This is an optimization exercise on Yosys and OpenROAD, whose aim is small area, a short achievable clock period and few clock cycles per item, not a production implementation. Where RTL was checked, it was by simulation tests only, not by an equivalence proof against the original. Not every run is shown, and edits may drop behaviour that the tests do not exercise. No functional check of the RTL was part of runs 3 to 15.

[design/flow/design.v]
typedef enum logic [3:0] {
	S_TOP_IDLE,
	S_TOP_ENABLE_UART_RX,
	S_TOP_WAIT_UART_RX,
	S_burst_read,
	S_M3_TOP_converting,
	S_M2_TOP_converting,
	S_M1_TOP_converting,
	S_VGA
} TOP_state_type;
typedef enum logic [1:0] {
	S_RXC_IDLE,
	S_RXC_SYNC,
	S_RXC_ASSEMBLE_DATA,
	S_RXC_STOP_BIT
} RX_Controller_state_type;
typedef enum logic [2:0] {
	S_US_IDLE,
	S_US_STRIP_FILE_HEADER_1,
	S_US_STRIP_FILE_HEADER_2,
	S_US_START_FIRST_BYTE_RECEIVE,
	S_US_WRITE_FIRST_BYTE,
	S_US_START_SECOND_BYTE_RECEIVE,
	S_US_WRITE_SECOND_BYTE
} UART_SRAM_state_type;
typedef enum logic [3:0] {
	S_VS_WAIT_NEW_PIXEL_ROW,
	S_VS_NEW_PIXEL_ROW_DELAY_1,
	S_VS_NEW_PIXEL_ROW_DELAY_2,
	S_VS_NEW_PIXEL_ROW_DELAY_3,
	S_VS_NEW_PIXEL_ROW_DELAY_4,
	S_VS_NEW_PIXEL_ROW_DELAY_5,
	S_VS_FETCH_PIXEL_DATA_0,
	S_VS_FETCH_PIXEL_DATA_1,
	S_VS_FETCH_PIXEL_DATA_2,
	S_VS_FETCH_PIXEL_DATA_3
} VGA_SRAM_state_type;
typedef enum logic [5:0] {
	S_M1_convert_IDLE,
	S_M1_convert_Leadin_0,
	S_M1_convert_Leadin_1,
	S_M1_convert_Leadin_2,
	S_M1_convert_Leadin_3,
	S_M1_convert_Leadin_4,
	S_M1_convert_Leadin_5,
	S_M1_convert_Leadin_6,
	S_M1_convert_Leadin_7,
	S_M1_convert_Leadin_8,
	S_M1_convert_Leadin_9,
	S_M1_convert_Leadin_10,
	S_M1_convert_CommonCase_0,
	S_M1_convert_CommonCase_1,
	S_M1_convert_CommonCase_2,
	S_M1_convert_CommonCase_3,
	S_M1_convert_CommonCase_4,
	S_M1_convert_CommonCase_5,
	S_M1_convert_CommonCase_6,
	S_M1_convert_CommonCase_7,
	S_M1_convert_CommonCase_8,
	S_M1_convert_CommonCase_9,
	S_M1_convert_CommonCase_10
} S_M1_convert_state_type;
typedef enum logic [3:0] {
	S_M2_Leadin_CQ,
	S_M2_Leadin_CT,
	S_M2_load_T1,
	S_M2_CommonCase_1,
	S_M2_load_S_prime1,
	S_M2_CommonCase_2,
	S_M2_Leadout_CS,
	S_M2_Leadout_WS,
	S_M2_convert_IDLE
} S_M2_state_type;
typedef enum logic [3:0] {
	S_M3_Leadin,
	S_M3_read_2_leadin,
	S_M3_00_R3W1,
	S_M3_00_R3W1_delay,
	S_M3_10_10_ZeroRun,
	S_M3_wait_Qb_update,
	S_M3_11_fillZero,
	S_M3_wait,
	S_M3_read,
	S_M3_convert_IDLE
} S_M3_state_type;
`timescale 1ns/100ps
`default_nettype none
module Milestone1_convert (
	input  logic          Clock,
	input  logic          Resetn,
	input  logic          Enable,
	input  logic   [15:0] SRAM_read_data,
	input  logic          redo,
	output logic          SRAM_we_n,
	output logic   [17:0] SRAM_address,
	output logic   [15:0] SRAM_write_data,
	output logic          Finish
);
localparam logic [1:0] T_NONE = 2'd0, T_Y = 2'd1, T_U = 2'd2, T_V = 2'd3;
localparam logic [1:0] K_NONE = 2'd0, K_EVEN = 2'd1, K_ODD = 2'd2, K_HOLD = 2'd3;
localparam logic [2:0] I_NONE = 3'd0, I_HI = 3'd1, I_LO = 3'd2, I_REP = 3'd3, I_PORT = 3'd4;
logic        run;           
logic [3:0]  nph;           
logic [7:0]  nk;            
logic        nlead;         
logic [15:0] y_addr;        
logic [17:0] u_addr;        
logic [17:0] rgb_addr;      
logic [1:0]  tag_a, tag_b, tag_c;    
logic [1:0]  kind_a, kind_b;         
logic        c_even, c_odd, c_hold, c_firv, c_ldv, c_ldu, c_ph2;
logic [2:0]  c_ins_u, c_ins_v;
logic [7:0]  y_lo;                  
logic [7:0]  y_sel;                 
logic [15:0] hu, hv;
logic [7:0]  su [0:5];
logic [7:0]  sv [0:5];
logic [8:0]  up_reg, vp_reg;        
logic [7:0]  b0_save;
function automatic logic [11:0] succ(input logic [3:0] p, input logic [7:0] kk);
	logic [3:0] p2;
	logic [7:0] k2;
	p2 = p + 4'd1;
	k2 = kk;
	if (p == 4'd4) begin
		if (kk == 8'd159) p2 = 4'd5;
		else begin p2 = 4'd0; k2 = kk + 8'd1; end
	end else if (p == 4'd9) begin
		p2 = 4'd0; k2 = 8'd0;
	end
	succ = {p2, k2};
endfunction
function automatic logic [5:0] ins_of(input logic [3:0] p, input logic [7:0] kk);
	logic [2:0] iu, iv;
	iu = I_NONE;
	iv = I_NONE;
	case (p)
	4'd0: begin
		if (kk == 8'd0)        iv = I_PORT;
		else if (kk <= 8'd155) iv = kk[0] ? I_LO : I_HI;
		else if (kk == 8'd159) iv = I_HI;
		else                   iv = I_REP;
	end
	4'd2: begin
		if (kk == 8'd0)        iu = I_PORT;
		else if (kk <= 8'd155) iu = kk[0] ? I_LO : I_HI;
		else if (kk == 8'd159) iu = I_HI;
		else                   iu = I_REP;
		if (kk == 8'd159)      iv = I_REP;
	end
	4'd3: if (kk == 8'd159) begin iu = I_REP; iv = I_REP; end
	4'd4: if (kk == 8'd159) begin iu = I_REP; iv = I_LO; end
	4'd5: iu = I_LO;
	4'd6: iv = I_HI;
	4'd7: begin iu = I_HI; iv = I_LO; end
	4'd8: iu = I_LO;
	default: ;
	endcase
	ins_of = {iu, iv};
endfunction
logic [3:0] nph2;
logic [7:0] nk2;
assign {nph2, nk2} = succ(nph, nk);
logic nlead2;
assign nlead2 = nlead & ~(nph == 4'd9);
logic rd_y, rd_u, rd_v;
always_comb begin
	rd_y = 1'b0; rd_u = 1'b0; rd_v = 1'b0;
	case (nph)
	4'd3: begin
		if (nk <= 8'd153) begin
			if (nk[0]) rd_u = 1'b1;
			else       rd_v = (nk <= 8'd152);
		end else if (nk == 8'd155 || nk == 8'd159) rd_v = 1'b1;
		else if (nk == 8'd156) rd_u = 1'b1;
	end
	4'd4: begin
		if (nk == 8'd159) rd_u = 1'b1;
		else              rd_y = ~nlead;
	end
	4'd8: rd_v = 1'b1;
	4'd9: rd_y = 1'b1;
	4'd0: rd_u = (nk == 8'd0);
	default: ;
	endcase
end
logic wr;    
assign wr = (kind_b != K_NONE);
always_ff @(posedge Clock) begin
	SRAM_we_n <= ~(run && wr);
end
always_ff @(posedge Clock or negedge Resetn) begin
	if (!Resetn) begin
		run       <= 1'b0;
		Finish    <= 1'b0;
	end else begin
		if (run) begin
			if (nph == 4'd7 && y_addr == 16'd38400) begin
				run    <= 1'b0;
				Finish <= 1'b1;
			end
		end else if (Finish) begin
			if (redo) Finish <= 1'b0;
		end else if (Enable) begin
			run <= 1'b1;
		end
	end
end
logic [17:0] v_addr;
assign v_addr = {u_addr[17:8] + 10'd75, u_addr[7:0]};    
always_ff @(posedge Clock) begin
	tag_b  <= tag_a;
	tag_c  <= tag_b;
	kind_b <= kind_a;
	if (!run) begin
		nph      <= 4'd4;
		nk       <= 8'd155;
		nlead    <= 1'b1;
		y_addr   <= 16'd0;
		u_addr   <= 18'd38400;
		rgb_addr <= 18'd146944;
		SRAM_address <= 18'd57600;
		tag_a    <= (Enable && !Finish) ? T_V : T_NONE;
		kind_a   <= K_NONE;
		kind_b   <= K_NONE;
		c_even <= 1'b0; c_odd <= 1'b0; c_hold <= 1'b0; c_firv <= 1'b0;
		c_ldv  <= 1'b0; c_ldu <= 1'b0; c_ph2  <= 1'b0;
		c_ins_u <= I_NONE; c_ins_v <= I_NONE;
	end else begin
		nph   <= nph2;
		nk    <= nk2;
		nlead <= nlead2;
		c_even <= (nph == 4'd2);
		c_odd  <= (nph == 4'd3);
		c_hold <= (nph == 4'd4);
		c_firv <= (nph == 4'd4) || (nph == 4'd9);
		c_ldv  <= (nph == 4'd1);
		c_ldu  <= (nph == 4'd2);
		c_ph2  <= (nph == 4'd2);
		{c_ins_u, c_ins_v} <= ins_of(nph, nk);
		kind_a <= K_NONE;
		if (!nlead) begin
			if (c_even)      kind_a <= K_EVEN;
			else if (c_odd)  kind_a <= K_ODD;
			else if (c_hold) kind_a <= K_HOLD;
		end
		tag_a <= T_NONE;
		if (rd_y) begin
			SRAM_address <= {2'd0, y_addr};
			y_addr <= y_addr + 16'd1;
			tag_a  <= T_Y;
		end
		if (rd_u) begin
			SRAM_address <= u_addr;
			u_addr <= u_addr + 18'd1;
			tag_a  <= T_U;
		end
		if (rd_v) begin
			SRAM_address <= v_addr;
			tag_a  <= T_V;
		end
		if (wr) begin
			SRAM_address <= rgb_addr;
			rgb_addr <= rgb_addr + 18'd1;
		end
	end
end
always_ff @(posedge Clock) begin
	if (tag_c == T_Y) y_lo <= SRAM_read_data[7:0];
	if (tag_c == T_U) hu   <= SRAM_read_data;
	if (tag_c == T_V) hv   <= SRAM_read_data;
	if (tag_c == T_Y)  y_sel <= SRAM_read_data[15:8];
	else if (c_ph2)    y_sel <= y_lo;
end
function automatic logic [7:0] ins_val(input logic [2:0] sel, input logic [15:0] h,
                                       input logic [7:0] last, input logic [7:0] port);
	case (sel)
	I_HI:    ins_val = h[15:8];
	I_LO:    ins_val = h[7:0];
	I_PORT:  ins_val = port;
	default: ins_val = last;
	endcase
endfunction
always_ff @(posedge Clock) begin
	if (c_ins_u != I_NONE) begin
		su[0] <= su[1]; su[1] <= su[2]; su[2] <= su[3];
		su[3] <= su[4]; su[4] <= su[5];
		su[5] <= ins_val(c_ins_u, hu, su[5], SRAM_read_data[15:8]);
	end
	if (c_ins_v != I_NONE) begin
		sv[0] <= sv[1]; sv[1] <= sv[2]; sv[2] <= sv[3];
		sv[3] <= sv[4]; sv[4] <= sv[5];
		sv[5] <= ins_val(c_ins_v, hv, sv[5], SRAM_read_data[15:8]);
	end
end
logic [7:0]  ta, tb, tc, td, te, tf;
assign ta = c_firv ? sv[0] : su[0];
assign tb = c_firv ? sv[1] : su[1];
assign tc = c_firv ? sv[2] : su[2];
assign td = c_firv ? sv[3] : su[3];
assign te = c_firv ? sv[4] : su[4];
assign tf = c_firv ? sv[5] : su[5];
logic [8:0]  t_af, t_be, t_cd;
assign t_af = {1'b0, ta} + {1'b0, tf};
assign t_be = {1'b0, tb} + {1'b0, te};
assign t_cd = {1'b0, tc} + {1'b0, td};
logic [8:0]  f_p1, f_np2, f_p3, f_np3;
always_ff @(posedge Clock) begin
	f_p1  <= t_af;
	f_np2 <= ~t_be;
	f_p3  <= t_cd;
	f_np3 <= ~t_cd;
end
logic [8:0] fm_h, g_h;
logic       fm_c, g_c;
fir_sum u_fir (.p1(f_p1), .np2(f_np2), .p3(f_p3), .np3(f_np3), .hi(fm_h), .c(fm_c));
always_ff @(posedge Clock) begin
	g_h <= fm_h;
	g_c <= fm_c;
end
logic [8:0] fw;
assign fw = g_h + {8'd0, g_c};
always_ff @(posedge Clock) begin
	if (c_ldv) vp_reg <= fw;
	if (c_ldu) up_reg <= fw;
end
logic [8:0]  su9, sv9;
assign su9 = c_even ? {su[2][7], ~su[2][7], su[2][6:0]} : up_reg;
assign sv9 = c_even ? {sv[1][7], ~sv[1][7], sv[1][6:0]} : vp_reg;
logic [13:0] yl_m;
logic        yc_m;
logic [10:0] yh_m;
yt_part u_yt (.y(y_sel), .lo(yl_m), .c(yc_m), .hi(yh_m));
logic [13:0] p_ytl;
logic        p_ytc;
logic [10:0] p_yth;
logic [8:0]  p_u, p_v;
logic [10:0] p_u3, p_v3;
always_ff @(posedge Clock) begin
	p_ytl <= yl_m;
	p_ytc <= yc_m;
	p_yth <= yh_m;
	p_u   <= su9;
	p_u3  <= {2'd0, su9} + {1'b0, su9, 1'b0};
	p_v   <= sv9;
	p_v3  <= {2'd0, sv9} + {1'b0, sv9, 1'b0};
end
logic [10:0] q_ra, q_rb, q_ga, q_gb, q_ba, q_bb;
logic        q_rc, q_gc, q_bc;
logic [10:0] m_ra, m_rb, m_ga, m_gb, m_ba, m_bb;
logic        m_rc, m_gc, m_bc;
pix_sum u_pix (.ytl(p_ytl), .ytc(p_ytc), .yth(p_yth),
	.pu(p_u), .pu3(p_u3), .pv(p_v), .pv3(p_v3),
	.ra(m_ra), .rb(m_rb), .rc(m_rc), .ga(m_ga), .gb(m_gb), .gc(m_gc),
	.ba(m_ba), .bb(m_bb), .bc(m_bc));
always_ff @(posedge Clock) begin
	q_ra <= m_ra; q_rb <= m_rb; q_rc <= m_rc;
	q_ga <= m_ga; q_gb <= m_gb; q_gc <= m_gc;
	q_ba <= m_ba; q_bb <= m_bb; q_bc <= m_bc;
end
function automatic logic [7:0] clip(input logic [10:0] s);
	clip = s[10] ? 8'd0 : (|s[9:8]) ? 8'd255 : s[7:0];
endfunction
logic [10:0] s_r, s_g, s_b;
assign s_r = q_ra + q_rb + {10'd0, q_rc};
assign s_g = q_ga + q_gb + {10'd0, q_gc};
assign s_b = q_ba + q_bb + {10'd0, q_bc};
logic [7:0] r8, g8, b8;
assign r8 = clip(s_r);
assign g8 = clip(s_g);
assign b8 = clip(s_b);
always_ff @(posedge Clock) begin
	case (kind_b)
	K_EVEN:  SRAM_write_data <= {r8, g8};
	K_ODD:   SRAM_write_data <= {b0_save, r8};
	default: SRAM_write_data <= {g8, b8};
	endcase
	if (kind_b == K_EVEN) b0_save <= b8;
end
endmodule
module yt_part(input wire [7:0] y, output wire [13:0] lo, output wire c, output wire [10:0] hi);
wire [7:0] ny = ~y;
wire yp_1, yp_2;
csa_ha yp_1_h (.a(ny[0]), .b(y[3]), .s(yp_1), .co(yp_2));
wire yp_3, yp_4;
csa_ha yp_3_h (.a(ny[1]), .b(y[4]), .s(yp_3), .co(yp_4));
wire yp_5, yp_6;
csa_ha yp_5_h (.a(ny[2]), .b(y[5]), .s(yp_5), .co(yp_6));
wire yp_7, yp_8;
csa_ha yp_7_h (.a(ny[0]), .b(y[2]), .s(yp_7), .co(yp_8));
wire yp_9, yp_10;
csa_fa yp_9_f (.a(ny[1]), .b(y[3]), .c(y[5]), .s(yp_9), .co(yp_10));
wire yp_11, yp_12;
csa_fa yp_11_f (.a(ny[2]), .b(y[4]), .c(y[6]), .s(yp_11), .co(yp_12));
wire yp_13, yp_14;
csa_fa yp_13_f (.a(y[5]), .b(y[7]), .c(y[2]), .s(yp_13), .co(yp_14));
wire yp_15, yp_16;
csa_fa yp_15_f (.a(y[6]), .b(y[0]), .c(yp_3), .s(yp_15), .co(yp_16));
wire yp_17, yp_18;
csa_fa yp_17_f (.a(y[7]), .b(y[1]), .c(yp_5), .s(yp_17), .co(yp_18));
wire yp_19, yp_20;
csa_fa yp_19_f (.a(ny[3]), .b(y[6]), .c(y[2]), .s(yp_19), .co(yp_20));
wire yp_21, yp_22;
csa_ha yp_21_h (.a(ny[4]), .b(y[7]), .s(yp_21), .co(yp_22));
wire yp_23, yp_24;
csa_ha yp_23_h (.a(ny[0]), .b(y[2]), .s(yp_23), .co(yp_24));
wire yp_25, yp_26;
csa_fa yp_25_f (.a(ny[1]), .b(y[3]), .c(y[0]), .s(yp_25), .co(yp_26));
wire yp_27, yp_28;
csa_fa yp_27_f (.a(y[4]), .b(y[1]), .c(yp_7), .s(yp_27), .co(yp_28));
wire yp_29, yp_30;
csa_fa yp_29_f (.a(y[0]), .b(yp_9), .c(yp_8), .s(yp_29), .co(yp_30));
wire yp_31, yp_32;
csa_fa yp_31_f (.a(y[1]), .b(yp_11), .c(yp_10), .s(yp_31), .co(yp_32));
wire yp_33, yp_34;
csa_fa yp_33_f (.a(yp_1), .b(yp_13), .c(yp_12), .s(yp_33), .co(yp_34));
wire yp_35, yp_36;
csa_fa yp_35_f (.a(yp_2), .b(yp_15), .c(yp_14), .s(yp_35), .co(yp_36));
wire yp_37, yp_38;
csa_fa yp_37_f (.a(yp_4), .b(yp_17), .c(yp_16), .s(yp_37), .co(yp_38));
wire yp_39, yp_40;
csa_fa yp_39_f (.a(yp_6), .b(yp_19), .c(yp_18), .s(yp_39), .co(yp_40));
wire yp_41, yp_42;
csa_fa yp_41_f (.a(y[3]), .b(yp_21), .c(yp_20), .s(yp_41), .co(yp_42));
wire yp_43, yp_44;
csa_fa yp_43_f (.a(ny[5]), .b(y[4]), .c(yp_22), .s(yp_43), .co(yp_44));
wire yp_45, yp_46;
csa_ha yp_45_h (.a(ny[6]), .b(y[5]), .s(yp_45), .co(yp_46));
wire yp_47, yp_48;
csa_ha yp_47_h (.a(ny[7]), .b(y[6]), .s(yp_47), .co(yp_48));
wire [14:0] yp_lo = {1'b0, {yp_31, yp_29, yp_27, yp_25, y[1], ny[1], y[0], ny[6], ny[5], ny[4], ny[3], ny[2], ny[1], y[0]}} + {1'b0, {yp_30, yp_28, yp_26, yp_24, yp_23, 1'b0, ny[7], 1'b0, 1'b0, 1'b0, 1'b0, 1'b0, ny[0], 1'b0}};
assign lo = yp_lo[13:0];
assign c = yp_lo[14];
assign hi = {ny[7], ny[7], ny[7], yp_47, yp_45, yp_43, yp_41, yp_39, yp_37, yp_35, yp_33} + {1'b0, 1'b0, yp_48, yp_46, yp_44, yp_42, yp_40, yp_38, yp_36, yp_34, yp_32};
endmodule
module pix_sum(input wire [13:0] ytl, input wire ytc, input wire [10:0] yth,
  input wire [8:0] pu, input wire [10:0] pu3, input wire [8:0] pv, input wire [10:0] pv3,
  output wire [10:0] ra, output wire [10:0] rb, output wire rc,
  output wire [10:0] ga, output wire [10:0] gb, output wire gc,
  output wire [10:0] ba, output wire [10:0] bb, output wire bc);
wire [0:0] ytc_v = ytc;
wire [8:0] npu = ~pu;
wire [10:0] npu3 = ~pu3;
wire [8:0] npv = ~pv;
wire [10:0] npv3 = ~pv3;
wire sr_1, sr_2;
csa_ha sr_1_h (.a(ytl[5]), .b(pv3[7]), .s(sr_1), .co(sr_2));
wire sr_3, sr_4;
csa_ha sr_3_h (.a(ytl[6]), .b(npv3[8]), .s(sr_3), .co(sr_4));
wire sr_5, sr_6;
csa_fa sr_5_f (.a(ytl[7]), .b(pv3[9]), .c(pv[5]), .s(sr_5), .co(sr_6));
wire sr_7, sr_8;
csa_ha sr_7_h (.a(ytl[8]), .b(npv3[10]), .s(sr_7), .co(sr_8));
wire sr_9, sr_10;
csa_fa sr_9_f (.a(ytl[9]), .b(npv[7]), .c(pv[4]), .s(sr_9), .co(sr_10));
wire sr_11, sr_12;
csa_fa sr_11_f (.a(ytl[10]), .b(pv[8]), .c(pv[5]), .s(sr_11), .co(sr_12));
wire sr_13, sr_14;
csa_ha sr_13_h (.a(ytl[13]), .b(npv[8]), .s(sr_13), .co(sr_14));
wire sr_15, sr_16;
csa_fa sr_15_f (.a(yth[0]), .b(ytc_v[0]), .c(pv3[5]), .s(sr_15), .co(sr_16));
wire sr_17, sr_18;
csa_ha sr_17_h (.a(pv[3]), .b(pv[0]), .s(sr_17), .co(sr_18));
wire sr_19, sr_20;
csa_fa sr_19_f (.a(pv[4]), .b(pv[1]), .c(sr_3), .s(sr_19), .co(sr_20));
wire sr_21, sr_22;
csa_fa sr_21_f (.a(pv[2]), .b(pv3[8]), .c(sr_5), .s(sr_21), .co(sr_22));
wire sr_23, sr_24;
csa_fa sr_23_f (.a(pv[6]), .b(pv[3]), .c(sr_7), .s(sr_23), .co(sr_24));
wire sr_25, sr_26;
csa_fa sr_25_f (.a(pv3[0]), .b(pv3[10]), .c(sr_9), .s(sr_25), .co(sr_26));
wire sr_27, sr_28;
csa_fa sr_27_f (.a(pv3[1]), .b(pv[7]), .c(sr_11), .s(sr_27), .co(sr_28));
wire sr_29, sr_30;
csa_fa sr_29_f (.a(ytl[11]), .b(pv[6]), .c(pv3[2]), .s(sr_29), .co(sr_30));
wire sr_31, sr_32;
csa_ha sr_31_h (.a(ytl[12]), .b(npv[7]), .s(sr_31), .co(sr_32));
wire sr_33, sr_34;
csa_fa sr_33_f (.a(pv3[4]), .b(pv3[0]), .c(pv[7]), .s(sr_33), .co(sr_34));
wire sr_35, sr_36;
csa_fa sr_35_f (.a(pv3[1]), .b(pv[8]), .c(sr_15), .s(sr_35), .co(sr_36));
wire sr_37, sr_38;
csa_fa sr_37_f (.a(yth[1]), .b(pv3[6]), .c(pv3[2]), .s(sr_37), .co(sr_38));
wire sr_39, sr_40;
csa_ha sr_39_h (.a(yth[2]), .b(npv3[7]), .s(sr_39), .co(sr_40));
wire sr_41, sr_42;
csa_fa sr_41_f (.a(yth[3]), .b(pv3[8]), .c(pv3[4]), .s(sr_41), .co(sr_42));
wire sr_43, sr_44;
csa_ha sr_43_h (.a(yth[4]), .b(npv3[9]), .s(sr_43), .co(sr_44));
wire sr_45, sr_46;
csa_fa sr_45_f (.a(yth[5]), .b(pv3[10]), .c(pv3[6]), .s(sr_45), .co(sr_46));
wire sr_47, sr_48;
csa_ha sr_47_h (.a(ytl[2]), .b(pv3[4]), .s(sr_47), .co(sr_48));
wire sr_49, sr_50;
csa_fa sr_49_f (.a(ytl[3]), .b(pv3[5]), .c(pv[1]), .s(sr_49), .co(sr_50));
wire sr_51, sr_52;
csa_fa sr_51_f (.a(ytl[4]), .b(npv3[6]), .c(pv[2]), .s(sr_51), .co(sr_52));
wire sr_53, sr_54;
csa_fa sr_53_f (.a(pv3[6]), .b(sr_1), .c(sr_17), .s(sr_53), .co(sr_54));
wire sr_55, sr_56;
csa_fa sr_55_f (.a(sr_2), .b(sr_19), .c(sr_18), .s(sr_55), .co(sr_56));
wire sr_57, sr_58;
csa_fa sr_57_f (.a(sr_4), .b(sr_21), .c(sr_20), .s(sr_57), .co(sr_58));
wire sr_59, sr_60;
csa_fa sr_59_f (.a(sr_6), .b(sr_23), .c(sr_22), .s(sr_59), .co(sr_60));
wire sr_61, sr_62;
csa_fa sr_61_f (.a(sr_8), .b(sr_25), .c(sr_24), .s(sr_61), .co(sr_62));
wire sr_63, sr_64;
csa_fa sr_63_f (.a(sr_10), .b(sr_27), .c(sr_26), .s(sr_63), .co(sr_64));
wire sr_65, sr_66;
csa_fa sr_65_f (.a(sr_12), .b(sr_29), .c(sr_28), .s(sr_65), .co(sr_66));
wire sr_67, sr_68;
csa_fa sr_67_f (.a(pv3[3]), .b(sr_31), .c(sr_30), .s(sr_67), .co(sr_68));
wire sr_69, sr_70;
csa_fa sr_69_f (.a(sr_13), .b(sr_33), .c(sr_32), .s(sr_69), .co(sr_70));
wire sr_71, sr_72;
csa_fa sr_71_f (.a(sr_14), .b(sr_35), .c(sr_34), .s(sr_71), .co(sr_72));
wire sr_73, sr_74;
csa_fa sr_73_f (.a(sr_16), .b(sr_37), .c(sr_36), .s(sr_73), .co(sr_74));
wire sr_75, sr_76;
csa_fa sr_75_f (.a(pv3[3]), .b(sr_39), .c(sr_38), .s(sr_75), .co(sr_76));
wire sr_77, sr_78;
csa_fa sr_77_f (.a(pv3[7]), .b(sr_41), .c(sr_40), .s(sr_77), .co(sr_78));
wire sr_79, sr_80;
csa_fa sr_79_f (.a(pv3[5]), .b(sr_43), .c(sr_42), .s(sr_79), .co(sr_80));
wire sr_81, sr_82;
csa_fa sr_81_f (.a(pv3[9]), .b(sr_45), .c(sr_44), .s(sr_81), .co(sr_82));
wire sr_83, sr_84;
csa_fa sr_83_f (.a(yth[6]), .b(npv3[7]), .c(sr_46), .s(sr_83), .co(sr_84));
wire sr_85, sr_86;
csa_fa sr_85_f (.a(yth[7]), .b(pv3[8]), .c(pv3[7]), .s(sr_85), .co(sr_86));
wire sr_87, sr_88;
csa_ha sr_87_h (.a(yth[8]), .b(pv3[9]), .s(sr_87), .co(sr_88));
wire sr_89, sr_90;
csa_ha sr_89_h (.a(yth[9]), .b(npv3[10]), .s(sr_89), .co(sr_90));
wire sr_91, sr_92;
csa_ha sr_91_h (.a(yth[10]), .b(npv3[10]), .s(sr_91), .co(sr_92));
wire [16:0] r_lo = {1'b0, {sr_69, sr_67, sr_65, sr_63, sr_61, sr_59, sr_57, sr_55, sr_53, sr_51, sr_49, pv[0], ytl[1], ytl[0], pv3[1], pv3[0]}} + {1'b0, {sr_68, sr_66, sr_64, sr_62, sr_60, sr_58, sr_56, sr_54, sr_52, sr_50, sr_48, sr_47, pv3[3], pv3[2], 1'b0, 1'b0}};
assign ra = {sr_91, sr_89, sr_87, sr_85, sr_83, sr_81, sr_79, sr_77, sr_75, sr_73, sr_71};
assign rb = {sr_90, sr_88, sr_86, sr_84, sr_82, sr_80, sr_78, sr_76, sr_74, sr_72, sr_70};
assign rc = r_lo[16];
wire sg_1, sg_2;
csa_ha sg_1_h (.a(yth[0]), .b(ytc_v[0]), .s(sg_1), .co(sg_2));
wire sg_3, sg_4;
csa_ha sg_3_h (.a(yth[1]), .b(npu[7]), .s(sg_3), .co(sg_4));
wire sg_5, sg_6;
csa_ha sg_5_h (.a(ytl[4]), .b(pu3[3]), .s(sg_5), .co(sg_6));
wire sg_7, sg_8;
csa_fa sg_7_f (.a(ytl[5]), .b(npu3[4]), .c(npv[7]), .s(sg_7), .co(sg_8));
wire sg_9, sg_10;
csa_ha sg_9_h (.a(ytl[6]), .b(pu3[5]), .s(sg_9), .co(sg_10));
wire sg_11, sg_12;
csa_ha sg_11_h (.a(ytl[7]), .b(pu3[6]), .s(sg_11), .co(sg_12));
wire sg_13, sg_14;
csa_fa sg_13_f (.a(ytl[8]), .b(npu3[7]), .c(npu[0]), .s(sg_13), .co(sg_14));
wire sg_15, sg_16;
csa_ha sg_15_h (.a(ytl[9]), .b(pu3[8]), .s(sg_15), .co(sg_16));
wire sg_17, sg_18;
csa_fa sg_17_f (.a(ytl[10]), .b(npu3[9]), .c(npu[2]), .s(sg_17), .co(sg_18));
wire sg_19, sg_20;
csa_ha sg_19_h (.a(npv[7]), .b(npv[0]), .s(sg_19), .co(sg_20));
wire sg_21, sg_22;
csa_fa sg_21_f (.a(ytl[11]), .b(npu3[10]), .c(npu[3]), .s(sg_21), .co(sg_22));
wire sg_23, sg_24;
csa_fa sg_23_f (.a(npu3[0]), .b(npv[8]), .c(npv[1]), .s(sg_23), .co(sg_24));
wire sg_25, sg_26;
csa_fa sg_25_f (.a(ytl[12]), .b(npu[4]), .c(npu3[1]), .s(sg_25), .co(sg_26));
wire sg_27, sg_28;
csa_ha sg_27_h (.a(npv[2]), .b(npv3[0]), .s(sg_27), .co(sg_28));
wire sg_29, sg_30;
csa_fa sg_29_f (.a(ytl[13]), .b(pu[5]), .c(npu3[2]), .s(sg_29), .co(sg_30));
wire sg_31, sg_32;
csa_ha sg_31_h (.a(npv[3]), .b(npv3[1]), .s(sg_31), .co(sg_32));
wire sg_33, sg_34;
csa_fa sg_33_f (.a(pu[6]), .b(npu3[3]), .c(npv[4]), .s(sg_33), .co(sg_34));
wire sg_35, sg_36;
csa_fa sg_35_f (.a(npv3[2]), .b(npu[5]), .c(sg_1), .s(sg_35), .co(sg_36));
wire sg_37, sg_38;
csa_fa sg_37_f (.a(npu3[4]), .b(npv[5]), .c(npv3[3]), .s(sg_37), .co(sg_38));
wire sg_39, sg_40;
csa_fa sg_39_f (.a(npu[6]), .b(sg_3), .c(sg_2), .s(sg_39), .co(sg_40));
wire sg_41, sg_42;
csa_fa sg_41_f (.a(yth[2]), .b(npu[8]), .c(npu3[5]), .s(sg_41), .co(sg_42));
wire sg_43, sg_44;
csa_fa sg_43_f (.a(npv[6]), .b(npv3[4]), .c(sg_4), .s(sg_43), .co(sg_44));
wire sg_45, sg_46;
csa_fa sg_45_f (.a(yth[3]), .b(pu3[6]), .c(npv[7]), .s(sg_45), .co(sg_46));
wire sg_47, sg_48;
csa_fa sg_47_f (.a(yth[4]), .b(pu3[7]), .c(npv[8]), .s(sg_47), .co(sg_48));
wire sg_49, sg_50;
csa_ha sg_49_h (.a(yth[5]), .b(pu3[8]), .s(sg_49), .co(sg_50));
wire sg_51, sg_52;
csa_ha sg_51_h (.a(yth[6]), .b(pu3[9]), .s(sg_51), .co(sg_52));
wire sg_53, sg_54;
csa_ha sg_53_h (.a(yth[7]), .b(pu3[10]), .s(sg_53), .co(sg_54));
wire sg_55, sg_56;
csa_ha sg_55_h (.a(ytl[2]), .b(npu3[1]), .s(sg_55), .co(sg_56));
wire sg_57, sg_58;
csa_fa sg_57_f (.a(ytl[3]), .b(pu3[2]), .c(npv[5]), .s(sg_57), .co(sg_58));
wire sg_59, sg_60;
csa_fa sg_59_f (.a(npv[6]), .b(npv[1]), .c(npu3[2]), .s(sg_59), .co(sg_60));
wire sg_61, sg_62;
csa_fa sg_61_f (.a(npv[2]), .b(npu3[3]), .c(sg_7), .s(sg_61), .co(sg_62));
wire sg_63, sg_64;
csa_fa sg_63_f (.a(npv[8]), .b(npv[3]), .c(sg_9), .s(sg_63), .co(sg_64));
wire sg_65, sg_66;
csa_fa sg_65_f (.a(npv[4]), .b(npu3[5]), .c(sg_11), .s(sg_65), .co(sg_66));
wire sg_67, sg_68;
csa_fa sg_67_f (.a(npv[5]), .b(npu3[6]), .c(sg_13), .s(sg_67), .co(sg_68));
wire sg_69, sg_70;
csa_fa sg_69_f (.a(npu[1]), .b(npv[6]), .c(sg_15), .s(sg_69), .co(sg_70));
wire sg_71, sg_72;
csa_fa sg_71_f (.a(npu3[8]), .b(sg_17), .c(sg_19), .s(sg_71), .co(sg_72));
wire sg_73, sg_74;
csa_fa sg_73_f (.a(sg_21), .b(sg_23), .c(sg_18), .s(sg_73), .co(sg_74));
wire sg_75, sg_76;
csa_fa sg_75_f (.a(sg_25), .b(sg_27), .c(sg_22), .s(sg_75), .co(sg_76));
wire sg_77, sg_78;
csa_fa sg_77_f (.a(sg_29), .b(sg_31), .c(sg_26), .s(sg_77), .co(sg_78));
wire sg_79, sg_80;
csa_fa sg_79_f (.a(sg_33), .b(sg_35), .c(sg_30), .s(sg_79), .co(sg_80));
wire sg_81, sg_82;
csa_fa sg_81_f (.a(sg_37), .b(sg_39), .c(sg_34), .s(sg_81), .co(sg_82));
wire sg_83, sg_84;
csa_fa sg_83_f (.a(sg_41), .b(sg_43), .c(sg_38), .s(sg_83), .co(sg_84));
wire sg_85, sg_86;
csa_fa sg_85_f (.a(npv3[5]), .b(sg_45), .c(sg_42), .s(sg_85), .co(sg_86));
wire sg_87, sg_88;
csa_fa sg_87_f (.a(npv3[6]), .b(npu3[6]), .c(sg_47), .s(sg_87), .co(sg_88));
wire sg_89, sg_90;
csa_fa sg_89_f (.a(npv3[7]), .b(npu3[7]), .c(sg_49), .s(sg_89), .co(sg_90));
wire sg_91, sg_92;
csa_fa sg_91_f (.a(npv3[8]), .b(npu3[8]), .c(sg_51), .s(sg_91), .co(sg_92));
wire sg_93, sg_94;
csa_fa sg_93_f (.a(npv3[9]), .b(npu3[9]), .c(sg_53), .s(sg_93), .co(sg_94));
wire sg_95, sg_96;
csa_fa sg_95_f (.a(yth[8]), .b(pv3[10]), .c(npu3[10]), .s(sg_95), .co(sg_96));
wire sg_97, sg_98;
csa_ha sg_97_h (.a(ytl[1]), .b(pu3[0]), .s(sg_97), .co(sg_98));
wire sg_99, sg_100;
csa_fa sg_99_f (.a(npv[4]), .b(npu3[0]), .c(sg_55), .s(sg_99), .co(sg_100));
wire sg_101, sg_102;
csa_fa sg_101_f (.a(npv[0]), .b(sg_57), .c(sg_56), .s(sg_101), .co(sg_102));
wire sg_103, sg_104;
csa_fa sg_103_f (.a(sg_5), .b(sg_59), .c(sg_58), .s(sg_103), .co(sg_104));
wire sg_105, sg_106;
csa_fa sg_105_f (.a(sg_6), .b(sg_61), .c(sg_60), .s(sg_105), .co(sg_106));
wire sg_107, sg_108;
csa_fa sg_107_f (.a(sg_8), .b(sg_63), .c(sg_62), .s(sg_107), .co(sg_108));
wire sg_109, sg_110;
csa_fa sg_109_f (.a(sg_10), .b(sg_65), .c(sg_64), .s(sg_109), .co(sg_110));
wire sg_111, sg_112;
csa_fa sg_111_f (.a(sg_12), .b(sg_67), .c(sg_66), .s(sg_111), .co(sg_112));
wire sg_113, sg_114;
csa_fa sg_113_f (.a(sg_14), .b(sg_69), .c(sg_68), .s(sg_113), .co(sg_114));
wire sg_115, sg_116;
csa_fa sg_115_f (.a(sg_16), .b(sg_71), .c(sg_70), .s(sg_115), .co(sg_116));
wire sg_117, sg_118;
csa_fa sg_117_f (.a(sg_20), .b(sg_73), .c(sg_72), .s(sg_117), .co(sg_118));
wire sg_119, sg_120;
csa_fa sg_119_f (.a(sg_24), .b(sg_75), .c(sg_74), .s(sg_119), .co(sg_120));
wire sg_121, sg_122;
csa_fa sg_121_f (.a(sg_28), .b(sg_77), .c(sg_76), .s(sg_121), .co(sg_122));
wire sg_123, sg_124;
csa_fa sg_123_f (.a(sg_32), .b(sg_79), .c(sg_78), .s(sg_123), .co(sg_124));
wire sg_125, sg_126;
csa_fa sg_125_f (.a(sg_36), .b(sg_81), .c(sg_80), .s(sg_125), .co(sg_126));
wire sg_127, sg_128;
csa_fa sg_127_f (.a(sg_40), .b(sg_83), .c(sg_82), .s(sg_127), .co(sg_128));
wire sg_129, sg_130;
csa_fa sg_129_f (.a(sg_44), .b(sg_85), .c(sg_84), .s(sg_129), .co(sg_130));
wire sg_131, sg_132;
csa_fa sg_131_f (.a(sg_46), .b(sg_87), .c(sg_86), .s(sg_131), .co(sg_132));
wire sg_133, sg_134;
csa_fa sg_133_f (.a(sg_48), .b(sg_89), .c(sg_88), .s(sg_133), .co(sg_134));
wire sg_135, sg_136;
csa_fa sg_135_f (.a(sg_50), .b(sg_91), .c(sg_90), .s(sg_135), .co(sg_136));
wire sg_137, sg_138;
csa_fa sg_137_f (.a(sg_52), .b(sg_93), .c(sg_92), .s(sg_137), .co(sg_138));
wire sg_139, sg_140;
csa_fa sg_139_f (.a(sg_54), .b(sg_95), .c(sg_94), .s(sg_139), .co(sg_140));
wire sg_141, sg_142;
csa_fa sg_141_f (.a(yth[9]), .b(npv3[10]), .c(sg_96), .s(sg_141), .co(sg_142));
wire [16:0] g_lo = {1'b0, {sg_121, sg_119, sg_117, sg_115, sg_113, sg_111, sg_109, sg_107, sg_105, sg_103, sg_101, sg_99, npv[3], ytl[0], npv[1], pv[0]}} + {1'b0, {sg_120, sg_118, sg_116, sg_114, sg_112, sg_110, sg_108, sg_106, sg_104, sg_102, sg_100, sg_98, sg_97, npv[2], npv[0], 1'b0}};
assign ga = {~yth[10], sg_141, sg_139, sg_137, sg_135, sg_133, sg_131, sg_129, sg_127, sg_125, sg_123};
assign gb = {sg_142, sg_140, sg_138, sg_136, sg_134, sg_132, sg_130, sg_128, sg_126, sg_124, sg_122};
assign gc = g_lo[16];
wire sb_1, sb_2;
csa_ha sb_1_h (.a(ytl[5]), .b(pu3[7]), .s(sb_1), .co(sb_2));
wire sb_3, sb_4;
csa_ha sb_3_h (.a(ytl[6]), .b(npu3[8]), .s(sb_3), .co(sb_4));
wire sb_5, sb_6;
csa_fa sb_5_f (.a(ytl[7]), .b(pu3[9]), .c(pu3[6]), .s(sb_5), .co(sb_6));
wire sb_7, sb_8;
csa_fa sb_7_f (.a(ytl[8]), .b(npu3[10]), .c(pu3[7]), .s(sb_7), .co(sb_8));
wire sb_9, sb_10;
csa_fa sb_9_f (.a(ytl[9]), .b(pu3[8]), .c(pu[4]), .s(sb_9), .co(sb_10));
wire sb_11, sb_12;
csa_ha sb_11_h (.a(ytl[10]), .b(pu3[9]), .s(sb_11), .co(sb_12));
wire sb_13, sb_14;
csa_ha sb_13_h (.a(ytl[11]), .b(pu3[10]), .s(sb_13), .co(sb_14));
wire sb_15, sb_16;
csa_ha sb_15_h (.a(pu3[4]), .b(pu[0]), .s(sb_15), .co(sb_16));
wire sb_17, sb_18;
csa_fa sb_17_f (.a(pu3[5]), .b(pu[1]), .c(sb_3), .s(sb_17), .co(sb_18));
wire sb_19, sb_20;
csa_fa sb_19_f (.a(pu[2]), .b(pu3[8]), .c(sb_5), .s(sb_19), .co(sb_20));
wire sb_21, sb_22;
csa_fa sb_21_f (.a(pu[3]), .b(pu[0]), .c(sb_7), .s(sb_21), .co(sb_22));
wire sb_23, sb_24;
csa_fa sb_23_f (.a(pu[1]), .b(pu3[10]), .c(sb_9), .s(sb_23), .co(sb_24));
wire sb_25, sb_26;
csa_fa sb_25_f (.a(pu[5]), .b(pu[2]), .c(sb_11), .s(sb_25), .co(sb_26));
wire sb_27, sb_28;
csa_fa sb_27_f (.a(pu[6]), .b(pu[3]), .c(sb_13), .s(sb_27), .co(sb_28));
wire sb_29, sb_30;
csa_fa sb_29_f (.a(ytl[12]), .b(npu[7]), .c(pu[4]), .s(sb_29), .co(sb_30));
wire sb_31, sb_32;
csa_fa sb_31_f (.a(ytl[13]), .b(npu[8]), .c(pu[5]), .s(sb_31), .co(sb_32));
wire sb_33, sb_34;
csa_fa sb_33_f (.a(yth[0]), .b(ytc_v[0]), .c(pu[6]), .s(sb_33), .co(sb_34));
wire sb_35, sb_36;
csa_ha sb_35_h (.a(yth[1]), .b(pu[7]), .s(sb_35), .co(sb_36));
wire sb_37, sb_38;
csa_ha sb_37_h (.a(yth[2]), .b(pu[8]), .s(sb_37), .co(sb_38));
wire sb_39, sb_40;
csa_ha sb_39_h (.a(ytl[1]), .b(pu3[3]), .s(sb_39), .co(sb_40));
wire sb_41, sb_42;
csa_fa sb_41_f (.a(ytl[2]), .b(pu3[4]), .c(pu3[1]), .s(sb_41), .co(sb_42));
wire sb_43, sb_44;
csa_fa sb_43_f (.a(ytl[3]), .b(pu3[5]), .c(pu3[2]), .s(sb_43), .co(sb_44));
wire sb_45, sb_46;
csa_fa sb_45_f (.a(ytl[4]), .b(npu3[6]), .c(pu3[3]), .s(sb_45), .co(sb_46));
wire sb_47, sb_48;
csa_fa sb_47_f (.a(pu3[6]), .b(sb_1), .c(sb_15), .s(sb_47), .co(sb_48));
wire sb_49, sb_50;
csa_fa sb_49_f (.a(sb_2), .b(sb_17), .c(sb_16), .s(sb_49), .co(sb_50));
wire sb_51, sb_52;
csa_fa sb_51_f (.a(sb_4), .b(sb_19), .c(sb_18), .s(sb_51), .co(sb_52));
wire sb_53, sb_54;
csa_fa sb_53_f (.a(sb_6), .b(sb_21), .c(sb_20), .s(sb_53), .co(sb_54));
wire sb_55, sb_56;
csa_fa sb_55_f (.a(sb_8), .b(sb_23), .c(sb_22), .s(sb_55), .co(sb_56));
wire sb_57, sb_58;
csa_fa sb_57_f (.a(sb_10), .b(sb_25), .c(sb_24), .s(sb_57), .co(sb_58));
wire sb_59, sb_60;
csa_fa sb_59_f (.a(sb_12), .b(sb_27), .c(sb_26), .s(sb_59), .co(sb_60));
wire sb_61, sb_62;
csa_fa sb_61_f (.a(sb_14), .b(sb_29), .c(sb_28), .s(sb_61), .co(sb_62));
wire sb_63, sb_64;
csa_fa sb_63_f (.a(pu[7]), .b(sb_31), .c(sb_30), .s(sb_63), .co(sb_64));
wire sb_65, sb_66;
csa_fa sb_65_f (.a(pu[8]), .b(sb_33), .c(sb_32), .s(sb_65), .co(sb_66));
wire sb_67, sb_68;
csa_fa sb_67_f (.a(pu[0]), .b(sb_35), .c(sb_34), .s(sb_67), .co(sb_68));
wire sb_69, sb_70;
csa_fa sb_69_f (.a(pu[1]), .b(sb_37), .c(sb_36), .s(sb_69), .co(sb_70));
wire sb_71, sb_72;
csa_fa sb_71_f (.a(yth[3]), .b(npu[2]), .c(sb_38), .s(sb_71), .co(sb_72));
wire sb_73, sb_74;
csa_fa sb_73_f (.a(yth[4]), .b(pu[3]), .c(pu[2]), .s(sb_73), .co(sb_74));
wire sb_75, sb_76;
csa_ha sb_75_h (.a(yth[5]), .b(npu[4]), .s(sb_75), .co(sb_76));
wire sb_77, sb_78;
csa_fa sb_77_f (.a(yth[6]), .b(npu[5]), .c(pu[4]), .s(sb_77), .co(sb_78));
wire sb_79, sb_80;
csa_fa sb_79_f (.a(yth[7]), .b(npu[6]), .c(pu[5]), .s(sb_79), .co(sb_80));
wire sb_81, sb_82;
csa_fa sb_81_f (.a(yth[8]), .b(npu[7]), .c(pu[6]), .s(sb_81), .co(sb_82));
wire sb_83, sb_84;
csa_fa sb_83_f (.a(yth[9]), .b(pu[8]), .c(pu[7]), .s(sb_83), .co(sb_84));
wire [16:0] b_lo = {1'b0, {sb_63, sb_61, sb_59, sb_57, sb_55, sb_53, sb_51, sb_49, sb_47, sb_45, sb_43, sb_41, pu3[0], ytl[0], pu3[1], pu3[0]}} + {1'b0, {sb_62, sb_60, sb_58, sb_56, sb_54, sb_52, sb_50, sb_48, sb_46, sb_44, sb_42, sb_40, sb_39, pu3[2], 1'b0, 1'b0}};
assign ba = {~yth[10], sb_83, sb_81, sb_79, sb_77, sb_75, sb_73, sb_71, sb_69, sb_67, sb_65};
assign bb = {sb_84, sb_82, sb_80, sb_78, sb_76, sb_74, sb_72, sb_70, sb_68, sb_66, sb_64};
assign bc = b_lo[16];
endmodule
module fir_sum(input wire [8:0] p1, input wire [8:0] np2, input wire [8:0] p3, input wire [8:0] np3,
  output wire [8:0] hi, output wire c);
wire fi_1, fi_2;
csa_ha fi_1_h (.a(p1[8]), .b(p1[6]), .s(fi_1), .co(fi_2));
wire fi_3, fi_4;
csa_fa fi_3_f (.a(p1[5]), .b(p1[3]), .c(p1[1]), .s(fi_3), .co(fi_4));
wire fi_5, fi_6;
csa_ha fi_5_h (.a(np2[3]), .b(np2[1]), .s(fi_5), .co(fi_6));
wire fi_7, fi_8;
csa_fa fi_7_f (.a(p1[6]), .b(p1[4]), .c(p1[2]), .s(fi_7), .co(fi_8));
wire fi_9, fi_10;
csa_fa fi_9_f (.a(np2[4]), .b(np2[2]), .c(np2[1]), .s(fi_9), .co(fi_10));
wire fi_11, fi_12;
csa_ha fi_11_h (.a(p3[1]), .b(np3[6]), .s(fi_11), .co(fi_12));
wire fi_13, fi_14;
csa_fa fi_13_f (.a(p1[7]), .b(p1[5]), .c(p1[3]), .s(fi_13), .co(fi_14));
wire fi_15, fi_16;
csa_fa fi_15_f (.a(np2[5]), .b(np2[3]), .c(np2[2]), .s(fi_15), .co(fi_16));
wire fi_17, fi_18;
csa_fa fi_17_f (.a(np3[0]), .b(p3[2]), .c(np3[7]), .s(fi_17), .co(fi_18));
wire fi_19, fi_20;
csa_fa fi_19_f (.a(p1[4]), .b(np2[6]), .c(np2[4]), .s(fi_19), .co(fi_20));
wire fi_21, fi_22;
csa_fa fi_21_f (.a(np2[3]), .b(p3[1]), .c(p3[3]), .s(fi_21), .co(fi_22));
wire fi_23, fi_24;
csa_fa fi_23_f (.a(np3[8]), .b(p3[0]), .c(fi_1), .s(fi_23), .co(fi_24));
wire fi_25, fi_26;
csa_fa fi_25_f (.a(p1[7]), .b(p1[5]), .c(np2[7]), .s(fi_25), .co(fi_26));
wire fi_27, fi_28;
csa_fa fi_27_f (.a(np2[5]), .b(np2[4]), .c(np3[2]), .s(fi_27), .co(fi_28));
wire fi_29, fi_30;
csa_ha fi_29_h (.a(p3[4]), .b(fi_2), .s(fi_29), .co(fi_30));
wire fi_31, fi_32;
csa_fa fi_31_f (.a(p1[8]), .b(p1[6]), .c(np2[8]), .s(fi_31), .co(fi_32));
wire fi_33, fi_34;
csa_fa fi_33_f (.a(np2[6]), .b(np2[5]), .c(np3[3]), .s(fi_33), .co(fi_34));
wire fi_35, fi_36;
csa_ha fi_35_h (.a(p3[5]), .b(p3[2]), .s(fi_35), .co(fi_36));
wire fi_37, fi_38;
csa_fa fi_37_f (.a(p1[7]), .b(np2[7]), .c(np2[6]), .s(fi_37), .co(fi_38));
wire fi_39, fi_40;
csa_ha fi_39_h (.a(p3[4]), .b(p3[6]), .s(fi_39), .co(fi_40));
wire fi_41, fi_42;
csa_ha fi_41_h (.a(p1[8]), .b(np2[8]), .s(fi_41), .co(fi_42));
wire fi_43, fi_44;
csa_ha fi_43_h (.a(p1[3]), .b(p1[1]), .s(fi_43), .co(fi_44));
wire fi_45, fi_46;
csa_fa fi_45_f (.a(p1[4]), .b(p1[2]), .c(p1[0]), .s(fi_45), .co(fi_46));
wire fi_47, fi_48;
csa_ha fi_47_h (.a(np2[2]), .b(np2[0]), .s(fi_47), .co(fi_48));
wire fi_49, fi_50;
csa_fa fi_49_f (.a(np2[0]), .b(np3[0]), .c(np3[5]), .s(fi_49), .co(fi_50));
wire fi_51, fi_52;
csa_fa fi_51_f (.a(np3[4]), .b(fi_3), .c(fi_5), .s(fi_51), .co(fi_52));
wire fi_53, fi_54;
csa_fa fi_53_f (.a(p3[0]), .b(fi_7), .c(fi_9), .s(fi_53), .co(fi_54));
wire fi_55, fi_56;
csa_fa fi_55_f (.a(fi_11), .b(fi_4), .c(fi_6), .s(fi_55), .co(fi_56));
wire fi_57, fi_58;
csa_fa fi_57_f (.a(fi_13), .b(fi_15), .c(fi_17), .s(fi_57), .co(fi_58));
wire fi_59, fi_60;
csa_fa fi_59_f (.a(fi_8), .b(fi_10), .c(fi_12), .s(fi_59), .co(fi_60));
wire fi_61, fi_62;
csa_fa fi_61_f (.a(fi_19), .b(fi_21), .c(fi_23), .s(fi_61), .co(fi_62));
wire fi_63, fi_64;
csa_fa fi_63_f (.a(fi_14), .b(fi_16), .c(fi_18), .s(fi_63), .co(fi_64));
wire fi_65, fi_66;
csa_fa fi_65_f (.a(fi_25), .b(fi_27), .c(fi_29), .s(fi_65), .co(fi_66));
wire fi_67, fi_68;
csa_fa fi_67_f (.a(fi_20), .b(fi_22), .c(fi_24), .s(fi_67), .co(fi_68));
wire fi_69, fi_70;
csa_fa fi_69_f (.a(fi_31), .b(fi_33), .c(fi_35), .s(fi_69), .co(fi_70));
wire fi_71, fi_72;
csa_fa fi_71_f (.a(fi_26), .b(fi_28), .c(fi_30), .s(fi_71), .co(fi_72));
wire fi_73, fi_74;
csa_fa fi_73_f (.a(p3[3]), .b(fi_37), .c(fi_39), .s(fi_73), .co(fi_74));
wire fi_75, fi_76;
csa_fa fi_75_f (.a(fi_32), .b(fi_34), .c(fi_36), .s(fi_75), .co(fi_76));
wire fi_77, fi_78;
csa_fa fi_77_f (.a(np2[7]), .b(np3[5]), .c(p3[7]), .s(fi_77), .co(fi_78));
wire fi_79, fi_80;
csa_fa fi_79_f (.a(fi_41), .b(fi_38), .c(fi_40), .s(fi_79), .co(fi_80));
wire fi_81, fi_82;
csa_fa fi_81_f (.a(np2[8]), .b(p3[6]), .c(p3[8]), .s(fi_81), .co(fi_82));
wire fi_83, fi_84;
csa_ha fi_83_h (.a(p3[5]), .b(fi_42), .s(fi_83), .co(fi_84));
wire fi_85, fi_86;
csa_ha fi_85_h (.a(p1[2]), .b(p1[0]), .s(fi_85), .co(fi_86));
wire fi_87, fi_88;
csa_fa fi_87_f (.a(np2[1]), .b(np3[3]), .c(np3[2]), .s(fi_87), .co(fi_88));
wire fi_89, fi_90;
csa_fa fi_89_f (.a(p3[4]), .b(fi_45), .c(fi_47), .s(fi_89), .co(fi_90));
wire fi_91, fi_92;
csa_fa fi_91_f (.a(fi_49), .b(fi_51), .c(fi_46), .s(fi_91), .co(fi_92));
wire fi_93, fi_94;
csa_fa fi_93_f (.a(fi_53), .b(fi_55), .c(fi_50), .s(fi_93), .co(fi_94));
wire fi_95, fi_96;
csa_fa fi_95_f (.a(fi_57), .b(fi_59), .c(fi_54), .s(fi_95), .co(fi_96));
wire fi_97, fi_98;
csa_fa fi_97_f (.a(fi_61), .b(fi_63), .c(fi_58), .s(fi_97), .co(fi_98));
wire fi_99, fi_100;
csa_fa fi_99_f (.a(fi_65), .b(fi_67), .c(fi_62), .s(fi_99), .co(fi_100));
wire fi_101, fi_102;
csa_fa fi_101_f (.a(fi_69), .b(fi_71), .c(fi_66), .s(fi_101), .co(fi_102));
wire fi_103, fi_104;
csa_fa fi_103_f (.a(fi_73), .b(fi_75), .c(fi_70), .s(fi_103), .co(fi_104));
wire fi_105, fi_106;
csa_fa fi_105_f (.a(fi_77), .b(fi_79), .c(fi_74), .s(fi_105), .co(fi_106));
wire fi_107, fi_108;
csa_fa fi_107_f (.a(fi_81), .b(fi_83), .c(fi_78), .s(fi_107), .co(fi_108));
wire fi_109, fi_110;
csa_ha fi_109_h (.a(p3[7]), .b(fi_82), .s(fi_109), .co(fi_110));
wire fi_111, fi_112;
csa_ha fi_111_h (.a(p1[1]), .b(np3[1]), .s(fi_111), .co(fi_112));
wire fi_113, fi_114;
csa_fa fi_113_f (.a(np2[0]), .b(p3[2]), .c(fi_85), .s(fi_113), .co(fi_114));
wire fi_115, fi_116;
csa_fa fi_115_f (.a(fi_43), .b(fi_87), .c(fi_86), .s(fi_115), .co(fi_116));
wire fi_117, fi_118;
csa_fa fi_117_f (.a(fi_44), .b(fi_89), .c(fi_88), .s(fi_117), .co(fi_118));
wire fi_119, fi_120;
csa_fa fi_119_f (.a(fi_48), .b(fi_91), .c(fi_90), .s(fi_119), .co(fi_120));
wire fi_121, fi_122;
csa_fa fi_121_f (.a(fi_52), .b(fi_93), .c(fi_92), .s(fi_121), .co(fi_122));
wire fi_123, fi_124;
csa_fa fi_123_f (.a(fi_56), .b(fi_95), .c(fi_94), .s(fi_123), .co(fi_124));
wire fi_125, fi_126;
csa_fa fi_125_f (.a(fi_60), .b(fi_97), .c(fi_96), .s(fi_125), .co(fi_126));
wire fi_127, fi_128;
csa_fa fi_127_f (.a(fi_64), .b(fi_99), .c(fi_98), .s(fi_127), .co(fi_128));
wire fi_129, fi_130;
csa_fa fi_129_f (.a(fi_68), .b(fi_101), .c(fi_100), .s(fi_129), .co(fi_130));
wire fi_131, fi_132;
csa_fa fi_131_f (.a(fi_72), .b(fi_103), .c(fi_102), .s(fi_131), .co(fi_132));
wire fi_133, fi_134;
csa_fa fi_133_f (.a(fi_76), .b(fi_105), .c(fi_104), .s(fi_133), .co(fi_134));
wire fi_135, fi_136;
csa_fa fi_135_f (.a(fi_80), .b(fi_107), .c(fi_106), .s(fi_135), .co(fi_136));
wire fi_137, fi_138;
csa_fa fi_137_f (.a(fi_84), .b(fi_109), .c(fi_108), .s(fi_137), .co(fi_138));
wire fi_139, fi_140;
csa_ha fi_139_h (.a(p3[8]), .b(fi_110), .s(fi_139), .co(fi_140));
wire [8:0] fi_lo = {1'b0, {fi_123, fi_121, fi_119, fi_117, fi_115, fi_113, np3[0], p1[0]}} + {1'b0, {fi_122, fi_120, fi_118, fi_116, fi_114, fi_112, fi_111, p3[0]}};
assign hi = {fi_140, fi_139, fi_137, fi_135, fi_133, fi_131, fi_129, fi_127, fi_125} + {1'b0, fi_138, fi_136, fi_134, fi_132, fi_130, fi_128, fi_126, fi_124};
assign c = fi_lo[8];
endmodule
module csa_fa(input wire a, input wire b, input wire c, output wire s, output wire co);
assign s = a ^ b ^ c;
assign co = (a & b) | (a & c) | (b & c);
endmodule
module csa_ha(input wire a, input wire b, output wire s, output wire co);
assign s = a ^ b;
assign co = a & b;
endmodule
[design/flow/flow/run.sh]
#!/bin/bash
# Standard ORFS layout (standard.sh) with two changes in how it is made:
#  - the port buffers are buf_4 cells instead of the buffer ORFS picks
#  - timing repair aims at a setup margin below the design's clock period
# The SDC, clock period and I/O constraints are the standard flow's, unchanged.
set -euo pipefail
bash standard.sh SETUP_SLACK_MARGIN=9.6 "BUFFER_PORTS_ARGS=-buffer_cell sky130_fd_sc_hd__buf_4" finish > orfs_make.log 2>&1
[design/flow/standard.sh]
#!/bin/bash
# synth_recipe.tcl (not shown) runs the flow's synth.tcl, then flattens the netlist and writes it again
# the make line also repeats each setting of config.mk as NAME=value (left out here)
make -C /OpenROAD-flow-scripts/flow DESIGN_CONFIG=/design/flow/config.mk WORK_HOME=/design/flow/orfs CLKGATE_MAP_FILE= SYNTH_SCRIPT=/design/flow/synth_recipe.tcl "${@:-finish}"
[design/flow/config.mk]
export PLATFORM = sky130hd
export DESIGN_NAME = Milestone1_convert
export DESIGN_NICKNAME = Milestone1_convert
export VERILOG_FILES = /design/flow/design.v
export SDC_FILE = /design/flow/constraint.sdc
export NUM_CORES = 4
export LEC_CHECK = 0
export CAP_MARGIN = 20
export CORE_MARGIN = 2
export CORE_UTILIZATION = 40
export CTS_CLUSTER_DIAMETER = 60
export CTS_CLUSTER_SIZE = 24
export SLEW_MARGIN = 20
export SYNTH_HIERARCHICAL = 1
[design/flow/constraint.sdc]
create_clock -name core_clock -period 14.0 [get_ports {Clock}]
set_input_delay 2.8000 -clock core_clock [delete_from_list [all_inputs] [get_ports {Clock}]]
set_output_delay 2.8000 -clock core_clock [all_outputs]
set_load 0.01 [all_outputs]
**Run 1: power grid**

Scale: 2 px per um. Pins as bars on the die edge. Tap cells in gray.
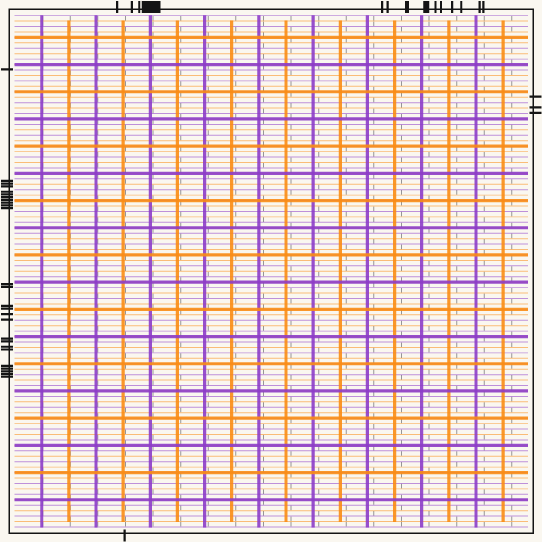
- purple: VSS
- orange: VDD
- tap cells: 864
- met1 rails: 95

**Run 1: placement by cell class**

Scale: 3 px per um. Fill, decap, tap and diode cells in gray.
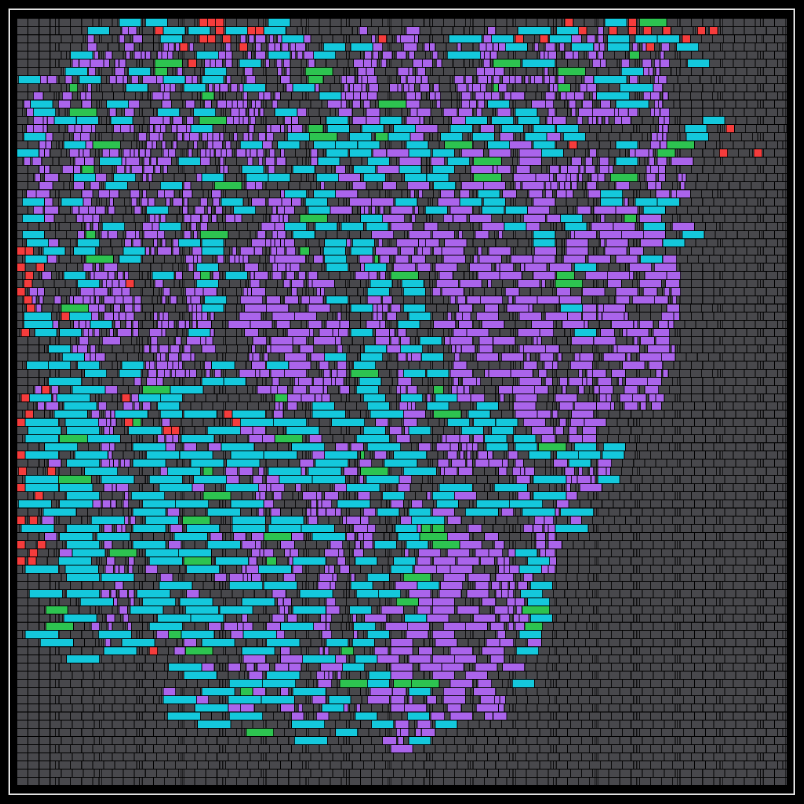
- red: remaining buffers and delay cells (cells 66)
- green: clock drivers and dummy loads (cells 76)
- purple: remaining logic cells (cells 1626)
- cyan: registers (cells 472)

==> results by group, run 1 <==
Logic synthesis
  • Mapped Area: 26500 sq um
  • Synth top area share: 22.7%
  • Ys async rst share: 0.424%
  • Post-synth cell types: 86
  • Primary FF master, synth: dfxtp_1
  • Number of synthesized flops with an enable pin: 170
  • Seq/Total Area, Yosys: 42.2%
  • Yosys warns: 9
  • Synthesized instance count: 2218
  • Top-count cell post-synth: dfxtp_1
  • Syn Nets: 2668
  • Largest area contributor in the netlist: dfxtp_1

Setup path
  • Reg2Reg Setup Slack: 9.83 ns
  • Crit path from: f_p1[6]
  • Worst path top cell family by delay: adder cells
  • CP peak stage delay: 0.58 ns
  • Critical Path Sink Type: flop
  • Critical Path, Cell by Cell: ha_1, fa_1, fa_1, fa_1, fa_1, ha_1, fa_1, a211oi_2, o21ai_1, a31oi_1, xnor2_1
  • CP Class: reg -> reg
  • Reg2reg end: g_h[8]
  • CP Data Required Time: 14.49 ns
  • Worst-path fanout max: 3
  • Worst R2R Start: f_p1[6]

STA
  • TNS Setup: 0 ns
  • Final setup vio count: 0
  • Endpoints failing hold: 0
  • RSZ-0062 raised after global routing: false
  • Skew final: 0.0341 ns
  • Measured slew at the worst slew-check pin: 0.999 ns
  • Max Freq: 240 MHz
  • Post-layout min period: 4.17 ns

Clock tree
  • Worst-skew pair later-pin latency: 0.59 ns
  • Setup bufs post-CTS: 0
  • CTS tree: yes
  • Cts bufs inserted: 41
  • Root Buffer: clkbuf_16

Floorplan
  • Area of the die: 68200 sq um
  • Die Y: 261 um
  • Initial Utilization: 40.3%
  • Core area: 65600 sq um

Outcome
  • Outcome: timing/DRC/antenna clean

Detailed routing
  • Drc violations: 0
  • Per-cell routed wire length: 18.7 um
  • Vias/cell: 5.19
  • Routed via count: 16100
  • Antenna viol nets, final: 0
  • Pre-antenna DRT Iters: 5

Cells and area
  • Reg area: 11200 sq um
  • Area delta synth->final: 8.67%
  • Area used by multi-input combinational logic: 14000 sq um

Global route
  • Vias in the first global route: 16800
  • Antenna violations before repair: 1
  • First-pass GRT wire length: 92300 um
  • Largest net degree at the start of global routing: 107

Hold path
  • Hold WC Path Type: reg -> reg
  • Min-delay src: tag_b[0]
  • Cells on Worst Hold Path: 0

Placed design
  • IO Port Bufs: 55
  • Hpwl dp: 45000 um
Testbench counts for the RTL of run 1, summed over its fixed seeds: cycles 1,545,808, frames 8.
**Run 1: clock distribution**

Scale: 2 px per um.
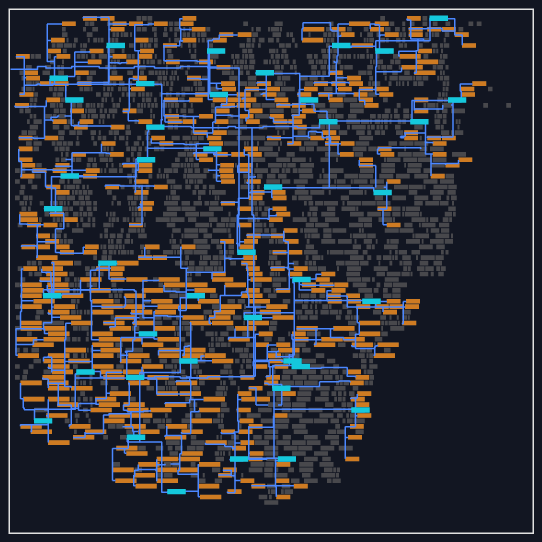
- blue: clock wires (length 5800 um)
- cyan: clock-net drivers (count 41)
- orange: flip-flops (count 472)
- routed clock nets: 42

==> run 1: layer usage <==
metal,share of wire [%],vias to the layer above,global-route usage [%]
met3,4.1,79,2.54
met1,47,8047,24.0
li1,-,7702,-
met5,0,-,0
met4,1.8,0,3.80
met2,47,292,28.8
==> run 1: cell usage in the layout, fill, tap and decap left out, types with 12 or more instances in the layout <==
cell type / n
mux2i_1: 17
nand2b_1: 13
mux2_2: 66
nand4_1: 26
fa_1: 209
o21a_1: 12
dfxtp_1: 299
xor2_1: 44
nor3_1: 23
a31oi_1: 14
buf_4: 66
nand3_1: 47
and2_1: 53
a21oi_1: 98
clkbuf_16: 43
edfxtp_1: 170
ha_1: 221
and3_1: 25
o21bai_1: 24
xnor2_1: 96
inv_1: 145
nand2_1: 108
a21o_1: 34
nor2b_1: 25
a22oi_1: 18
nor2_1: 55
o21ai_0: 89
==> run 1: logic make-up (layout without fill, tap and decap cells) <==
| family | count (synthesis) | after routing | synth area share, % |
|---|---|---|---|
| and+or+nand+nor | 422 | 422 | 8.47 |
| muxes | 83 | 83 | 3.45 |
| xor gates and xnor gates | 140 | 140 | 4.63 |
| DFF | 472 | 472 | 42.2 |
| buffers and inverters | 265 | 287 | 4.89 |
| AOI/OAI and AO/OA | 406 | 406 | 10.1 |
| adders and majority gates | 430 | 430 | 26.3 |
==> run 1: worst max-delay path by stage <==
stage	to	slack, ns	cells past startpoint
floorplan	g_h[8]	10.08	11
global placement	g_h[8]	9.84	11
detailed placement	g_h[8]	9.84	11
CTS	g_h[8]	9.82	11
global route	g_h[8]	9.67	11
finish	g_h[8]	9.83	11
==> run 1: modules after synthesis (local to each module, per instance) <==
module,flops+latches,cells,times used,cell area [sq um]
Milestone1_convert,472,1607,1,19000
csa_fa,0,1,196,20.0
fir_sum,0,53,1,469
pix_sum,0,202,1,1500
yt_part,0,103,1,811
csa_ha,0,1,57,12.5
==> run 1: per-stage QoR <==
| step | std cells | instance area, sq um | hold slack [ns] | setup slack (ns) |
|---|---|---|---|---|
| floorplan | 2218 | 26500 | 0.310 | 10.08 |
| global placement | 3028 | 27300 | 0.319 | 9.84 |
| detailed placement | 3028 | 27300 | 0.319 | 9.84 |
| CTS | 3104 | 28800 | 0.328 | 9.82 |
| global route | 3104 | 28800 | 0.335 | 9.67 |
| finish | 3104 | 28800 | 0.324 | 9.83 |
==> run 1: area by class of cell <==
class,count,share of cell area [%]
clock inverters,29,1.21
flip-flops and latches,472,38.8
well taps,864,3.76
multi-input cells,1481,48.7
clock buffers,47,3.86
repair buffers,66,1.72
inverters,145,1.89
==> inputs of run 2 (changes only) <==
==> design/flow/flow/run.sh (replaced) <==
#!/bin/bash
# Standard ORFS layout (standard.sh) with these changes in how it is made:
#  - the port buffers are buf_4 cells instead of the buffer ORFS picks
#  - clock tree: larger sink clusters, no dummy loads
#  - timing repair aims at a setup margin below the design's clock period
# The SDC, clock period and I/O constraints are the standard flow's, unchanged.
set -euo pipefail
bash standard.sh SETUP_SLACK_MARGIN=10.0 \
  "BUFFER_PORTS_ARGS=-buffer_cell sky130_fd_sc_hd__buf_4" \
  "CTS_ARGS=-sink_clustering_enable -repair_clock_nets -sink_clustering_size 36 -sink_clustering_max_diameter 70 -dont_use_dummy_load" \
  finish > orfs_make.log 2>&1
--- a/design/flow/config.mk
+++ b/design/flow/config.mk
@@ -8,7 +8,5 @@
 export CAP_MARGIN = 20
 export CORE_MARGIN = 2
 export CORE_UTILIZATION = 40
-export CTS_CLUSTER_DIAMETER = 60
-export CTS_CLUSTER_SIZE = 24
 export SLEW_MARGIN = 20
 export SYNTH_HIERARCHICAL = 1
**Run 2: signal wires by layer**

Scale: 2 px per um.
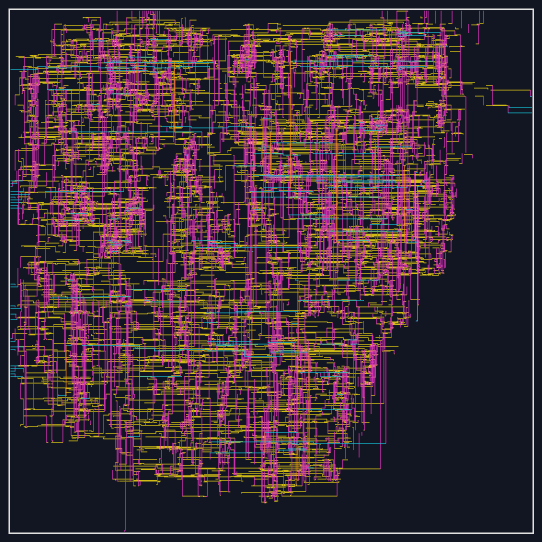
- orange: M4 (wire length 951 um)
- yellow: M1 (wire length 27.1 mm)
- magenta: M2 (wire length 27.2 mm)
- cyan: M3 (wire length 2290 um)
per-cell routed wire length: 18.8 um
GRT Util Overall: 17.2%

**Run 2: routing congestion**

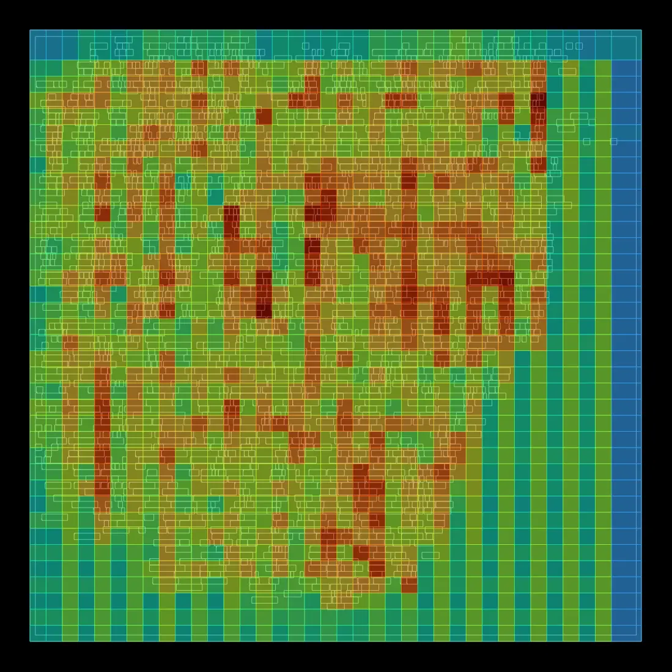
busiest grt layer: met2
met2 Use GR: 28.5%
fin util: 43.0%

==> run 2 against run 1 <==
Net effect:
- flip-flop and latch count stayed put
- maximum frequency is 6.3% higher
- global-route usage is 0.15 points lower
- area after synthesis stayed put
- die area stayed put
- wire length is 0.99% lower
- clock skew is 0.022 ns higher
- design area is 1.9% lower
- first-iteration DRC count is 3.2% lower
- register-to-register slack better by 0.29 ns
==> results by group, run 2 <==
Logic synthesis
  • Yosys warns: 9
  • Syn_area_per_cell: 11.9 sq um
  • Primary FF master, synth: dfxtp_1
  • Synth top area share: 22.7%
  • Largest area contributor in the netlist: dfxtp_1
  • Synth top cells by count: 300 x dfxtp_1, 221 x ha_1, 209 x fa_1
  • Ys async rst share: 0.424%
  • Number of synthesized flops with an enable pin: 170
  • Mapped Area: 26500 sq um
  • Top-count cell post-synth: dfxtp_1
  • Post-synth cell types: 86
  • Synthesized instance count: 2218
  • Seq/Total Area, Yosys: 42.2%
  • Syn Nets: 2668

STA
  • Max Freq: 255 MHz
  • Final Cycle Share: 28.0%
  • Skew final: 0.0560 ns
  • TNS Setup: 0 ns
  • Post-layout min period: 3.92 ns
  • Measured slew at the worst slew-check pin: 1.01 ns
  • Max Slew Vio Count: 0
  • RSZ-0062 raised after global routing: true
  • Final setup vio count: 0
  • Endpoints failing hold: 0
  • Min setup slack post-route: 10.08 ns

Detailed routing
  • Routed via count: 15900
  • DR iter-0 viols: 842
  • Antenna viol nets, final: 0
  • Pre-antenna DRT Iters: 5
  • Vias/cell: 5.21
  • Drc violations: 0

Clock tree
  • Worst-skew pair later-pin latency: 0.56 ns
  • CTS max path bufs: 3
  • Cts bufs inserted: 34
  • Htree depth: 2
  • CTS tree: yes
  • Root Buffer: clkbuf_16

Cells and area
  • Commonest non-fill, non-tap cells in the layout: 297 x dfxtp_1, 219 x ha_1, 208 x fa_1
  • Reg area: 11200 sq um
  • Area delta synth->final: 6.57%
  • Most common cell after layout, fill and taps aside: dfxtp_1
  • Area used by multi-input combinational logic: 14000 sq um

Global route
  • Antenna violations before repair: 1
  • First-pass GRT wire length: 91600 um
  • Vias in the first global route: 16600
  • Largest net degree at the start of global routing: 107

Hold path
  • Hold WC Path Type: reg -> reg

Outcome
  • Outcome: timing/DRC/antenna clean

Floorplan
  • Area of the die: 68200 sq um
  • Initial Utilization: 40.3%
  • Die Y: 261 um
  • Site Rows: 94
  • Core area: 65600 sq um

Setup path
  • Critical Path, Cell by Cell: buf_4
  • CP Class: reg -> out
  • Worst-path fanout max: 3
  • Startpoint Class: flop
  • CP max stage cell: dfrtp_1
  • Worst path top cell family by delay: flip-flops
  • CP Data Required Time: 11.20 ns
  • CP peak stage delay: 0.41 ns
  • Critical Path Sink Type: output port

Placed design
  • IO Port Bufs: 55
  • Hpwl dp: 45000 um
  • Dpl ws: 9.84 ns
## run 2: cell counts after synthesis
No cell type changed its count.
## run 2: layer usage
| metal | GRT usage, % | up-vias | share of wire, % |
|---|---|---|---|
| met5 | 0 | - | 0 |
| met4 | 3.46 | 0 | 1.6 |
| met3 | 2.56 | 59 | 4.0 |
| met2 | 28.5 | 290 | 47 |
| met1 | 23.9 | 7942 | 47 |
| li1 | - | 7658 | - |
## run 2: cell families after synthesis
| family | Yosys count | synth area share (%) |
|---|---|---|
| XOR/XNOR | 140 | 4.63 |
| flip-flops | 472 | 42.2 |
| AND/OR/NAND/NOR | 422 | 8.47 |
| buffers and inverters | 265 | 4.89 |
| AO/OA/AOI/OAI | 406 | 10.1 |
| multiplexers | 83 | 3.45 |
| adder cells (fa/ha/maj) | 430 | 26.3 |
## run 2: path summary, 6_finish.rpt
path,to,start,cells past startpoint,slack [ns]
worst max-delay path,Finish,Finish,1,10.08
min in group asynchronous,run,Resetn,1,1.99
worst min register to register,tag_c[1],tag_b[1],0,0.33
worst max register to register,g_h[8],f_p1[6],11,10.12
worst min-delay path,tag_c[1],tag_b[1],0,0.33
max in group asynchronous,run,Resetn,1,11.91
## run 2: per-module statistics from Yosys, one instance, submodules excluded
module / area, sq um / cells inside / flops+latches / times used
csa_ha: 12.5 / 1 / 0 / 57
fir_sum: 469 / 53 / 0 / 1
Milestone1_convert: 19000 / 1607 / 472 / 1
pix_sum: 1500 / 202 / 0 / 1
csa_fa: 20.0 / 1 / 0 / 196
yt_part: 811 / 103 / 0 / 1
## run 2: through the flow
stage	utilization [%]	instances	cell area, sq um	hold slack [ns]
after floorplan	-	2218	26500	0.310
after global placement	41.6	3028	27300	0.319
after detailed placement	41.6	3028	27300	0.319
after CTS	42.9	3062	28200	0.337
after global routing	43.0	3064	28200	0.347
final	43.0	3064	28200	0.334
## run 2: cell type report
cell class,count,area share (%)
Multi-Input combinational cell,1481,49.8
Clock buffer,34,3.02
Timing Repair Buffer,68,1.81
Tap cell,864,3.83
Inverter,145,1.93
Sequential cell,472,39.6
## run 2: repair_timing
action | 4_1_cts | 5_1_grt
setup buffers | 0 | 2
pin swaps | 1 | 14
resized for setup | 4 | 5
setup endpoints to repair | 2 | 2
==> inputs of run 3 (changes only) <==
--- a/design/flow/design.v
+++ b/design/flow/design.v
@@ -104,7 +104,7 @@
 logic [7:0]  nk;            
 logic        nlead;         
 logic [15:0] y_addr;        
-logic [17:0] u_addr;        
+logic [15:0] u_addr;        
 logic [17:0] rgb_addr;      
 logic [1:0]  tag_a, tag_b, tag_c;    
 logic [1:0]  kind_a, kind_b;         
@@ -206,8 +206,15 @@
 		end
 	end
 end
-logic [17:0] v_addr;
-assign v_addr = {u_addr[17:8] + 10'd75, u_addr[7:0]};    
+logic [17:0] v_addr, a_sel, a_inc;
+assign v_addr = {1'b0, u_addr[15:8] + 9'd75, u_addr[7:0]};    
+always_comb begin
+	a_sel = rgb_addr;
+	if (rd_y) a_sel = {2'd0, y_addr};
+	if (rd_u) a_sel = {2'd0, u_addr};
+	if (rd_v) a_sel = v_addr;
+end
+assign a_inc = a_sel + 18'd1;
 always_ff @(posedge Clock) begin
 	tag_b  <= tag_a;
 	tag_c  <= tag_b;
@@ -217,7 +224,7 @@
 		nk       <= 8'd155;
 		nlead    <= 1'b1;
 		y_addr   <= 16'd0;
-		u_addr   <= 18'd38400;
+		u_addr   <= 16'd38400;
 		rgb_addr <= 18'd146944;
 		SRAM_address <= 18'd57600;
 		tag_a    <= (Enable && !Finish) ? T_V : T_NONE;
@@ -245,24 +252,13 @@
 			else if (c_hold) kind_a <= K_HOLD;
 		end
 		tag_a <= T_NONE;
-		if (rd_y) begin
-			SRAM_address <= {2'd0, y_addr};
-			y_addr <= y_addr + 16'd1;
-			tag_a  <= T_Y;
-		end
-		if (rd_u) begin
-			SRAM_address <= u_addr;
-			u_addr <= u_addr + 18'd1;
-			tag_a  <= T_U;
-		end
-		if (rd_v) begin
-			SRAM_address <= v_addr;
-			tag_a  <= T_V;
-		end
-		if (wr) begin
-			SRAM_address <= rgb_addr;
-			rgb_addr <= rgb_addr + 18'd1;
-		end
+		if (rd_y) tag_a <= T_Y;
+		if (rd_u) tag_a <= T_U;
+		if (rd_v) tag_a <= T_V;
+		SRAM_address <= a_sel;
+		if (rd_y) y_addr   <= a_inc[15:0];
+		if (rd_u) u_addr   <= a_inc[15:0];
+		if (wr)   rgb_addr <= a_inc;
 	end
 end
 always_ff @(posedge Clock) begin
**Run 3: power grid**

Scale: 2 px per um. Pins as bars on the die edge. Tap cells in gray.
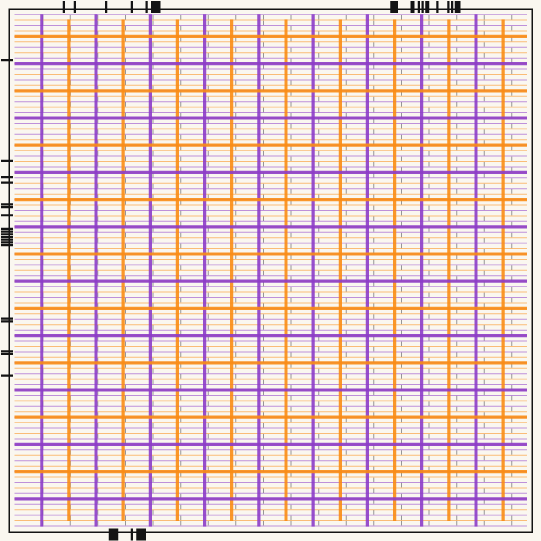
- orange: VDD
- purple: VSS
- signal pins: 56
- tap cells: 864
- rows: 94

**Run 3: signal wires by layer**

Scale: 2 px per um.
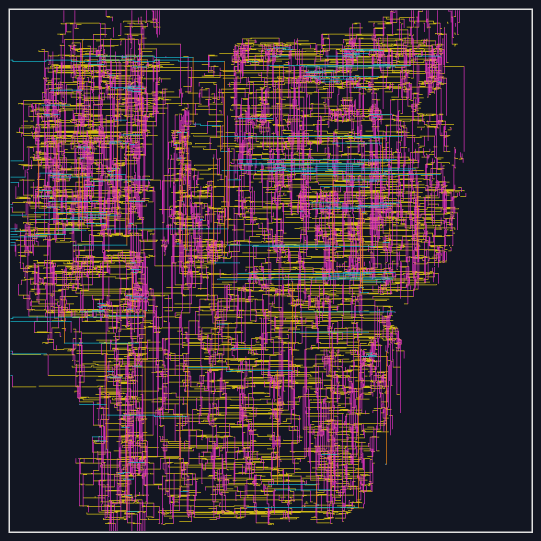
- yellow: M1 (wire length 26.5 mm)
- cyan: M3 (wire length 2900 um)
- magenta: M2 (wire length 28.2 mm)
- orange: M4 (wire length 1670 um)

==> run 3 against run 2 <==
Net effect:
- still clean
- clock skew is 0.0094 ns lower
- first-iteration DRC count is 19% higher
- maximum frequency hardly changed
- critical endpoint unchanged
- non-clock buffer count is 4 higher
- final cell count is 0.49% higher
- setup slack better by 0.0027 ns
- global-route usage is 0.37 points higher
- flip-flop and latch count is 2 lower
- via count is 1.7% higher
==> results by group, run 3 <==
Outcome
  • Outcome: timing/DRC/antenna clean

Clock tree
  • Cts bufs inserted: 28
  • Htree depth: 1
  • Root Buffer: clkbuf_16
  • Worst-skew pair later-pin latency: 0.60 ns
  • CTS clk-pin slew, worst paths: 0.08 ns
  • # hold bufs at CTS: 0
  • CTS sink cnt: 470
  • CTS max path bufs: 3
  • CTS tree: yes

Cells and area
  • Commonest non-fill, non-tap cells in the layout: 294 x dfxtp_1, 211 x ha_1, 208 x fa_1
  • Reg area: 11100 sq um
  • Most common cell after layout, fill and taps aside: dfxtp_1
  • Biggest regs: su (48), sv (48)
  • # nets final: 2663
  • Fraction of layout cells with a size suffix above 1: 10.5%
  • Area used by multi-input combinational logic: 14100 sq um
  • Final instance area: 28100 sq um
  • N_diodes: 0
  • Number of fill cells: 6026
  • Area delta synth->final: 6.57%
  • Non-Filler Instances: 3079

STA
  • Post-layout min period: 3.92 ns
  • Skew final: 0.0466 ns
  • TNS Setup: 0 ns
  • RSZ-0062 raised after global routing: true
  • Max-Slew Margin vs Limit: 33.8%
  • Max Freq: 255 MHz
  • Measured slew at the worst slew-check pin: 0.992 ns
  • Max Slew Vio Count: 0
  • Final setup vio count: 0
  • Endpoints failing hold: 0
  • Final Cycle Share: 28.0%

Logic synthesis
  • Syn_area_per_cell: 11.8 sq um
  • Synthesis-stage register bit count: 470
  • Top post-synthesis cells by area: dfxtp_1 23%, edfxtp_1 19%, fa_1 16%, ha_1 10%, mux2_2 2.8%
  • Syn Nets: 2685
  • Post-synth cell types: 101
  • Seq/Total Area, Yosys: 42.2%
  • Yosys warns: 9
  • Synth top cells by count: 298 x dfxtp_1, 217 x ha_1, 209 x fa_1
  • Mapped Area: 26400 sq um
  • Primary FF master, synth: dfxtp_1
  • Top-count cell post-synth: dfxtp_1
  • Number of synthesized flops with an enable pin: 170
  • Ys async rst share: 0.426%
  • Synth top area share: 22.6%
  • Largest area contributor in the netlist: dfxtp_1
  • Synthesized instance count: 2239

Floorplan
  • Core area: 65500 sq um
  • Site Rows: 94
  • Area of the die: 68000 sq um
  • Die Y: 261 um
  • Die X: 261 um
  • Initial Utilization: 40.2%
  • I/O Pins: 56

Setup path
  • Startpoint Class: flop
  • Critical Path, Cell by Cell: buf_4
  • Critical Path Sink Type: output port
  • Crit path arrival time: 1.12 ns
  • CP peak stage delay: 0.39 ns
  • CP Class: reg -> out
  • Worst path top cell family by delay: flip-flops
  • CP max stage cell: dfrtp_1
  • Worst path bufs/invs: 1
  • Worst-path fanout max: 2
  • CP Data Required Time: 11.20 ns

Detailed routing
  • Routed via count: 16200
  • Antenna viol nets, final: 0
  • Drc violations: 0
  • Per-cell routed wire length: 19.2 um
  • DR iter-0 viols: 998
  • Total Wirelength: 59200 um
  • Vias/cell: 5.27
  • Pre-antenna DRT Iters: 5

Placed design
  • Hpwl dp: 46000 um
  • IO Port Bufs: 55
  • Placed Instances: 3044
  • Post-DP Area: 27200 sq um
  • Final Wtd Congestion: 0.876

Global route
  • Vias in the first global route: 17000
  • First-pass GRT wire length: 93900 um
  • Antenna violations before repair: 0
  • Grt ovf: 0
  • Largest net degree at the start of global routing: 52
  • GRT Util Overall: 17.5%

Hold path
  • Hold WC Path Type: reg -> reg

Run
  • Max-cap violations: 0
## run 3: cell count changes after synthesis, sizes merged, moves of 12 or more
cell	previous run	this run
and3	27	15
xnor2	96	78
nor2	56	125
xor2	44	28
and2	56	22
a211oi	13	28
nand2	108	122
a21oi	102	114
## run 3: per-module statistics from Yosys, one instance, submodules excluded
module / area, sq um / cells inside / copies in the design / flops+latches
Milestone1_convert: 18900 / 1627 / 1 / 470
fir_sum: 469 / 53 / 1 / 0
pix_sum: 1500 / 202 / 1 / 0
csa_fa: 20.0 / 1 / 196 / 0
csa_ha: 12.5 / 1 / 57 / 0
yt_part: 816 / 104 / 1 / 0
## run 3: what timing repair did
| item | in CTS | in global routing |
|---|---|---|
| gates cloned | 0 | 0 |
| resized for setup | 12 | 18 |
| setup buffers | 3 | 4 |
| endpoints found under the setup margin | 22 | 14 |
| pin swaps | 3 | 11 |
## run 3: final cells by class
class                      instances  share of cell area [%]
clock buffer                      28                    2.49
inverter                         146                    1.95
multi-input combinational       1499                    50.1
sequential                       470                    39.6
tap                              864                    3.85
timing repair buffer              72                    1.98
## run 3: layer usage
metal	track usage, %	vias up	wire (um)
met5	0	-	0
met4	5.14	0	1670
li1	-	7738	-
met1	23.0	8020	26500
met3	2.91	98	2900
met2	29.8	358	28200
## run 3: path summary, 6_finish.rpt
kind / startpoint / endpoint / slack (ns) / cells past startpoint
min in group asynchronous: Resetn / Finish / 1.98 / 1
hold / removal: tag_b[0] / tag_c[0] / 0.33 / 0
hold reg to reg: tag_b[0] / tag_c[0] / 0.33 / 0
setup reg to reg: f_p1[6] / g_h[6] / 10.10 / 11
setup / recovery: Finish / Finish / 10.08 / 1
max in group asynchronous: Resetn / Finish / 11.94 / 1
## run 3: cells by family after synthesis
kind of cell,share of synthesized area (%)
flip-flops,42.2
AND/OR/NAND/NOR,8.50
AO/OA/AOI/OAI,11.2
adder cells (fa/ha/maj),26.2
buffers and inverters,4.91
XOR/XNOR,3.52
multiplexers,3.54
## run 3: worst reg2reg max path, stage by stage, from the launching register on
cell and delay [ns]:
dfxtp_4 0.36, ha_4 0.23, fa_1 0.56, fa_1 0.44, fa_1 0.51, fa_1 0.46
ha_4 0.20, fa_2 0.39, a211oi_2 0.27, o21bai_1 0.12, a21oi_2 0.16, xnor2_1 0.13
## run 3: stage by stage
stage	utilization (%)	setup WS, ns	hold WS (ns)
6_report	42.9	10.08	0.331
5_1_grt	42.9	9.94	0.340
4_1_cts	42.7	10.03	0.335
3_5_place_dp	41.5	9.57	0.314
3_3_place_gp	41.5	9.62	0.313
2_1_floorplan	-	10.08	0.310
==> inputs of run 4 (changes only) <==
--- a/design/flow/config.mk
+++ b/design/flow/config.mk
@@ -8,5 +8,6 @@
 export CAP_MARGIN = 20
 export CORE_MARGIN = 2
 export CORE_UTILIZATION = 40
+export GPL_TIMING_DRIVEN = 1
 export SLEW_MARGIN = 20
 export SYNTH_HIERARCHICAL = 1
**Run 4: placement by cell class**

Scale: 3 px per um. Fill, decap, tap and diode cells in gray.
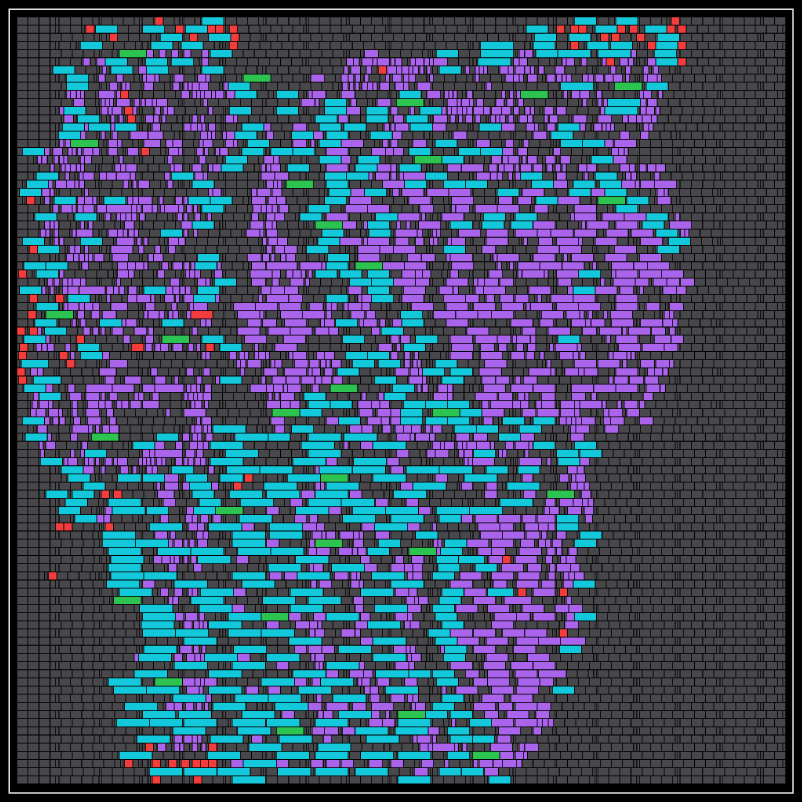
- red: remaining buffers and delay cells (cells 72)
- green: clock-net drivers (cells 28)
- purple: remaining logic cells (cells 1645)
- cyan: registers (cells 470)
Seq/total area: 39.6%
fin util: 42.9%

**Run 4: routing congestion**

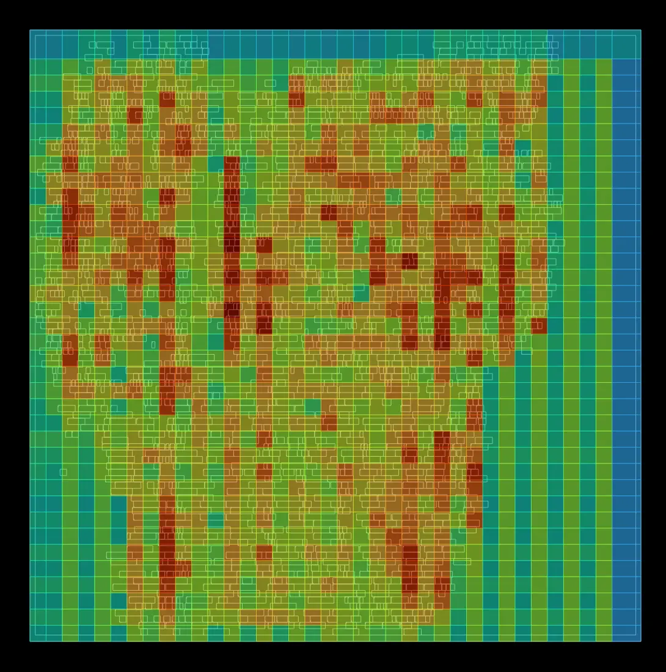
M3 GR Usage: 2.91%
per-cell routed wire length: 19.2 um
met1 Use GR: 23.0%

==> run 4 against run 3 <==
Net effect:
- clock skew is the same
- first-iteration DRC count is the same
- global-route usage is the same
- critical path type unchanged
- final cell count is the same
- design area is the same
- non-clock buffer count is the same
- critical endpoint unchanged
- critical path depth is the same
- maximum frequency is the same
- via count is the same
- worst hold slack is the same
==> results by group, run 4 <==
Outcome
  • Outcome: timing/DRC/antenna clean

STA
  • Skew final: 0.0466 ns
  • Post-layout min period: 3.92 ns
  • RSZ-0062 raised after global routing: true
  • Max-Slew Margin vs Limit: 33.8%
  • Final Cycle Share: 28.0%
  • Endpoints failing hold: 0
  • Measured slew at the worst slew-check pin: 0.992 ns

Setup path
  • Critical Path, Cell by Cell: buf_4
  • R2R depth: 11
  • Reg2Reg Setup Slack: 10.10 ns
  • WP depth: 1
  • CP max stage cell: dfrtp_1
  • CP peak stage delay: 0.39 ns
  • Worst path top cell family by delay: flip-flops
  • CP Capture Point: Finish
  • Worst R2R Start: f_p1[6]
  • Reg2reg end: g_h[6]
  • Critical Path Sink Type: output port

Clock tree
  • CTS max path bufs: 3
  • Worst-skew pair later-pin latency: 0.60 ns
  • Htree depth: 1
  • Root Buffer: clkbuf_16
  • CTS sink cnt: 470
  • CTS tree: yes
  • Cts bufs inserted: 28
  • # hold bufs at CTS: 0

Detailed routing
  • Drc violations: 0
  • Vias/cell: 5.27
  • Pre-antenna DRT Iters: 5
  • Routed via count: 16200
  • Antenna viol nets, final: 0
  • DR iter-0 viols: 998
  • Total Wirelength: 59200 um

Run
  • Max-cap violations: 0

Logic synthesis
  • Ys async rst share: 0.426%
  • Top-count cell post-synth: dfxtp_1
  • Syn_area_per_cell: 11.8 sq um
  • Largest family of logic cells by synthesized area: adder cells
  • Synthesized instance count: 2239
  • Yosys warns: 9
  • Largest area contributor in the netlist: dfxtp_1
  • Synth Area in Compound Gates: 11.2%
  • Synth top cells by count: 298 x dfxtp_1, 217 x ha_1, 209 x fa_1
  • Top post-synthesis cells by area: dfxtp_1 23%, edfxtp_1 19%, fa_1 16%, ha_1 10%, mux2_2 2.8%
  • Primary FF master, synth: dfxtp_1
  • Synth top area share: 22.6%
  • Synth Area in Adders: 26.2%
  • Number of synthesized flops with an enable pin: 170
  • Seq/Total Area, Yosys: 42.2%
  • Syn Nets: 2685
  • XOR/XNOR Fraction of Synth Area: 3.52%
  • Synthesis-stage register bit count: 470
  • Post-synthesis mux area share: 3.54%
  • Synth Area in Simple Gates: 8.50%

Cells and area
  • Area delta synth->final: 6.57%
  • Fraction of layout cells with a size suffix above 1: 10.5%
  • Commonest non-fill, non-tap cells in the layout: 294 x dfxtp_1, 211 x ha_1, 208 x fa_1
  • Most common cell after layout, fill and taps aside: dfxtp_1
  • Biggest regs: su (48), sv (48)
  • Number of fill cells: 6026
  • # nets final: 2663
  • N_diodes: 0

Floorplan
  • Area of the die: 68000 sq um
  • Die X: 261 um
  • I/O Pins: 56
  • Initial Utilization: 40.2%
  • Die Y: 261 um
  • Site Rows: 94
  • Core area: 65500 sq um

Global route
  • Vias in the first global route: 17000
  • Largest net degree at the start of global routing: 52
  • Antenna violations before repair: 0
  • Met2 Use GR: 29.8%

Placed design
  • Hpwl dp: 46000 um
  • IO Port Bufs: 55
  • Final Wtd Congestion: 0.876

Hold path
  • Hold WC Path Type: reg -> reg
==> run 4: timing repair <==
item / 4_1_cts / 5_1_grt
pin swaps: 3 / 11
endpoints found under the setup margin: 22 / 14
buffers inserted: 3 / 4
resized for setup: 12 / 18
==> run 4: how the worst min path moves through the flow <==
| stage | from | endpoint | slack [ns] | depth (start not counted) |
|---|---|---|---|---|
| 6_report | tag_b[0] | tag_c[0] | 0.33 | 0 |
| 5_1_grt | tag_b[0] | tag_c[0] | 0.34 | 0 |
| 3_5_place_dp | tag_b[0] | tag_c[0] | 0.31 | 0 |
| 3_3_place_gp | tag_b[0] | tag_c[0] | 0.31 | 0 |
| 2_1_floorplan | tag_a[0] | tag_b[0] | 0.31 | 0 |
| 4_1_cts | tag_b[0] | tag_c[0] | 0.33 | 0 |
==> run 4: area by class of cell <==
cell class                      count  area, sq um  area share, %
Timing Repair Buffer               72          557           1.98
Clock buffer                       28          701           2.49
Multi-Input combinational cell   1499        14100           50.1
Sequential cell                   470        11100           39.6
Tap cell                          864         1080           3.85
Inverter                          146          548           1.95
==> run 4: modules after synthesis, one instance, submodules excluded <==
module	times used	flops+latches	cells	area (sq um)
csa_fa	196	0	1	20.0
fir_sum	1	0	53	469
pix_sum	1	0	202	1500
Milestone1_convert	1	470	1627	18900
yt_part	1	0	104	816
csa_ha	57	0	1	12.5
==> run 4: worst reg2reg max path, cell delays in order (launching register included) <==
cell and delay, ns:
dfxtp_4 0.36, ha_4 0.23, fa_1 0.56, fa_1 0.44, fa_1 0.51, fa_1 0.46
ha_4 0.20, fa_2 0.39, a211oi_2 0.27, o21bai_1 0.12, a21oi_2 0.16, xnor2_1 0.13
==> run 4: cell families (layout without fill, tap and decap cells) <==
family,Yosys count,count (layout)
buffers and inverters,270,246
adder cells (fa/ha/maj),426,426
XOR/XNOR,106,106
flip-flops,470,470
multiplexers,85,85
AND/OR/NAND/NOR,448,448
AO/OA/AOI/OAI,434,434
==> run 4: per-stage QoR <==
step	utilization (%)	worst slack [ns]	area, sq um	std cells
global placement	41.5	9.62	27200	3044
detailed placement	41.5	9.57	27200	3044
CTS	42.7	10.03	28000	3075
global route	42.9	9.94	28100	3079
floorplan	-	10.08	26400	2239
finish	42.9	10.08	28100	3079
==> run 4: per-layer routing <==
metal	wire length [um]	vias up
met3	2900	98
met4	1670	0
met5	0	-
li1	-	7738
met2	28200	358
met1	26500	8020
==> inputs of run 5 (changes only) <==
--- a/design/flow/flow/run.sh
+++ b/design/flow/flow/run.sh
@@ -7,5 +7,5 @@
 set -euo pipefail
 bash standard.sh SETUP_SLACK_MARGIN=10.0 \
   "BUFFER_PORTS_ARGS=-buffer_cell sky130_fd_sc_hd__buf_4" \
-  "CTS_ARGS=-sink_clustering_enable -repair_clock_nets -sink_clustering_size 36 -sink_clustering_max_diameter 70 -dont_use_dummy_load" \
+  "CTS_ARGS=-sink_clustering_enable -repair_clock_nets -sink_clustering_size 36 -sink_clustering_max_diameter 70 -dont_use_dummy_load -wire_unit 40" \
   finish > orfs_make.log 2>&1
--- a/design/flow/config.mk
+++ b/design/flow/config.mk
@@ -8,6 +8,5 @@
 export CAP_MARGIN = 20
 export CORE_MARGIN = 2
 export CORE_UTILIZATION = 40
-export GPL_TIMING_DRIVEN = 1
 export SLEW_MARGIN = 20
 export SYNTH_HIERARCHICAL = 1
**Run 5: clock distribution**

Scale: 2 px per um.
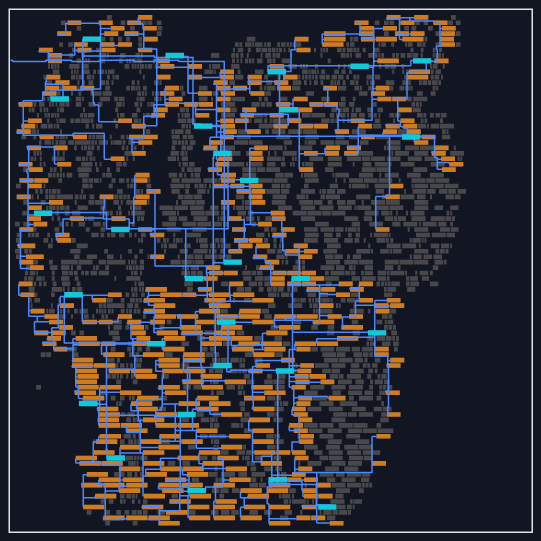
- blue: clock wires (length 5360 um)
- cyan: clock-net drivers (count 28)
- orange: flip-flops (count 470)
- routed clock nets: 29
worst-skew pair later-pin latency: 0.60 ns
skew final: 0.0466 ns

==> run 5 against run 4 <==
Net effect:
- largest cell class unchanged
- core utilization unchanged
- still clean on timing, DRC and antenna
- highest routed layer unchanged
- worst hold slack unchanged
- critical endpoint unchanged
==> results by group, run 5 <==
Global route
  • Grt ovf: 0
  • Antenna violations before repair: 0
  • Vias in the first global route: 17000
  • First-pass GRT wire length: 93900 um
  • GRT Util Overall: 17.5%
  • Largest net degree at the start of global routing: 52

Floorplan
  • Die X: 261 um
  • Die Y: 261 um
  • Site Rows: 94
  • Area of the die: 68000 sq um
  • I/O Pins: 56
  • Core area: 65500 sq um
  • Initial Utilization: 40.2%

Detailed routing
  • Routed via count: 16200
  • Drc violations: 0
  • Antenna viol nets, final: 0
  • DR iter-0 viols: 998
  • Pre-antenna DRT Iters: 5
  • Total Wirelength: 59200 um
  • Per-cell routed wire length: 19.2 um
  • Vias/cell: 5.27

Logic synthesis
  • Synthesis-stage register bit count: 470
  • Top post-synthesis cells by area: dfxtp_1 23%, edfxtp_1 19%, fa_1 16%, ha_1 10%, mux2_2 2.8%
  • Number of synthesized flops with an enable pin: 170
  • Mapped Area: 26400 sq um
  • Post-synth cell types: 101
  • Yosys warns: 9
  • Largest area contributor in the netlist: dfxtp_1
  • Synth top area share: 22.6%
  • Top-count cell post-synth: dfxtp_1
  • Syn_area_per_cell: 11.8 sq um
  • Primary FF master, synth: dfxtp_1
  • Ys async rst share: 0.426%
  • Synthesized instance count: 2239
  • Seq/Total Area, Yosys: 42.2%
  • Syn Nets: 2685
  • Synth top cells by count: 298 x dfxtp_1, 217 x ha_1, 209 x fa_1

Setup path
  • Worst path bufs/invs: 1
  • Startpoint Class: flop
  • Crit path arrival time: 1.12 ns
  • Critical Path Sink Type: output port
  • Critical Path, Cell by Cell: buf_4
  • CP Data Required Time: 11.20 ns
  • CP Class: reg -> out
  • Worst path top cell family by delay: flip-flops
  • Worst-path fanout max: 2
  • CP peak stage delay: 0.39 ns
  • Worst R2R Start: f_p1[6]
  • CP max stage cell: dfrtp_1
  • Crit path from: Finish

Hold path
  • Hold WC Path Type: reg -> reg
  • Min-delay src: tag_b[0]

Cells and area
  • Number of fill cells: 6026
  • N_diodes: 0
  • Area used by multi-input combinational logic: 14100 sq um
  • Biggest regs: su (48), sv (48)
  • Area delta synth->final: 6.57%
  • # nets final: 2663
  • Commonest non-fill, non-tap cells in the layout: 294 x dfxtp_1, 211 x ha_1, 208 x fa_1
  • Fraction of layout cells with a size suffix above 1: 10.5%
  • Fin util: 42.9%
  • Reg area: 11100 sq um
  • Most common cell after layout, fill and taps aside: dfxtp_1

STA
  • Post-layout min period: 3.92 ns
  • RSZ-0062 raised after global routing: true
  • Hold Slack: 0.331 ns
  • Final setup vio count: 0
  • Max Freq: 255 MHz
  • Max-Slew Margin vs Limit: 33.8%
  • Max Slew Vio Count: 0
  • Final Cycle Share: 28.0%
  • Endpoints failing hold: 0
  • Measured slew at the worst slew-check pin: 0.992 ns
  • TNS Setup: 0 ns

Run
  • Max-cap violations: 0

Clock tree
  • CTS sink cnt: 470
  • Cts bufs inserted: 28
  • CTS tree: yes
  • Htree depth: 1
  • CTS max path bufs: 3
  • CTS clk-pin slew, worst paths: 0.08 ns
  • Root Buffer: clkbuf_16

Outcome
  • Outcome: timing/DRC/antenna clean

Placed design
  • IO Port Bufs: 55
  • Hpwl dp: 46000 um
  • Final Wtd Congestion: 0.876
-- run 5: modules after synthesis (local to each module, per instance) --
| module | times used | cells inside | flops+latches |
|---|---|---|---|
| Milestone1_convert | 1 | 1627 | 470 |
| pix_sum | 1 | 202 | 0 |
| yt_part | 1 | 104 | 0 |
| csa_fa | 196 | 1 | 0 |
| csa_ha | 57 | 1 | 0 |
| fir_sum | 1 | 53 | 0 |
-- run 5: what timing repair did --
action	in CTS	in global routing
gates resized for setup	12	18
hold buffers	0	0
endpoints found under the setup margin	22	14
setup buffers	3	4
pin swaps	3	11
-- run 5: area by class of cell --
| cell class | count | share of cell area, % |
|---|---|---|
| Clock buffer | 28 | 2.49 |
| Multi-Input combinational cell | 1499 | 50.1 |
| Inverter | 146 | 1.95 |
| Timing Repair Buffer | 72 | 1.98 |
| Sequential cell | 470 | 39.6 |
| Tap cell | 864 | 3.85 |
-- run 5: final timing paths --
check / to / slack [ns] / depth (start not counted)
max in group asynchronous: Finish / 11.94 / 1
max reg2reg: g_h[6] / 10.10 / 11
min in group asynchronous: Finish / 1.98 / 1
min reg2reg: tag_c[0] / 0.33 / 0
min: tag_c[0] / 0.33 / 0
max: Finish / 10.08 / 1
-- run 5: kinds of logic (layout without fill, tap and decap cells) --
logic type	after synthesis	after routing	synth area share, %
AO/OA/AOI/OAI	434	434	11.2
flip-flops	470	470	42.2
AND/OR/NAND/NOR	448	448	8.50
buffers and inverters	270	246	4.91
multiplexers	85	85	3.54
XOR/XNOR	106	106	3.52
adder cells (fa/ha/maj)	426	426	26.2
-- run 5: metal layers --
layer  vias to the layer above  track usage [%]  wire length, um
met1                      8020             23.0            26500
li1                       7738                -                -
met5                         -                0                0
met2                       358             29.8            28200
met4                         0             5.14             1670
met3                        98             2.91             2900
-- run 5: stage by stage --
stage | setup slack, ns | cell area, sq um | instances
2_1_floorplan | 10.08 | 26400 | 2239
3_3_place_gp | 9.62 | 27200 | 3044
3_5_place_dp | 9.57 | 27200 | 3044
4_1_cts | 10.03 | 28000 | 3075
5_1_grt | 9.94 | 28100 | 3079
6_report | 10.08 | 28100 | 3079
==> inputs of run 6 (changes only) <==
==> design/flow/flow/run.sh (replaced) <==
#!/bin/bash
# Standard ORFS layout (standard.sh) with two changes in how it is made:
#  - the port buffers are buf_4 cells instead of the buffer ORFS picks
#  - timing repair aims at a setup margin below the design's clock period
# The SDC, clock period and I/O constraints are the standard flow's, unchanged.
set -euo pipefail
bash standard.sh SETUP_SLACK_MARGIN=10.0 "BUFFER_PORTS_ARGS=-buffer_cell sky130_fd_sc_hd__buf_4" finish > orfs_make.log 2>&1
--- a/design/flow/config.mk
+++ b/design/flow/config.mk
@@ -8,5 +8,7 @@
 export CAP_MARGIN = 20
 export CORE_MARGIN = 2
 export CORE_UTILIZATION = 40
+export CTS_CLUSTER_DIAMETER = 60
+export CTS_CLUSTER_SIZE = 24
 export SLEW_MARGIN = 20
 export SYNTH_HIERARCHICAL = 1
**Run 6: routing congestion**

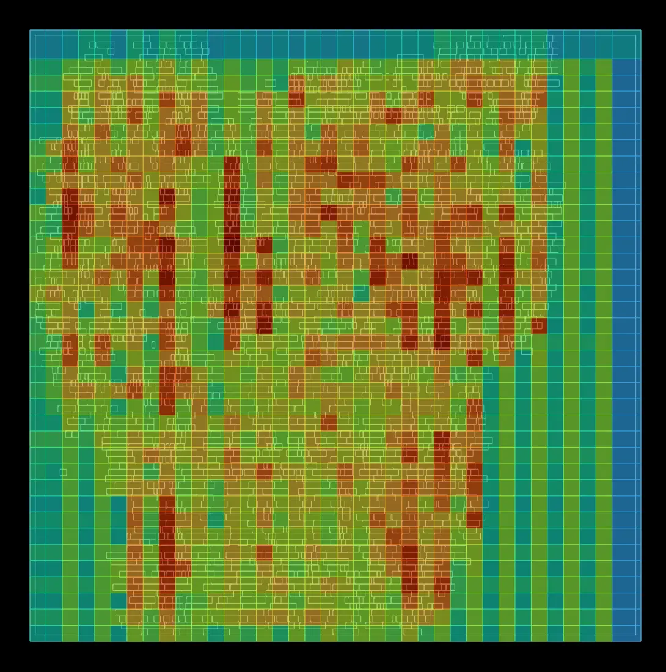
per-cell routed wire length: 19.1 um
M3 GR Usage: 3.49%
GRT Util Overall: 17.8%

**Run 6: placement by cell class**

Scale: 3 px per um. Fill, decap, tap and diode cells in gray.
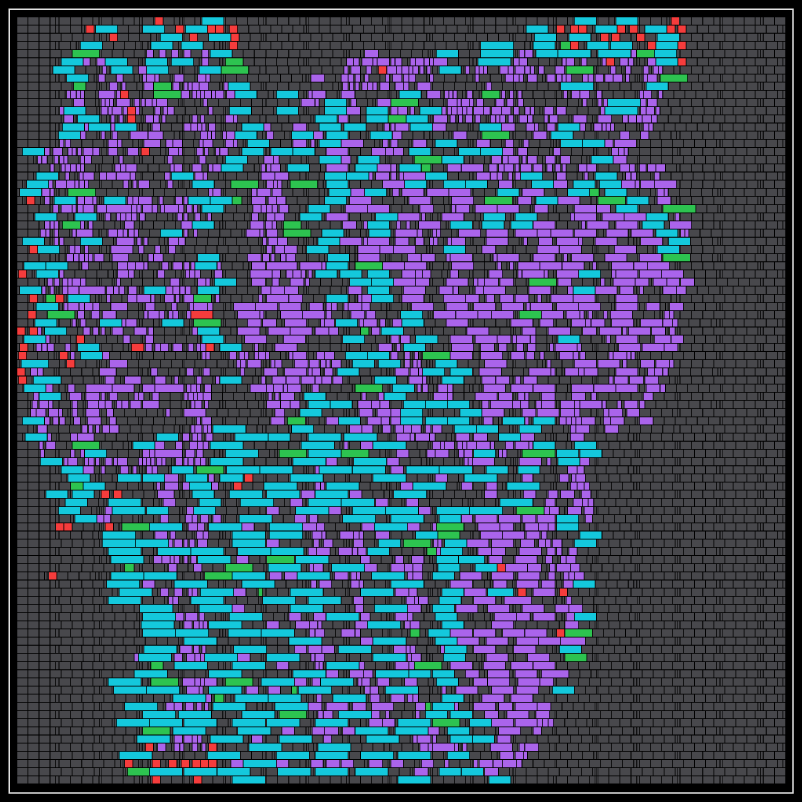
- cyan: registers (cells 470)
- purple: remaining logic cells (cells 1645)
- green: clock drivers and dummy loads (cells 70)
- red: remaining buffers and delay cells (cells 72)

==> run 6 against run 5 <==
Net effect:
- still clean on timing, DRC and antenna
- worst hold slack hardly changed
- global-route usage is 0.24 points higher
- design area is 2.5% higher
- synthesized cell count stayed put
- via count is 0.62% higher
- highest routed layer unchanged
==> results by group, run 6 <==
Logic synthesis
  • Post-synth cell types: 101
  • Syn_area_per_cell: 11.8 sq um
  • Largest area contributor in the netlist: dfxtp_1
  • Number of synthesized flops with an enable pin: 170
  • Synthesized instance count: 2239
  • Synth top area share: 22.6%
  • Mapped Area: 26400 sq um
  • Seq/Total Area, Yosys: 42.2%
  • Yosys warns: 9
  • Ys async rst share: 0.426%
  • Synthesis-stage register bit count: 470
  • Top-count cell post-synth: dfxtp_1
  • Top post-synthesis cells by area: dfxtp_1 23%, edfxtp_1 19%, fa_1 16%, ha_1 10%, mux2_2 2.8%
  • Synth top cells by count: 298 x dfxtp_1, 217 x ha_1, 209 x fa_1
  • Syn Nets: 2685
  • Primary FF master, synth: dfxtp_1

Setup path
  • Worst path top cell family by delay: flip-flops
  • CP Class: reg -> out
  • Crit path arrival time: 1.10 ns
  • Startpoint Class: flop
  • Critical Path, Cell by Cell: buf_4
  • CP max stage cell: dfrtp_1
  • Reg2Reg Setup Slack: 10.14 ns
  • CP peak stage delay: 0.39 ns
  • Critical Path Sink Type: output port
  • Worst path bufs/invs: 1
  • CP Data Required Time: 11.20 ns
  • Crit path from: Finish
  • Worst-path fanout max: 2
  • Worst R2R Start: f_p1[6]

Clock tree
  • CTS sink cnt: 470
  • CTS tree: yes
  • Root Buffer: clkbuf_16
  • Cts bufs inserted: 38
  • CTS max path bufs: 3
  • # hold bufs at CTS: 0
  • Worst-skew pair later-pin latency: 0.59 ns
  • CTS clk-pin slew, worst paths: 0.08 ns
  • Htree depth: 2

Detailed routing
  • Total Wirelength: 59600 um
  • DR iter-0 viols: 1033
  • Met2 WL: 28400 um
  • Top sig layer: met4
  • Metal-1 WL: 26600 um
  • Vias/cell: 5.23
  • Met3 Wirelength: 2910 um
  • Pre-antenna DRT Iters: 5
  • Antenna viol nets, final: 0
  • Drc violations: 0
  • Routed via count: 16300

STA
  • Skew final: 0.0380 ns
  • Measured slew at the worst slew-check pin: 1.01 ns
  • Max Freq: 256 MHz
  • Max Slew Vio Count: 0
  • RSZ-0062 raised after global routing: true
  • Final setup vio count: 0
  • Post-layout min period: 3.90 ns
  • Max-Slew Margin vs Limit: 32.7%
  • Endpoints failing hold: 0
  • Final Cycle Share: 27.9%
  • TNS Setup: 0 ns

Outcome
  • Outcome: timing/DRC/antenna clean

Floorplan
  • Core area: 65500 sq um
  • I/O Pins: 56
  • Initial Utilization: 40.2%
  • Die Y: 261 um
  • Die X: 261 um
  • Site Rows: 94
  • Area of the die: 68000 sq um

Cells and area
  • Most common cell after layout, fill and taps aside: dfxtp_1
  • Commonest non-fill, non-tap cells in the layout: 294 x dfxtp_1, 211 x ha_1, 208 x fa_1
  • # nets final: 2673
  • Fraction of layout cells with a size suffix above 1: 12.1%
  • Biggest regs: su (48), sv (48)
  • N_diodes: 0
  • Area delta synth->final: 9.21%

Run
  • Max-cap violations: 0

Placed design
  • IO Port Bufs: 55
  • Hpwl dp: 46000 um
  • Final Wtd Congestion: 0.876

Hold path
  • Min-delay src: tag_b[0]
  • Hold WC Path Type: reg -> reg

Global route
  • Antenna violations before repair: 0
  • Grt ovf: 0
  • Vias in the first global route: 17200
  • Largest net degree at the start of global routing: 52
  • First-pass GRT wire length: 94700 um
-- run 6: cell counts after synthesis --
No cell type changed its count.
-- run 6: logic make-up (layout without fill, tap and decap cells) --
family                     count (synthesis)  after routing  synth area share, %
buffers and inverters                    270            288                 4.91
AOI/OAI and AO/OA                        434            434                 11.2
and+or+nand+nor                          448            448                 8.50
xor gates and xnor gates                 106            106                 3.52
DFF                                      470            470                 42.2
muxes                                     85             85                 3.54
adders and majority gates                426            426                 26.2
-- run 6: final cells by class --
type                       instances  area [sq um]
clock inverter                    30           417
fill                            5945         36700
timing repair buffer              72           557
clock buffer                      40           980
sequential                       470         11100
inverter                         146           548
tap                              864          1080
multi-input combinational       1499         14100
-- run 6: path summary, 6_finish.rpt --
check / endpoint / depth (start not counted)
max: Finish / 1
min: tag_c[0] / 0
max reg2reg: g_h[8] / 11
min reg2reg: tag_c[0] / 0
max in group asynchronous: Finish / 1
min in group asynchronous: Finish / 1
-- run 6: timing repair --
| item | 4_1_cts | 5_1_grt |
|---|---|---|
| setup buffers | 3 | 4 |
| endpoints found under the setup margin | 24 | 14 |
| pin swaps | 2 | 13 |
| resized for setup | 11 | 19 |
-- run 6: modules after synthesis (local to each module, per instance) --
module	times used	cell area, sq um	cells	flip-flops and latches
Milestone1_convert	1	18900	1627	470
pix_sum	1	1500	202	0
yt_part	1	816	104	0
fir_sum	1	469	53	0
csa_fa	196	20.0	1	0
csa_ha	57	12.5	1	0
-- run 6: layer usage --
layer	GRT usage, %	vias up
met3	3.49	104
li1	-	7799
met2	30.0	365
met1	23.0	8047
met4	5.52	0
met5	0	-
-- run 6: stage by stage --
step,cell area [sq um],hold slack [ns],instances,setup WS [ns],util [%]
2_1_floorplan,26400,0.310,2239,10.08,-
3_3_place_gp,27200,0.313,3044,9.62,41.5
3_5_place_dp,27200,0.314,3044,9.57,41.5
4_1_cts,28700,0.335,3117,10.02,43.7
5_1_grt,28800,0.340,3121,9.98,43.9
6_report,28800,0.331,3121,10.10,43.9
==> inputs of run 7 (changes only) <==
--- a/design/flow/config.mk
+++ b/design/flow/config.mk
@@ -8,7 +8,7 @@
 export CAP_MARGIN = 20
 export CORE_MARGIN = 2
 export CORE_UTILIZATION = 40
-export CTS_CLUSTER_DIAMETER = 60
-export CTS_CLUSTER_SIZE = 24
+export CTS_CLUSTER_DIAMETER = 70
+export CTS_CLUSTER_SIZE = 44
 export SLEW_MARGIN = 20
 export SYNTH_HIERARCHICAL = 1
**Run 7: placement by cell class**

Scale: 3 px per um. Fill, decap, tap and diode cells in gray.
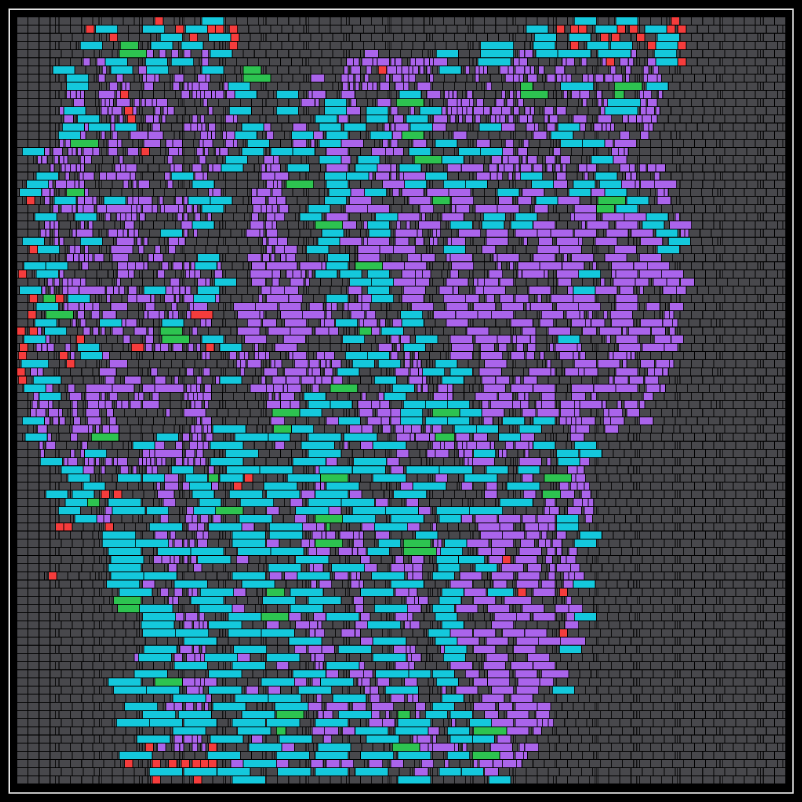
- red: remaining buffers and delay cells (cells 72)
- cyan: registers (cells 470)
- purple: remaining logic cells (cells 1645)
- green: clock drivers and dummy loads (cells 52)
Seq/total area: 39.1%
core area: 65500 sq um
Site Rows: 94

**Run 7: signal wires by layer**

Scale: 2 px per um.
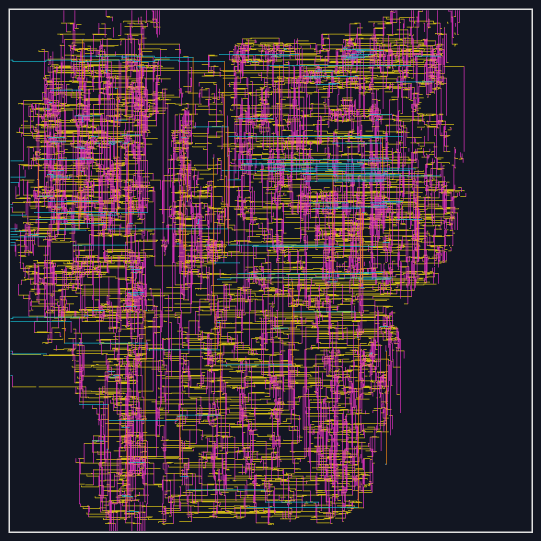
- orange: M4 (wire length 1440 um)
- yellow: M1 (wire length 26.7 mm)
- cyan: M3 (wire length 2700 um)
- magenta: M2 (wire length 28.4 mm)

==> run 7 against run 6 <==
Net effect:
- global-route usage is 0.21 points lower
- clock skew shrank 0.018 ns
- critical endpoint unchanged
- largest cell class unchanged
- wire length is 0.56% lower
- synthesized cell count did not move
- highest routed layer unchanged
- critical path type unchanged
==> results by group, run 7 <==
Outcome
  • Outcome: timing/DRC/antenna clean

STA
  • Hold Slack: 0.334 ns
  • Final setup vio count: 0
  • Max Freq: 254 MHz
  • Final Cycle Share: 28.1%
  • TNS Setup: 0 ns
  • Endpoints failing hold: 0
  • Measured slew at the worst slew-check pin: 0.994 ns
  • Max-Slew Margin vs Limit: 33.7%
  • Max Slew Vio Count: 0
  • RSZ-0062 raised after global routing: true
  • Post-layout min period: 3.93 ns

Setup path
  • CP Data Required Time: 11.20 ns
  • Worst path top cell family by delay: flip-flops
  • Worst-path fanout max: 2
  • Startpoint Class: flop
  • Worst path bufs/invs: 1
  • Critical Path, Cell by Cell: buf_4
  • R2R depth: 11
  • Critical Path Sink Type: output port
  • Reg2reg end: g_h[6]
  • CP max stage cell: dfrtp_1
  • Worst R2R Start: f_p1[6]
  • CP Class: reg -> out
  • Crit path arrival time: 1.13 ns

Logic synthesis
  • Synth top area share: 22.6%
  • Syn_area_per_cell: 11.8 sq um
  • Synthesized instance count: 2239
  • Synth top cells by count: 298 x dfxtp_1, 217 x ha_1, 209 x fa_1
  • Ys async rst share: 0.426%
  • Synthesis-stage register bit count: 470
  • Top post-synthesis cells by area: dfxtp_1 23%, edfxtp_1 19%, fa_1 16%, ha_1 10%, mux2_2 2.8%
  • Syn Nets: 2685
  • Top-count cell post-synth: dfxtp_1
  • Post-synth cell types: 101
  • Seq/Total Area, Yosys: 42.2%
  • Primary FF master, synth: dfxtp_1
  • Number of synthesized flops with an enable pin: 170
  • Mapped Area: 26400 sq um
  • Largest area contributor in the netlist: dfxtp_1

Cells and area
  • Final instance area: 28500 sq um
  • Area used by multi-input combinational logic: 14100 sq um
  • Number of fill cells: 5990
  • N_diodes: 0
  • Commonest non-fill, non-tap cells in the layout: 294 x dfxtp_1, 211 x ha_1, 208 x fa_1
  • Area delta synth->final: 8.01%
  • Biggest regs: su (48), sv (48)
  • Most common cell after layout, fill and taps aside: dfxtp_1
  • Fraction of layout cells with a size suffix above 1: 11.4%
  • # nets final: 2663

Global route
  • Antenna violations before repair: 0
  • M3 GR Usage: 2.95%
  • GRT Util Overall: 17.6%
  • Vias in the first global route: 17000
  • Met1 Use GR: 23.1%
  • First-pass GRT wire length: 94100 um
  • Largest net degree at the start of global routing: 52
  • Busiest grt layer: met2
  • Met2 Use GR: 29.9%

Hold path
  • Cells on Worst Hold Path: 0
  • Hold WC Path Type: reg -> reg
  • Min-delay src: tag_b[0]
  • Hold Crit Endpoint: tag_c[0]

Detailed routing
  • Routed via count: 16200
  • Drc violations: 0
  • Total Wirelength: 59300 um
  • Vias/cell: 5.23
  • DR iter-0 viols: 1129
  • Pre-antenna DRT Iters: 5
  • Antenna viol nets, final: 0

Floorplan
  • Area of the die: 68000 sq um
  • Initial Utilization: 40.2%
  • Die X: 261 um
  • I/O Pins: 56

Clock tree
  • CTS sink cnt: 470
  • CTS max path bufs: 3
  • Root Buffer: clkbuf_16
  • CTS clk-pin slew, worst paths: 0.10 ns
  • CTS tree: yes
  • Worst-skew pair later-pin latency: 0.61 ns

Placed design
  • Final Wtd Congestion: 0.876
  • Post-DP Area: 27200 sq um

Run
  • Max-cap violations: 0
## run 7: cell counts after synthesis
Identical to the previous run, type by type.
## run 7: cell families (layout without fill, tap and decap cells)
kind of cell / count (synthesis) / count (layout) / synth area share [%]
buffers and inverters: 270 / 270 / 4.91
muxes: 85 / 85 / 3.54
and+or+nand+nor: 448 / 448 / 8.50
DFF: 470 / 470 / 42.2
xor gates and xnor gates: 106 / 106 / 3.52
AOI/OAI and AO/OA: 434 / 434 / 11.2
adders and majority gates: 426 / 426 / 26.2
## run 7: timing repair
item / CTS / global route
pin swaps: 2 / 12
buffers inserted: 3 / 4
resized for setup: 10 / 20
hold buffers: 0 / 0
setup endpoints to repair: 21 / 16
## run 7: Yosys stat by module, one instance, submodules excluded
module | copies in the design | cells inside | flip-flops and latches | area (sq um)
Milestone1_convert | 1 | 1627 | 470 | 18900
csa_fa | 196 | 1 | 0 | 20.0
csa_ha | 57 | 1 | 0 | 12.5
fir_sum | 1 | 53 | 0 | 469
pix_sum | 1 | 202 | 0 | 1500
yt_part | 1 | 104 | 0 | 816
## run 7: layer usage
layer / vias up / routed length (um)
li1: 7768 / -
met5: - / 0
met2: 310 / 28400
met1: 8054 / 26700
met4: 0 / 1440
met3: 83 / 2700
## run 7: worst max-delay path by stage
stage	startpoint	end	cells past startpoint
floorplan	f_p1[6]	g_h[8]	11
global placement	nk[0]	rgb_addr[14]	11
detailed placement	nk[0]	rgb_addr[14]	11
CTS	nph[1]	u_addr[14]	14
global route	f_p1[6]	g_h[8]	11
finish	Finish	Finish	1
## run 7: metrics by stage
stage | setup slack [ns]
4_1_cts | 10.0
3_5_place_dp | 9.57
5_1_grt | 9.95
2_1_floorplan | 10.08
6_report | 10.07
3_3_place_gp | 9.62
## run 7: area by class of cell
type	instances	share of cell area, %
clock buffers	29	2.55
flip-flops and latches	470	39.1
well taps	864	3.80
repair buffers	72	1.96
inverters	146	1.92
clock inverters	23	1.24
multi-input cells	1499	49.4
==> inputs of run 8 (changes only) <==
==> design/flow/flow/run.sh (replaced) <==
#!/bin/bash
# Standard ORFS layout (standard.sh) with two changes in how it is made:
#  - the port buffers are buf_4 cells instead of the buffer ORFS picks
#  - timing repair aims at a setup margin below the design's clock period
# The SDC, clock period and I/O constraints are the standard flow's, unchanged.
set -euo pipefail
bash standard.sh SETUP_SLACK_MARGIN=10.3 "BUFFER_PORTS_ARGS=-buffer_cell sky130_fd_sc_hd__buf_4" finish > orfs_make.log 2>&1
--- a/design/flow/config.mk
+++ b/design/flow/config.mk
@@ -9,6 +9,6 @@
 export CORE_MARGIN = 2
 export CORE_UTILIZATION = 40
 export CTS_CLUSTER_DIAMETER = 70
-export CTS_CLUSTER_SIZE = 44
+export CTS_CLUSTER_SIZE = 36
 export SLEW_MARGIN = 20
 export SYNTH_HIERARCHICAL = 1
**Run 8: routing congestion**

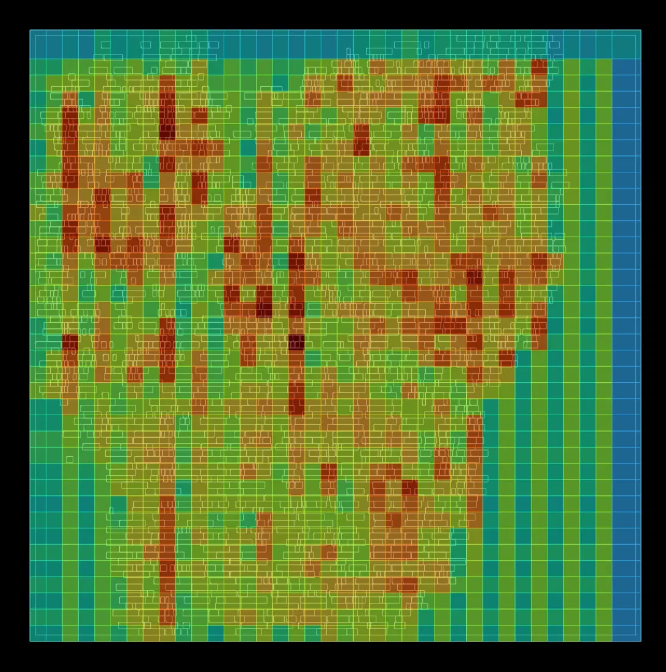
per-cell routed wire length: 19.2 um
met2 Use GR: 31.2%

**Run 8: clock distribution**

Scale: 2 px per um.
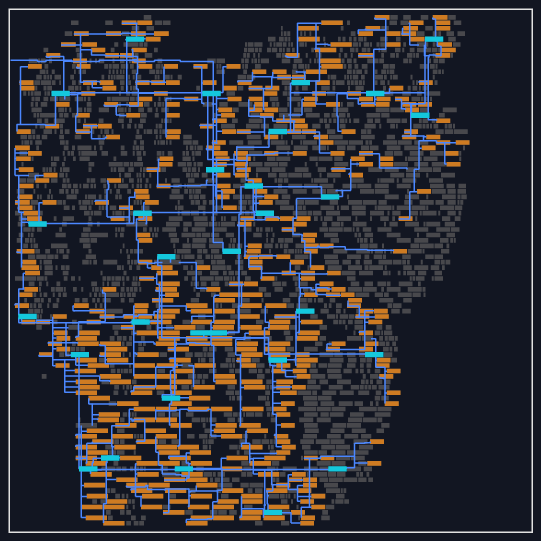
- cyan: clock-net drivers (count 30)
- blue: clock wires (length 5380 um)
- orange: flip-flops (count 470)
- routed clock nets: 31
skew final: 0.0406 ns
worst-skew pair later-pin latency: 0.63 ns

==> run 8 against run 7 <==
Net effect:
- still clean on timing, DRC and antenna
- setup slack better by 0.010 ns
- area after synthesis stayed put
- critical endpoint unchanged
- critical path depth did not move
- largest cell class unchanged
==> results by group, run 8 <==
Clock tree
  • CTS max path bufs: 3
  • CTS tree: yes
  • Cts bufs inserted: 30
  • CTS clk-pin slew, worst paths: 0.11 ns
  • Root Buffer: clkbuf_16
  • CTS sink cnt: 470
  • # hold bufs at CTS: 0
  • Htree depth: 1

Cells and area
  • Area used by multi-input combinational logic: 14100 sq um
  • Fin util: 44.4%
  • Biggest regs: su (48), sv (48)
  • Fraction of layout cells with a size suffix above 1: 14.5%
  • Reg area: 11200 sq um
  • # nets final: 2693
  • Commonest non-fill, non-tap cells in the layout: 255 x dfxtp_1, 210 x ha_1, 208 x fa_1
  • Most common cell after layout, fill and taps aside: dfxtp_1
  • N_diodes: 0
  • Number of fill cells: 5959
  • Non-Filler Instances: 3135
  • Area delta synth->final: 10.4%

STA
  • Final Cycle Share: 28.0%
  • Measured slew at the worst slew-check pin: 1.01 ns
  • Max Freq: 255 MHz
  • Endpoints failing hold: 0
  • TNS Setup: 0 ns
  • RSZ-0062 raised after global routing: true
  • Post-layout min period: 3.92 ns
  • Max Slew Vio Count: 0
  • Final setup vio count: 0
  • Max-Slew Margin vs Limit: 32.7%

Detailed routing
  • DR iter-0 viols: 1012
  • Total Wirelength: 60100 um
  • Antenna viol nets, final: 0
  • Pre-antenna DRT Iters: 5
  • Drc violations: 0
  • Routed via count: 16500
  • Vias/cell: 5.26

Logic synthesis
  • Ys async rst share: 0.426%
  • Seq/Total Area, Yosys: 42.2%
  • Mapped Area: 26400 sq um
  • Syn Nets: 2685
  • Post-synth cell types: 101
  • Number of synthesized flops with an enable pin: 170
  • Synth top area share: 22.6%
  • Top-count cell post-synth: dfxtp_1
  • Synthesis-stage register bit count: 470
  • Top post-synthesis cells by area: dfxtp_1 23%, edfxtp_1 19%, fa_1 16%, ha_1 10%, mux2_2 2.8%
  • Syn_area_per_cell: 11.8 sq um
  • Synthesized instance count: 2239
  • Largest area contributor in the netlist: dfxtp_1
  • Yosys warns: 9
  • Primary FF master, synth: dfxtp_1
  • Synth top cells by count: 298 x dfxtp_1, 217 x ha_1, 209 x fa_1

Setup path
  • CP max stage cell: dfrtp_1
  • Worst path top cell family by delay: flip-flops
  • Critical Path, Cell by Cell: buf_6
  • Worst path bufs/invs: 1
  • Worst-path fanout max: 2
  • CP Data Required Time: 11.20 ns
  • Startpoint Class: flop
  • CP Class: reg -> out
  • CP peak stage delay: 0.40 ns
  • Critical Path Sink Type: output port
  • Crit path arrival time: 1.12 ns

Floorplan
  • Core area: 65500 sq um
  • Area of the die: 68000 sq um
  • Die X: 261 um
  • Initial Utilization: 40.2%
  • Die Y: 261 um
  • Site Rows: 94
  • I/O Pins: 56

Global route
  • Largest net degree at the start of global routing: 50
  • Antenna violations before repair: 0
  • First-pass GRT wire length: 95100 um
  • GRT Util Overall: 17.8%
  • Grt ovf: 0
  • Vias in the first global route: 17200

Hold path
  • Hold WC Path Type: reg -> reg

Placed design
  • Placed Instances: 3047
  • IO Port Bufs: 55
  • Final Wtd Congestion: 0.883
  • Hpwl dp: 46100 um

Run
  • Max-cap violations: 0

Outcome
  • Outcome: timing/DRC/antenna clean
-- run 8: logic make-up after synthesis --
logic type                 Yosys count  synth area share (%)
adders and majority gates          426                  26.2
muxes                               85                  3.54
xor gates and xnor gates           106                  3.52
DFF                                470                  42.2
AOI/OAI and AO/OA                  434                  11.2
buffers and inverters              270                  4.91
and+or+nand+nor                    448                  8.50
-- run 8: area by class of cell --
type | count | share of cell area, %
well taps | 864 | 3.71
clock buffers | 33 | 2.76
repair buffers | 99 | 3.11
inverters | 146 | 1.90
clock inverters | 23 | 1.53
flip-flops and latches | 470 | 38.4
multi-input cells | 1500 | 48.6
-- run 8: final timing paths --
path	cells past startpoint	end	from	slack (ns)
setup / recovery	1	Finish	Finish	10.08
hold / removal	0	tag_c[0]	tag_b[0]	0.34
setup reg to reg	11	g_h[8]	f_p1[6]	10.18
hold reg to reg	0	tag_c[0]	tag_b[0]	0.34
max in group asynchronous	1	Finish	Resetn	11.95
min in group asynchronous	1	run	Resetn	1.97
-- run 8: modules after synthesis, one instance, submodules excluded --
module	flip-flops and latches	copies in the design	cell area, sq um
Milestone1_convert	470	1	18900
csa_fa	0	196	20.0
csa_ha	0	57	12.5
fir_sum	0	1	469
pix_sum	0	1	1500
yt_part	0	1	816
-- run 8: metal layers --
metal / track usage (%) / share of wire (%)
met5: 0 / 0
met2: 31.2 / 50
met4: 3.38 / 1.7
met1: 23.6 / 45
met3: 2.27 / 3.9
-- run 8: repair_timing --
action | in CTS | in global routing
gates cloned | 0 | 1
gates resized for setup | 82 | 33
pin swaps | 5 | 11
buffers inserted | 14 | 17
setup endpoints to repair | 84 | 85
-- run 8: through the flow --
stage / setup slack [ns] / hold slack (ns) / instance area, sq um
floorplan: 10.29 / 0.310 / 26400
CTS: 10.04 / 0.342 / 28800
detailed placement: 9.65 / 0.314 / 27200
finish: 10.08 / 0.338 / 29100
global placement: 9.79 / 0.312 / 27200
global route: 10.02 / 0.346 / 29100
==> inputs of run 9 (changes only) <==
==> design/flow/run.sh (new file) <==
#!/bin/bash
# synth_recipe.tcl (not shown) runs the flow's synth.tcl, then flattens the netlist and writes it again
# the make line also repeats each setting of config.mk as NAME=value (left out here)
make -C /OpenROAD-flow-scripts/flow DESIGN_CONFIG=/design/flow/config.mk WORK_HOME=/design/flow/orfs CLKGATE_MAP_FILE= SYNTH_SCRIPT=/design/flow/synth_recipe.tcl finish
--- a/design/flow/config.mk
+++ b/design/flow/config.mk
@@ -10,5 +10,6 @@
 export CORE_UTILIZATION = 40
 export CTS_CLUSTER_DIAMETER = 70
 export CTS_CLUSTER_SIZE = 36
+export SETUP_SLACK_MARGIN = 5
 export SLEW_MARGIN = 20
 export SYNTH_HIERARCHICAL = 1
removed: design/flow/flow/run.sh
removed: design/flow/standard.sh
**Run 9: placement by cell class**

Scale: 3 px per um. Fill, decap, tap and diode cells in gray.
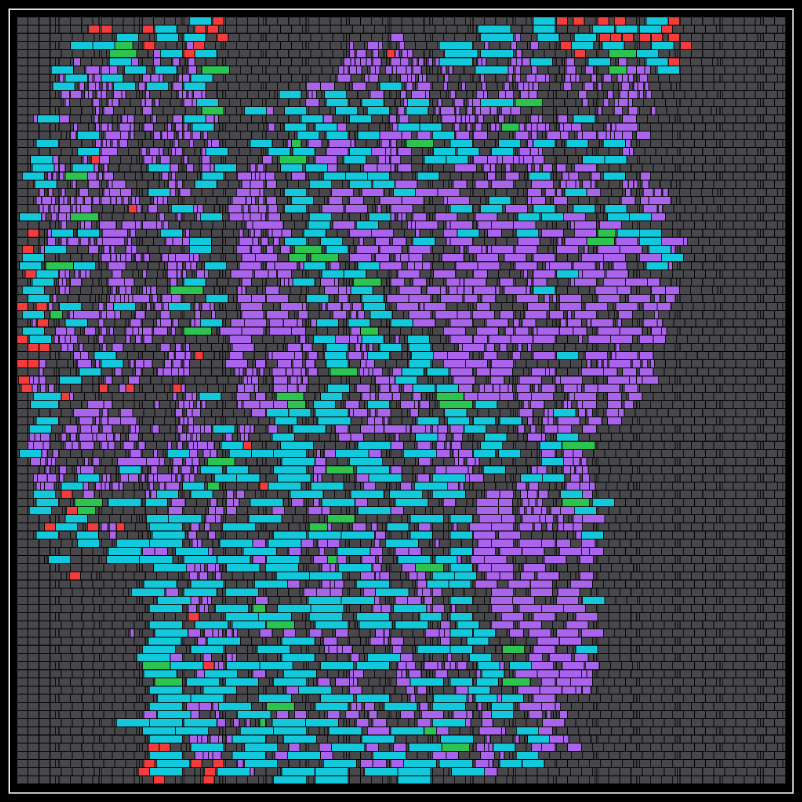
- green: clock drivers and dummy loads (cells 50)
- cyan: registers (cells 470)
- red: remaining buffers and delay cells (cells 66)
- purple: remaining logic cells (cells 1645)
final instance area: 28400 sq um
Seq/total area: 39.1%
fin util: 43.4%

**Run 9: routing congestion**

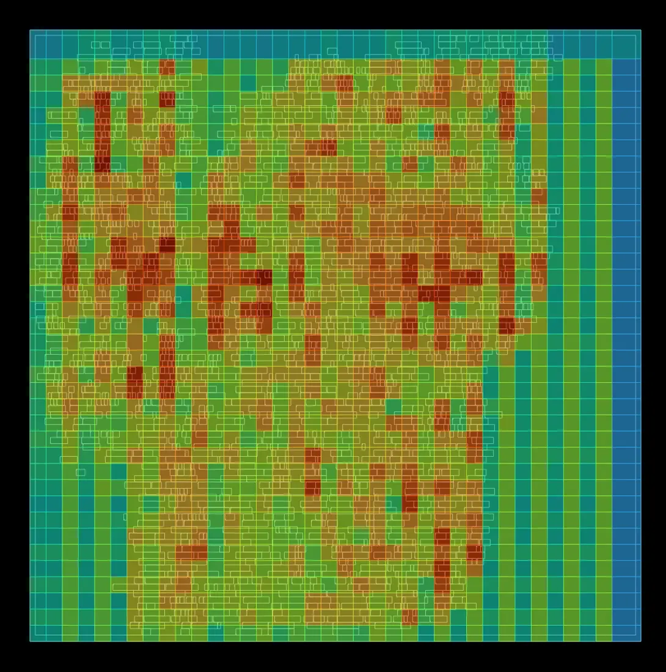
per-cell routed wire length: 19.0 um
M3 GR Usage: 1.81%
met2 Use GR: 30.0%
met1 Use GR: 23.6%
GRT Util Overall: 17.5%

==> run 9 against run 8 <==
Net effect:
- worst hold slack gained 0.00051 ns
- final cell count decreased by 1.3%
- flip-flop and latch count unchanged
- sequential share of layout area is 0.75 points higher
- critical path depth increased by 10
- synthesized cell count did not move
- non-clock buffer count shrank 33
- maximum frequency is 15% lower
- clock skew is 0.015 ns lower
- critical path type is now reg -> reg
==> results by group, run 9 <==
STA
  • RSZ-0062 raised after global routing: false
  • Measured slew at the worst slew-check pin: 1.12 ns
  • Post-layout min period: 4.63 ns
  • Hold Slack: 0.339 ns
  • Max Slew Vio Count: 0
  • Final setup vio count: 0
  • Max-Slew Margin vs Limit: 25.4%
  • Endpoints failing hold: 0
  • Skew final: 0.0256 ns
  • TNS Setup: 0 ns
  • Max Freq: 216 MHz
  • Final Cycle Share: 33.1%

Cells and area
  • Area used by multi-input combinational logic: 14000 sq um
  • Most common cell after layout, fill and taps aside: dfxtp_1
  • Area delta synth->final: 7.76%
  • Commonest non-fill, non-tap cells in the layout: 297 x dfxtp_1, 217 x ha_1, 209 x fa_1
  • Number of fill cells: 5956
  • # nets final: 2656
  • Biggest regs: su (48), sv (48)
  • Reg area: 11100 sq um
  • Fraction of layout cells with a size suffix above 1: 7.89%
  • N_diodes: 0

Detailed routing
  • Vias/cell: 5.27
  • Antenna viol nets, final: 0
  • Total Wirelength: 58800 um
  • Drc violations: 0
  • Routed via count: 16300
  • DR iter-0 viols: 1139
  • Pre-antenna DRT Iters: 7

Clock tree
  • CTS clk-pin slew, worst paths: 0.11 ns
  • CTS sink cnt: 470
  • Worst-skew pair later-pin latency: 0.60 ns
  • Htree depth: 1
  • CTS max path bufs: 3
  • Setup bufs post-CTS: 0
  • # resized after CTS: 0
  • CTS tree: yes
  • # hold bufs at CTS: 0
  • Root Buffer: clkbuf_16
  • Cts bufs inserted: 27

Placed design
  • Hpwl dp: 46100 um
  • Final Wtd Congestion: 0.899
  • IO Port Bufs: 55

Logic synthesis
  • Top-count cell post-synth: dfxtp_1
  • Syn Nets: 2685
  • Top post-synthesis cells by area: dfxtp_1 23%, edfxtp_1 19%, fa_1 16%, ha_1 10%, mux2_2 2.8%
  • Largest area contributor in the netlist: dfxtp_1
  • Mapped Area: 26400 sq um
  • Number of synthesized flops with an enable pin: 170
  • Synthesized instance count: 2239
  • Synth top area share: 22.6%
  • Seq/Total Area, Yosys: 42.2%
  • Post-synth cell types: 101
  • Primary FF master, synth: dfxtp_1
  • Synthesis-stage register bit count: 470
  • Syn_area_per_cell: 11.8 sq um
  • Synth top cells by count: 298 x dfxtp_1, 217 x ha_1, 209 x fa_1
  • Ys async rst share: 0.426%
  • Yosys warns: 9

Global route
  • Largest net degree at the start of global routing: 50
  • Vias in the first global route: 16900
  • First-pass GRT wire length: 93900 um
  • Antenna violations before repair: 0
  • Grt ovf: 0

Floorplan
  • I/O Pins: 56
  • Die Y: 261 um
  • Initial Utilization: 40.2%
  • Core area: 65500 sq um
  • Area of the die: 68000 sq um
  • Die X: 261 um
  • Site Rows: 94

Setup path
  • Critical Path Sink Type: flop
  • CP Data Required Time: 14.50 ns
  • Worst-path fanout max: 13
  • Startpoint Class: flop
  • CP Class: reg -> reg
  • Crit path arrival time: 5.13 ns

Hold path
  • Hold WC Path Type: reg -> reg

Run
  • Max-cap violations: 0

Outcome
  • Outcome: timing/DRC/antenna clean
run 9: cell counts after synthesis:
Identical to the previous run, type by type.
run 9: critical path: stages (launching register included):
cell,delay [ns]
dfxtp_1,0.48
inv_1,0.13
ha_1,0.22
or2_2,0.28
a21o_1,0.18
a21oi_1,0.85
nand3_1,0.69
o32a_4,0.43
a211oi_4,0.56
nand4b_4,0.19
nor3b_1,0.18
a311o_1,0.32
run 9: layout make-up:
class	instances	area share, %
clock buffer	28	2.47
tap	864	3.81
multi-input combinational	1499	49.1
timing repair buffer	66	2.23
sequential	470	39.1
inverter	146	1.93
clock inverter	22	1.28
run 9: through the flow:
stage               utilization, %  setup slack [ns]  instances  area (sq um)
floorplan                        -             10.08       2239         26400
global placement              41.7              9.62       3045         27300
detailed placement            41.7              9.50       3045         27300
CTS                           43.4              9.49       3095         28400
global route                  43.4              9.21       3095         28400
finish                        43.4              9.37       3095         28400
run 9: layer usage:
metal | GRT usage [%] | vias up | wire (um) | part of all wire [%]
met4 | 4.30 | 0 | 1470 | 2.5
met2 | 30.0 | 350 | 28200 | 48
met1 | 23.6 | 8103 | 27000 | 46
met3 | 1.81 | 86 | 2190 | 3.7
li1 | - | 7759 | - | -
met5 | 0 | - | 0 | 0
run 9: worst paths after layout:
kind / from / endpoint / slack [ns] / cells past startpoint
max in group asynchronous: Resetn / Finish / 11.53 / 1
min in group asynchronous: Resetn / run / 2.35 / 1
setup reg to reg: nk[0] / rgb_addr[14] / 9.37 / 11
hold reg to reg: tag_a[0] / tag_b[0] / 0.34 / 0
hold / removal: tag_a[0] / tag_b[0] / 0.34 / 0
setup / recovery: nk[0] / rgb_addr[14] / 9.37 / 11
run 9: logic make-up after synthesis:
logic type               share of synthesized area, %
adder cells (fa/ha/maj)                          26.2
AND/OR/NAND/NOR                                  8.50
multiplexers                                     3.54
buffers and inverters                            4.91
XOR/XNOR                                         3.52
flip-flops                                       42.2
AO/OA/AOI/OAI                                    11.2
run 9: Yosys stat by module (local to each module, per instance):
module	times used	area, sq um	flops+latches
csa_fa	196	20.0	0
yt_part	1	816	0
csa_ha	57	12.5	0
fir_sum	1	469	0
pix_sum	1	1500	0
Milestone1_convert	1	18900	470
==> inputs of run 10 (changes only) <==
--- a/design/flow/design.v
+++ b/design/flow/design.v
@@ -341,26 +341,23 @@
 	p_v   <= sv9;
 	p_v3  <= {2'd0, sv9} + {1'b0, sv9, 1'b0};
 end
-logic [10:0] q_ra, q_rb, q_ga, q_gb, q_ba, q_bb;
-logic        q_rc, q_gc, q_bc;
-logic [10:0] m_ra, m_rb, m_ga, m_gb, m_ba, m_bb;
-logic        m_rc, m_gc, m_bc;
+logic [10:0] q_r, q_g, q_b, m_r, m_g, m_b;
+logic        q_rc, q_gc, q_bc, m_rc, m_gc, m_bc;
 pix_sum u_pix (.ytl(p_ytl), .ytc(p_ytc), .yth(p_yth),
 	.pu(p_u), .pu3(p_u3), .pv(p_v), .pv3(p_v3),
-	.ra(m_ra), .rb(m_rb), .rc(m_rc), .ga(m_ga), .gb(m_gb), .gc(m_gc),
-	.ba(m_ba), .bb(m_bb), .bc(m_bc));
+	.rh(m_r), .rc(m_rc), .gh(m_g), .gc(m_gc), .bh(m_b), .bc(m_bc));
 always_ff @(posedge Clock) begin
-	q_ra <= m_ra; q_rb <= m_rb; q_rc <= m_rc;
-	q_ga <= m_ga; q_gb <= m_gb; q_gc <= m_gc;
-	q_ba <= m_ba; q_bb <= m_bb; q_bc <= m_bc;
+	q_r <= m_r; q_rc <= m_rc;
+	q_g <= m_g; q_gc <= m_gc;
+	q_b <= m_b; q_bc <= m_bc;
 end
 function automatic logic [7:0] clip(input logic [10:0] s);
 	clip = s[10] ? 8'd0 : (|s[9:8]) ? 8'd255 : s[7:0];
 endfunction
 logic [10:0] s_r, s_g, s_b;
-assign s_r = q_ra + q_rb + {10'd0, q_rc};
-assign s_g = q_ga + q_gb + {10'd0, q_gc};
-assign s_b = q_ba + q_bb + {10'd0, q_bc};
+assign s_r = q_r + {10'd0, q_rc};
+assign s_g = q_g + {10'd0, q_gc};
+assign s_b = q_b + {10'd0, q_bc};
 logic [7:0] r8, g8, b8;
 assign r8 = clip(s_r);
 assign g8 = clip(s_g);
@@ -431,9 +428,8 @@
 endmodule
 module pix_sum(input wire [13:0] ytl, input wire ytc, input wire [10:0] yth,
   input wire [8:0] pu, input wire [10:0] pu3, input wire [8:0] pv, input wire [10:0] pv3,
-  output wire [10:0] ra, output wire [10:0] rb, output wire rc,
-  output wire [10:0] ga, output wire [10:0] gb, output wire gc,
-  output wire [10:0] ba, output wire [10:0] bb, output wire bc);
+  output wire [10:0] rh, output wire rc, output wire [10:0] gh, output wire gc,
+  output wire [10:0] bh, output wire bc);
 wire [0:0] ytc_v = ytc;
 wire [8:0] npu = ~pu;
 wire [10:0] npu3 = ~pu3;
@@ -532,8 +528,7 @@
 wire sr_91, sr_92;
 csa_ha sr_91_h (.a(yth[10]), .b(npv3[10]), .s(sr_91), .co(sr_92));
 wire [16:0] r_lo = {1'b0, {sr_69, sr_67, sr_65, sr_63, sr_61, sr_59, sr_57, sr_55, sr_53, sr_51, sr_49, pv[0], ytl[1], ytl[0], pv3[1], pv3[0]}} + {1'b0, {sr_68, sr_66, sr_64, sr_62, sr_60, sr_58, sr_56, sr_54, sr_52, sr_50, sr_48, sr_47, pv3[3], pv3[2], 1'b0, 1'b0}};
-assign ra = {sr_91, sr_89, sr_87, sr_85, sr_83, sr_81, sr_79, sr_77, sr_75, sr_73, sr_71};
-assign rb = {sr_90, sr_88, sr_86, sr_84, sr_82, sr_80, sr_78, sr_76, sr_74, sr_72, sr_70};
+assign rh = {sr_91, sr_89, sr_87, sr_85, sr_83, sr_81, sr_79, sr_77, sr_75, sr_73, sr_71} + {sr_90, sr_88, sr_86, sr_84, sr_82, sr_80, sr_78, sr_76, sr_74, sr_72, sr_70};
 assign rc = r_lo[16];
 wire sg_1, sg_2;
 csa_ha sg_1_h (.a(yth[0]), .b(ytc_v[0]), .s(sg_1), .co(sg_2));
@@ -678,8 +673,7 @@
 wire sg_141, sg_142;
 csa_fa sg_141_f (.a(yth[9]), .b(npv3[10]), .c(sg_96), .s(sg_141), .co(sg_142));
 wire [16:0] g_lo = {1'b0, {sg_121, sg_119, sg_117, sg_115, sg_113, sg_111, sg_109, sg_107, sg_105, sg_103, sg_101, sg_99, npv[3], ytl[0], npv[1], pv[0]}} + {1'b0, {sg_120, sg_118, sg_116, sg_114, sg_112, sg_110, sg_108, sg_106, sg_104, sg_102, sg_100, sg_98, sg_97, npv[2], npv[0], 1'b0}};
-assign ga = {~yth[10], sg_141, sg_139, sg_137, sg_135, sg_133, sg_131, sg_129, sg_127, sg_125, sg_123};
-assign gb = {sg_142, sg_140, sg_138, sg_136, sg_134, sg_132, sg_130, sg_128, sg_126, sg_124, sg_122};
+assign gh = {~yth[10], sg_141, sg_139, sg_137, sg_135, sg_133, sg_131, sg_129, sg_127, sg_125, sg_123} + {sg_142, sg_140, sg_138, sg_136, sg_134, sg_132, sg_130, sg_128, sg_126, sg_124, sg_122};
 assign gc = g_lo[16];
 wire sb_1, sb_2;
 csa_ha sb_1_h (.a(ytl[5]), .b(pu3[7]), .s(sb_1), .co(sb_2));
@@ -766,8 +760,7 @@
 wire sb_83, sb_84;
 csa_fa sb_83_f (.a(yth[9]), .b(pu[8]), .c(pu[7]), .s(sb_83), .co(sb_84));
 wire [16:0] b_lo = {1'b0, {sb_63, sb_61, sb_59, sb_57, sb_55, sb_53, sb_51, sb_49, sb_47, sb_45, sb_43, sb_41, pu3[0], ytl[0], pu3[1], pu3[0]}} + {1'b0, {sb_62, sb_60, sb_58, sb_56, sb_54, sb_52, sb_50, sb_48, sb_46, sb_44, sb_42, sb_40, sb_39, pu3[2], 1'b0, 1'b0}};
-assign ba = {~yth[10], sb_83, sb_81, sb_79, sb_77, sb_75, sb_73, sb_71, sb_69, sb_67, sb_65};
-assign bb = {sb_84, sb_82, sb_80, sb_78, sb_76, sb_74, sb_72, sb_70, sb_68, sb_66, sb_64};
+assign bh = {~yth[10], sb_83, sb_81, sb_79, sb_77, sb_75, sb_73, sb_71, sb_69, sb_67, sb_65} + {sb_84, sb_82, sb_80, sb_78, sb_76, sb_74, sb_72, sb_70, sb_68, sb_66, sb_64};
 assign bc = b_lo[16];
 endmodule
 module fir_sum(input wire [8:0] p1, input wire [8:0] np2, input wire [8:0] p3, input wire [8:0] np3,
==> design/flow/flow/run.sh (new file) <==
#!/bin/bash
# Standard ORFS layout (standard.sh) with these changes in how it is made:
#  - the port buffers are buf_4 cells instead of the buffer ORFS picks
#  - clock tree: larger sink clusters, no dummy loads
#  - timing repair aims at a setup margin below the design's clock period
# The SDC, clock period and I/O constraints are the standard flow's, unchanged.
set -euo pipefail
bash standard.sh SETUP_SLACK_MARGIN=10.0 \
  "BUFFER_PORTS_ARGS=-buffer_cell sky130_fd_sc_hd__buf_4" \
  "CTS_ARGS=-sink_clustering_enable -repair_clock_nets -sink_clustering_size 36 -sink_clustering_max_diameter 70 -dont_use_dummy_load" \
  finish > orfs_make.log 2>&1
==> design/flow/standard.sh (new file) <==
#!/bin/bash
# synth_recipe.tcl (not shown) runs the flow's synth.tcl, then flattens the netlist and writes it again
# the make line also repeats each setting of config.mk as NAME=value (left out here)
make -C /OpenROAD-flow-scripts/flow DESIGN_CONFIG=/design/flow/config.mk WORK_HOME=/design/flow/orfs CLKGATE_MAP_FILE= SYNTH_SCRIPT=/design/flow/synth_recipe.tcl "${@:-finish}"
--- a/design/flow/config.mk
+++ b/design/flow/config.mk
@@ -8,8 +8,5 @@
 export CAP_MARGIN = 20
 export CORE_MARGIN = 2
 export CORE_UTILIZATION = 40
-export CTS_CLUSTER_DIAMETER = 70
-export CTS_CLUSTER_SIZE = 36
-export SETUP_SLACK_MARGIN = 5
 export SLEW_MARGIN = 20
 export SYNTH_HIERARCHICAL = 1
removed: design/flow/run.sh
**Run 10: placement by cell class**

Scale: 3 px per um. Fill, decap, tap and diode cells in gray.
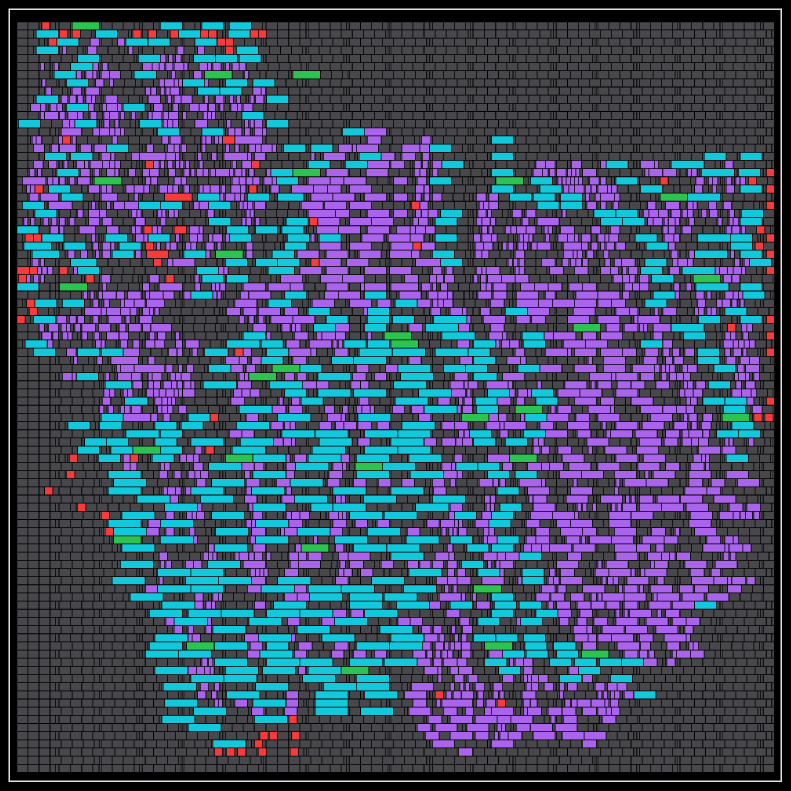
- green: clock-net drivers (cells 29)
- purple: remaining logic cells (cells 1685)
- cyan: registers (cells 437)
- red: remaining buffers and delay cells (cells 80)
final instance area: 27900 sq um
core area: 63200 sq um
Site Rows: 92

**Run 10: power grid**

Scale: 2 px per um. Pins as bars on the die edge. Tap cells in gray.
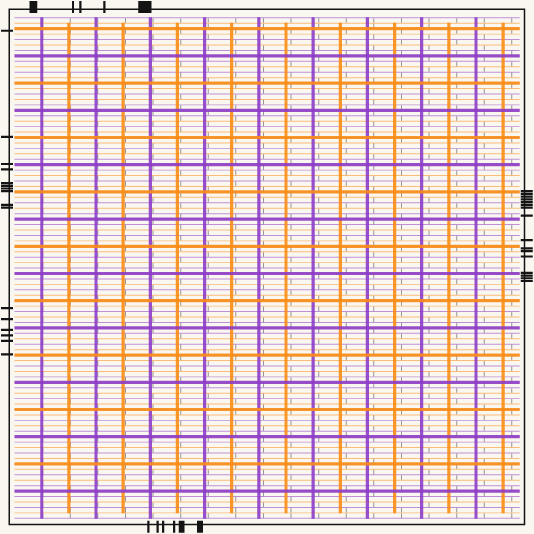
- purple: VSS
- orange: VDD
- met4 straps: 18
- met1 rails: 93
- rows: 92
- tap cells: 846
Die Y: 257 um
Die X: 257 um

==> run 10 against run 9 <==
Net effect:
- setup slack improved by 0.68 ns
- still clean on timing, DRC and antenna
- die area shrank 2.9%
- register-to-register slack better by 0.70 ns
- worst hold slack worse by 0.0060 ns
==> results by group, run 10 <==
Clock tree
  • # hold bufs at CTS: 0
  • CTS max path bufs: 3
  • Worst-skew pair later-pin latency: 0.62 ns
  • Cts bufs inserted: 29
  • CTS tree: yes
  • Htree depth: 1
  • CTS clk-pin slew, worst paths: 0.09 ns
  • CTS sink cnt: 437
  • Root Buffer: clkbuf_16

Cells and area
  • Most common cell after layout, fill and taps aside: dfxtp_1
  • Area delta synth->final: 9.21%
  • Number of fill cells: 5873
  • Fraction of layout cells with a size suffix above 1: 11.3%
  • # nets final: 2685
  • N_diodes: 0
  • Biggest regs: su (48), sv (48)
  • Commonest non-fill, non-tap cells in the layout: 257 x dfxtp_1, 220 x ha_1, 205 x fa_1

Setup path
  • Startpoint Class: flop
  • Critical Path, Cell by Cell: buf_6
  • CP peak stage delay: 0.40 ns
  • Worst path top cell family by delay: flip-flops
  • CP max stage cell: dfrtp_1
  • Critical Path Sink Type: output port
  • CP Class: reg -> out
  • CP Data Required Time: 11.20 ns
  • Worst path bufs/invs: 1
  • Worst-path fanout max: 2
  • Crit path arrival time: 1.15 ns

Placed design
  • Final Wtd Congestion: 0.916
  • Dpl ws: 9.44 ns
  • IO Port Bufs: 55
  • Hpwl dp: 48200 um

Logic synthesis
  • Primary FF master, synth: dfxtp_1
  • Top post-synthesis cells by area: dfxtp_1 21%, edfxtp_1 20%, fa_1 16%, ha_1 11%, xnor2_1 3.4%
  • Synthesized instance count: 2183
  • Synth top area share: 20.7%
  • Mapped Area: 25600 sq um
  • Synth Area in Compound Gates: 10.8%
  • Syn_area_per_cell: 11.7 sq um
  • Largest family of logic cells by synthesized area: adder cells
  • Seq/Total Area, Yosys: 40.9%
  • Synthesis-stage register bit count: 437
  • XOR/XNOR Fraction of Synth Area: 4.93%
  • Number of synthesized flops with an enable pin: 170
  • Largest area contributor in the netlist: dfxtp_1
  • Yosys warns: 9
  • Ys async rst share: 0.458%
  • Post-synthesis mux area share: 3.81%
  • Post-synth cell types: 94
  • Top-count cell post-synth: dfxtp_1
  • Synth Area in Adders: 27.2%
  • Synth top cells by count: 265 x dfxtp_1, 226 x ha_1, 206 x fa_1
  • Synth Area in Simple Gates: 9.20%
  • Syn Nets: 2635

Detailed routing
  • Total Wirelength: 61300 um
  • Vias/cell: 5.28
  • Antenna viol nets, final: 0
  • Per-cell routed wire length: 19.9 um
  • Pre-antenna DRT Iters: 5
  • Drc violations: 0
  • DR iter-0 viols: 967
  • Routed via count: 16200

Floorplan
  • Area of the die: 66000 sq um
  • Initial Utilization: 40.5%
  • I/O Pins: 56

Global route
  • Met1 Use GR: 23.3%
  • Busiest grt layer: met2
  • Antenna violations before repair: 0
  • Largest net degree at the start of global routing: 53
  • GRT Util Overall: 18.6%
  • Met2 Use GR: 33.5%
  • First-pass GRT wire length: 96600 um
  • Vias in the first global route: 17000
  • M3 GR Usage: 2.24%
  • Grt ovf: 0

Outcome
  • Outcome: timing/DRC/antenna clean

STA
  • Max Slew Vio Count: 0
  • RSZ-0062 raised after global routing: true
  • Min setup slack post-route: 10.05 ns
  • TNS Setup: 0 ns
  • Max Freq: 253 MHz
  • Skew final: 0.113 ns
  • Measured slew at the worst slew-check pin: 1.18 ns
  • Final Cycle Share: 28.2%
  • Post-layout min period: 3.95 ns
  • Final setup vio count: 0
  • Max-Slew Margin vs Limit: 21.5%
  • Endpoints failing hold: 0

Run
  • Max-cap violations: 0

Hold path
  • Hold WC Path Type: reg -> reg
## run 10: layout make-up
class | count | area [sq um] | area share, %
Clock buffer | 29 | 726 | 2.60
Inverter | 148 | 556 | 1.99
Multi-Input combinational cell | 1537 | 14500 | 51.8
Sequential cell | 437 | 10500 | 37.5
Tap cell | 846 | 1060 | 3.79
Timing Repair Buffer | 80 | 642 | 2.30
## run 10: logic make-up (layout without fill, tap and decap cells)
kind of cell,count (synthesis),in the layout
DFF,437,437
muxes,88,88
AOI/OAI and AO/OA,417,417
adders and majority gates,432,432
and+or+nand+nor,456,456
buffers and inverters,209,257
xor gates and xnor gates,144,144
## run 10: timing repair
item / 4_1_cts / 5_1_grt
buffers inserted: 0 / 12
setup endpoints to repair: 17 / 32
gates resized for setup: 21 / 24
gates cloned: 0 / 1
hold endpoints to repair: 0 / 0
pin swaps: 4 / 16
## run 10: stage by stage
| step | instances | utilization (%) | area [sq um] | hold slack, ns |
|---|---|---|---|---|
| after global routing | 3077 | 44.2 | 27900 | 0.341 |
| after global placement | 3035 | 42.6 | 26900 | 0.314 |
| after CTS | 3064 | 43.9 | 27700 | 0.335 |
| final | 3077 | 44.2 | 27900 | 0.333 |
| after detailed placement | 3035 | 42.6 | 26900 | 0.312 |
| after floorplan | 2183 | - | 25600 | 0.310 |
## run 10: metal layers
layer | vias up | share of wire, %
met5 | - | 0
met4 | 0 | 3.5
met3 | 87 | 3.3
met2 | 290 | 51
met1 | 8098 | 42
li1 | 7770 | -
## run 10: path summary, 6_finish.rpt
kind                       depth (start not counted)        to     start  slack [ns]
min in group asynchronous                          1       run    Resetn        1.95
setup reg to reg                                  11    g_h[8]   f_p1[6]       10.07
setup / recovery                                   1    Finish    Finish       10.05
max in group asynchronous                          1    Finish    Resetn       11.97
hold / removal                                     0  tag_c[0]  tag_b[0]        0.33
hold reg to reg                                    0  tag_c[0]  tag_b[0]        0.33
## run 10: worst register-to-register path: cells and delay by family (launching register included)
| kind | cells | cell delay [ns] |
|---|---|---|
| flip-flops | 1 | 0.37 |
| adder cells (fa/ha/maj) | 7 | 2.70 |
| XOR/XNOR | 1 | 0.13 |
| AO/OA/AOI/OAI | 3 | 0.59 |
## run 10: per-module statistics from Yosys (local to each module, per instance)
module              cells inside  cell area [sq um]
yt_part                      105                810
Milestone1_convert          1468              17400
fir_sum                       53                469
csa_fa                         1               20.0
pix_sum                      304               2300
csa_ha                         1               12.5
==> inputs of run 11 (changes only) <==
--- a/design/flow/flow/run.sh
+++ b/design/flow/flow/run.sh
@@ -5,7 +5,7 @@
 #  - timing repair aims at a setup margin below the design's clock period
 # The SDC, clock period and I/O constraints are the standard flow's, unchanged.
 set -euo pipefail
-bash standard.sh SETUP_SLACK_MARGIN=10.0 \
+bash standard.sh SETUP_SLACK_MARGIN=10.15 \
   "BUFFER_PORTS_ARGS=-buffer_cell sky130_fd_sc_hd__buf_4" \
   "CTS_ARGS=-sink_clustering_enable -repair_clock_nets -sink_clustering_size 36 -sink_clustering_max_diameter 70 -dont_use_dummy_load" \
   finish > orfs_make.log 2>&1
**Run 11: routing congestion**

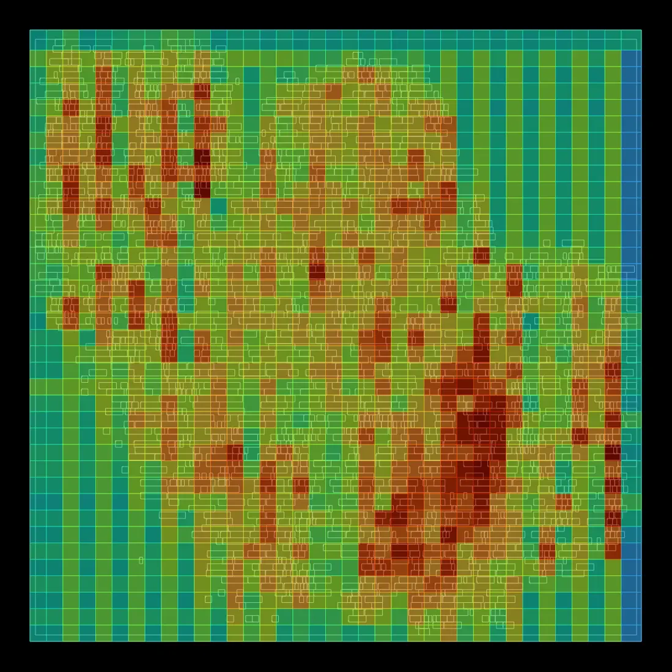
met2 Use GR: 32.9%
GRT Util Overall: 18.3%

**Run 11: placement by cell class**

Scale: 3 px per um. Fill, decap, tap and diode cells in gray.
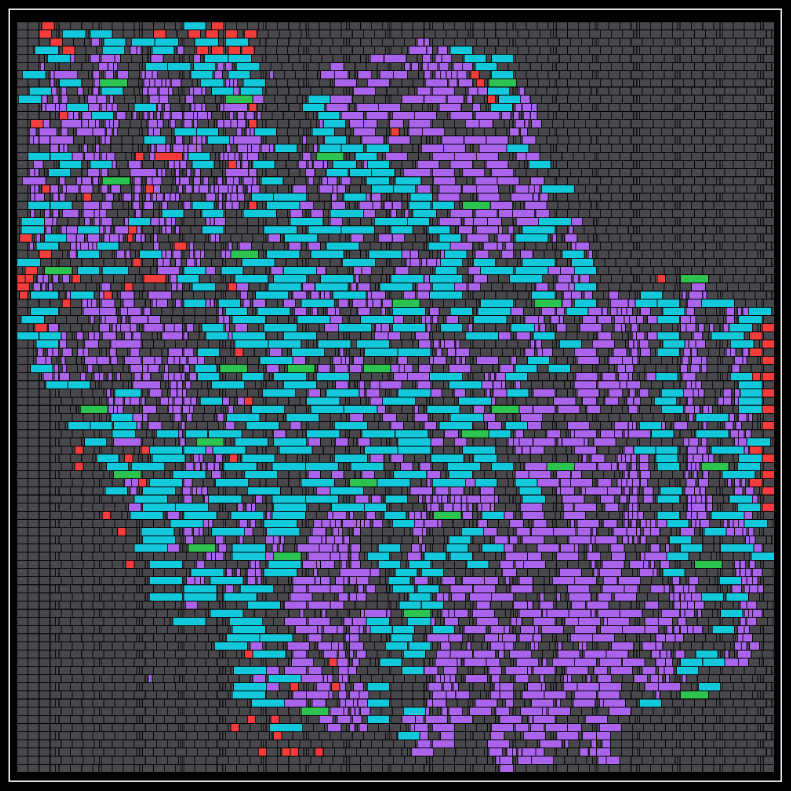
- purple: remaining logic cells (cells 1686)
- cyan: registers (cells 437)
- green: clock-net drivers (cells 29)
- red: remaining buffers and delay cells (cells 87)

==> run 11 against run 10 <==
Net effect:
- global-route usage is 0.35 points lower
- critical path depth stayed put
- worst hold slack worse by 0.0077 ns
- still clean
==> results by group, run 11 <==
Clock tree
  • Root Buffer: clkbuf_16
  • CTS clk-pin slew, worst paths: 0.08 ns
  • CTS tree: yes
  • Worst-skew pair later-pin latency: 0.62 ns
  • Cts bufs inserted: 29
  • CTS max path bufs: 3
  • Htree depth: 1
  • CTS sink cnt: 437

STA
  • Skew final: 0.0728 ns
  • Final setup vio count: 0
  • RSZ-0062 raised after global routing: true
  • Endpoints failing hold: 0
  • TNS Setup: 0 ns
  • Max Slew Vio Count: 0
  • Measured slew at the worst slew-check pin: 1.00 ns
  • Max-Slew Margin vs Limit: 33.2%
  • Max Freq: 256 MHz
  • Post-layout min period: 3.91 ns
  • Final Cycle Share: 27.9%

Logic synthesis
  • Syn Nets: 2635
  • Top-count cell post-synth: dfxtp_1
  • Largest area contributor in the netlist: dfxtp_1
  • Synth top cells by count: 265 x dfxtp_1, 226 x ha_1, 206 x fa_1
  • Primary FF master, synth: dfxtp_1
  • Yosys warns: 9
  • Ys async rst share: 0.458%
  • Seq/Total Area, Yosys: 40.9%
  • Top post-synthesis cells by area: dfxtp_1 21%, edfxtp_1 20%, fa_1 16%, ha_1 11%, xnor2_1 3.4%
  • Synthesized instance count: 2183
  • Syn_area_per_cell: 11.7 sq um
  • Post-synth cell types: 94
  • Mapped Area: 25600 sq um
  • Number of synthesized flops with an enable pin: 170
  • Synth top area share: 20.7%
  • Synthesis-stage register bit count: 437

Detailed routing
  • Vias/cell: 5.31
  • DR iter-0 viols: 1082
  • Total Wirelength: 60600 um
  • Antenna viol nets, final: 0
  • Pre-antenna DRT Iters: 5
  • Drc violations: 0
  • Routed via count: 16400
  • Per-cell routed wire length: 19.6 um

Cells and area
  • Biggest regs: su (48), sv (48)
  • Fin util: 44.6%
  • Commonest non-fill, non-tap cells in the layout: 218 x ha_1, 214 x dfxtp_1, 205 x fa_1
  • # nets final: 2693
  • Fraction of layout cells with a size suffix above 1: 13.9%
  • Area delta synth->final: 10.3%
  • Number of fill cells: 5714
  • Most common cell after layout, fill and taps aside: ha_1
  • Non-Filler Instances: 3086

Global route
  • Largest net degree at the start of global routing: 53
  • Grt ovf: 0
  • Vias in the first global route: 17100
  • First-pass GRT wire length: 95600 um
  • Antenna violations before repair: 1

Floorplan
  • Die X: 257 um
  • I/O Pins: 56
  • Die Y: 257 um
  • Initial Utilization: 40.5%
  • Site Rows: 92
  • Area of the die: 66000 sq um
  • Core area: 63200 sq um

Setup path
  • CP Class: reg -> out
  • Worst path top cell family by delay: flip-flops
  • CP max stage cell: dfrtp_1
  • Worst path bufs/invs: 1
  • Worst-path fanout max: 2
  • Critical Path Sink Type: output port
  • R2R depth: 11
  • Startpoint Class: flop
  • CP Data Required Time: 11.20 ns
  • Crit path arrival time: 1.11 ns
  • WP depth: 1
  • CP peak stage delay: 0.40 ns
  • Critical Path, Cell by Cell: buf_6

Hold path
  • Cells on Worst Hold Path: 0
  • Hold WC Path Type: reg -> reg

Placed design
  • Hpwl dp: 47000 um
  • Final Wtd Congestion: 0.910
  • IO Port Bufs: 55
  • Placed Instances: 3035

Run
  • Max-cap violations: 0

Outcome
  • Outcome: timing/DRC/antenna clean
-- run 11: timing repair --
action | CTS | global route
gates resized for setup | 71 | 58
pin swaps | 16 | 25
hold buffers | 0 | 0
endpoints found under the setup margin | 55 | 58
buffers inserted | 4 | 14
cloned | 1 | 2
-- run 11: final timing paths --
check                          from       end  slack, ns
min in group asynchronous    Resetn    Finish       1.98
hold / removal             tag_a[0]  tag_b[0]       0.33
setup / recovery             Finish    Finish      10.09
hold reg to reg            tag_a[0]  tag_b[0]       0.33
setup reg to reg            f_p1[8]    g_h[8]      10.11
max in group asynchronous    Resetn       run      11.93
-- run 11: metal layers --
| metal | share of wire (%) | global-route usage, % | vias to the layer above |
|---|---|---|---|
| li1 | - | - | 7809 |
| met1 | 43 | 23.1 | 8115 |
| met2 | 51 | 32.9 | 366 |
| met3 | 3.8 | 2.15 | 87 |
| met4 | 2.8 | 5.05 | 0 |
| met5 | 0 | 0 | - |
-- run 11: modules after synthesis (local to each module, per instance) --
module,flip-flops and latches,cell area (sq um)
csa_fa,0,20.0
csa_ha,0,12.5
Milestone1_convert,437,17400
fir_sum,0,469
yt_part,0,810
pix_sum,0,2300
-- run 11: cells by family after synthesis --
logic type	after synthesis	share of synthesized area, %
AO/OA/AOI/OAI	417	10.8
XOR/XNOR	144	4.93
adder cells (fa/ha/maj)	432	27.2
buffers and inverters	209	3.17
flip-flops	437	40.9
multiplexers	88	3.81
AND/OR/NAND/NOR	456	9.20
-- run 11: per-stage QoR --
stage | setup slack, ns | hold slack [ns] | area (sq um)
floorplan | 10.16 | 0.310 | 25600
CTS | 10.05 | 0.325 | 27900
finish | 10.09 | 0.325 | 28200
global route | 9.97 | 0.351 | 28200
global placement | 9.44 | 0.316 | 26900
detailed placement | 9.34 | 0.312 | 26900
-- run 11: layout make-up --
type	instances	area, sq um	area share (%)
Inverter	148	556	1.97
Multi-Input combinational cell	1538	14500	51.5
Sequential cell	437	10500	37.3
Clock buffer	29	726	2.57
Antenna cell	1	2.50	0.00887
Timing Repair Buffer	87	816	2.89
Tap cell	846	1060	3.75
==> inputs of run 12 (changes only) <==
--- a/design/flow/flow/run.sh
+++ b/design/flow/flow/run.sh
@@ -5,7 +5,7 @@
 #  - timing repair aims at a setup margin below the design's clock period
 # The SDC, clock period and I/O constraints are the standard flow's, unchanged.
 set -euo pipefail
-bash standard.sh SETUP_SLACK_MARGIN=10.15 \
+bash standard.sh SETUP_SLACK_MARGIN=10.0 \
   "BUFFER_PORTS_ARGS=-buffer_cell sky130_fd_sc_hd__buf_4" \
   "CTS_ARGS=-sink_clustering_enable -repair_clock_nets -sink_clustering_size 36 -sink_clustering_max_diameter 70 -dont_use_dummy_load" \
   finish > orfs_make.log 2>&1
--- a/design/flow/config.mk
+++ b/design/flow/config.mk
@@ -7,6 +7,6 @@
 export LEC_CHECK = 0
 export CAP_MARGIN = 20
 export CORE_MARGIN = 2
-export CORE_UTILIZATION = 40
+export CORE_UTILIZATION = 60
 export SLEW_MARGIN = 20
 export SYNTH_HIERARCHICAL = 1
**Run 12: routing congestion**

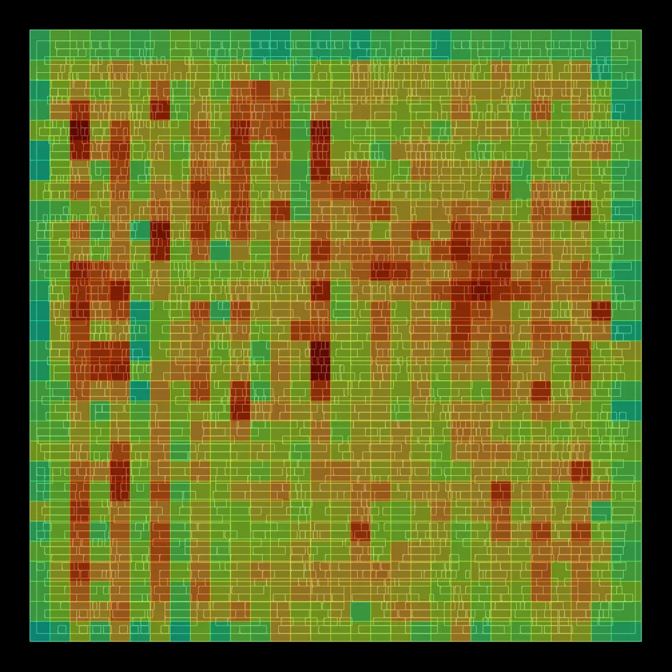
M3 GR Usage: 3.35%
GRT Util Overall: 26.1%
met2 Use GR: 41.3%
per-cell routed wire length: 20.3 um

**Run 12: signal wires by layer**

Scale: 3 px per um.
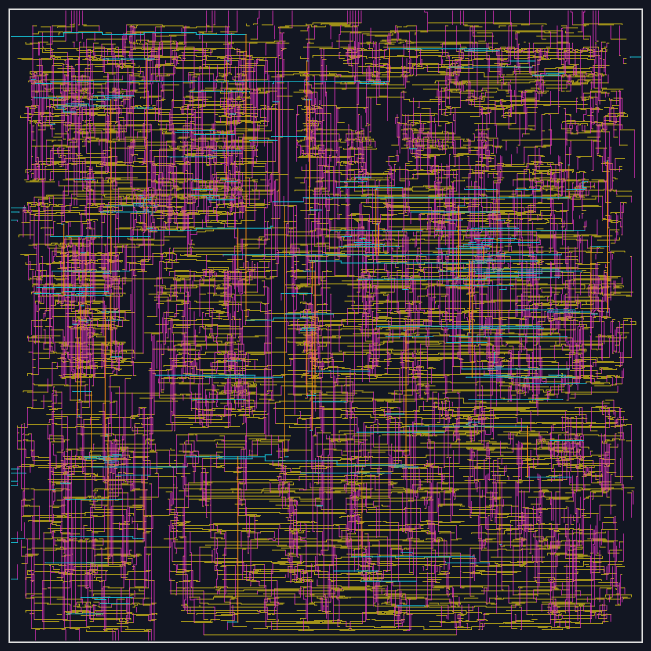
- cyan: M3 (wire length 2680 um)
- yellow: M1 (wire length 26.8 mm)
- magenta: M2 (wire length 25.3 mm)
- orange: M4 (wire length 1240 um)
Total Wirelength: 56000 um
routed via count: 16300

==> run 12 against run 11 <==
Net effect:
- wire length down 7.5%
- synthesized cell count unchanged
- register-to-register slack got worse by 0.04 ns
- worst hold slack gained 0.020 ns
- maximum frequency fell by 1.1%
- design area is 2.9% lower
- largest cell class unchanged
- flip-flop and latch count did not move
- sequential share of layout area up 0.92 points
==> results by group, run 12 <==
Logic synthesis
  • Synth top area share: 20.7%
  • Seq/Total Area, Yosys: 40.9%
  • Synth top cells by count: 265 x dfxtp_1, 226 x ha_1, 206 x fa_1
  • XOR/XNOR Fraction of Synth Area: 4.93%
  • Largest area contributor in the netlist: dfxtp_1
  • Synthesis-stage register bit count: 437
  • Post-synth cell types: 94
  • Primary FF master, synth: dfxtp_1
  • Synthesized instance count: 2183
  • Synth Area in Compound Gates: 10.8%
  • Top-count cell post-synth: dfxtp_1
  • Top post-synthesis cells by area: dfxtp_1 21%, edfxtp_1 20%, fa_1 16%, ha_1 11%, xnor2_1 3.4%
  • Syn_area_per_cell: 11.7 sq um
  • Synth Area in Adders: 27.2%
  • Syn Nets: 2635
  • Yosys warns: 9
  • Mapped Area: 25600 sq um
  • Synth Area in Simple Gates: 9.20%
  • Largest family of logic cells by synthesized area: adder cells
  • Post-synthesis mux area share: 3.81%
  • Number of synthesized flops with an enable pin: 170
  • Ys async rst share: 0.458%

Detailed routing
  • Drc violations: 0
  • Vias/cell: 5.89
  • DR iter-0 viols: 989
  • Pre-antenna DRT Iters: 5
  • Antenna viol nets, final: 0

Floorplan
  • Initial Utilization: 60.8%
  • Die X: 210 um
  • I/O Pins: 56
  • Core area: 42000 sq um
  • Die Y: 210 um
  • Area of the die: 44300 sq um
  • Site Rows: 75

STA
  • Endpoints failing hold: 0
  • Final Cycle Share: 28.2%
  • Max-Slew Margin vs Limit: 34.6%
  • Max Slew Vio Count: 0
  • Max Freq: 253 MHz
  • TNS Setup: 0 ns
  • Measured slew at the worst slew-check pin: 0.981 ns
  • Final setup vio count: 0
  • Post-layout min period: 3.95 ns
  • RSZ-0062 raised after global routing: true
  • Skew final: 0.0910 ns

Cells and area
  • Fraction of layout cells with a size suffix above 1: 11.0%
  • Reg area: 10500 sq um
  • Most common cell after layout, fill and taps aside: dfxtp_1
  • Area used by multi-input combinational logic: 14400 sq um
  • Area delta synth->final: 7.08%
  • Fin util: 65.1%
  • Final instance area: 27400 sq um
  • Commonest non-fill, non-tap cells in the layout: 256 x dfxtp_1, 220 x ha_1, 205 x fa_1
  • Biggest regs: su (48), sv (48)
  • Number of fill cells: 3267
  • N_diodes: 0
  • # nets final: 2676

Global route
  • Grt ovf: 0
  • Antenna violations before repair: 0
  • First-pass GRT wire length: 90300 um
  • Vias in the first global route: 16800
  • Largest net degree at the start of global routing: 53

Setup path
  • CP peak stage delay: 0.45 ns
  • Reg2reg end: g_h[8]
  • Worst-path fanout max: 2
  • R2R depth: 11
  • WP depth: 1
  • Crit path arrival time: 1.15 ns
  • Worst path bufs/invs: 1
  • Worst path top cell family by delay: flip-flops
  • Crit path from: Finish
  • Critical Path, Cell by Cell: buf_4
  • Reg2Reg Setup Slack: 10.07 ns
  • CP Capture Point: Finish
  • Startpoint Class: flop
  • Worst R2R Start: f_p1[6]
  • Critical Path Sink Type: output port
  • CP Class: reg -> out
  • CP Data Required Time: 11.20 ns
  • CP max stage cell: dfrtp_1

Placed design
  • Post-DP Area: 26500 sq um
  • Final Wtd Congestion: 0.924
  • Hpwl dp: 43700 um
  • IO Port Bufs: 55

Clock tree
  • Worst-skew pair later-pin latency: 0.61 ns
  • CTS clk-pin slew, worst paths: 0.11 ns
  • # hold bufs at CTS: 0
  • CTS max path bufs: 3
  • Cts bufs inserted: 27
  • CTS sink cnt: 437
  • Htree depth: 1
  • CTS tree: yes
  • Root Buffer: clkbuf_16

Run
  • Max-cap violations: 0

Hold path
  • Hold WC Path Type: reg -> reg

Outcome
  • Outcome: timing/DRC/antenna clean
-- run 12: cell types whose count changed in the layout (fill, tap and decap cells not counted), sizes merged --
cell | before | now
nor2 | 106 | 105
clkbuf | 30 | 27
buf | 86 | 73
diode | 1 | 0
-- run 12: per-stage QoR --
stage | hold WS (ns) | setup WS [ns] | cells
after floorplan | 0.310 | 10.05 | 2183
after global placement | 0.314 | 9.83 | 2726
after detailed placement | 0.318 | 9.62 | 2726
after CTS | 0.351 | 9.99 | 2755
after global routing | 0.353 | 9.89 | 2761
final | 0.345 | 10.05 | 2761
-- run 12: area by class of cell --
| class | count | area share [%] |
|---|---|---|
| Clock buffer | 27 | 2.47 |
| Inverter | 148 | 2.03 |
| Multi-Input combinational cell | 1537 | 52.8 |
| Sequential cell | 437 | 38.3 |
| Tap cell | 539 | 2.46 |
| Timing Repair Buffer | 73 | 2.04 |
-- run 12: per-module statistics from Yosys, one instance, submodules excluded --
module,cells,area (sq um),copies in the design,flops+latches
Milestone1_convert,1468,17400,1,437
csa_fa,1,20.0,196,0
yt_part,105,810,1,0
csa_ha,1,12.5,57,0
fir_sum,53,469,1,0
pix_sum,304,2300,1,0
-- run 12: how the worst min path moves through the flow --
stage	from	to	cells after the start	slack, ns
2_1_floorplan	tag_a[0]	tag_b[0]	0	0.31
3_3_place_gp	tag_b[1]	tag_c[1]	0	0.31
3_5_place_dp	tag_a[1]	tag_b[1]	0	0.32
4_1_cts	tag_b[1]	tag_c[1]	0	0.35
5_1_grt	tag_b[1]	tag_c[1]	0	0.35
6_report	tag_b[1]	tag_c[1]	0	0.34
-- run 12: per-layer routing --
layer  share of wire [%]  up-vias  global-route usage, %  routed length [um]
met2                  45      376                   41.3               25300
li1                    -     7782                      -                   -
met1                  48     8012                   38.6               26800
met5                   0        -                      0                   0
met3                 4.8       85                   3.35                2680
met4                 2.2        0                   6.27                1240
-- run 12: repair_timing --
action | CTS | global route
gates cloned | 0 | 0
pin swaps | 2 | 15
setup buffers | 2 | 6
resized for setup | 15 | 23
endpoints found under the setup margin | 18 | 28
-- run 12: cell families after synthesis --
family	Yosys count
AOI/OAI and AO/OA	417
xor gates and xnor gates	144
adders and majority gates	432
buffers and inverters	209
DFF	437
muxes	88
and+or+nand+nor	456
## Run 13: large edit since run 12, in outline
design/flow/design.v: 919 -> 961 lines; modules unchanged: 3
  Milestone1_convert: edited, 286 -> 290 lines
  pix_sum: edited, 337 -> 374 lines
  fir_sum: edited, 146 -> 147 lines
==> module fir_sum as of run 13 <==
module fir_sum(input wire [8:0] p1, input wire [8:0] np2, input wire [8:0] p3, input wire [8:0] np3,
  output wire [8:0] ha, output wire [8:0] hb, output wire c);
wire fi_1, fi_2;
csa_ha fi_1_h (.a(p1[8]), .b(p1[6]), .s(fi_1), .co(fi_2));
wire fi_3, fi_4;
csa_fa fi_3_f (.a(p1[5]), .b(p1[3]), .c(p1[1]), .s(fi_3), .co(fi_4));
wire fi_5, fi_6;
csa_ha fi_5_h (.a(np2[3]), .b(np2[1]), .s(fi_5), .co(fi_6));
wire fi_7, fi_8;
csa_fa fi_7_f (.a(p1[6]), .b(p1[4]), .c(p1[2]), .s(fi_7), .co(fi_8));
wire fi_9, fi_10;
csa_fa fi_9_f (.a(np2[4]), .b(np2[2]), .c(np2[1]), .s(fi_9), .co(fi_10));
wire fi_11, fi_12;
csa_ha fi_11_h (.a(p3[1]), .b(np3[6]), .s(fi_11), .co(fi_12));
wire fi_13, fi_14;
csa_fa fi_13_f (.a(p1[7]), .b(p1[5]), .c(p1[3]), .s(fi_13), .co(fi_14));
wire fi_15, fi_16;
csa_fa fi_15_f (.a(np2[5]), .b(np2[3]), .c(np2[2]), .s(fi_15), .co(fi_16));
wire fi_17, fi_18;
csa_fa fi_17_f (.a(np3[0]), .b(p3[2]), .c(np3[7]), .s(fi_17), .co(fi_18));
wire fi_19, fi_20;
csa_fa fi_19_f (.a(p1[4]), .b(np2[6]), .c(np2[4]), .s(fi_19), .co(fi_20));
wire fi_21, fi_22;
csa_fa fi_21_f (.a(np2[3]), .b(p3[1]), .c(p3[3]), .s(fi_21), .co(fi_22));
wire fi_23, fi_24;
csa_fa fi_23_f (.a(np3[8]), .b(p3[0]), .c(fi_1), .s(fi_23), .co(fi_24));
wire fi_25, fi_26;
csa_fa fi_25_f (.a(p1[7]), .b(p1[5]), .c(np2[7]), .s(fi_25), .co(fi_26));
wire fi_27, fi_28;
csa_fa fi_27_f (.a(np2[5]), .b(np2[4]), .c(np3[2]), .s(fi_27), .co(fi_28));
wire fi_29, fi_30;
csa_ha fi_29_h (.a(p3[4]), .b(fi_2), .s(fi_29), .co(fi_30));
wire fi_31, fi_32;
csa_fa fi_31_f (.a(p1[8]), .b(p1[6]), .c(np2[8]), .s(fi_31), .co(fi_32));
wire fi_33, fi_34;
csa_fa fi_33_f (.a(np2[6]), .b(np2[5]), .c(np3[3]), .s(fi_33), .co(fi_34));
wire fi_35, fi_36;
csa_ha fi_35_h (.a(p3[5]), .b(p3[2]), .s(fi_35), .co(fi_36));
wire fi_37, fi_38;
csa_fa fi_37_f (.a(p1[7]), .b(np2[7]), .c(np2[6]), .s(fi_37), .co(fi_38));
wire fi_39, fi_40;
csa_ha fi_39_h (.a(p3[4]), .b(p3[6]), .s(fi_39), .co(fi_40));
wire fi_41, fi_42;
csa_ha fi_41_h (.a(p1[8]), .b(np2[8]), .s(fi_41), .co(fi_42));
wire fi_43, fi_44;
csa_ha fi_43_h (.a(p1[3]), .b(p1[1]), .s(fi_43), .co(fi_44));
wire fi_45, fi_46;
csa_fa fi_45_f (.a(p1[4]), .b(p1[2]), .c(p1[0]), .s(fi_45), .co(fi_46));
wire fi_47, fi_48;
csa_ha fi_47_h (.a(np2[2]), .b(np2[0]), .s(fi_47), .co(fi_48));
wire fi_49, fi_50;
csa_fa fi_49_f (.a(np2[0]), .b(np3[0]), .c(np3[5]), .s(fi_49), .co(fi_50));
wire fi_51, fi_52;
csa_fa fi_51_f (.a(np3[4]), .b(fi_3), .c(fi_5), .s(fi_51), .co(fi_52));
wire fi_53, fi_54;
csa_fa fi_53_f (.a(p3[0]), .b(fi_7), .c(fi_9), .s(fi_53), .co(fi_54));
wire fi_55, fi_56;
csa_fa fi_55_f (.a(fi_11), .b(fi_4), .c(fi_6), .s(fi_55), .co(fi_56));
wire fi_57, fi_58;
csa_fa fi_57_f (.a(fi_13), .b(fi_15), .c(fi_17), .s(fi_57), .co(fi_58));
wire fi_59, fi_60;
csa_fa fi_59_f (.a(fi_8), .b(fi_10), .c(fi_12), .s(fi_59), .co(fi_60));
wire fi_61, fi_62;
csa_fa fi_61_f (.a(fi_19), .b(fi_21), .c(fi_23), .s(fi_61), .co(fi_62));
wire fi_63, fi_64;
csa_fa fi_63_f (.a(fi_14), .b(fi_16), .c(fi_18), .s(fi_63), .co(fi_64));
wire fi_65, fi_66;
csa_fa fi_65_f (.a(fi_25), .b(fi_27), .c(fi_29), .s(fi_65), .co(fi_66));
wire fi_67, fi_68;
csa_fa fi_67_f (.a(fi_20), .b(fi_22), .c(fi_24), .s(fi_67), .co(fi_68));
wire fi_69, fi_70;
csa_fa fi_69_f (.a(fi_31), .b(fi_33), .c(fi_35), .s(fi_69), .co(fi_70));
wire fi_71, fi_72;
csa_fa fi_71_f (.a(fi_26), .b(fi_28), .c(fi_30), .s(fi_71), .co(fi_72));
wire fi_73, fi_74;
csa_fa fi_73_f (.a(p3[3]), .b(fi_37), .c(fi_39), .s(fi_73), .co(fi_74));
wire fi_75, fi_76;
csa_fa fi_75_f (.a(fi_32), .b(fi_34), .c(fi_36), .s(fi_75), .co(fi_76));
wire fi_77, fi_78;
csa_fa fi_77_f (.a(np2[7]), .b(np3[5]), .c(p3[7]), .s(fi_77), .co(fi_78));
wire fi_79, fi_80;
csa_fa fi_79_f (.a(fi_41), .b(fi_38), .c(fi_40), .s(fi_79), .co(fi_80));
wire fi_81, fi_82;
csa_fa fi_81_f (.a(np2[8]), .b(p3[6]), .c(p3[8]), .s(fi_81), .co(fi_82));
wire fi_83, fi_84;
csa_ha fi_83_h (.a(p3[5]), .b(fi_42), .s(fi_83), .co(fi_84));
wire fi_85, fi_86;
csa_ha fi_85_h (.a(p1[2]), .b(p1[0]), .s(fi_85), .co(fi_86));
wire fi_87, fi_88;
csa_fa fi_87_f (.a(np2[1]), .b(np3[3]), .c(np3[2]), .s(fi_87), .co(fi_88));
wire fi_89, fi_90;
csa_fa fi_89_f (.a(p3[4]), .b(fi_45), .c(fi_47), .s(fi_89), .co(fi_90));
wire fi_91, fi_92;
csa_fa fi_91_f (.a(fi_49), .b(fi_51), .c(fi_46), .s(fi_91), .co(fi_92));
wire fi_93, fi_94;
csa_fa fi_93_f (.a(fi_53), .b(fi_55), .c(fi_50), .s(fi_93), .co(fi_94));
wire fi_95, fi_96;
csa_fa fi_95_f (.a(fi_57), .b(fi_59), .c(fi_54), .s(fi_95), .co(fi_96));
wire fi_97, fi_98;
csa_fa fi_97_f (.a(fi_61), .b(fi_63), .c(fi_58), .s(fi_97), .co(fi_98));
wire fi_99, fi_100;
csa_fa fi_99_f (.a(fi_65), .b(fi_67), .c(fi_62), .s(fi_99), .co(fi_100));
wire fi_101, fi_102;
csa_fa fi_101_f (.a(fi_69), .b(fi_71), .c(fi_66), .s(fi_101), .co(fi_102));
wire fi_103, fi_104;
csa_fa fi_103_f (.a(fi_73), .b(fi_75), .c(fi_70), .s(fi_103), .co(fi_104));
wire fi_105, fi_106;
csa_fa fi_105_f (.a(fi_77), .b(fi_79), .c(fi_74), .s(fi_105), .co(fi_106));
wire fi_107, fi_108;
csa_fa fi_107_f (.a(fi_81), .b(fi_83), .c(fi_78), .s(fi_107), .co(fi_108));
wire fi_109, fi_110;
csa_ha fi_109_h (.a(p3[7]), .b(fi_82), .s(fi_109), .co(fi_110));
wire fi_111, fi_112;
csa_ha fi_111_h (.a(p1[1]), .b(np3[1]), .s(fi_111), .co(fi_112));
wire fi_113, fi_114;
csa_fa fi_113_f (.a(np2[0]), .b(p3[2]), .c(fi_85), .s(fi_113), .co(fi_114));
wire fi_115, fi_116;
csa_fa fi_115_f (.a(fi_43), .b(fi_87), .c(fi_86), .s(fi_115), .co(fi_116));
wire fi_117, fi_118;
csa_fa fi_117_f (.a(fi_44), .b(fi_89), .c(fi_88), .s(fi_117), .co(fi_118));
wire fi_119, fi_120;
csa_fa fi_119_f (.a(fi_48), .b(fi_91), .c(fi_90), .s(fi_119), .co(fi_120));
wire fi_121, fi_122;
csa_fa fi_121_f (.a(fi_52), .b(fi_93), .c(fi_92), .s(fi_121), .co(fi_122));
wire fi_123, fi_124;
csa_fa fi_123_f (.a(fi_56), .b(fi_95), .c(fi_94), .s(fi_123), .co(fi_124));
wire fi_125, fi_126;
csa_fa fi_125_f (.a(fi_60), .b(fi_97), .c(fi_96), .s(fi_125), .co(fi_126));
wire fi_127, fi_128;
csa_fa fi_127_f (.a(fi_64), .b(fi_99), .c(fi_98), .s(fi_127), .co(fi_128));
wire fi_129, fi_130;
csa_fa fi_129_f (.a(fi_68), .b(fi_101), .c(fi_100), .s(fi_129), .co(fi_130));
wire fi_131, fi_132;
csa_fa fi_131_f (.a(fi_72), .b(fi_103), .c(fi_102), .s(fi_131), .co(fi_132));
wire fi_133, fi_134;
csa_fa fi_133_f (.a(fi_76), .b(fi_105), .c(fi_104), .s(fi_133), .co(fi_134));
wire fi_135, fi_136;
csa_fa fi_135_f (.a(fi_80), .b(fi_107), .c(fi_106), .s(fi_135), .co(fi_136));
wire fi_137, fi_138;
csa_fa fi_137_f (.a(fi_84), .b(fi_109), .c(fi_108), .s(fi_137), .co(fi_138));
wire fi_139, fi_140;
csa_ha fi_139_h (.a(p3[8]), .b(fi_110), .s(fi_139), .co(fi_140));
wire [8:0] fi_lo = {1'b0, {fi_123, fi_121, fi_119, fi_117, fi_115, fi_113, np3[0], p1[0]}} + {1'b0, {fi_122, fi_120, fi_118, fi_116, fi_114, fi_112, fi_111, p3[0]}};
assign ha = {fi_140, fi_139, fi_137, fi_135, fi_133, fi_131, fi_129, fi_127, fi_125};
assign hb = {1'b0, fi_138, fi_136, fi_134, fi_132, fi_130, fi_128, fi_126, fi_124};
assign c = fi_lo[8];
endmodule
--- a/design/flow/config.mk
+++ b/design/flow/config.mk
@@ -8,5 +8,5 @@
 export CAP_MARGIN = 20
 export CORE_MARGIN = 2
-export CORE_UTILIZATION = 60
+export CORE_UTILIZATION = 40
 export SLEW_MARGIN = 20
 export SYNTH_HIERARCHICAL = 1
**Run 13: routing congestion**

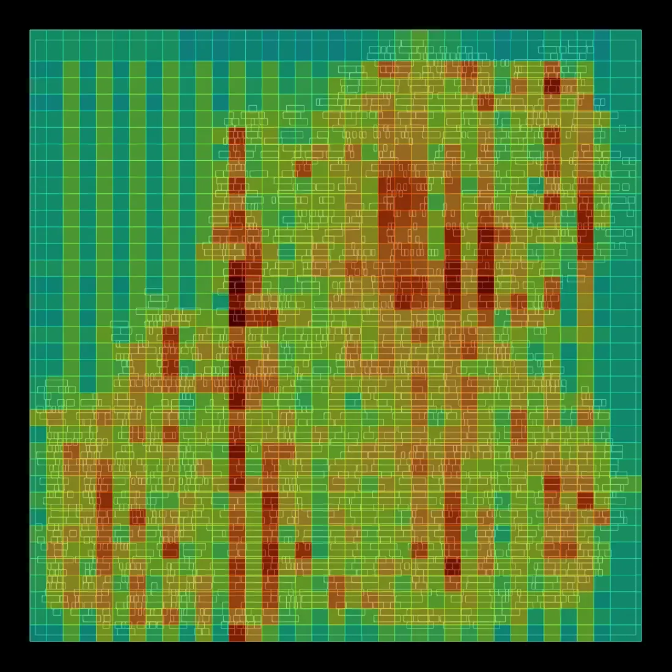
M3 GR Usage: 2.15%
fin util: 43.4%

**Run 13: clock distribution**

Scale: 2 px per um.
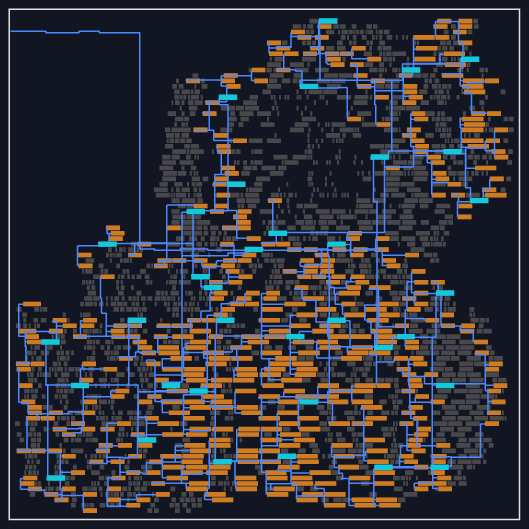
- cyan: clock-net drivers (count 35)
- orange: flip-flops (count 472)
- blue: clock wires (length 5560 um)
- routed clock nets: 36

==> run 13 against run 12 <==
Net effect:
- still clean on timing, DRC and antenna
- final cell count grew 7.9%
- via count shrank 5.6%
- design area shrank 2.0%
- maximum frequency grew 0.71%
- wire length shrank 0.32%
- first-iteration DRC count grew 4.3%
- global-route usage shrank 8.5 points
- synthesized cell count shrank 1.3%
- register-to-register slack gained 0.24 ns
- core utilization shrank 22 points
- critical endpoint is now SRAM_address[6]
==> results by group, run 13 <==
Outcome
  • Outcome: timing/DRC/antenna clean

Logic synthesis
  • Primary FF master, synth: dfxtp_1
  • Number of synthesized flops with an enable pin: 178
  • Synth top cells by count: 292 x dfxtp_1, 183 x ha_1, 182 x fa_1
  • Post-synth cell types: 84
  • Synthesized instance count: 2154
  • Synth top area share: 23.3%
  • Seq/Total Area, Yosys: 44.8%
  • Mapped Area: 25100 sq um
  • Syn_area_per_cell: 11.6 sq um
  • Largest area contributor in the netlist: dfxtp_1
  • Synthesis-stage register bit count: 472
  • Top post-synthesis cells by area: dfxtp_1 23%, edfxtp_1 21%, fa_1 15%, ha_1 9.1%, mux2_2 3.1%
  • Syn Nets: 2539
  • Top-count cell post-synth: dfxtp_1
  • Ys async rst share: 0.424%
  • Yosys warns: 9

Cells and area
  • Fraction of layout cells with a size suffix above 1: 9.16%
  • Commonest non-fill, non-tap cells in the layout: 291 x dfxtp_1, 183 x ha_1, 182 x fa_1
  • Most common cell after layout, fill and taps aside: dfxtp_1
  • # nets final: 2527
  • Biggest regs: su (48), sv (48)
  • Final instance area: 26900 sq um
  • Area delta synth->final: 7.04%

Floorplan
  • Die Y: 254 um
  • Initial Utilization: 40.6%
  • Core area: 61800 sq um
  • Die X: 254 um
  • Area of the die: 64700 sq um
  • Site Rows: 91
  • I/O Pins: 56

Setup path
  • Startpoint Class: flop
  • Critical Path, Cell by Cell: buf_4
  • Worst path top cell family by delay: flip-flops
  • CP peak stage delay: 0.38 ns
  • Critical Path Sink Type: output port
  • Crit path arrival time: 1.13 ns
  • CP Data Required Time: 11.20 ns
  • CP max stage cell: dfxtp_1
  • Worst-path fanout max: 2
  • CP Class: reg -> out
  • Worst path bufs/invs: 1

Clock tree
  • CTS clk-pin slew, worst paths: 0.11 ns
  • Htree depth: 2
  • CTS sink cnt: 472
  • CTS max path bufs: 3
  • Cts bufs inserted: 35
  • Worst-skew pair later-pin latency: 0.61 ns
  • # hold bufs at CTS: 0
  • CTS tree: yes
  • Root Buffer: clkbuf_16

Detailed routing
  • Per-cell routed wire length: 18.8 um
  • Routed via count: 15300
  • Drc violations: 0
  • DR iter-0 viols: 1032
  • Total Wirelength: 55900 um
  • Vias/cell: 5.15
  • Antenna viol nets, final: 0
  • Pre-antenna DRT Iters: 5

Run
  • Max-cap violations: 0

Global route
  • Antenna violations before repair: 1
  • Grt ovf: 0
  • Largest net degree at the start of global routing: 62
  • First-pass GRT wire length: 87900 um
  • GRT Util Overall: 17.6%
  • Vias in the first global route: 15700

STA
  • Max-Slew Margin vs Limit: 33.7%
  • Max Freq: 255 MHz
  • Post-layout min period: 3.93 ns
  • Measured slew at the worst slew-check pin: 0.995 ns
  • TNS Setup: 0 ns
  • Skew final: 0.139 ns
  • Final setup vio count: 0
  • Endpoints failing hold: 0
  • Final Cycle Share: 28.0%
  • Max Slew Vio Count: 0
  • RSZ-0062 raised after global routing: false

Placed design
  • Post-DP Area: 25900 sq um
  • Hpwl dp: 44200 um
  • Final Wtd Congestion: 0.914
  • IO Port Bufs: 55

Hold path
  • Hold WC Path Type: reg -> reg
==> run 13: final timing paths <==
kind                                 startpoint              end  slack [ns]  cells past startpoint
worst max-delay path            SRAM_address[6]  SRAM_address[6]       10.07                      1
worst min-delay path                   tag_b[1]         tag_c[1]        0.33                      0
worst max register to register            p_isb             q_xc       10.31                     13
worst min register to register         tag_b[1]         tag_c[1]        0.33                      0
max in group asynchronous                Resetn           Finish       11.90                      1
min in group asynchronous                Resetn              run        2.01                      1
==> run 13: stage by stage <==
stage / worst slack (ns) / cells / hold slack, ns
after floorplan: 10.57 / 2154 / 0.310
after global placement: 9.80 / 2938 / 0.314
after detailed placement: 9.86 / 2938 / 0.312
after CTS: 10.03 / 2974 / 0.326
after global routing: 10.03 / 2977 / 0.332
final: 10.07 / 2978 / 0.330
==> run 13: final cells by class <==
cell class	count	area (sq um)
Fill cell	5690	35000
Multi-Input combinational cell	1429	12700
Sequential cell	472	11200
Tap cell	837	1050
Clock buffer	35	876
Timing Repair Buffer	68	510
Inverter	135	510
Timing Repair inverter	1	5.00
Antenna cell	1	2.50
==> run 13: Yosys stat by module, one instance, submodules excluded <==
module              flip-flops and latches  times used
Milestone1_convert                     472           1
fir_sum                                  0           1
csa_fa                                   0         170
yt_part                                  0           1
csa_ha                                   0          47
pix_sum                                  0           1
==> run 13: cells by family after synthesis <==
| group | Yosys count | share of synthesized area [%] |
|---|---|---|
| flip-flops | 472 | 44.8 |
| AND/OR/NAND/NOR | 504 | 9.85 |
| other | 1 | 0.0149 |
| AO/OA/AOI/OAI | 358 | 9.15 |
| adder cells (fa/ha/maj) | 365 | 23.7 |
| multiplexers | 82 | 3.61 |
| buffers and inverters | 253 | 4.76 |
| XOR/XNOR | 119 | 4.15 |
==> run 13: per-layer routing <==
layer  routed length [um]  vias up  share of wire (%)  GRT usage, %
met5                    0        -                  0             0
met4                 1540        0                2.8          5.48
met3                 2090       74                3.7          2.15
met2                26700      289                 48          29.5
met1                25600     7601                 46          24.0
li1                     -     7382                  -             -
==> run 13: timing repair <==
| action | CTS | global route |
|---|---|---|
| resized for setup | 1 | 1 |
| buffers inserted | 0 | 3 |
| setup endpoints to repair | 1 | 1 |
| pin swaps | 0 | 0 |
| cloned | 1 | 0 |
==> inputs of run 14 (changes only) <==
--- a/design/flow/design.v
+++ b/design/flow/design.v
@@ -117,7 +117,7 @@
 logic [7:0]  su [0:5];
 logic [7:0]  sv [0:5];
 logic [8:0]  up_reg, vp_reg;        
-logic [7:0]  b0_save, g1_save;
+logic [7:0]  b0_save;
 function automatic logic [11:0] succ(input logic [3:0] p, input logic [7:0] kk);
 	logic [3:0] p2;
 	logic [7:0] k2;
@@ -301,16 +301,15 @@
 assign t_af = {1'b0, ta} + {1'b0, tf};
 assign t_be = {1'b0, tb} + {1'b0, te};
 assign t_cd = {1'b0, tc} + {1'b0, td};
-logic [8:0]  f_p1, f_np2, f_p3, f_np3;
+logic [8:0]  f_p1, f_np2, f_p3;
 always_ff @(posedge Clock) begin
 	f_p1  <= t_af;
 	f_np2 <= ~t_be;
 	f_p3  <= t_cd;
-	f_np3 <= ~t_cd;
 end
 logic [8:0] fm_a, fm_b, g_a, g_b;
 logic       fm_c, g_c;
-fir_sum u_fir (.p1(f_p1), .np2(f_np2), .p3(f_p3), .np3(f_np3), .ha(fm_a), .hb(fm_b), .c(fm_c));
+fir_sum u_fir (.p1(f_p1), .np2(f_np2), .p3(f_p3), .np3(~f_p3), .ha(fm_a), .hb(fm_b), .c(fm_c));
 always_ff @(posedge Clock) begin
 	g_a <= fm_a;
 	g_b <= fm_b;
@@ -369,10 +368,9 @@
 	case (kind_b)
 	K_RG0:   SRAM_write_data <= {x8, g8};
 	K_RG1:   SRAM_write_data <= {b0_save, x8};
-	default: SRAM_write_data <= {g1_save, x8};
+	default: SRAM_write_data <= {g8, x8};
 	endcase
 	if (kind_b == K_B0)  b0_save <= x8;
-	if (kind_b == K_RG1) g1_save <= g8;
 end
 endmodule
 module yt_part(input wire [7:0] y, output wire [13:0] lo, output wire c, output wire [10:0] hi);
**Run 14: signal wires by layer**

Scale: 2 px per um.
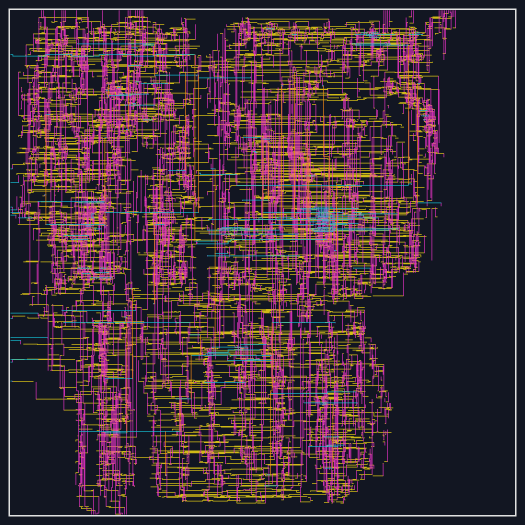
- magenta: M2 (wire length 27.1 mm)
- orange: M4 (wire length 1350 um)
- yellow: M1 (wire length 24.9 mm)
- cyan: M3 (wire length 2000 um)

**Run 14: routing congestion**

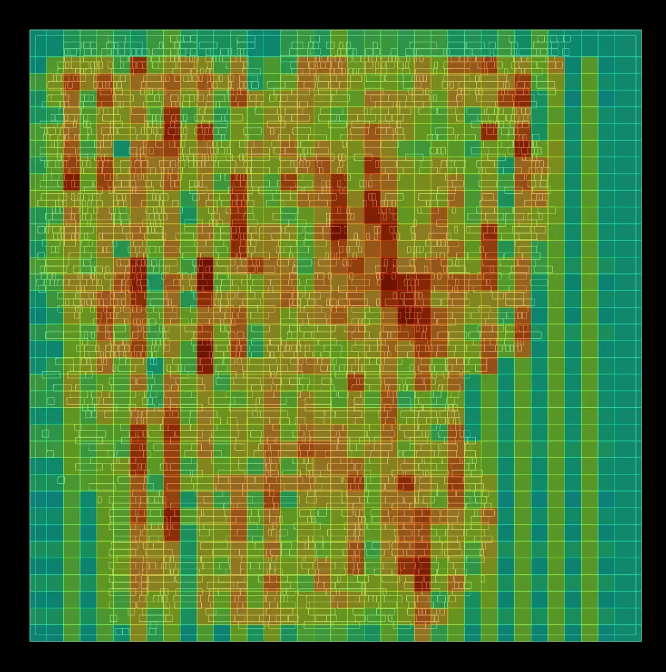
met2 Use GR: 30.6%
met1 Use GR: 23.0%

==> run 14 against run 13 <==
Net effect:
- still clean
- worst hold slack improved by 0.0083 ns
- global-route usage fell by 0.14 points
- setup slack got worse by 0.014 ns
- flip-flop and latch count fell by 17
- critical endpoint is now SRAM_address[17]
- highest routed layer unchanged
==> results by group, run 14 <==
Run
  • Max-cap violations: 0

Floorplan
  • Initial Utilization: 40.3%
  • I/O Pins: 56
  • Site Rows: 91
  • Area of the die: 63800 sq um
  • Die X: 253 um
  • Core area: 61400 sq um
  • Die Y: 253 um

STA
  • Post-layout min period: 3.94 ns
  • Min setup slack post-route: 10.06 ns
  • Max Freq: 254 MHz
  • Final setup vio count: 0
  • Max-Slew Margin vs Limit: 35.0%
  • Final Cycle Share: 28.1%
  • Endpoints failing hold: 0
  • RSZ-0062 raised after global routing: false
  • Max Slew Vio Count: 0
  • TNS Setup: 0 ns
  • Measured slew at the worst slew-check pin: 0.974 ns
  • Skew final: 0.0605 ns

Clock tree
  • CTS max path bufs: 3
  • Setup bufs post-CTS: 0
  • # hold bufs at CTS: 0
  • CTS sink cnt: 455
  • Cts bufs inserted: 27
  • CTS clk-pin slew, worst paths: 0.10 ns
  • Htree depth: 1
  • CTS tree: yes
  • Root Buffer: clkbuf_16
  • Worst-skew pair later-pin latency: 0.58 ns

Logic synthesis
  • Top post-synthesis cells by area: dfxtp_1 23%, edfxtp_1 21%, fa_1 15%, ha_1 9.3%, nand2_1 3.2%
  • Synth top cells by count: 283 x dfxtp_1, 209 x nand2_1, 183 x ha_1
  • Mapped Area: 24700 sq um
  • Synthesized instance count: 2162
  • Primary FF master, synth: dfxtp_1
  • Largest area contributor in the netlist: dfxtp_1
  • Synth top area share: 22.9%
  • Ys async rst share: 0.440%
  • Post-synth cell types: 78
  • Top-count cell post-synth: dfxtp_1
  • Yosys warns: 9
  • Syn_area_per_cell: 11.4 sq um
  • Synthesis-stage register bit count: 455
  • Number of synthesized flops with an enable pin: 170
  • Syn Nets: 2547
  • Seq/Total Area, Yosys: 43.8%

Placed design
  • Final Wtd Congestion: 0.902
  • IO Port Bufs: 55
  • Dpl ws: 9.66 ns
  • Post-DP Area: 25500 sq um
  • Hpwl dp: 44000 um

Setup path
  • CP max stage cell: dfxtp_1
  • Crit path from: SRAM_address[17]
  • Worst R2R Start: p_isb
  • R2R depth: 13
  • Reg2reg end: q_xc
  • CP Data Required Time: 11.20 ns
  • Reg2Reg Setup Slack: 10.35 ns
  • CP Class: reg -> out
  • Worst path top cell family by delay: flip-flops
  • Worst-path fanout max: 2
  • Worst path bufs/invs: 1
  • CP peak stage delay: 0.41 ns
  • Critical Path, Cell by Cell: buf_4
  • Startpoint Class: flop
  • Critical Path Sink Type: output port
  • Crit path arrival time: 1.14 ns

Global route
  • Vias in the first global route: 16000
  • Largest net degree at the start of global routing: 62
  • GRT Util Overall: 17.5%
  • Grt ovf: 0
  • First-pass GRT wire length: 87300 um
  • Antenna violations before repair: 0

Cells and area
  • Number of fill cells: 5709
  • N_diodes: 0
  • Most common cell after layout, fill and taps aside: dfxtp_1
  • Area used by multi-input combinational logic: 12700 sq um
  • Area delta synth->final: 5.97%
  • Reg area: 10800 sq um
  • Fin util: 42.7%
  • Final instance area: 26200 sq um
  • Commonest non-fill, non-tap cells in the layout: 281 x dfxtp_1, 209 x nand2_1, 183 x ha_1
  • Fraction of layout cells with a size suffix above 1: 8.42%
  • Biggest regs: su (48), sv (48)
  • # nets final: 2525

Detailed routing
  • Pre-antenna DRT Iters: 6
  • Antenna viol nets, final: 0
  • Total Wirelength: 55300 um
  • Drc violations: 0
  • Vias/cell: 5.13
  • DR iter-0 viols: 970
  • Per-cell routed wire length: 18.9 um
  • Routed via count: 15000

Hold path
  • Min-delay src: tag_a[0]
  • Hold WC Path Type: reg -> reg
  • Hold Crit Endpoint: tag_b[0]
  • Cells on Worst Hold Path: 0

Outcome
  • Outcome: timing/DRC/antenna clean
==> run 14: changes by cell type in the layout (fill, tap and decap cells not counted), moves of 12 or more <==
cell / before / now
nand2_1: 173 / 209
xor2_1: 61 / 49
o21ai_0: 72 / 89
xnor2_1: 58 / 71
inv_1: 133 / 151
==> run 14: kinds of logic after synthesis <==
group           share of synthesized area (%)
simple gates                             9.68
flops                                    43.8
fa+ha+maj                                24.0
compound gates                           9.33
buf+inv                                  5.02
xor+xnor                                 4.25
mux                                      3.89
other cells                            0.0152
==> run 14: per-layer routing <==
metal  global-route usage [%]  up-vias  share of wire [%]
met2                     30.6      254                 49
met4                     4.62        0                2.4
met1                     23.0     7360                 45
li1                         -     7325                  -
met3                     2.02       71                3.6
met5                        0        -                  0
==> run 14: cell type report <==
class | count | share of cell area, %
timing repair buffer | 63 | 1.81
clock buffer | 27 | 2.58
sequential | 455 | 41.3
tap | 790 | 3.78
multi-input combinational | 1442 | 48.3
inverter | 151 | 2.16
==> run 14: per-module statistics from Yosys, one instance, submodules excluded <==
module | flops+latches | cells | times used | area (sq um)
csa_fa | 0 | 1 | 170 | 20.0
fir_sum | 0 | 35 | 1 | 280
Milestone1_convert | 455 | 1560 | 1 | 18200
pix_sum | 0 | 247 | 1 | 1430
csa_ha | 0 | 1 | 47 | 12.5
yt_part | 0 | 103 | 1 | 811
==> run 14: worst max path at each step <==
stage | end | slack (ns) | cells after the start
2_1_floorplan | q_xc | 10.57 | 12
3_3_place_gp | q_xc | 9.61 | 12
3_5_place_dp | q_xc | 9.66 | 12
4_1_cts | q_xc | 10.03 | 12
5_1_grt | Finish | 10.03 | 1
6_report | SRAM_address[17] | 10.06 | 1
==> run 14: timing repair <==
item	CTS	global route
pin swaps	0	0
endpoints found under the hold margin	0	0
resized for setup	1	2
endpoints found under the setup margin	1	1
==> run 14: stage by stage <==
step	hold slack [ns]	std cells
final	0.339	2928
after global routing	0.348	2928
after CTS	0.342	2928
after detailed placement	0.318	2901
after floorplan	0.310	2162
after global placement	0.317	2901
==> inputs of run 15 (changes only) <==
--- a/design/flow/flow/run.sh
+++ b/design/flow/flow/run.sh
@@ -7,5 +7,5 @@
 set -euo pipefail
 bash standard.sh SETUP_SLACK_MARGIN=10.0 \
   "BUFFER_PORTS_ARGS=-buffer_cell sky130_fd_sc_hd__buf_4" \
-  "CTS_ARGS=-sink_clustering_enable -repair_clock_nets -sink_clustering_size 36 -sink_clustering_max_diameter 70 -dont_use_dummy_load" \
+  "CTS_ARGS=-sink_clustering_enable -repair_clock_nets -root_buf sky130_fd_sc_hd__clkbuf_16 -buf_list sky130_fd_sc_hd__clkbuf_8 -sink_clustering_size 18 -sink_clustering_max_diameter 50 -dont_use_dummy_load" \
   finish > orfs_make.log 2>&1
**Run 15: routing congestion**

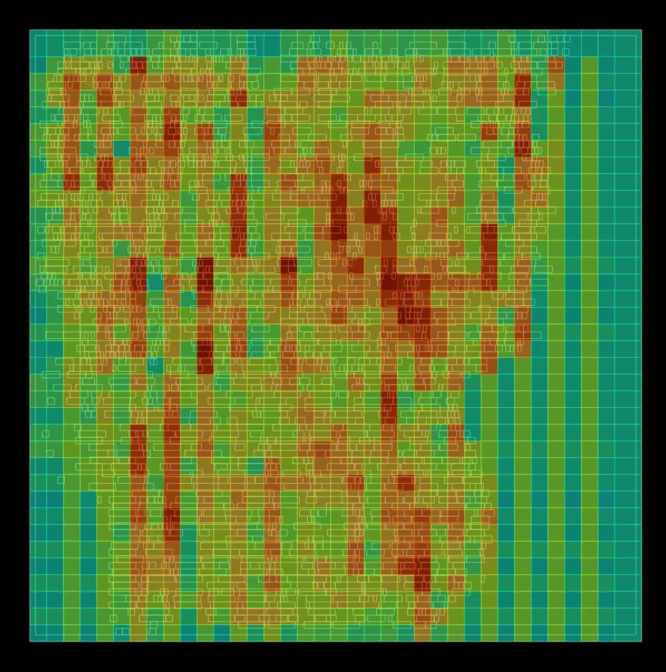
M3 GR Usage: 2.86%
GRT Util Overall: 17.7%

**Run 15: power grid**

Scale: 2 px per um. Pins as bars on the die edge. Tap cells in gray.
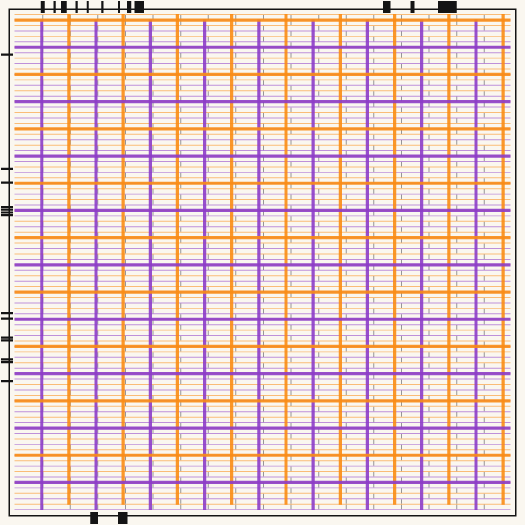
- purple: VSS
- orange: VDD
- signal pins: 56
- met4 straps: 18

==> run 15 against run 14 <==
Net effect:
- still clean
- die area stayed put
- setup slack improved by 0.043 ns
- clock-buffer cell count increased by 14
- first-iteration DRC count is 22% lower
- core utilization fell by 0.090 points
- critical path type unchanged
- critical path depth is the same
- flip-flop and latch count did not move
==> results by group, run 15 <==
Outcome
  • Outcome: timing/DRC/antenna clean

Detailed routing
  • Total Wirelength: 55700 um
  • Routed via count: 15100
  • Antenna viol nets, final: 0
  • Per-cell routed wire length: 18.9 um
  • Drc violations: 0
  • Vias/cell: 5.13
  • Pre-antenna DRT Iters: 5
  • DR iter-0 viols: 756

Clock tree
  • Root Buffer: clkbuf_16
  • CTS clk-pin slew, worst paths: 0.10 ns
  • CTS sink cnt: 455
  • Setup bufs post-CTS: 0
  • CTS max path bufs: 3
  • CTS tree: yes
  • Worst-skew pair later-pin latency: 0.53 ns
  • # hold bufs at CTS: 0
  • Cts bufs inserted: 41
  • # resized after CTS: 1
  • Htree depth: 2

Setup path
  • Worst path top cell family by delay: flip-flops
  • CP peak stage delay: 0.40 ns
  • Critical Path Sink Type: output port
  • Worst R2R Start: p_isb
  • CP Class: reg -> out
  • R2R depth: 13
  • Reg2reg end: q_xc
  • Critical Path, Cell by Cell: buf_4
  • Startpoint Class: flop
  • CP max stage cell: dfxtp_1
  • Crit path from: SRAM_address[8]
  • Reg2Reg Setup Slack: 10.33 ns
  • CP Data Required Time: 11.20 ns
  • Worst-path fanout max: 2
  • Crit path arrival time: 1.10 ns
  • Worst path bufs/invs: 1

Placed design
  • Dpl ws: 9.66 ns
  • IO Port Bufs: 55
  • Final Wtd Congestion: 0.902
  • Hpwl dp: 44000 um

Cells and area
  • Area delta synth->final: 5.75%
  • Commonest non-fill, non-tap cells in the layout: 281 x dfxtp_1, 209 x nand2_1, 183 x ha_1
  • Biggest regs: su (48), sv (48)
  • Number of fill cells: 5717
  • Fin util: 42.6%
  • Most common cell after layout, fill and taps aside: dfxtp_1
  • Fraction of layout cells with a size suffix above 1: 9.01%
  • N_diodes: 0
  • Reg area: 10800 sq um
  • Area used by multi-input combinational logic: 12700 sq um
  • # nets final: 2539

STA
  • Max Freq: 257 MHz
  • TNS Setup: 0 ns
  • Final Cycle Share: 27.8%
  • Measured slew at the worst slew-check pin: 1.02 ns
  • Min setup slack post-route: 10.10 ns
  • Post-layout min period: 3.90 ns
  • Endpoints failing hold: 0
  • Final setup vio count: 0
  • Max Slew Vio Count: 0
  • Max-Slew Margin vs Limit: 32.1%
  • Skew final: 0.0497 ns
  • RSZ-0062 raised after global routing: false

Global route
  • Largest net degree at the start of global routing: 62
  • Vias in the first global route: 16000
  • Grt ovf: 0
  • First-pass GRT wire length: 87700 um
  • Antenna violations before repair: 0

Floorplan
  • I/O Pins: 56
  • Area of the die: 63800 sq um
  • Die X: 253 um
  • Die Y: 253 um
  • Initial Utilization: 40.3%
  • Site Rows: 91
  • Core area: 61400 sq um

Logic synthesis
  • Synthesized instance count: 2162
  • Number of synthesized flops with an enable pin: 170
  • Mapped Area: 24700 sq um
  • Synthesis-stage register bit count: 455
  • Yosys warns: 9
  • Top-count cell post-synth: dfxtp_1
  • Largest area contributor in the netlist: dfxtp_1
  • Seq/Total Area, Yosys: 43.8%
  • Post-synth cell types: 78
  • Syn Nets: 2547
  • Ys async rst share: 0.440%
  • Synth top area share: 22.9%
  • Top post-synthesis cells by area: dfxtp_1 23%, edfxtp_1 21%, fa_1 15%, ha_1 9.3%, nand2_1 3.2%
  • Synth top cells by count: 283 x dfxtp_1, 209 x nand2_1, 183 x ha_1
  • Syn_area_per_cell: 11.4 sq um
  • Primary FF master, synth: dfxtp_1

Hold path
  • Hold Crit Endpoint: p_isb
  • Cells on Worst Hold Path: 0
  • Min-delay src: c_isb
  • Hold WC Path Type: reg -> reg

Run
  • Max-cap violations: 0
[run 15: kinds of logic (layout without fill, tap and decap cells)]
family          Yosys count  count (layout)  synth area share [%]
mux                      88              88                  3.89
xor+xnor                120             120                  4.25
compound gates          354             354                  9.33
other cells               1               1                0.0152
fa+ha+maj               365             365                  24.0
flops                   455             455                  43.8
simple gates            514             514                  9.68
buf+inv                 265             255                  5.02
[run 15: worst max-delay path by stage]
| stage | to | cells past startpoint |
|---|---|---|
| final | SRAM_address[8] | 1 |
| after global routing | SRAM_address[8] | 1 |
| after CTS | q_xc | 12 |
| after detailed placement | q_xc | 12 |
| after global placement | q_xc | 12 |
| after floorplan | q_xc | 12 |
[run 15: per-module statistics from Yosys (local to each module, per instance)]
module,cells,copies in the design,flip-flops and latches
csa_fa,1,170,0
fir_sum,35,1,0
csa_ha,1,47,0
yt_part,103,1,0
pix_sum,247,1,0
Milestone1_convert,1560,1,455
[run 15: layer usage]
layer	GRT usage [%]	part of all wire, %
met4	5.38	2.7
met5	0	0
met2	30.4	48
met1	23.0	45
met3	2.86	3.9
[run 15: per-stage QoR]
stage               cell area, sq um  hold slack, ns  instances
global placement               25500           0.317       2901
floorplan                      24700           0.310       2162
global route                   26100           0.318       2942
detailed placement             25500           0.318       2901
CTS                            26100           0.304       2942
finish                         26100           0.300       2942
[run 15: area by class of cell]
cell class	instances	area share [%]
timing repair buffer	63	1.81
inverter	151	2.17
sequential	455	41.4
multi-input combinational	1442	48.4
clock buffer	41	2.38
tap	790	3.78
==> inputs of run 16 (changes only) <==
--- a/design/flow/design.v
+++ b/design/flow/design.v
@@ -117,7 +117,7 @@
 logic [7:0]  su [0:5];
 logic [7:0]  sv [0:5];
 logic [8:0]  up_reg, vp_reg;        
-logic [7:0]  b0_save;
+logic [7:0]  b0_save, g1_save;
 function automatic logic [11:0] succ(input logic [3:0] p, input logic [7:0] kk);
 	logic [3:0] p2;
 	logic [7:0] k2;
@@ -301,22 +301,22 @@
 assign t_af = {1'b0, ta} + {1'b0, tf};
 assign t_be = {1'b0, tb} + {1'b0, te};
 assign t_cd = {1'b0, tc} + {1'b0, td};
-logic [8:0]  f_p1, f_np2, f_p3;
+logic [8:0]  f_p1, f_np2, f_p3, f_np3;
 always_ff @(posedge Clock) begin
 	f_p1  <= t_af;
 	f_np2 <= ~t_be;
 	f_p3  <= t_cd;
+	f_np3 <= ~t_cd;
 end
-logic [8:0] fm_a, fm_b, g_a, g_b;
+logic [8:0] fm_h, g_h;
 logic       fm_c, g_c;
-fir_sum u_fir (.p1(f_p1), .np2(f_np2), .p3(f_p3), .np3(~f_p3), .ha(fm_a), .hb(fm_b), .c(fm_c));
+fir_sum u_fir (.p1(f_p1), .np2(f_np2), .p3(f_p3), .np3(f_np3), .hi(fm_h), .c(fm_c));
 always_ff @(posedge Clock) begin
-	g_a <= fm_a;
-	g_b <= fm_b;
+	g_h <= fm_h;
 	g_c <= fm_c;
 end
 logic [8:0] fw;
-assign fw = g_a + g_b + {8'd0, g_c};
+assign fw = g_h + {8'd0, g_c};
 always_ff @(posedge Clock) begin
 	if (c_ldv) vp_reg <= fw;
 	if (c_ldu) up_reg <= fw;
@@ -368,9 +368,10 @@
 	case (kind_b)
 	K_RG0:   SRAM_write_data <= {x8, g8};
 	K_RG1:   SRAM_write_data <= {b0_save, x8};
-	default: SRAM_write_data <= {g8, x8};
+	default: SRAM_write_data <= {g1_save, x8};
 	endcase
 	if (kind_b == K_B0)  b0_save <= x8;
+	if (kind_b == K_RG1) g1_save <= g8;
 end
 endmodule
 module yt_part(input wire [7:0] y, output wire [13:0] lo, output wire c, output wire [10:0] hi);
@@ -803,7 +804,7 @@
 assign xc = x_lo[16];
 endmodule
 module fir_sum(input wire [8:0] p1, input wire [8:0] np2, input wire [8:0] p3, input wire [8:0] np3,
-  output wire [8:0] ha, output wire [8:0] hb, output wire c);
+  output wire [8:0] hi, output wire c);
 wire fi_1, fi_2;
 csa_ha fi_1_h (.a(p1[8]), .b(p1[6]), .s(fi_1), .co(fi_2));
 wire fi_3, fi_4;
@@ -945,8 +946,7 @@
 wire fi_139, fi_140;
 csa_ha fi_139_h (.a(p3[8]), .b(fi_110), .s(fi_139), .co(fi_140));
 wire [8:0] fi_lo = {1'b0, {fi_123, fi_121, fi_119, fi_117, fi_115, fi_113, np3[0], p1[0]}} + {1'b0, {fi_122, fi_120, fi_118, fi_116, fi_114, fi_112, fi_111, p3[0]}};
-assign ha = {fi_140, fi_139, fi_137, fi_135, fi_133, fi_131, fi_129, fi_127, fi_125};
-assign hb = {1'b0, fi_138, fi_136, fi_134, fi_132, fi_130, fi_128, fi_126, fi_124};
+assign hi = {fi_140, fi_139, fi_137, fi_135, fi_133, fi_131, fi_129, fi_127, fi_125} + {1'b0, fi_138, fi_136, fi_134, fi_132, fi_130, fi_128, fi_126, fi_124};
 assign c = fi_lo[8];
 endmodule
 module csa_fa(input wire a, input wire b, input wire c, output wire s, output wire co);
--- a/design/flow/flow/run.sh
+++ b/design/flow/flow/run.sh
@@ -7,5 +7,5 @@
 set -euo pipefail
 bash standard.sh SETUP_SLACK_MARGIN=10.0 \
   "BUFFER_PORTS_ARGS=-buffer_cell sky130_fd_sc_hd__buf_4" \
-  "CTS_ARGS=-sink_clustering_enable -repair_clock_nets -root_buf sky130_fd_sc_hd__clkbuf_16 -buf_list sky130_fd_sc_hd__clkbuf_8 -sink_clustering_size 18 -sink_clustering_max_diameter 50 -dont_use_dummy_load" \
+  "CTS_ARGS=-sink_clustering_enable -repair_clock_nets -sink_clustering_size 36 -sink_clustering_max_diameter 70 -dont_use_dummy_load" \
   finish > orfs_make.log 2>&1
**Run 16: routing congestion**

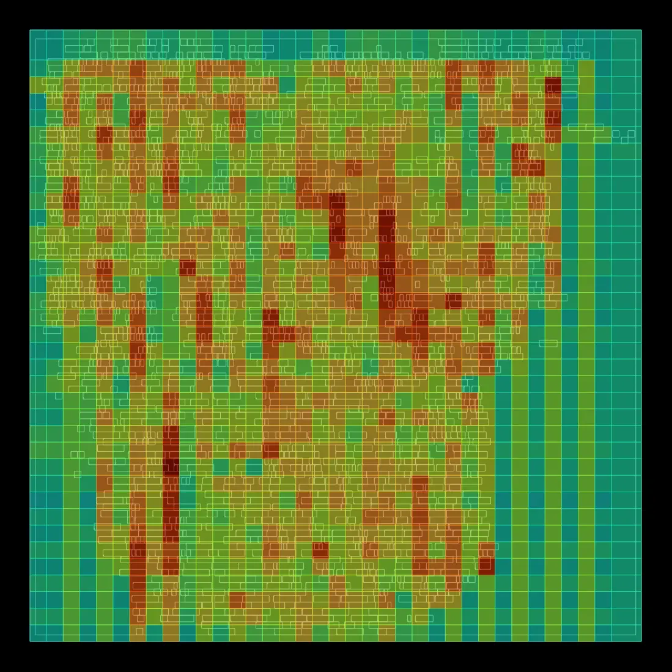
fin util: 43.5%
GRT Util Overall: 18.1%
met1 Use GR: 24.8%
met2 Use GR: 30.1%
per-cell routed wire length: 19.1 um

**Run 16: power grid**

Scale: 2 px per um. Pins as bars on the die edge. Tap cells in gray.
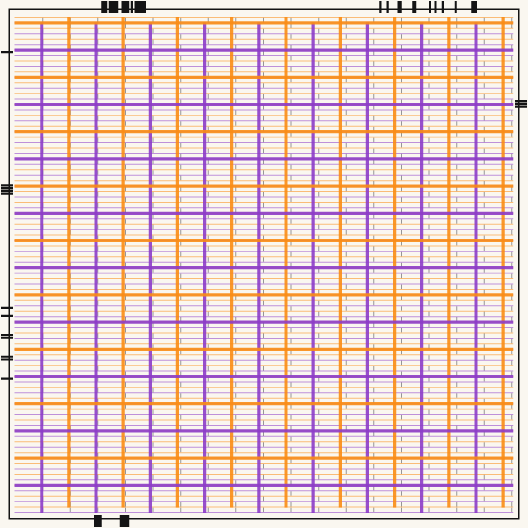
- purple: VSS
- orange: VDD
- tap cells: 837
- signal pins: 56
- rows: 91

==> run 16 against run 15 <==
Net effect:
- register-to-register slack worse by 0.26 ns
- non-clock buffer count up 7
- critical path depth up 10
- maximum frequency down 0.97%
==> results by group, run 16 <==
Outcome
  • Outcome: timing/DRC/antenna clean

Cells and area
  • Most common cell after layout, fill and taps aside: dfxtp_1
  • Final instance area: 26800 sq um
  • Area delta synth->final: 7.32%
  • Fraction of layout cells with a size suffix above 1: 9.34%
  • # nets final: 2573
  • N_diodes: 0

Placed design
  • Post-DP Area: 25900 sq um
  • IO Port Bufs: 55
  • Final Wtd Congestion: 0.903
  • Hpwl dp: 45400 um

Detailed routing
  • DR iter-0 viols: 1242
  • Vias/cell: 5.22
  • Total Wirelength: 57700 um
  • Routed via count: 15800
  • Drc violations: 0
  • Pre-antenna DRT Iters: 6

Logic synthesis
  • Synth top cells by count: 283 x dfxtp_1, 187 x nand2_1, 185 x ha_1
  • Top post-synthesis cells by area: dfxtp_1 23%, edfxtp_1 21%, fa_1 14%, ha_1 9.3%, mux2_2 3.1%
  • Number of synthesized flops with an enable pin: 178
  • Primary FF master, synth: dfxtp_1
  • Synthesis-stage register bit count: 463
  • Syn_area_per_cell: 11.4 sq um
  • Yosys warns: 9
  • Syn Nets: 2574
  • Synth top area share: 22.7%
  • Largest area contributor in the netlist: dfxtp_1
  • Ys async rst share: 0.432%
  • Mapped Area: 25000 sq um
  • Seq/Total Area, Yosys: 44.3%
  • Top-count cell post-synth: dfxtp_1
  • Post-synth cell types: 83

STA
  • Skew final: 0.0600 ns
  • Hold Slack: 0.329 ns
  • Max-Slew Margin vs Limit: 28.2%
  • Endpoints failing hold: 0
  • Max Slew Vio Count: 0
  • Final Cycle Share: 28.1%
  • Post-layout min period: 3.93 ns
  • Measured slew at the worst slew-check pin: 1.05 ns
  • RSZ-0062 raised after global routing: true
  • Final setup vio count: 0
  • Max Freq: 254 MHz

Floorplan
  • Core area: 61700 sq um
  • Die Y: 254 um
  • Area of the die: 64500 sq um
  • Die X: 254 um
  • Initial Utilization: 40.5%
  • I/O Pins: 56

Setup path
  • Reg2Reg Setup Slack: 10.07 ns
  • Worst-path fanout max: 3
  • Worst R2R Start: f_p1[6]
  • Critical Path Sink Type: flop
  • Startpoint Class: flop
  • R2R depth: 11
  • Reg2reg end: g_h[4]
  • CP Class: reg -> reg
  • CP Data Required Time: 14.49 ns

Clock tree
  • CTS tree: yes
  • Root Buffer: clkbuf_16
  • # hold bufs at CTS: 0
  • Htree depth: 1
  • Cts bufs inserted: 31
  • CTS sink cnt: 463
  • CTS max path bufs: 3
  • CTS clk-pin slew, worst paths: 0.09 ns
  • Worst-skew pair later-pin latency: 0.62 ns

Global route
  • First-pass GRT wire length: 90400 um
  • Grt ovf: 0
  • Antenna violations before repair: 0
  • Vias in the first global route: 16100

Hold path
  • Hold WC Path Type: reg -> reg
  • Hold Crit Endpoint: tag_c[1]
  • Min-delay src: tag_b[1]

Run
  • Max-cap violations: 0
Testbench counts for the RTL of run 16, summed over its fixed seeds: cycles 1,547,720, frames 8.
run 16: area by class of cell:
class	count	area, sq um
tap	837	1050
multi-input combinational	1483	12900
inverter	137	518
fill	5818	34900
sequential	463	11100
timing repair buffer	70	526
timing repair inverter	1	5.00
clock buffer	31	776
run 16: cell families (layout without fill, tap and decap cells):
group                      Yosys count  in the layout  synth area share [%]
and+or+nand+nor                    565            565                  10.9
DFF                                463            463                  44.3
adders and majority gates          366            366                  23.8
AOI/OAI and AO/OA                  346            346                  8.79
buffers and inverters              242            239                  4.38
xor gates and xnor gates           128            128                  4.49
muxes                               78             78                  3.46
run 16: what timing repair did:
action / CTS / global route
buffers inserted: 0 / 6
gates cloned: 1 / 0
resized for setup: 4 / 8
endpoints found under the hold margin: 0 / 0
pin swaps: 1 / 14
endpoints found under the setup margin: 4 / 3
run 16: metrics by stage:
step,instances,setup slack [ns]
4_1_cts,3016,10.01
2_1_floorplan,2188,10.08
3_3_place_gp,2984,9.81
5_1_grt,3022,9.97
3_5_place_dp,2984,9.85
6_report,3022,10.07
run 16: worst max path at each step:
| stage | from | endpoint | slack, ns | cells past startpoint |
|---|---|---|---|---|
| 3_5_place_dp | p_isb | q_xc | 9.85 | 13 |
| 6_report | f_p1[6] | g_h[4] | 10.07 | 11 |
| 5_1_grt | f_p1[6] | g_h[8] | 9.97 | 11 |
| 3_3_place_gp | p_isb | q_xc | 9.81 | 13 |
| 4_1_cts | f_p1[8] | g_h[8] | 10.01 | 11 |
| 2_1_floorplan | f_p1[6] | g_h[8] | 10.08 | 11 |
run 16: critical path: stages, from the launching register on:
cell and delay [ns]:
dfxtp_4 0.36, ha_4 0.23, fa_1 0.57, fa_1 0.45, fa_1 0.51, fa_1 0.45, ha_4 0.20, fa_2 0.39
buf_4 0.16, a21o_2 0.20, a21oi_1 0.19, xnor2_1 0.13
run 16: routing by layer:
| layer | wire length [um] | up-vias | global-route usage, % |
|---|---|---|---|
| met3 | 2750 | 63 | 2.50 |
| li1 | - | 7522 | - |
| met2 | 27200 | 358 | 30.1 |
| met5 | 0 | - | 0 |
| met4 | 1200 | 0 | 4.29 |
| met1 | 26500 | 7834 | 24.8 |
run 16: Yosys stat by module, one instance, submodules excluded:
module / area (sq um) / times used
csa_ha: 12.5 / 47
fir_sum: 469 / 1
Milestone1_convert: 18300 / 1
pix_sum: 1430 / 1
csa_fa: 20.0 / 170
yt_part: 811 / 1
==> inputs of run 17 (changes only) <==
--- a/design/flow/design.v
+++ b/design/flow/design.v
@@ -108,16 +108,17 @@
 logic [17:0] rgb_addr;      
 logic [1:0]  tag_a, tag_b, tag_c;    
 logic [2:0]  kind_a, kind_b;         
-logic        c_even, c_isb, c_firv, c_ldv, c_ldu, c_ph2;
+logic        c_even, c_ph1, c_isb, c_firv, c_ldv, c_ldu, c_ph2;
 logic [2:0]  c_kind;
 logic [2:0]  c_ins_u, c_ins_v;
 logic [7:0]  y_lo;                  
 logic [7:0]  y_sel;                 
-logic [15:0] hu, hv;
+logic [7:0]  hu;                    
+logic [15:0] hv;
 logic [7:0]  su [0:5];
 logic [7:0]  sv [0:5];
 logic [8:0]  up_reg, vp_reg;        
-logic [7:0]  b0_save, g1_save;
+logic [7:0]  b0_save;
 function automatic logic [11:0] succ(input logic [3:0] p, input logic [7:0] kk);
 	logic [3:0] p2;
 	logic [7:0] k2;
@@ -142,19 +143,16 @@
 		else if (kk == 8'd159) iv = I_HI;
 		else                   iv = I_REP;
 	end
-	4'd2: begin
-		if (kk == 8'd0)        iu = I_PORT;
-		else if (kk <= 8'd155) iu = kk[0] ? I_LO : I_HI;
-		else if (kk == 8'd159) iu = I_HI;
+	4'd1: begin
+		if (kk <= 8'd155)      iu = kk[0] ? I_LO : I_PORT;
+		else if (kk == 8'd159) iu = I_PORT;
 		else                   iu = I_REP;
-		if (kk == 8'd159)      iv = I_REP;
 	end
+	4'd2: if (kk == 8'd159) begin iu = I_REP; iv = I_REP; end
 	4'd3: if (kk == 8'd159) begin iu = I_REP; iv = I_REP; end
-	4'd4: if (kk == 8'd159) begin iu = I_REP; iv = I_LO; end
-	4'd5: iu = I_LO;
-	4'd6: iv = I_HI;
-	4'd7: begin iu = I_HI; iv = I_LO; end
-	4'd8: iu = I_LO;
+	4'd4: if (kk == 8'd159) begin iu = I_LO; iv = I_LO; end
+	4'd6: begin iu = I_PORT; iv = I_HI; end
+	4'd7: begin iu = I_LO; iv = I_LO; end
 	default: ;
 	endcase
 	ins_of = {iu, iv};
@@ -177,11 +175,11 @@
 			if (nk[0]) rd_u = 1'b1;
 			else       rd_v = (nk <= 8'd152);
 		end else if (nk == 8'd155) rd_v = 1'b1;
-		else if (nk == 8'd156 || nk == 8'd159) rd_u = 1'b1;
+		else if (nk == 8'd158 || nk == 8'd159) rd_u = 1'b1;
 	end
-	4'd8: rd_y = 1'b1;
-	4'd9: rd_v = 1'b1;
-	4'd0: rd_u = (nk == 8'd0);
+	4'd8:  rd_y = 1'b1;
+	4'd9:  rd_v = 1'b1;
+	4'd10: rd_u = 1'b1;
 	default: ;
 	endcase
 end
@@ -224,7 +222,7 @@
 		tag_a    <= (Enable && !Finish) ? T_V : T_NONE;
 		kind_a   <= K_NONE;
 		kind_b   <= K_NONE;
-		c_even <= 1'b0; c_isb <= 1'b0; c_kind <= K_NONE; c_firv <= 1'b0;
+		c_even <= 1'b0; c_ph1 <= 1'b0; c_isb <= 1'b0; c_kind <= K_NONE; c_firv <= 1'b0;
 		c_ldv  <= 1'b0; c_ldu <= 1'b0; c_ph2  <= 1'b0;
 		c_ins_u <= I_NONE; c_ins_v <= I_NONE;
 	end else begin
@@ -232,6 +230,7 @@
 		nk    <= nk2;
 		nlead <= nlead2;
 		c_even <= (nph == 4'd1) || (nph == 4'd2);
+		c_ph1  <= (nph == 4'd1);
 		c_isb  <= (nph == 4'd1) || (nph == 4'd4);
 		c_kind <= (nph == 4'd1) ? K_B0 : (nph == 4'd2) ? K_RG0 :
 		          (nph == 4'd3) ? K_RG1 : (nph == 4'd4) ? K_B1 : K_NONE;
@@ -264,7 +263,7 @@
 end
 always_ff @(posedge Clock) begin
 	if (tag_c == T_Y) y_lo <= SRAM_read_data[7:0];
-	if (tag_c == T_U) hu   <= SRAM_read_data;
+	if (tag_c == T_U) hu   <= SRAM_read_data[7:0];
 	if (tag_c == T_V) hv   <= SRAM_read_data;
 	if (tag_c == T_Y)  y_sel <= SRAM_read_data[15:8];
 	else if (c_ph2)    y_sel <= y_lo;
@@ -282,7 +281,7 @@
 	if (c_ins_u != I_NONE) begin
 		su[0] <= su[1]; su[1] <= su[2]; su[2] <= su[3];
 		su[3] <= su[4]; su[4] <= su[5];
-		su[5] <= ins_val(c_ins_u, hu, su[5], SRAM_read_data[15:8]);
+		su[5] <= ins_val(c_ins_u, {8'd0, hu}, su[5], SRAM_read_data[15:8]);
 	end
 	if (c_ins_v != I_NONE) begin
 		sv[0] <= sv[1]; sv[1] <= sv[2]; sv[2] <= sv[3];
@@ -301,28 +300,30 @@
 assign t_af = {1'b0, ta} + {1'b0, tf};
 assign t_be = {1'b0, tb} + {1'b0, te};
 assign t_cd = {1'b0, tc} + {1'b0, td};
-logic [8:0]  f_p1, f_np2, f_p3, f_np3;
+logic [8:0]  f_p1, f_np2, f_p3;
 always_ff @(posedge Clock) begin
 	f_p1  <= t_af;
 	f_np2 <= ~t_be;
 	f_p3  <= t_cd;
-	f_np3 <= ~t_cd;
 end
-logic [8:0] fm_h, g_h;
+logic [8:0] fm_a, fm_b, g_a, g_b;
 logic       fm_c, g_c;
-fir_sum u_fir (.p1(f_p1), .np2(f_np2), .p3(f_p3), .np3(f_np3), .hi(fm_h), .c(fm_c));
+fir_sum u_fir (.p1(f_p1), .np2(f_np2), .p3(f_p3), .np3(~f_p3), .ha(fm_a), .hb(fm_b), .c(fm_c));
 always_ff @(posedge Clock) begin
-	g_h <= fm_h;
+	g_a <= fm_a;
+	g_b <= fm_b;
 	g_c <= fm_c;
 end
 logic [8:0] fw;
-assign fw = g_h + {8'd0, g_c};
+assign fw = g_a + g_b + {8'd0, g_c};
 always_ff @(posedge Clock) begin
 	if (c_ldv) vp_reg <= fw;
 	if (c_ldu) up_reg <= fw;
 end
 logic [8:0]  su9, sv9;
-assign su9 = c_even ? {su[2][7], ~su[2][7], su[2][6:0]} : up_reg;
+logic [7:0]  su_e;                  
+assign su_e = c_ph1 ? su[2] : su[1];
+assign su9 = c_even ? {su_e[7], ~su_e[7], su_e[6:0]} : up_reg;
 assign sv9 = c_even ? {sv[1][7], ~sv[1][7], sv[1][6:0]} : vp_reg;
 logic [13:0] yl_m;
 logic        yc_m;
@@ -368,10 +369,9 @@
 	case (kind_b)
 	K_RG0:   SRAM_write_data <= {x8, g8};
 	K_RG1:   SRAM_write_data <= {b0_save, x8};
-	default: SRAM_write_data <= {g1_save, x8};
+	default: SRAM_write_data <= {g8, x8};
 	endcase
 	if (kind_b == K_B0)  b0_save <= x8;
-	if (kind_b == K_RG1) g1_save <= g8;
 end
 endmodule
 module yt_part(input wire [7:0] y, output wire [13:0] lo, output wire c, output wire [10:0] hi);
@@ -804,7 +804,7 @@
 assign xc = x_lo[16];
 endmodule
 module fir_sum(input wire [8:0] p1, input wire [8:0] np2, input wire [8:0] p3, input wire [8:0] np3,
-  output wire [8:0] hi, output wire c);
+  output wire [8:0] ha, output wire [8:0] hb, output wire c);
 wire fi_1, fi_2;
 csa_ha fi_1_h (.a(p1[8]), .b(p1[6]), .s(fi_1), .co(fi_2));
 wire fi_3, fi_4;
@@ -946,7 +946,8 @@
 wire fi_139, fi_140;
 csa_ha fi_139_h (.a(p3[8]), .b(fi_110), .s(fi_139), .co(fi_140));
 wire [8:0] fi_lo = {1'b0, {fi_123, fi_121, fi_119, fi_117, fi_115, fi_113, np3[0], p1[0]}} + {1'b0, {fi_122, fi_120, fi_118, fi_116, fi_114, fi_112, fi_111, p3[0]}};
-assign hi = {fi_140, fi_139, fi_137, fi_135, fi_133, fi_131, fi_129, fi_127, fi_125} + {1'b0, fi_138, fi_136, fi_134, fi_132, fi_130, fi_128, fi_126, fi_124};
+assign ha = {fi_140, fi_139, fi_137, fi_135, fi_133, fi_131, fi_129, fi_127, fi_125};
+assign hb = {1'b0, fi_138, fi_136, fi_134, fi_132, fi_130, fi_128, fi_126, fi_124};
 assign c = fi_lo[8];
 endmodule
 module csa_fa(input wire a, input wire b, input wire c, output wire s, output wire co);
--- a/design/flow/flow/run.sh
+++ b/design/flow/flow/run.sh
@@ -7,5 +7,5 @@
 set -euo pipefail
 bash standard.sh SETUP_SLACK_MARGIN=10.0 \
   "BUFFER_PORTS_ARGS=-buffer_cell sky130_fd_sc_hd__buf_4" \
-  "CTS_ARGS=-sink_clustering_enable -repair_clock_nets -sink_clustering_size 36 -sink_clustering_max_diameter 70 -dont_use_dummy_load" \
+  "CTS_ARGS=-sink_clustering_enable -repair_clock_nets -root_buf sky130_fd_sc_hd__clkbuf_16 -buf_list sky130_fd_sc_hd__clkbuf_8 -sink_clustering_size 18 -sink_clustering_max_diameter 50 -dont_use_dummy_load" \
   finish > orfs_make.log 2>&1
**Run 17: routing congestion**

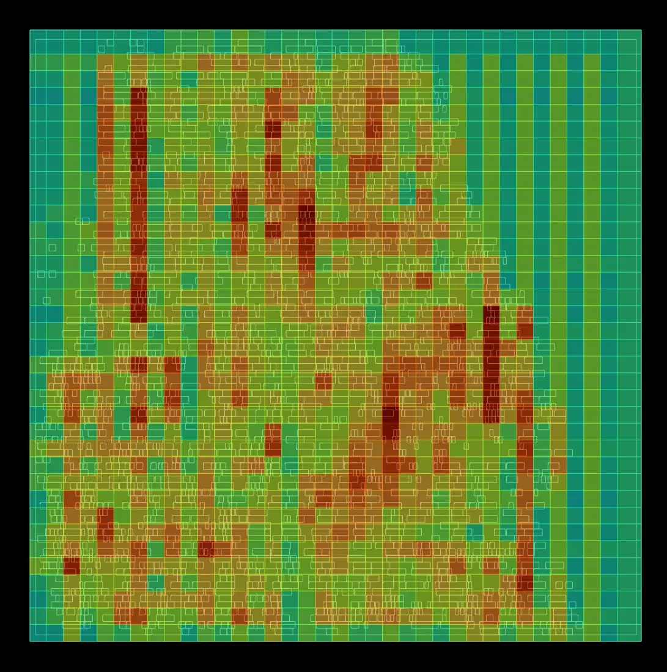
met2 Use GR: 29.1%
met1 Use GR: 23.3%

**Run 17: power grid**

Scale: 2 px per um. Pins as bars on the die edge. Tap cells in gray.
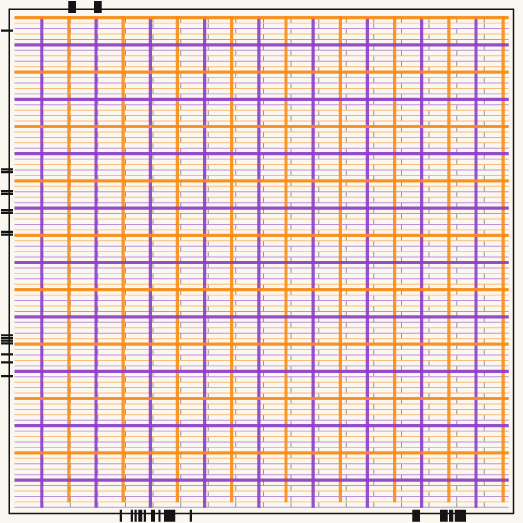
- orange: VDD
- purple: VSS
- rows: 90
- met5 straps: 18
Die X: 251 um
core area: 60500 sq um
Die Y: 251 um

==> run 17 against run 16 <==
Net effect:
- wire length shrank 5.7%
- non-clock buffer count shrank 4
- via count shrank 3.6%
- highest routed layer is now met5
==> results by group, run 17 <==
Detailed routing
  • DR iter-0 viols: 1067
  • Per-cell routed wire length: 18.6 um
  • Pre-antenna DRT Iters: 5
  • Drc violations: 0
  • Total Wirelength: 54400 um
  • Routed via count: 15200
  • Antenna viol nets, final: 0
  • Vias/cell: 5.20

Cells and area
  • Commonest non-fill, non-tap cells in the layout: 281 x dfxtp_1, 193 x nand2_1, 183 x ha_1
  • Final instance area: 25900 sq um
  • # nets final: 2532
  • Fraction of layout cells with a size suffix above 1: 8.90%
  • Non-Filler Instances: 2927
  • Area delta synth->final: 5.99%
  • N_diodes: 0
  • Most common cell after layout, fill and taps aside: dfxtp_1
  • Biggest regs: su (48), sv (48)
  • Number of fill cells: 5583

Placed design
  • Hpwl dp: 42900 um
  • Placed Instances: 2882
  • Final Wtd Congestion: 0.922
  • IO Port Bufs: 55
  • Post-DP Area: 25300 sq um

Logic synthesis
  • Synth top cells by count: 283 x dfxtp_1, 193 x nand2_1, 183 x ha_1
  • Syn Nets: 2536
  • Yosys warns: 9
  • Post-synth cell types: 77
  • Seq/Total Area, Yosys: 43.2%
  • Syn_area_per_cell: 11.4 sq um
  • Synthesis-stage register bit count: 447
  • Synthesized instance count: 2151
  • Mapped Area: 24500 sq um
  • Ys async rst share: 0.447%
  • Synth top area share: 23.1%
  • Number of synthesized flops with an enable pin: 162
  • Primary FF master, synth: dfxtp_1
  • Top-count cell post-synth: dfxtp_1
  • Top post-synthesis cells by area: dfxtp_1 23%, edfxtp_1 20%, fa_1 15%, ha_1 9.4%, nand2_1 3.0%

Global route
  • First-pass GRT wire length: 85600 um
  • Vias in the first global route: 15800
  • Antenna violations before repair: 1
  • GRT Util Overall: 17.4%
  • Grt ovf: 0

Outcome
  • Outcome: timing/DRC/antenna clean

Clock tree
  • Root Buffer: clkbuf_16
  • CTS tree: yes
  • Cts bufs inserted: 45
  • # hold bufs at CTS: 0
  • Setup bufs post-CTS: 0
  • Htree depth: 2
  • CTS max path bufs: 3
  • CTS sink cnt: 447
  • Worst-skew pair later-pin latency: 0.57 ns
  • CTS clk-pin slew, worst paths: 0.08 ns

Floorplan
  • Area of the die: 63200 sq um
  • I/O Pins: 56

Setup path
  • Crit path arrival time: 1.10 ns
  • CP peak stage delay: 0.40 ns
  • Worst path bufs/invs: 1
  • CP max stage cell: dfrtp_1
  • Startpoint Class: flop
  • CP Data Required Time: 11.20 ns
  • Worst path top cell family by delay: flip-flops
  • Critical Path, Cell by Cell: buf_4
  • Critical Path Sink Type: output port
  • CP Class: reg -> out

STA
  • Skew final: 0.0630 ns
  • Measured slew at the worst slew-check pin: 1.03 ns
  • Max-Slew Margin vs Limit: 31.6%
  • Final setup vio count: 0
  • Endpoints failing hold: 0
  • Max Freq: 256 MHz
  • Final Cycle Share: 27.8%
  • Post-layout min period: 3.90 ns
  • RSZ-0062 raised after global routing: false
  • Max Slew Vio Count: 0

Hold path
  • Hold WC Path Type: reg -> reg

Run
  • Max-cap violations: 0
Testbench counts for the RTL of run 17, summed over its fixed seeds: cycles 1,547,720, frames 8.
==> run 17: worst paths after layout <==
check / start / to / slack, ns / cells after the start
min in group asynchronous: Resetn / run / 2.01 / 1
max in group asynchronous: Resetn / run / 11.90 / 1
max: Finish / Finish / 10.10 / 1
max reg2reg: p_isb / q_xc / 10.29 / 13
min: tag_b[1] / tag_c[1] / 0.30 / 0
min reg2reg: tag_b[1] / tag_c[1] / 0.30 / 0
==> run 17: stage by stage <==
step	util (%)	hold slack, ns	setup WS [ns]
after floorplan	-	0.310	10.57
after global placement	41.8	0.313	9.63
after detailed placement	41.8	0.312	9.60
after CTS	42.9	0.303	10.06
after global routing	42.9	0.303	10.05
final	42.9	0.299	10.10
==> run 17: layout make-up <==
class	instances	area [sq um]	share of cell area [%]
Clock buffer	45	676	2.60
Sequential cell	447	10600	40.8
Multi-Input combinational cell	1449	12700	48.9
Timing Repair Buffer	66	499	1.92
Inverter	138	518	2.00
Tap cell	782	978	3.77
==> run 17: logic make-up after synthesis <==
kind of cell               count (synthesis)  synth area share (%)
AOI/OAI and AO/OA                        368                  9.59
xor gates and xnor gates                 118                  4.22
adders and majority gates                365                  24.2
buffers and inverters                    255                  5.00
DFF                                      447                  43.2
muxes                                     76                  3.40
other                                      1                0.0153
and+or+nand+nor                          521                  10.3
==> run 17: timing repair <==
| item | in CTS | in global routing |
|---|---|---|
| endpoints found under the setup margin | 1 | 1 |
| cloned | 0 | 0 |
| gates resized for setup | 2 | 1 |
==> run 17: layer usage <==
metal  global-route usage (%)  wire length [um]  vias to the layer above
met5                        0                11                        -
met4                     5.36              1530                        2
met3                     2.48              1990                       86
met2                     29.1             26100                      303
met1                     23.3             24800                     7503
li1                         -                 -                     7312
==> run 17: Yosys stat by module, one instance, submodules excluded <==
module	flops+latches	area (sq um)
Milestone1_convert	447	18000
csa_ha	0	12.5
fir_sum	0	280
pix_sum	0	1430
csa_fa	0	20.0
yt_part	0	811
==> inputs of run 18 (changes only) <==
--- a/design/flow/flow/run.sh
+++ b/design/flow/flow/run.sh
@@ -7,5 +7,5 @@
 set -euo pipefail
 bash standard.sh SETUP_SLACK_MARGIN=10.0 \
   "BUFFER_PORTS_ARGS=-buffer_cell sky130_fd_sc_hd__buf_4" \
-  "CTS_ARGS=-sink_clustering_enable -repair_clock_nets -root_buf sky130_fd_sc_hd__clkbuf_16 -buf_list sky130_fd_sc_hd__clkbuf_8 -sink_clustering_size 18 -sink_clustering_max_diameter 50 -dont_use_dummy_load" \
+  "CTS_ARGS=-sink_clustering_enable -repair_clock_nets -sink_clustering_size 36 -sink_clustering_max_diameter 70 -dont_use_dummy_load" \
   finish > orfs_make.log 2>&1
**Run 18: routing congestion**

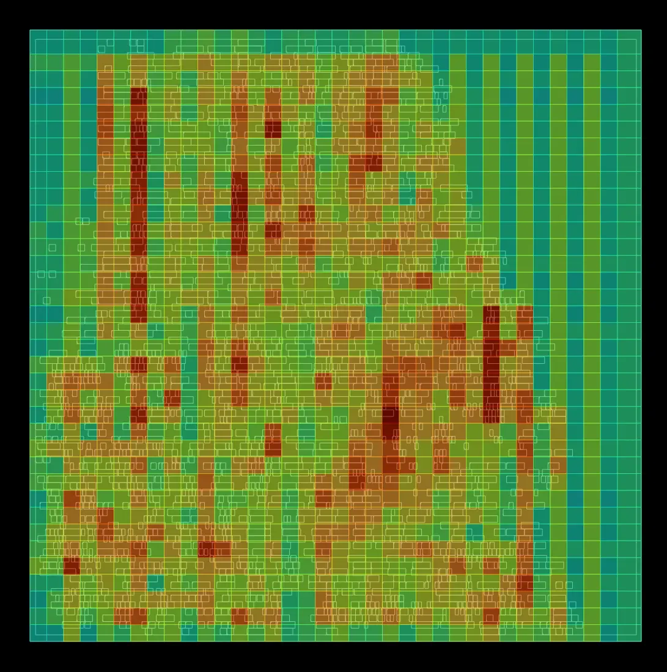
per-cell routed wire length: 18.5 um
fin util: 43.0%
M3 GR Usage: 1.84%

**Run 18: placement by cell class**

Scale: 3 px per um. Fill, decap, tap and diode cells in gray.
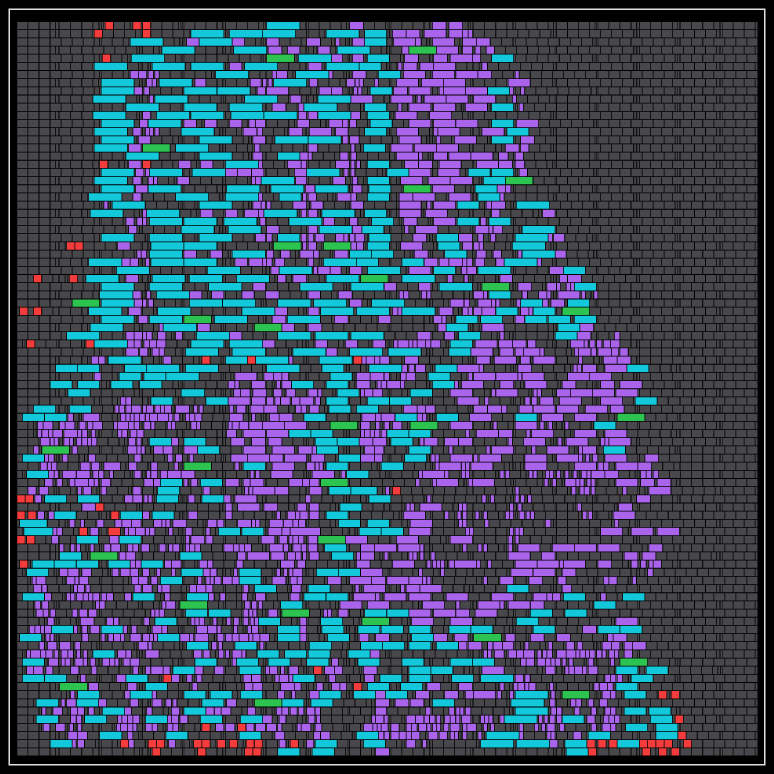
- red: remaining buffers and delay cells (cells 66)
- purple: remaining logic cells (cells 1587)
- green: clock-net drivers (cells 29)
- cyan: registers (cells 447)

==> run 18 against run 17 <==
Net effect:
- first-iteration DRC count up 9.1%
- critical endpoint unchanged
- highest routed layer unchanged
- clock-buffer cell count decreased by 16
- critical path type unchanged
- clock skew down 0.013 ns
==> results by group, run 18 <==
Outcome
  • Outcome: timing/DRC/antenna clean

Clock tree
  • CTS max path bufs: 3
  • Worst-skew pair later-pin latency: 0.59 ns
  • Setup bufs post-CTS: 0
  • CTS sink cnt: 447
  • Cts bufs inserted: 29
  • CTS tree: yes
  • Htree depth: 1

STA
  • Final Cycle Share: 27.9%
  • Skew final: 0.0497 ns
  • Hold Slack: 0.320 ns
  • Max Freq: 256 MHz
  • Endpoints failing hold: 0
  • Final setup vio count: 0
  • TNS Setup: 0 ns
  • Max Slew Vio Count: 0
  • Post-layout min period: 3.90 ns
  • Measured slew at the worst slew-check pin: 1.02 ns

Setup path
  • Startpoint Class: flop
  • CP Data Required Time: 11.20 ns
  • CP Class: reg -> out
  • Reg2reg end: q_xc
  • Worst path top cell family by delay: flip-flops
  • Critical Path Sink Type: output port
  • Worst path bufs/invs: 1
  • Worst R2R Start: p_isb
  • Reg2Reg Setup Slack: 10.31 ns
  • Worst-path fanout max: 3
  • Crit path arrival time: 1.10 ns

Placed design
  • Final Wtd Congestion: 0.922
  • Placed Instances: 2882
  • IO Port Bufs: 55

Detailed routing
  • Routed via count: 15100
  • Pre-antenna DRT Iters: 5
  • Vias/cell: 5.19
  • Drc violations: 0
  • Total Wirelength: 54000 um

Cells and area
  • Biggest regs: su (48), sv (48)
  • N_diodes: 0
  • Area delta synth->final: 6.19%
  • Fraction of layout cells with a size suffix above 1: 8.22%

Floorplan
  • Site Rows: 90
  • Die Y: 251 um
  • Area of the die: 63200 sq um

Logic synthesis
  • Syn Nets: 2536
  • Synth top cells by count: 283 x dfxtp_1, 193 x nand2_1, 183 x ha_1
  • Seq/Total Area, Yosys: 43.2%
  • Number of synthesized flops with an enable pin: 162
  • Post-synth cell types: 77
  • Syn_area_per_cell: 11.4 sq um
  • Largest area contributor in the netlist: dfxtp_1
  • Primary FF master, synth: dfxtp_1
  • Yosys warns: 9
  • Synth top area share: 23.1%

Hold path
  • Hold Crit Endpoint: tag_c[1]

Global route
  • GRT Util Overall: 17.1%

Run
  • Max-cap violations: 0
run 18: per-layer routing:
metal	up-vias	routed length, um	global-route usage [%]
met1	7495	24800	23.3
met4	2	1100	4.23
met5	-	9	0
li1	7292	-	-
met3	58	1820	1.84
met2	272	26200	29.1
run 18: kinds of logic (layout without fill, tap and decap cells):
| kind of cell | Yosys count | in the layout | share of synthesized area, % |
|---|---|---|---|
| AOI/OAI and AO/OA | 368 | 368 | 9.59 |
| xor gates and xnor gates | 118 | 118 | 4.22 |
| adders and majority gates | 365 | 365 | 24.2 |
| buffers and inverters | 255 | 233 | 5.00 |
| DFF | 447 | 447 | 43.2 |
| muxes | 76 | 76 | 3.40 |
| other | 1 | 1 | 0.0153 |
| and+or+nand+nor | 521 | 521 | 10.3 |
run 18: final cells by class:
class / count / area [sq um]
clock buffer: 29 / 726
tap: 782 / 978
inverter: 138 / 518
fill: 5561 / 34500
timing repair buffer: 66 / 499
multi-input combinational: 1449 / 12700
sequential: 447 / 10600
run 18: metrics by stage:
| step | setup slack, ns | instance area [sq um] |
|---|---|---|
| after floorplan | 10.57 | 24500 |
| after global placement | 9.63 | 25200 |
| after detailed placement | 9.60 | 25300 |
| after global routing | 10.03 | 26000 |
| final | 10.10 | 26000 |
| after CTS | 10.05 | 26000 |
run 18: timing repair:
item	CTS	global route
gates resized for setup	2	1
gates cloned	0	0
hold buffers	0	0
endpoints found under the setup margin	1	1
run 18: how the worst max path moves through the flow:
| stage | from | endpoint | slack [ns] | cells past startpoint |
|---|---|---|---|---|
| 3_3_place_gp | p_isb | q_xc | 9.63 | 12 |
| 3_5_place_dp | p_isb | q_xc | 9.60 | 12 |
| 6_report | Finish | Finish | 10.10 | 1 |
| 5_1_grt | Finish | Finish | 10.03 | 1 |
| 2_1_floorplan | p_isb | q_xc | 10.57 | 12 |
| 4_1_cts | Finish | Finish | 10.05 | 1 |
run 18: per-module statistics from Yosys (local to each module, per instance):
module | cell area, sq um | flip-flops and latches
pix_sum | 1430 | 0
fir_sum | 280 | 0
csa_fa | 20.0 | 0
Milestone1_convert | 18000 | 447
yt_part | 811 | 0
csa_ha | 12.5 | 0
==> inputs of run 19 (changes only) <==
==> design/flow/flow/run.sh (replaced) <==
#!/bin/bash
# Standard ORFS layout (standard.sh) with these changes in how it is made:
#  - the port buffers are buf_4 cells instead of the buffer ORFS picks
#  - clock tree: clkbuf_16 root, clkbuf_8 leaf buffers over small sink
#    clusters, no dummy loads
#  - timing repair aims at a setup margin below the design's clock period
# The SDC, clock period and I/O constraints are the standard flow's, unchanged.  ORFS
# writes each step's log under orfs/logs; make's own output goes to
# orfs_make.log here.
set -euo pipefail
bash standard.sh SETUP_SLACK_MARGIN=10.0 \
  "BUFFER_PORTS_ARGS=-buffer_cell sky130_fd_sc_hd__buf_4" \
  "CTS_ARGS=-sink_clustering_enable -repair_clock_nets -root_buf sky130_fd_sc_hd__clkbuf_16 -buf_list sky130_fd_sc_hd__clkbuf_8 -sink_clustering_size 18 -sink_clustering_max_diameter 50 -dont_use_dummy_load" \
  finish > orfs_make.log 2>&1
**Run 19: placement by cell class**

Scale: 3 px per um. Fill, decap, tap and diode cells in gray.
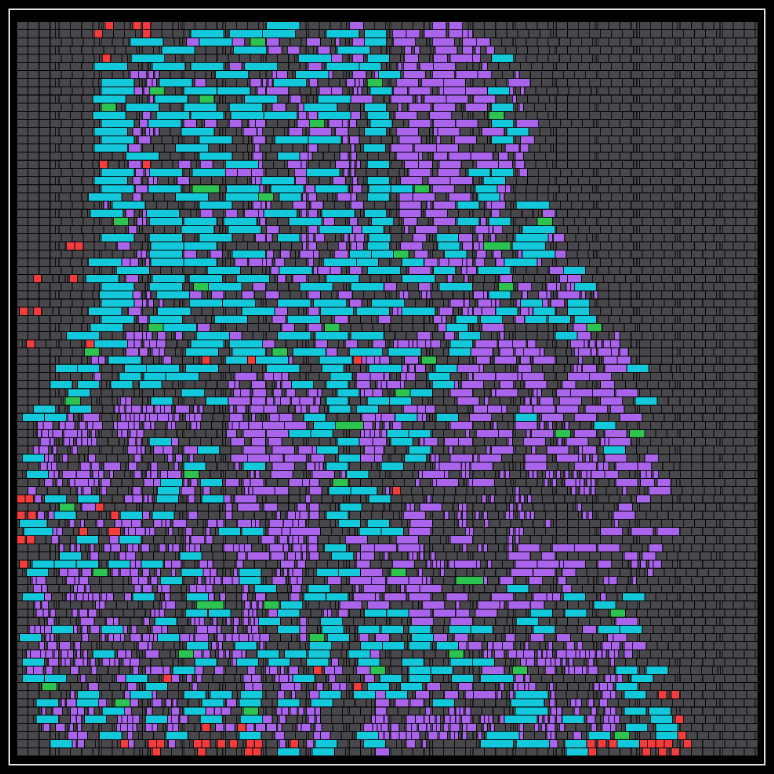
- cyan: registers (cells 447)
- red: remaining buffers and delay cells (cells 66)
- green: clock-net drivers (cells 45)
- purple: remaining logic cells (cells 1587)

**Run 19: signal wires by layer**

Scale: 2 px per um.
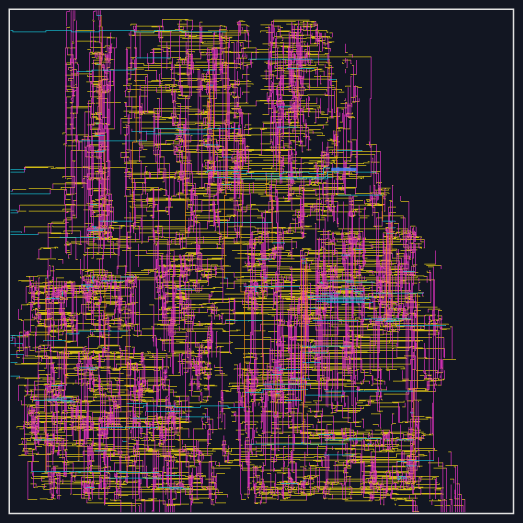
- blue: M5 (wire length 11.0 um)
- cyan: M3 (wire length 1990 um)
- magenta: M2 (wire length 26.1 mm)
- yellow: M1 (wire length 24.8 mm)
- orange: M4 (wire length 1530 um)

==> run 19 against run 18 <==
Net effect:
- synthesized cell count did not move
- global-route usage rose by 0.26 points
- still clean
- maximum frequency up 0.11%
- critical endpoint unchanged
==> results by group, run 19 <==
STA
  • Final Cycle Share: 27.8%
  • Max-Slew Margin vs Limit: 31.6%
  • Final setup vio count: 0
  • Endpoints failing hold: 0
  • Post-layout min period: 3.90 ns
  • Skew final: 0.0630 ns
  • Max Freq: 256 MHz

Floorplan
  • I/O Pins: 56

Logic synthesis
  • Mapped Area: 24500 sq um
  • Syn Nets: 2536
  • Seq/Total Area, Yosys: 43.2%
  • Number of synthesized flops with an enable pin: 162
  • Synthesized instance count: 2151
  • Largest area contributor in the netlist: dfxtp_1
  • Top-count cell post-synth: dfxtp_1
  • Yosys warns: 9

Clock tree
  • CTS clk-pin slew, worst paths: 0.08 ns
  • CTS tree: yes
  • Cts bufs inserted: 45
  • Root Buffer: clkbuf_16
  • Worst-skew pair later-pin latency: 0.57 ns

Global route
  • Met2 Use GR: 29.1%
  • M3 GR Usage: 2.48%
  • Vias in the first global route: 15800
  • Met1 Use GR: 23.3%
  • Largest net degree at the start of global routing: 49
  • Antenna violations before repair: 1
  • Busiest grt layer: met2

Hold path
  • Min-delay src: tag_b[1]
  • Cells on Worst Hold Path: 0

Setup path
  • Worst R2R Start: p_isb
  • Crit path arrival time: 1.10 ns
  • CP Data Required Time: 11.20 ns
  • R2R depth: 13
  • WP depth: 1
  • Worst path bufs/invs: 1
  • Worst path top cell family by delay: flip-flops
  • CP max stage cell: dfrtp_1
  • Reg2Reg Setup Slack: 10.29 ns
  • CP peak stage delay: 0.40 ns
  • Critical Path Sink Type: output port
  • Startpoint Class: flop

Cells and area
  • Biggest regs: su (48), sv (48)
  • Reg area: 10600 sq um
  • Commonest non-fill, non-tap cells in the layout: 281 x dfxtp_1, 193 x nand2_1, 183 x ha_1
  • Most common cell after layout, fill and taps aside: dfxtp_1
  • Fraction of layout cells with a size suffix above 1: 8.90%
  • Number of fill cells: 5583
  • Area used by multi-input combinational logic: 12700 sq um
  • # nets final: 2532

Detailed routing
  • Antenna viol nets, final: 0
  • Drc violations: 0
  • Vias/cell: 5.20
  • Per-cell routed wire length: 18.6 um

Placed design
  • IO Port Bufs: 55
  • Hpwl dp: 42900 um

Outcome
  • Outcome: timing/DRC/antenna clean
==> run 19: cell types whose count changed in the layout (fill, tap and decap cells not counted) <==
cell | before | now
clkbuf_8 | 0 | 40
clkbuf_16 | 29 | 5
==> run 19: cells by family (layout without fill, tap and decap cells) <==
kind of cell	after synthesis	in the layout	synth area share (%)
other	1	1	0.0153
AND/OR/NAND/NOR	521	521	10.3
multiplexers	76	76	3.40
flip-flops	447	447	43.2
adder cells (fa/ha/maj)	365	365	24.2
XOR/XNOR	118	118	4.22
AO/OA/AOI/OAI	368	368	9.59
buffers and inverters	255	249	5.00
==> run 19: final cells by class <==
cell class              instances  share of cell area [%]
well taps                     782                    3.77
inverters                     138                    2.00
repair buffers                 66                    1.92
flip-flops and latches        447                    40.8
clock buffers                  45                    2.60
multi-input cells            1449                    48.9
==> run 19: modules after synthesis (local to each module, per instance) <==
module | cell area, sq um | cells inside | flip-flops and latches | copies in the design
yt_part | 811 | 103 | 0 | 1
csa_fa | 20.0 | 1 | 0 | 170
fir_sum | 280 | 35 | 0 | 1
csa_ha | 12.5 | 1 | 0 | 47
Milestone1_convert | 18000 | 1549 | 447 | 1
pix_sum | 1430 | 247 | 0 | 1
==> run 19: routing by layer <==
| metal | vias up | part of all wire [%] |
|---|---|---|
| met5 | - | 0.020 |
| met4 | 2 | 2.8 |
| met3 | 86 | 3.7 |
| met2 | 303 | 48 |
| met1 | 7503 | 46 |
| li1 | 7312 | - |
==> run 19: timing repair <==
action	in CTS	in global routing
gates resized for setup	2	1
hold buffers	0	0
pin swaps	0	0
setup endpoints to repair	1	1
==> run 19: worst max path at each step <==
| stage | end | slack (ns) | start |
|---|---|---|---|
| detailed placement | q_xc | 9.60 | p_isb |
| CTS | Finish | 10.06 | Finish |
| global placement | q_xc | 9.63 | p_isb |
| floorplan | q_xc | 10.57 | p_isb |
| global route | Finish | 10.05 | Finish |
| finish | Finish | 10.10 | Finish |
==> run 19: per-stage QoR <==
stage / setup WS, ns / instance area, sq um / utilization (%) / instances / hold slack [ns]
finish: 10.10 / 25900 / 42.9 / 2927 / 0.299
global placement: 9.63 / 25200 / 41.8 / 2881 / 0.313
detailed placement: 9.60 / 25300 / 41.8 / 2882 / 0.312
floorplan: 10.57 / 24500 / - / 2151 / 0.310
global route: 10.05 / 25900 / 42.9 / 2927 / 0.303
CTS: 10.06 / 25900 / 42.9 / 2927 / 0.303

==> re-timing with driven ports <==
No port has a modelled driver above. Below, the same layouts with a new extraction and two added sets of constraints.
Step 1 assumes that a clkbuf_16 drives the clock port and a buf_2 every other input.
Step 2 adds t to the input delays and takes it off the output delays; t is the mean of the earliest and latest rising clock arrival at the registers after step 1. Input paths then give back, and output paths get back, about the clock's delay inside the block.
Slacks: ideal / step 1 / step 2; pairs: ideal / step 1.
run	t (ns)	setup WS [ns]	worst setup path at the end
run 1	0.629	9.835 / 9.835 / 9.835	register to register
run 2	0.593	10.080 / 10.021 / 10.123	register to register
run 3	0.636	10.083 / 10.027 / 10.096	register to register
run 4	0.636	10.083 / 10.027 / 10.096	register to register
run 5	0.636	10.083 / 10.027 / 10.096	register to register
run 6	0.630	10.097 / 10.038 / 10.140	register to register
run 7	0.653	10.066 / 10.011 / 10.112	register to register
run 8	0.664	10.076 / 10.020 / 10.181	register to register
run 9	0.648	9.372 / 9.372 / 9.372	register to register
run 10	0.641	10.053 / 9.992 / 10.075	register to register
run 11	0.637	10.092 / 10.034 / 10.107	register to register
run 12	0.621	10.047 / 9.991 / 10.073	register to register
run 13	0.595	10.074 / 10.022 / 10.306	register to register
run 14	0.609	10.061 / 10.005 / 10.348	register to register
run 15	0.578	10.104 / 10.047 / 10.331	register to register
run 16	0.653	10.065 / 10.032 / 10.065	register to register
run 17	0.595	10.101 / 10.041 / 10.294	register to register
run 18	0.638	10.097 / 10.035 / 10.307	register to register
run 19	0.595	10.101 / 10.041 / 10.294	register to register
After both steps every run listed still meets setup and hold.
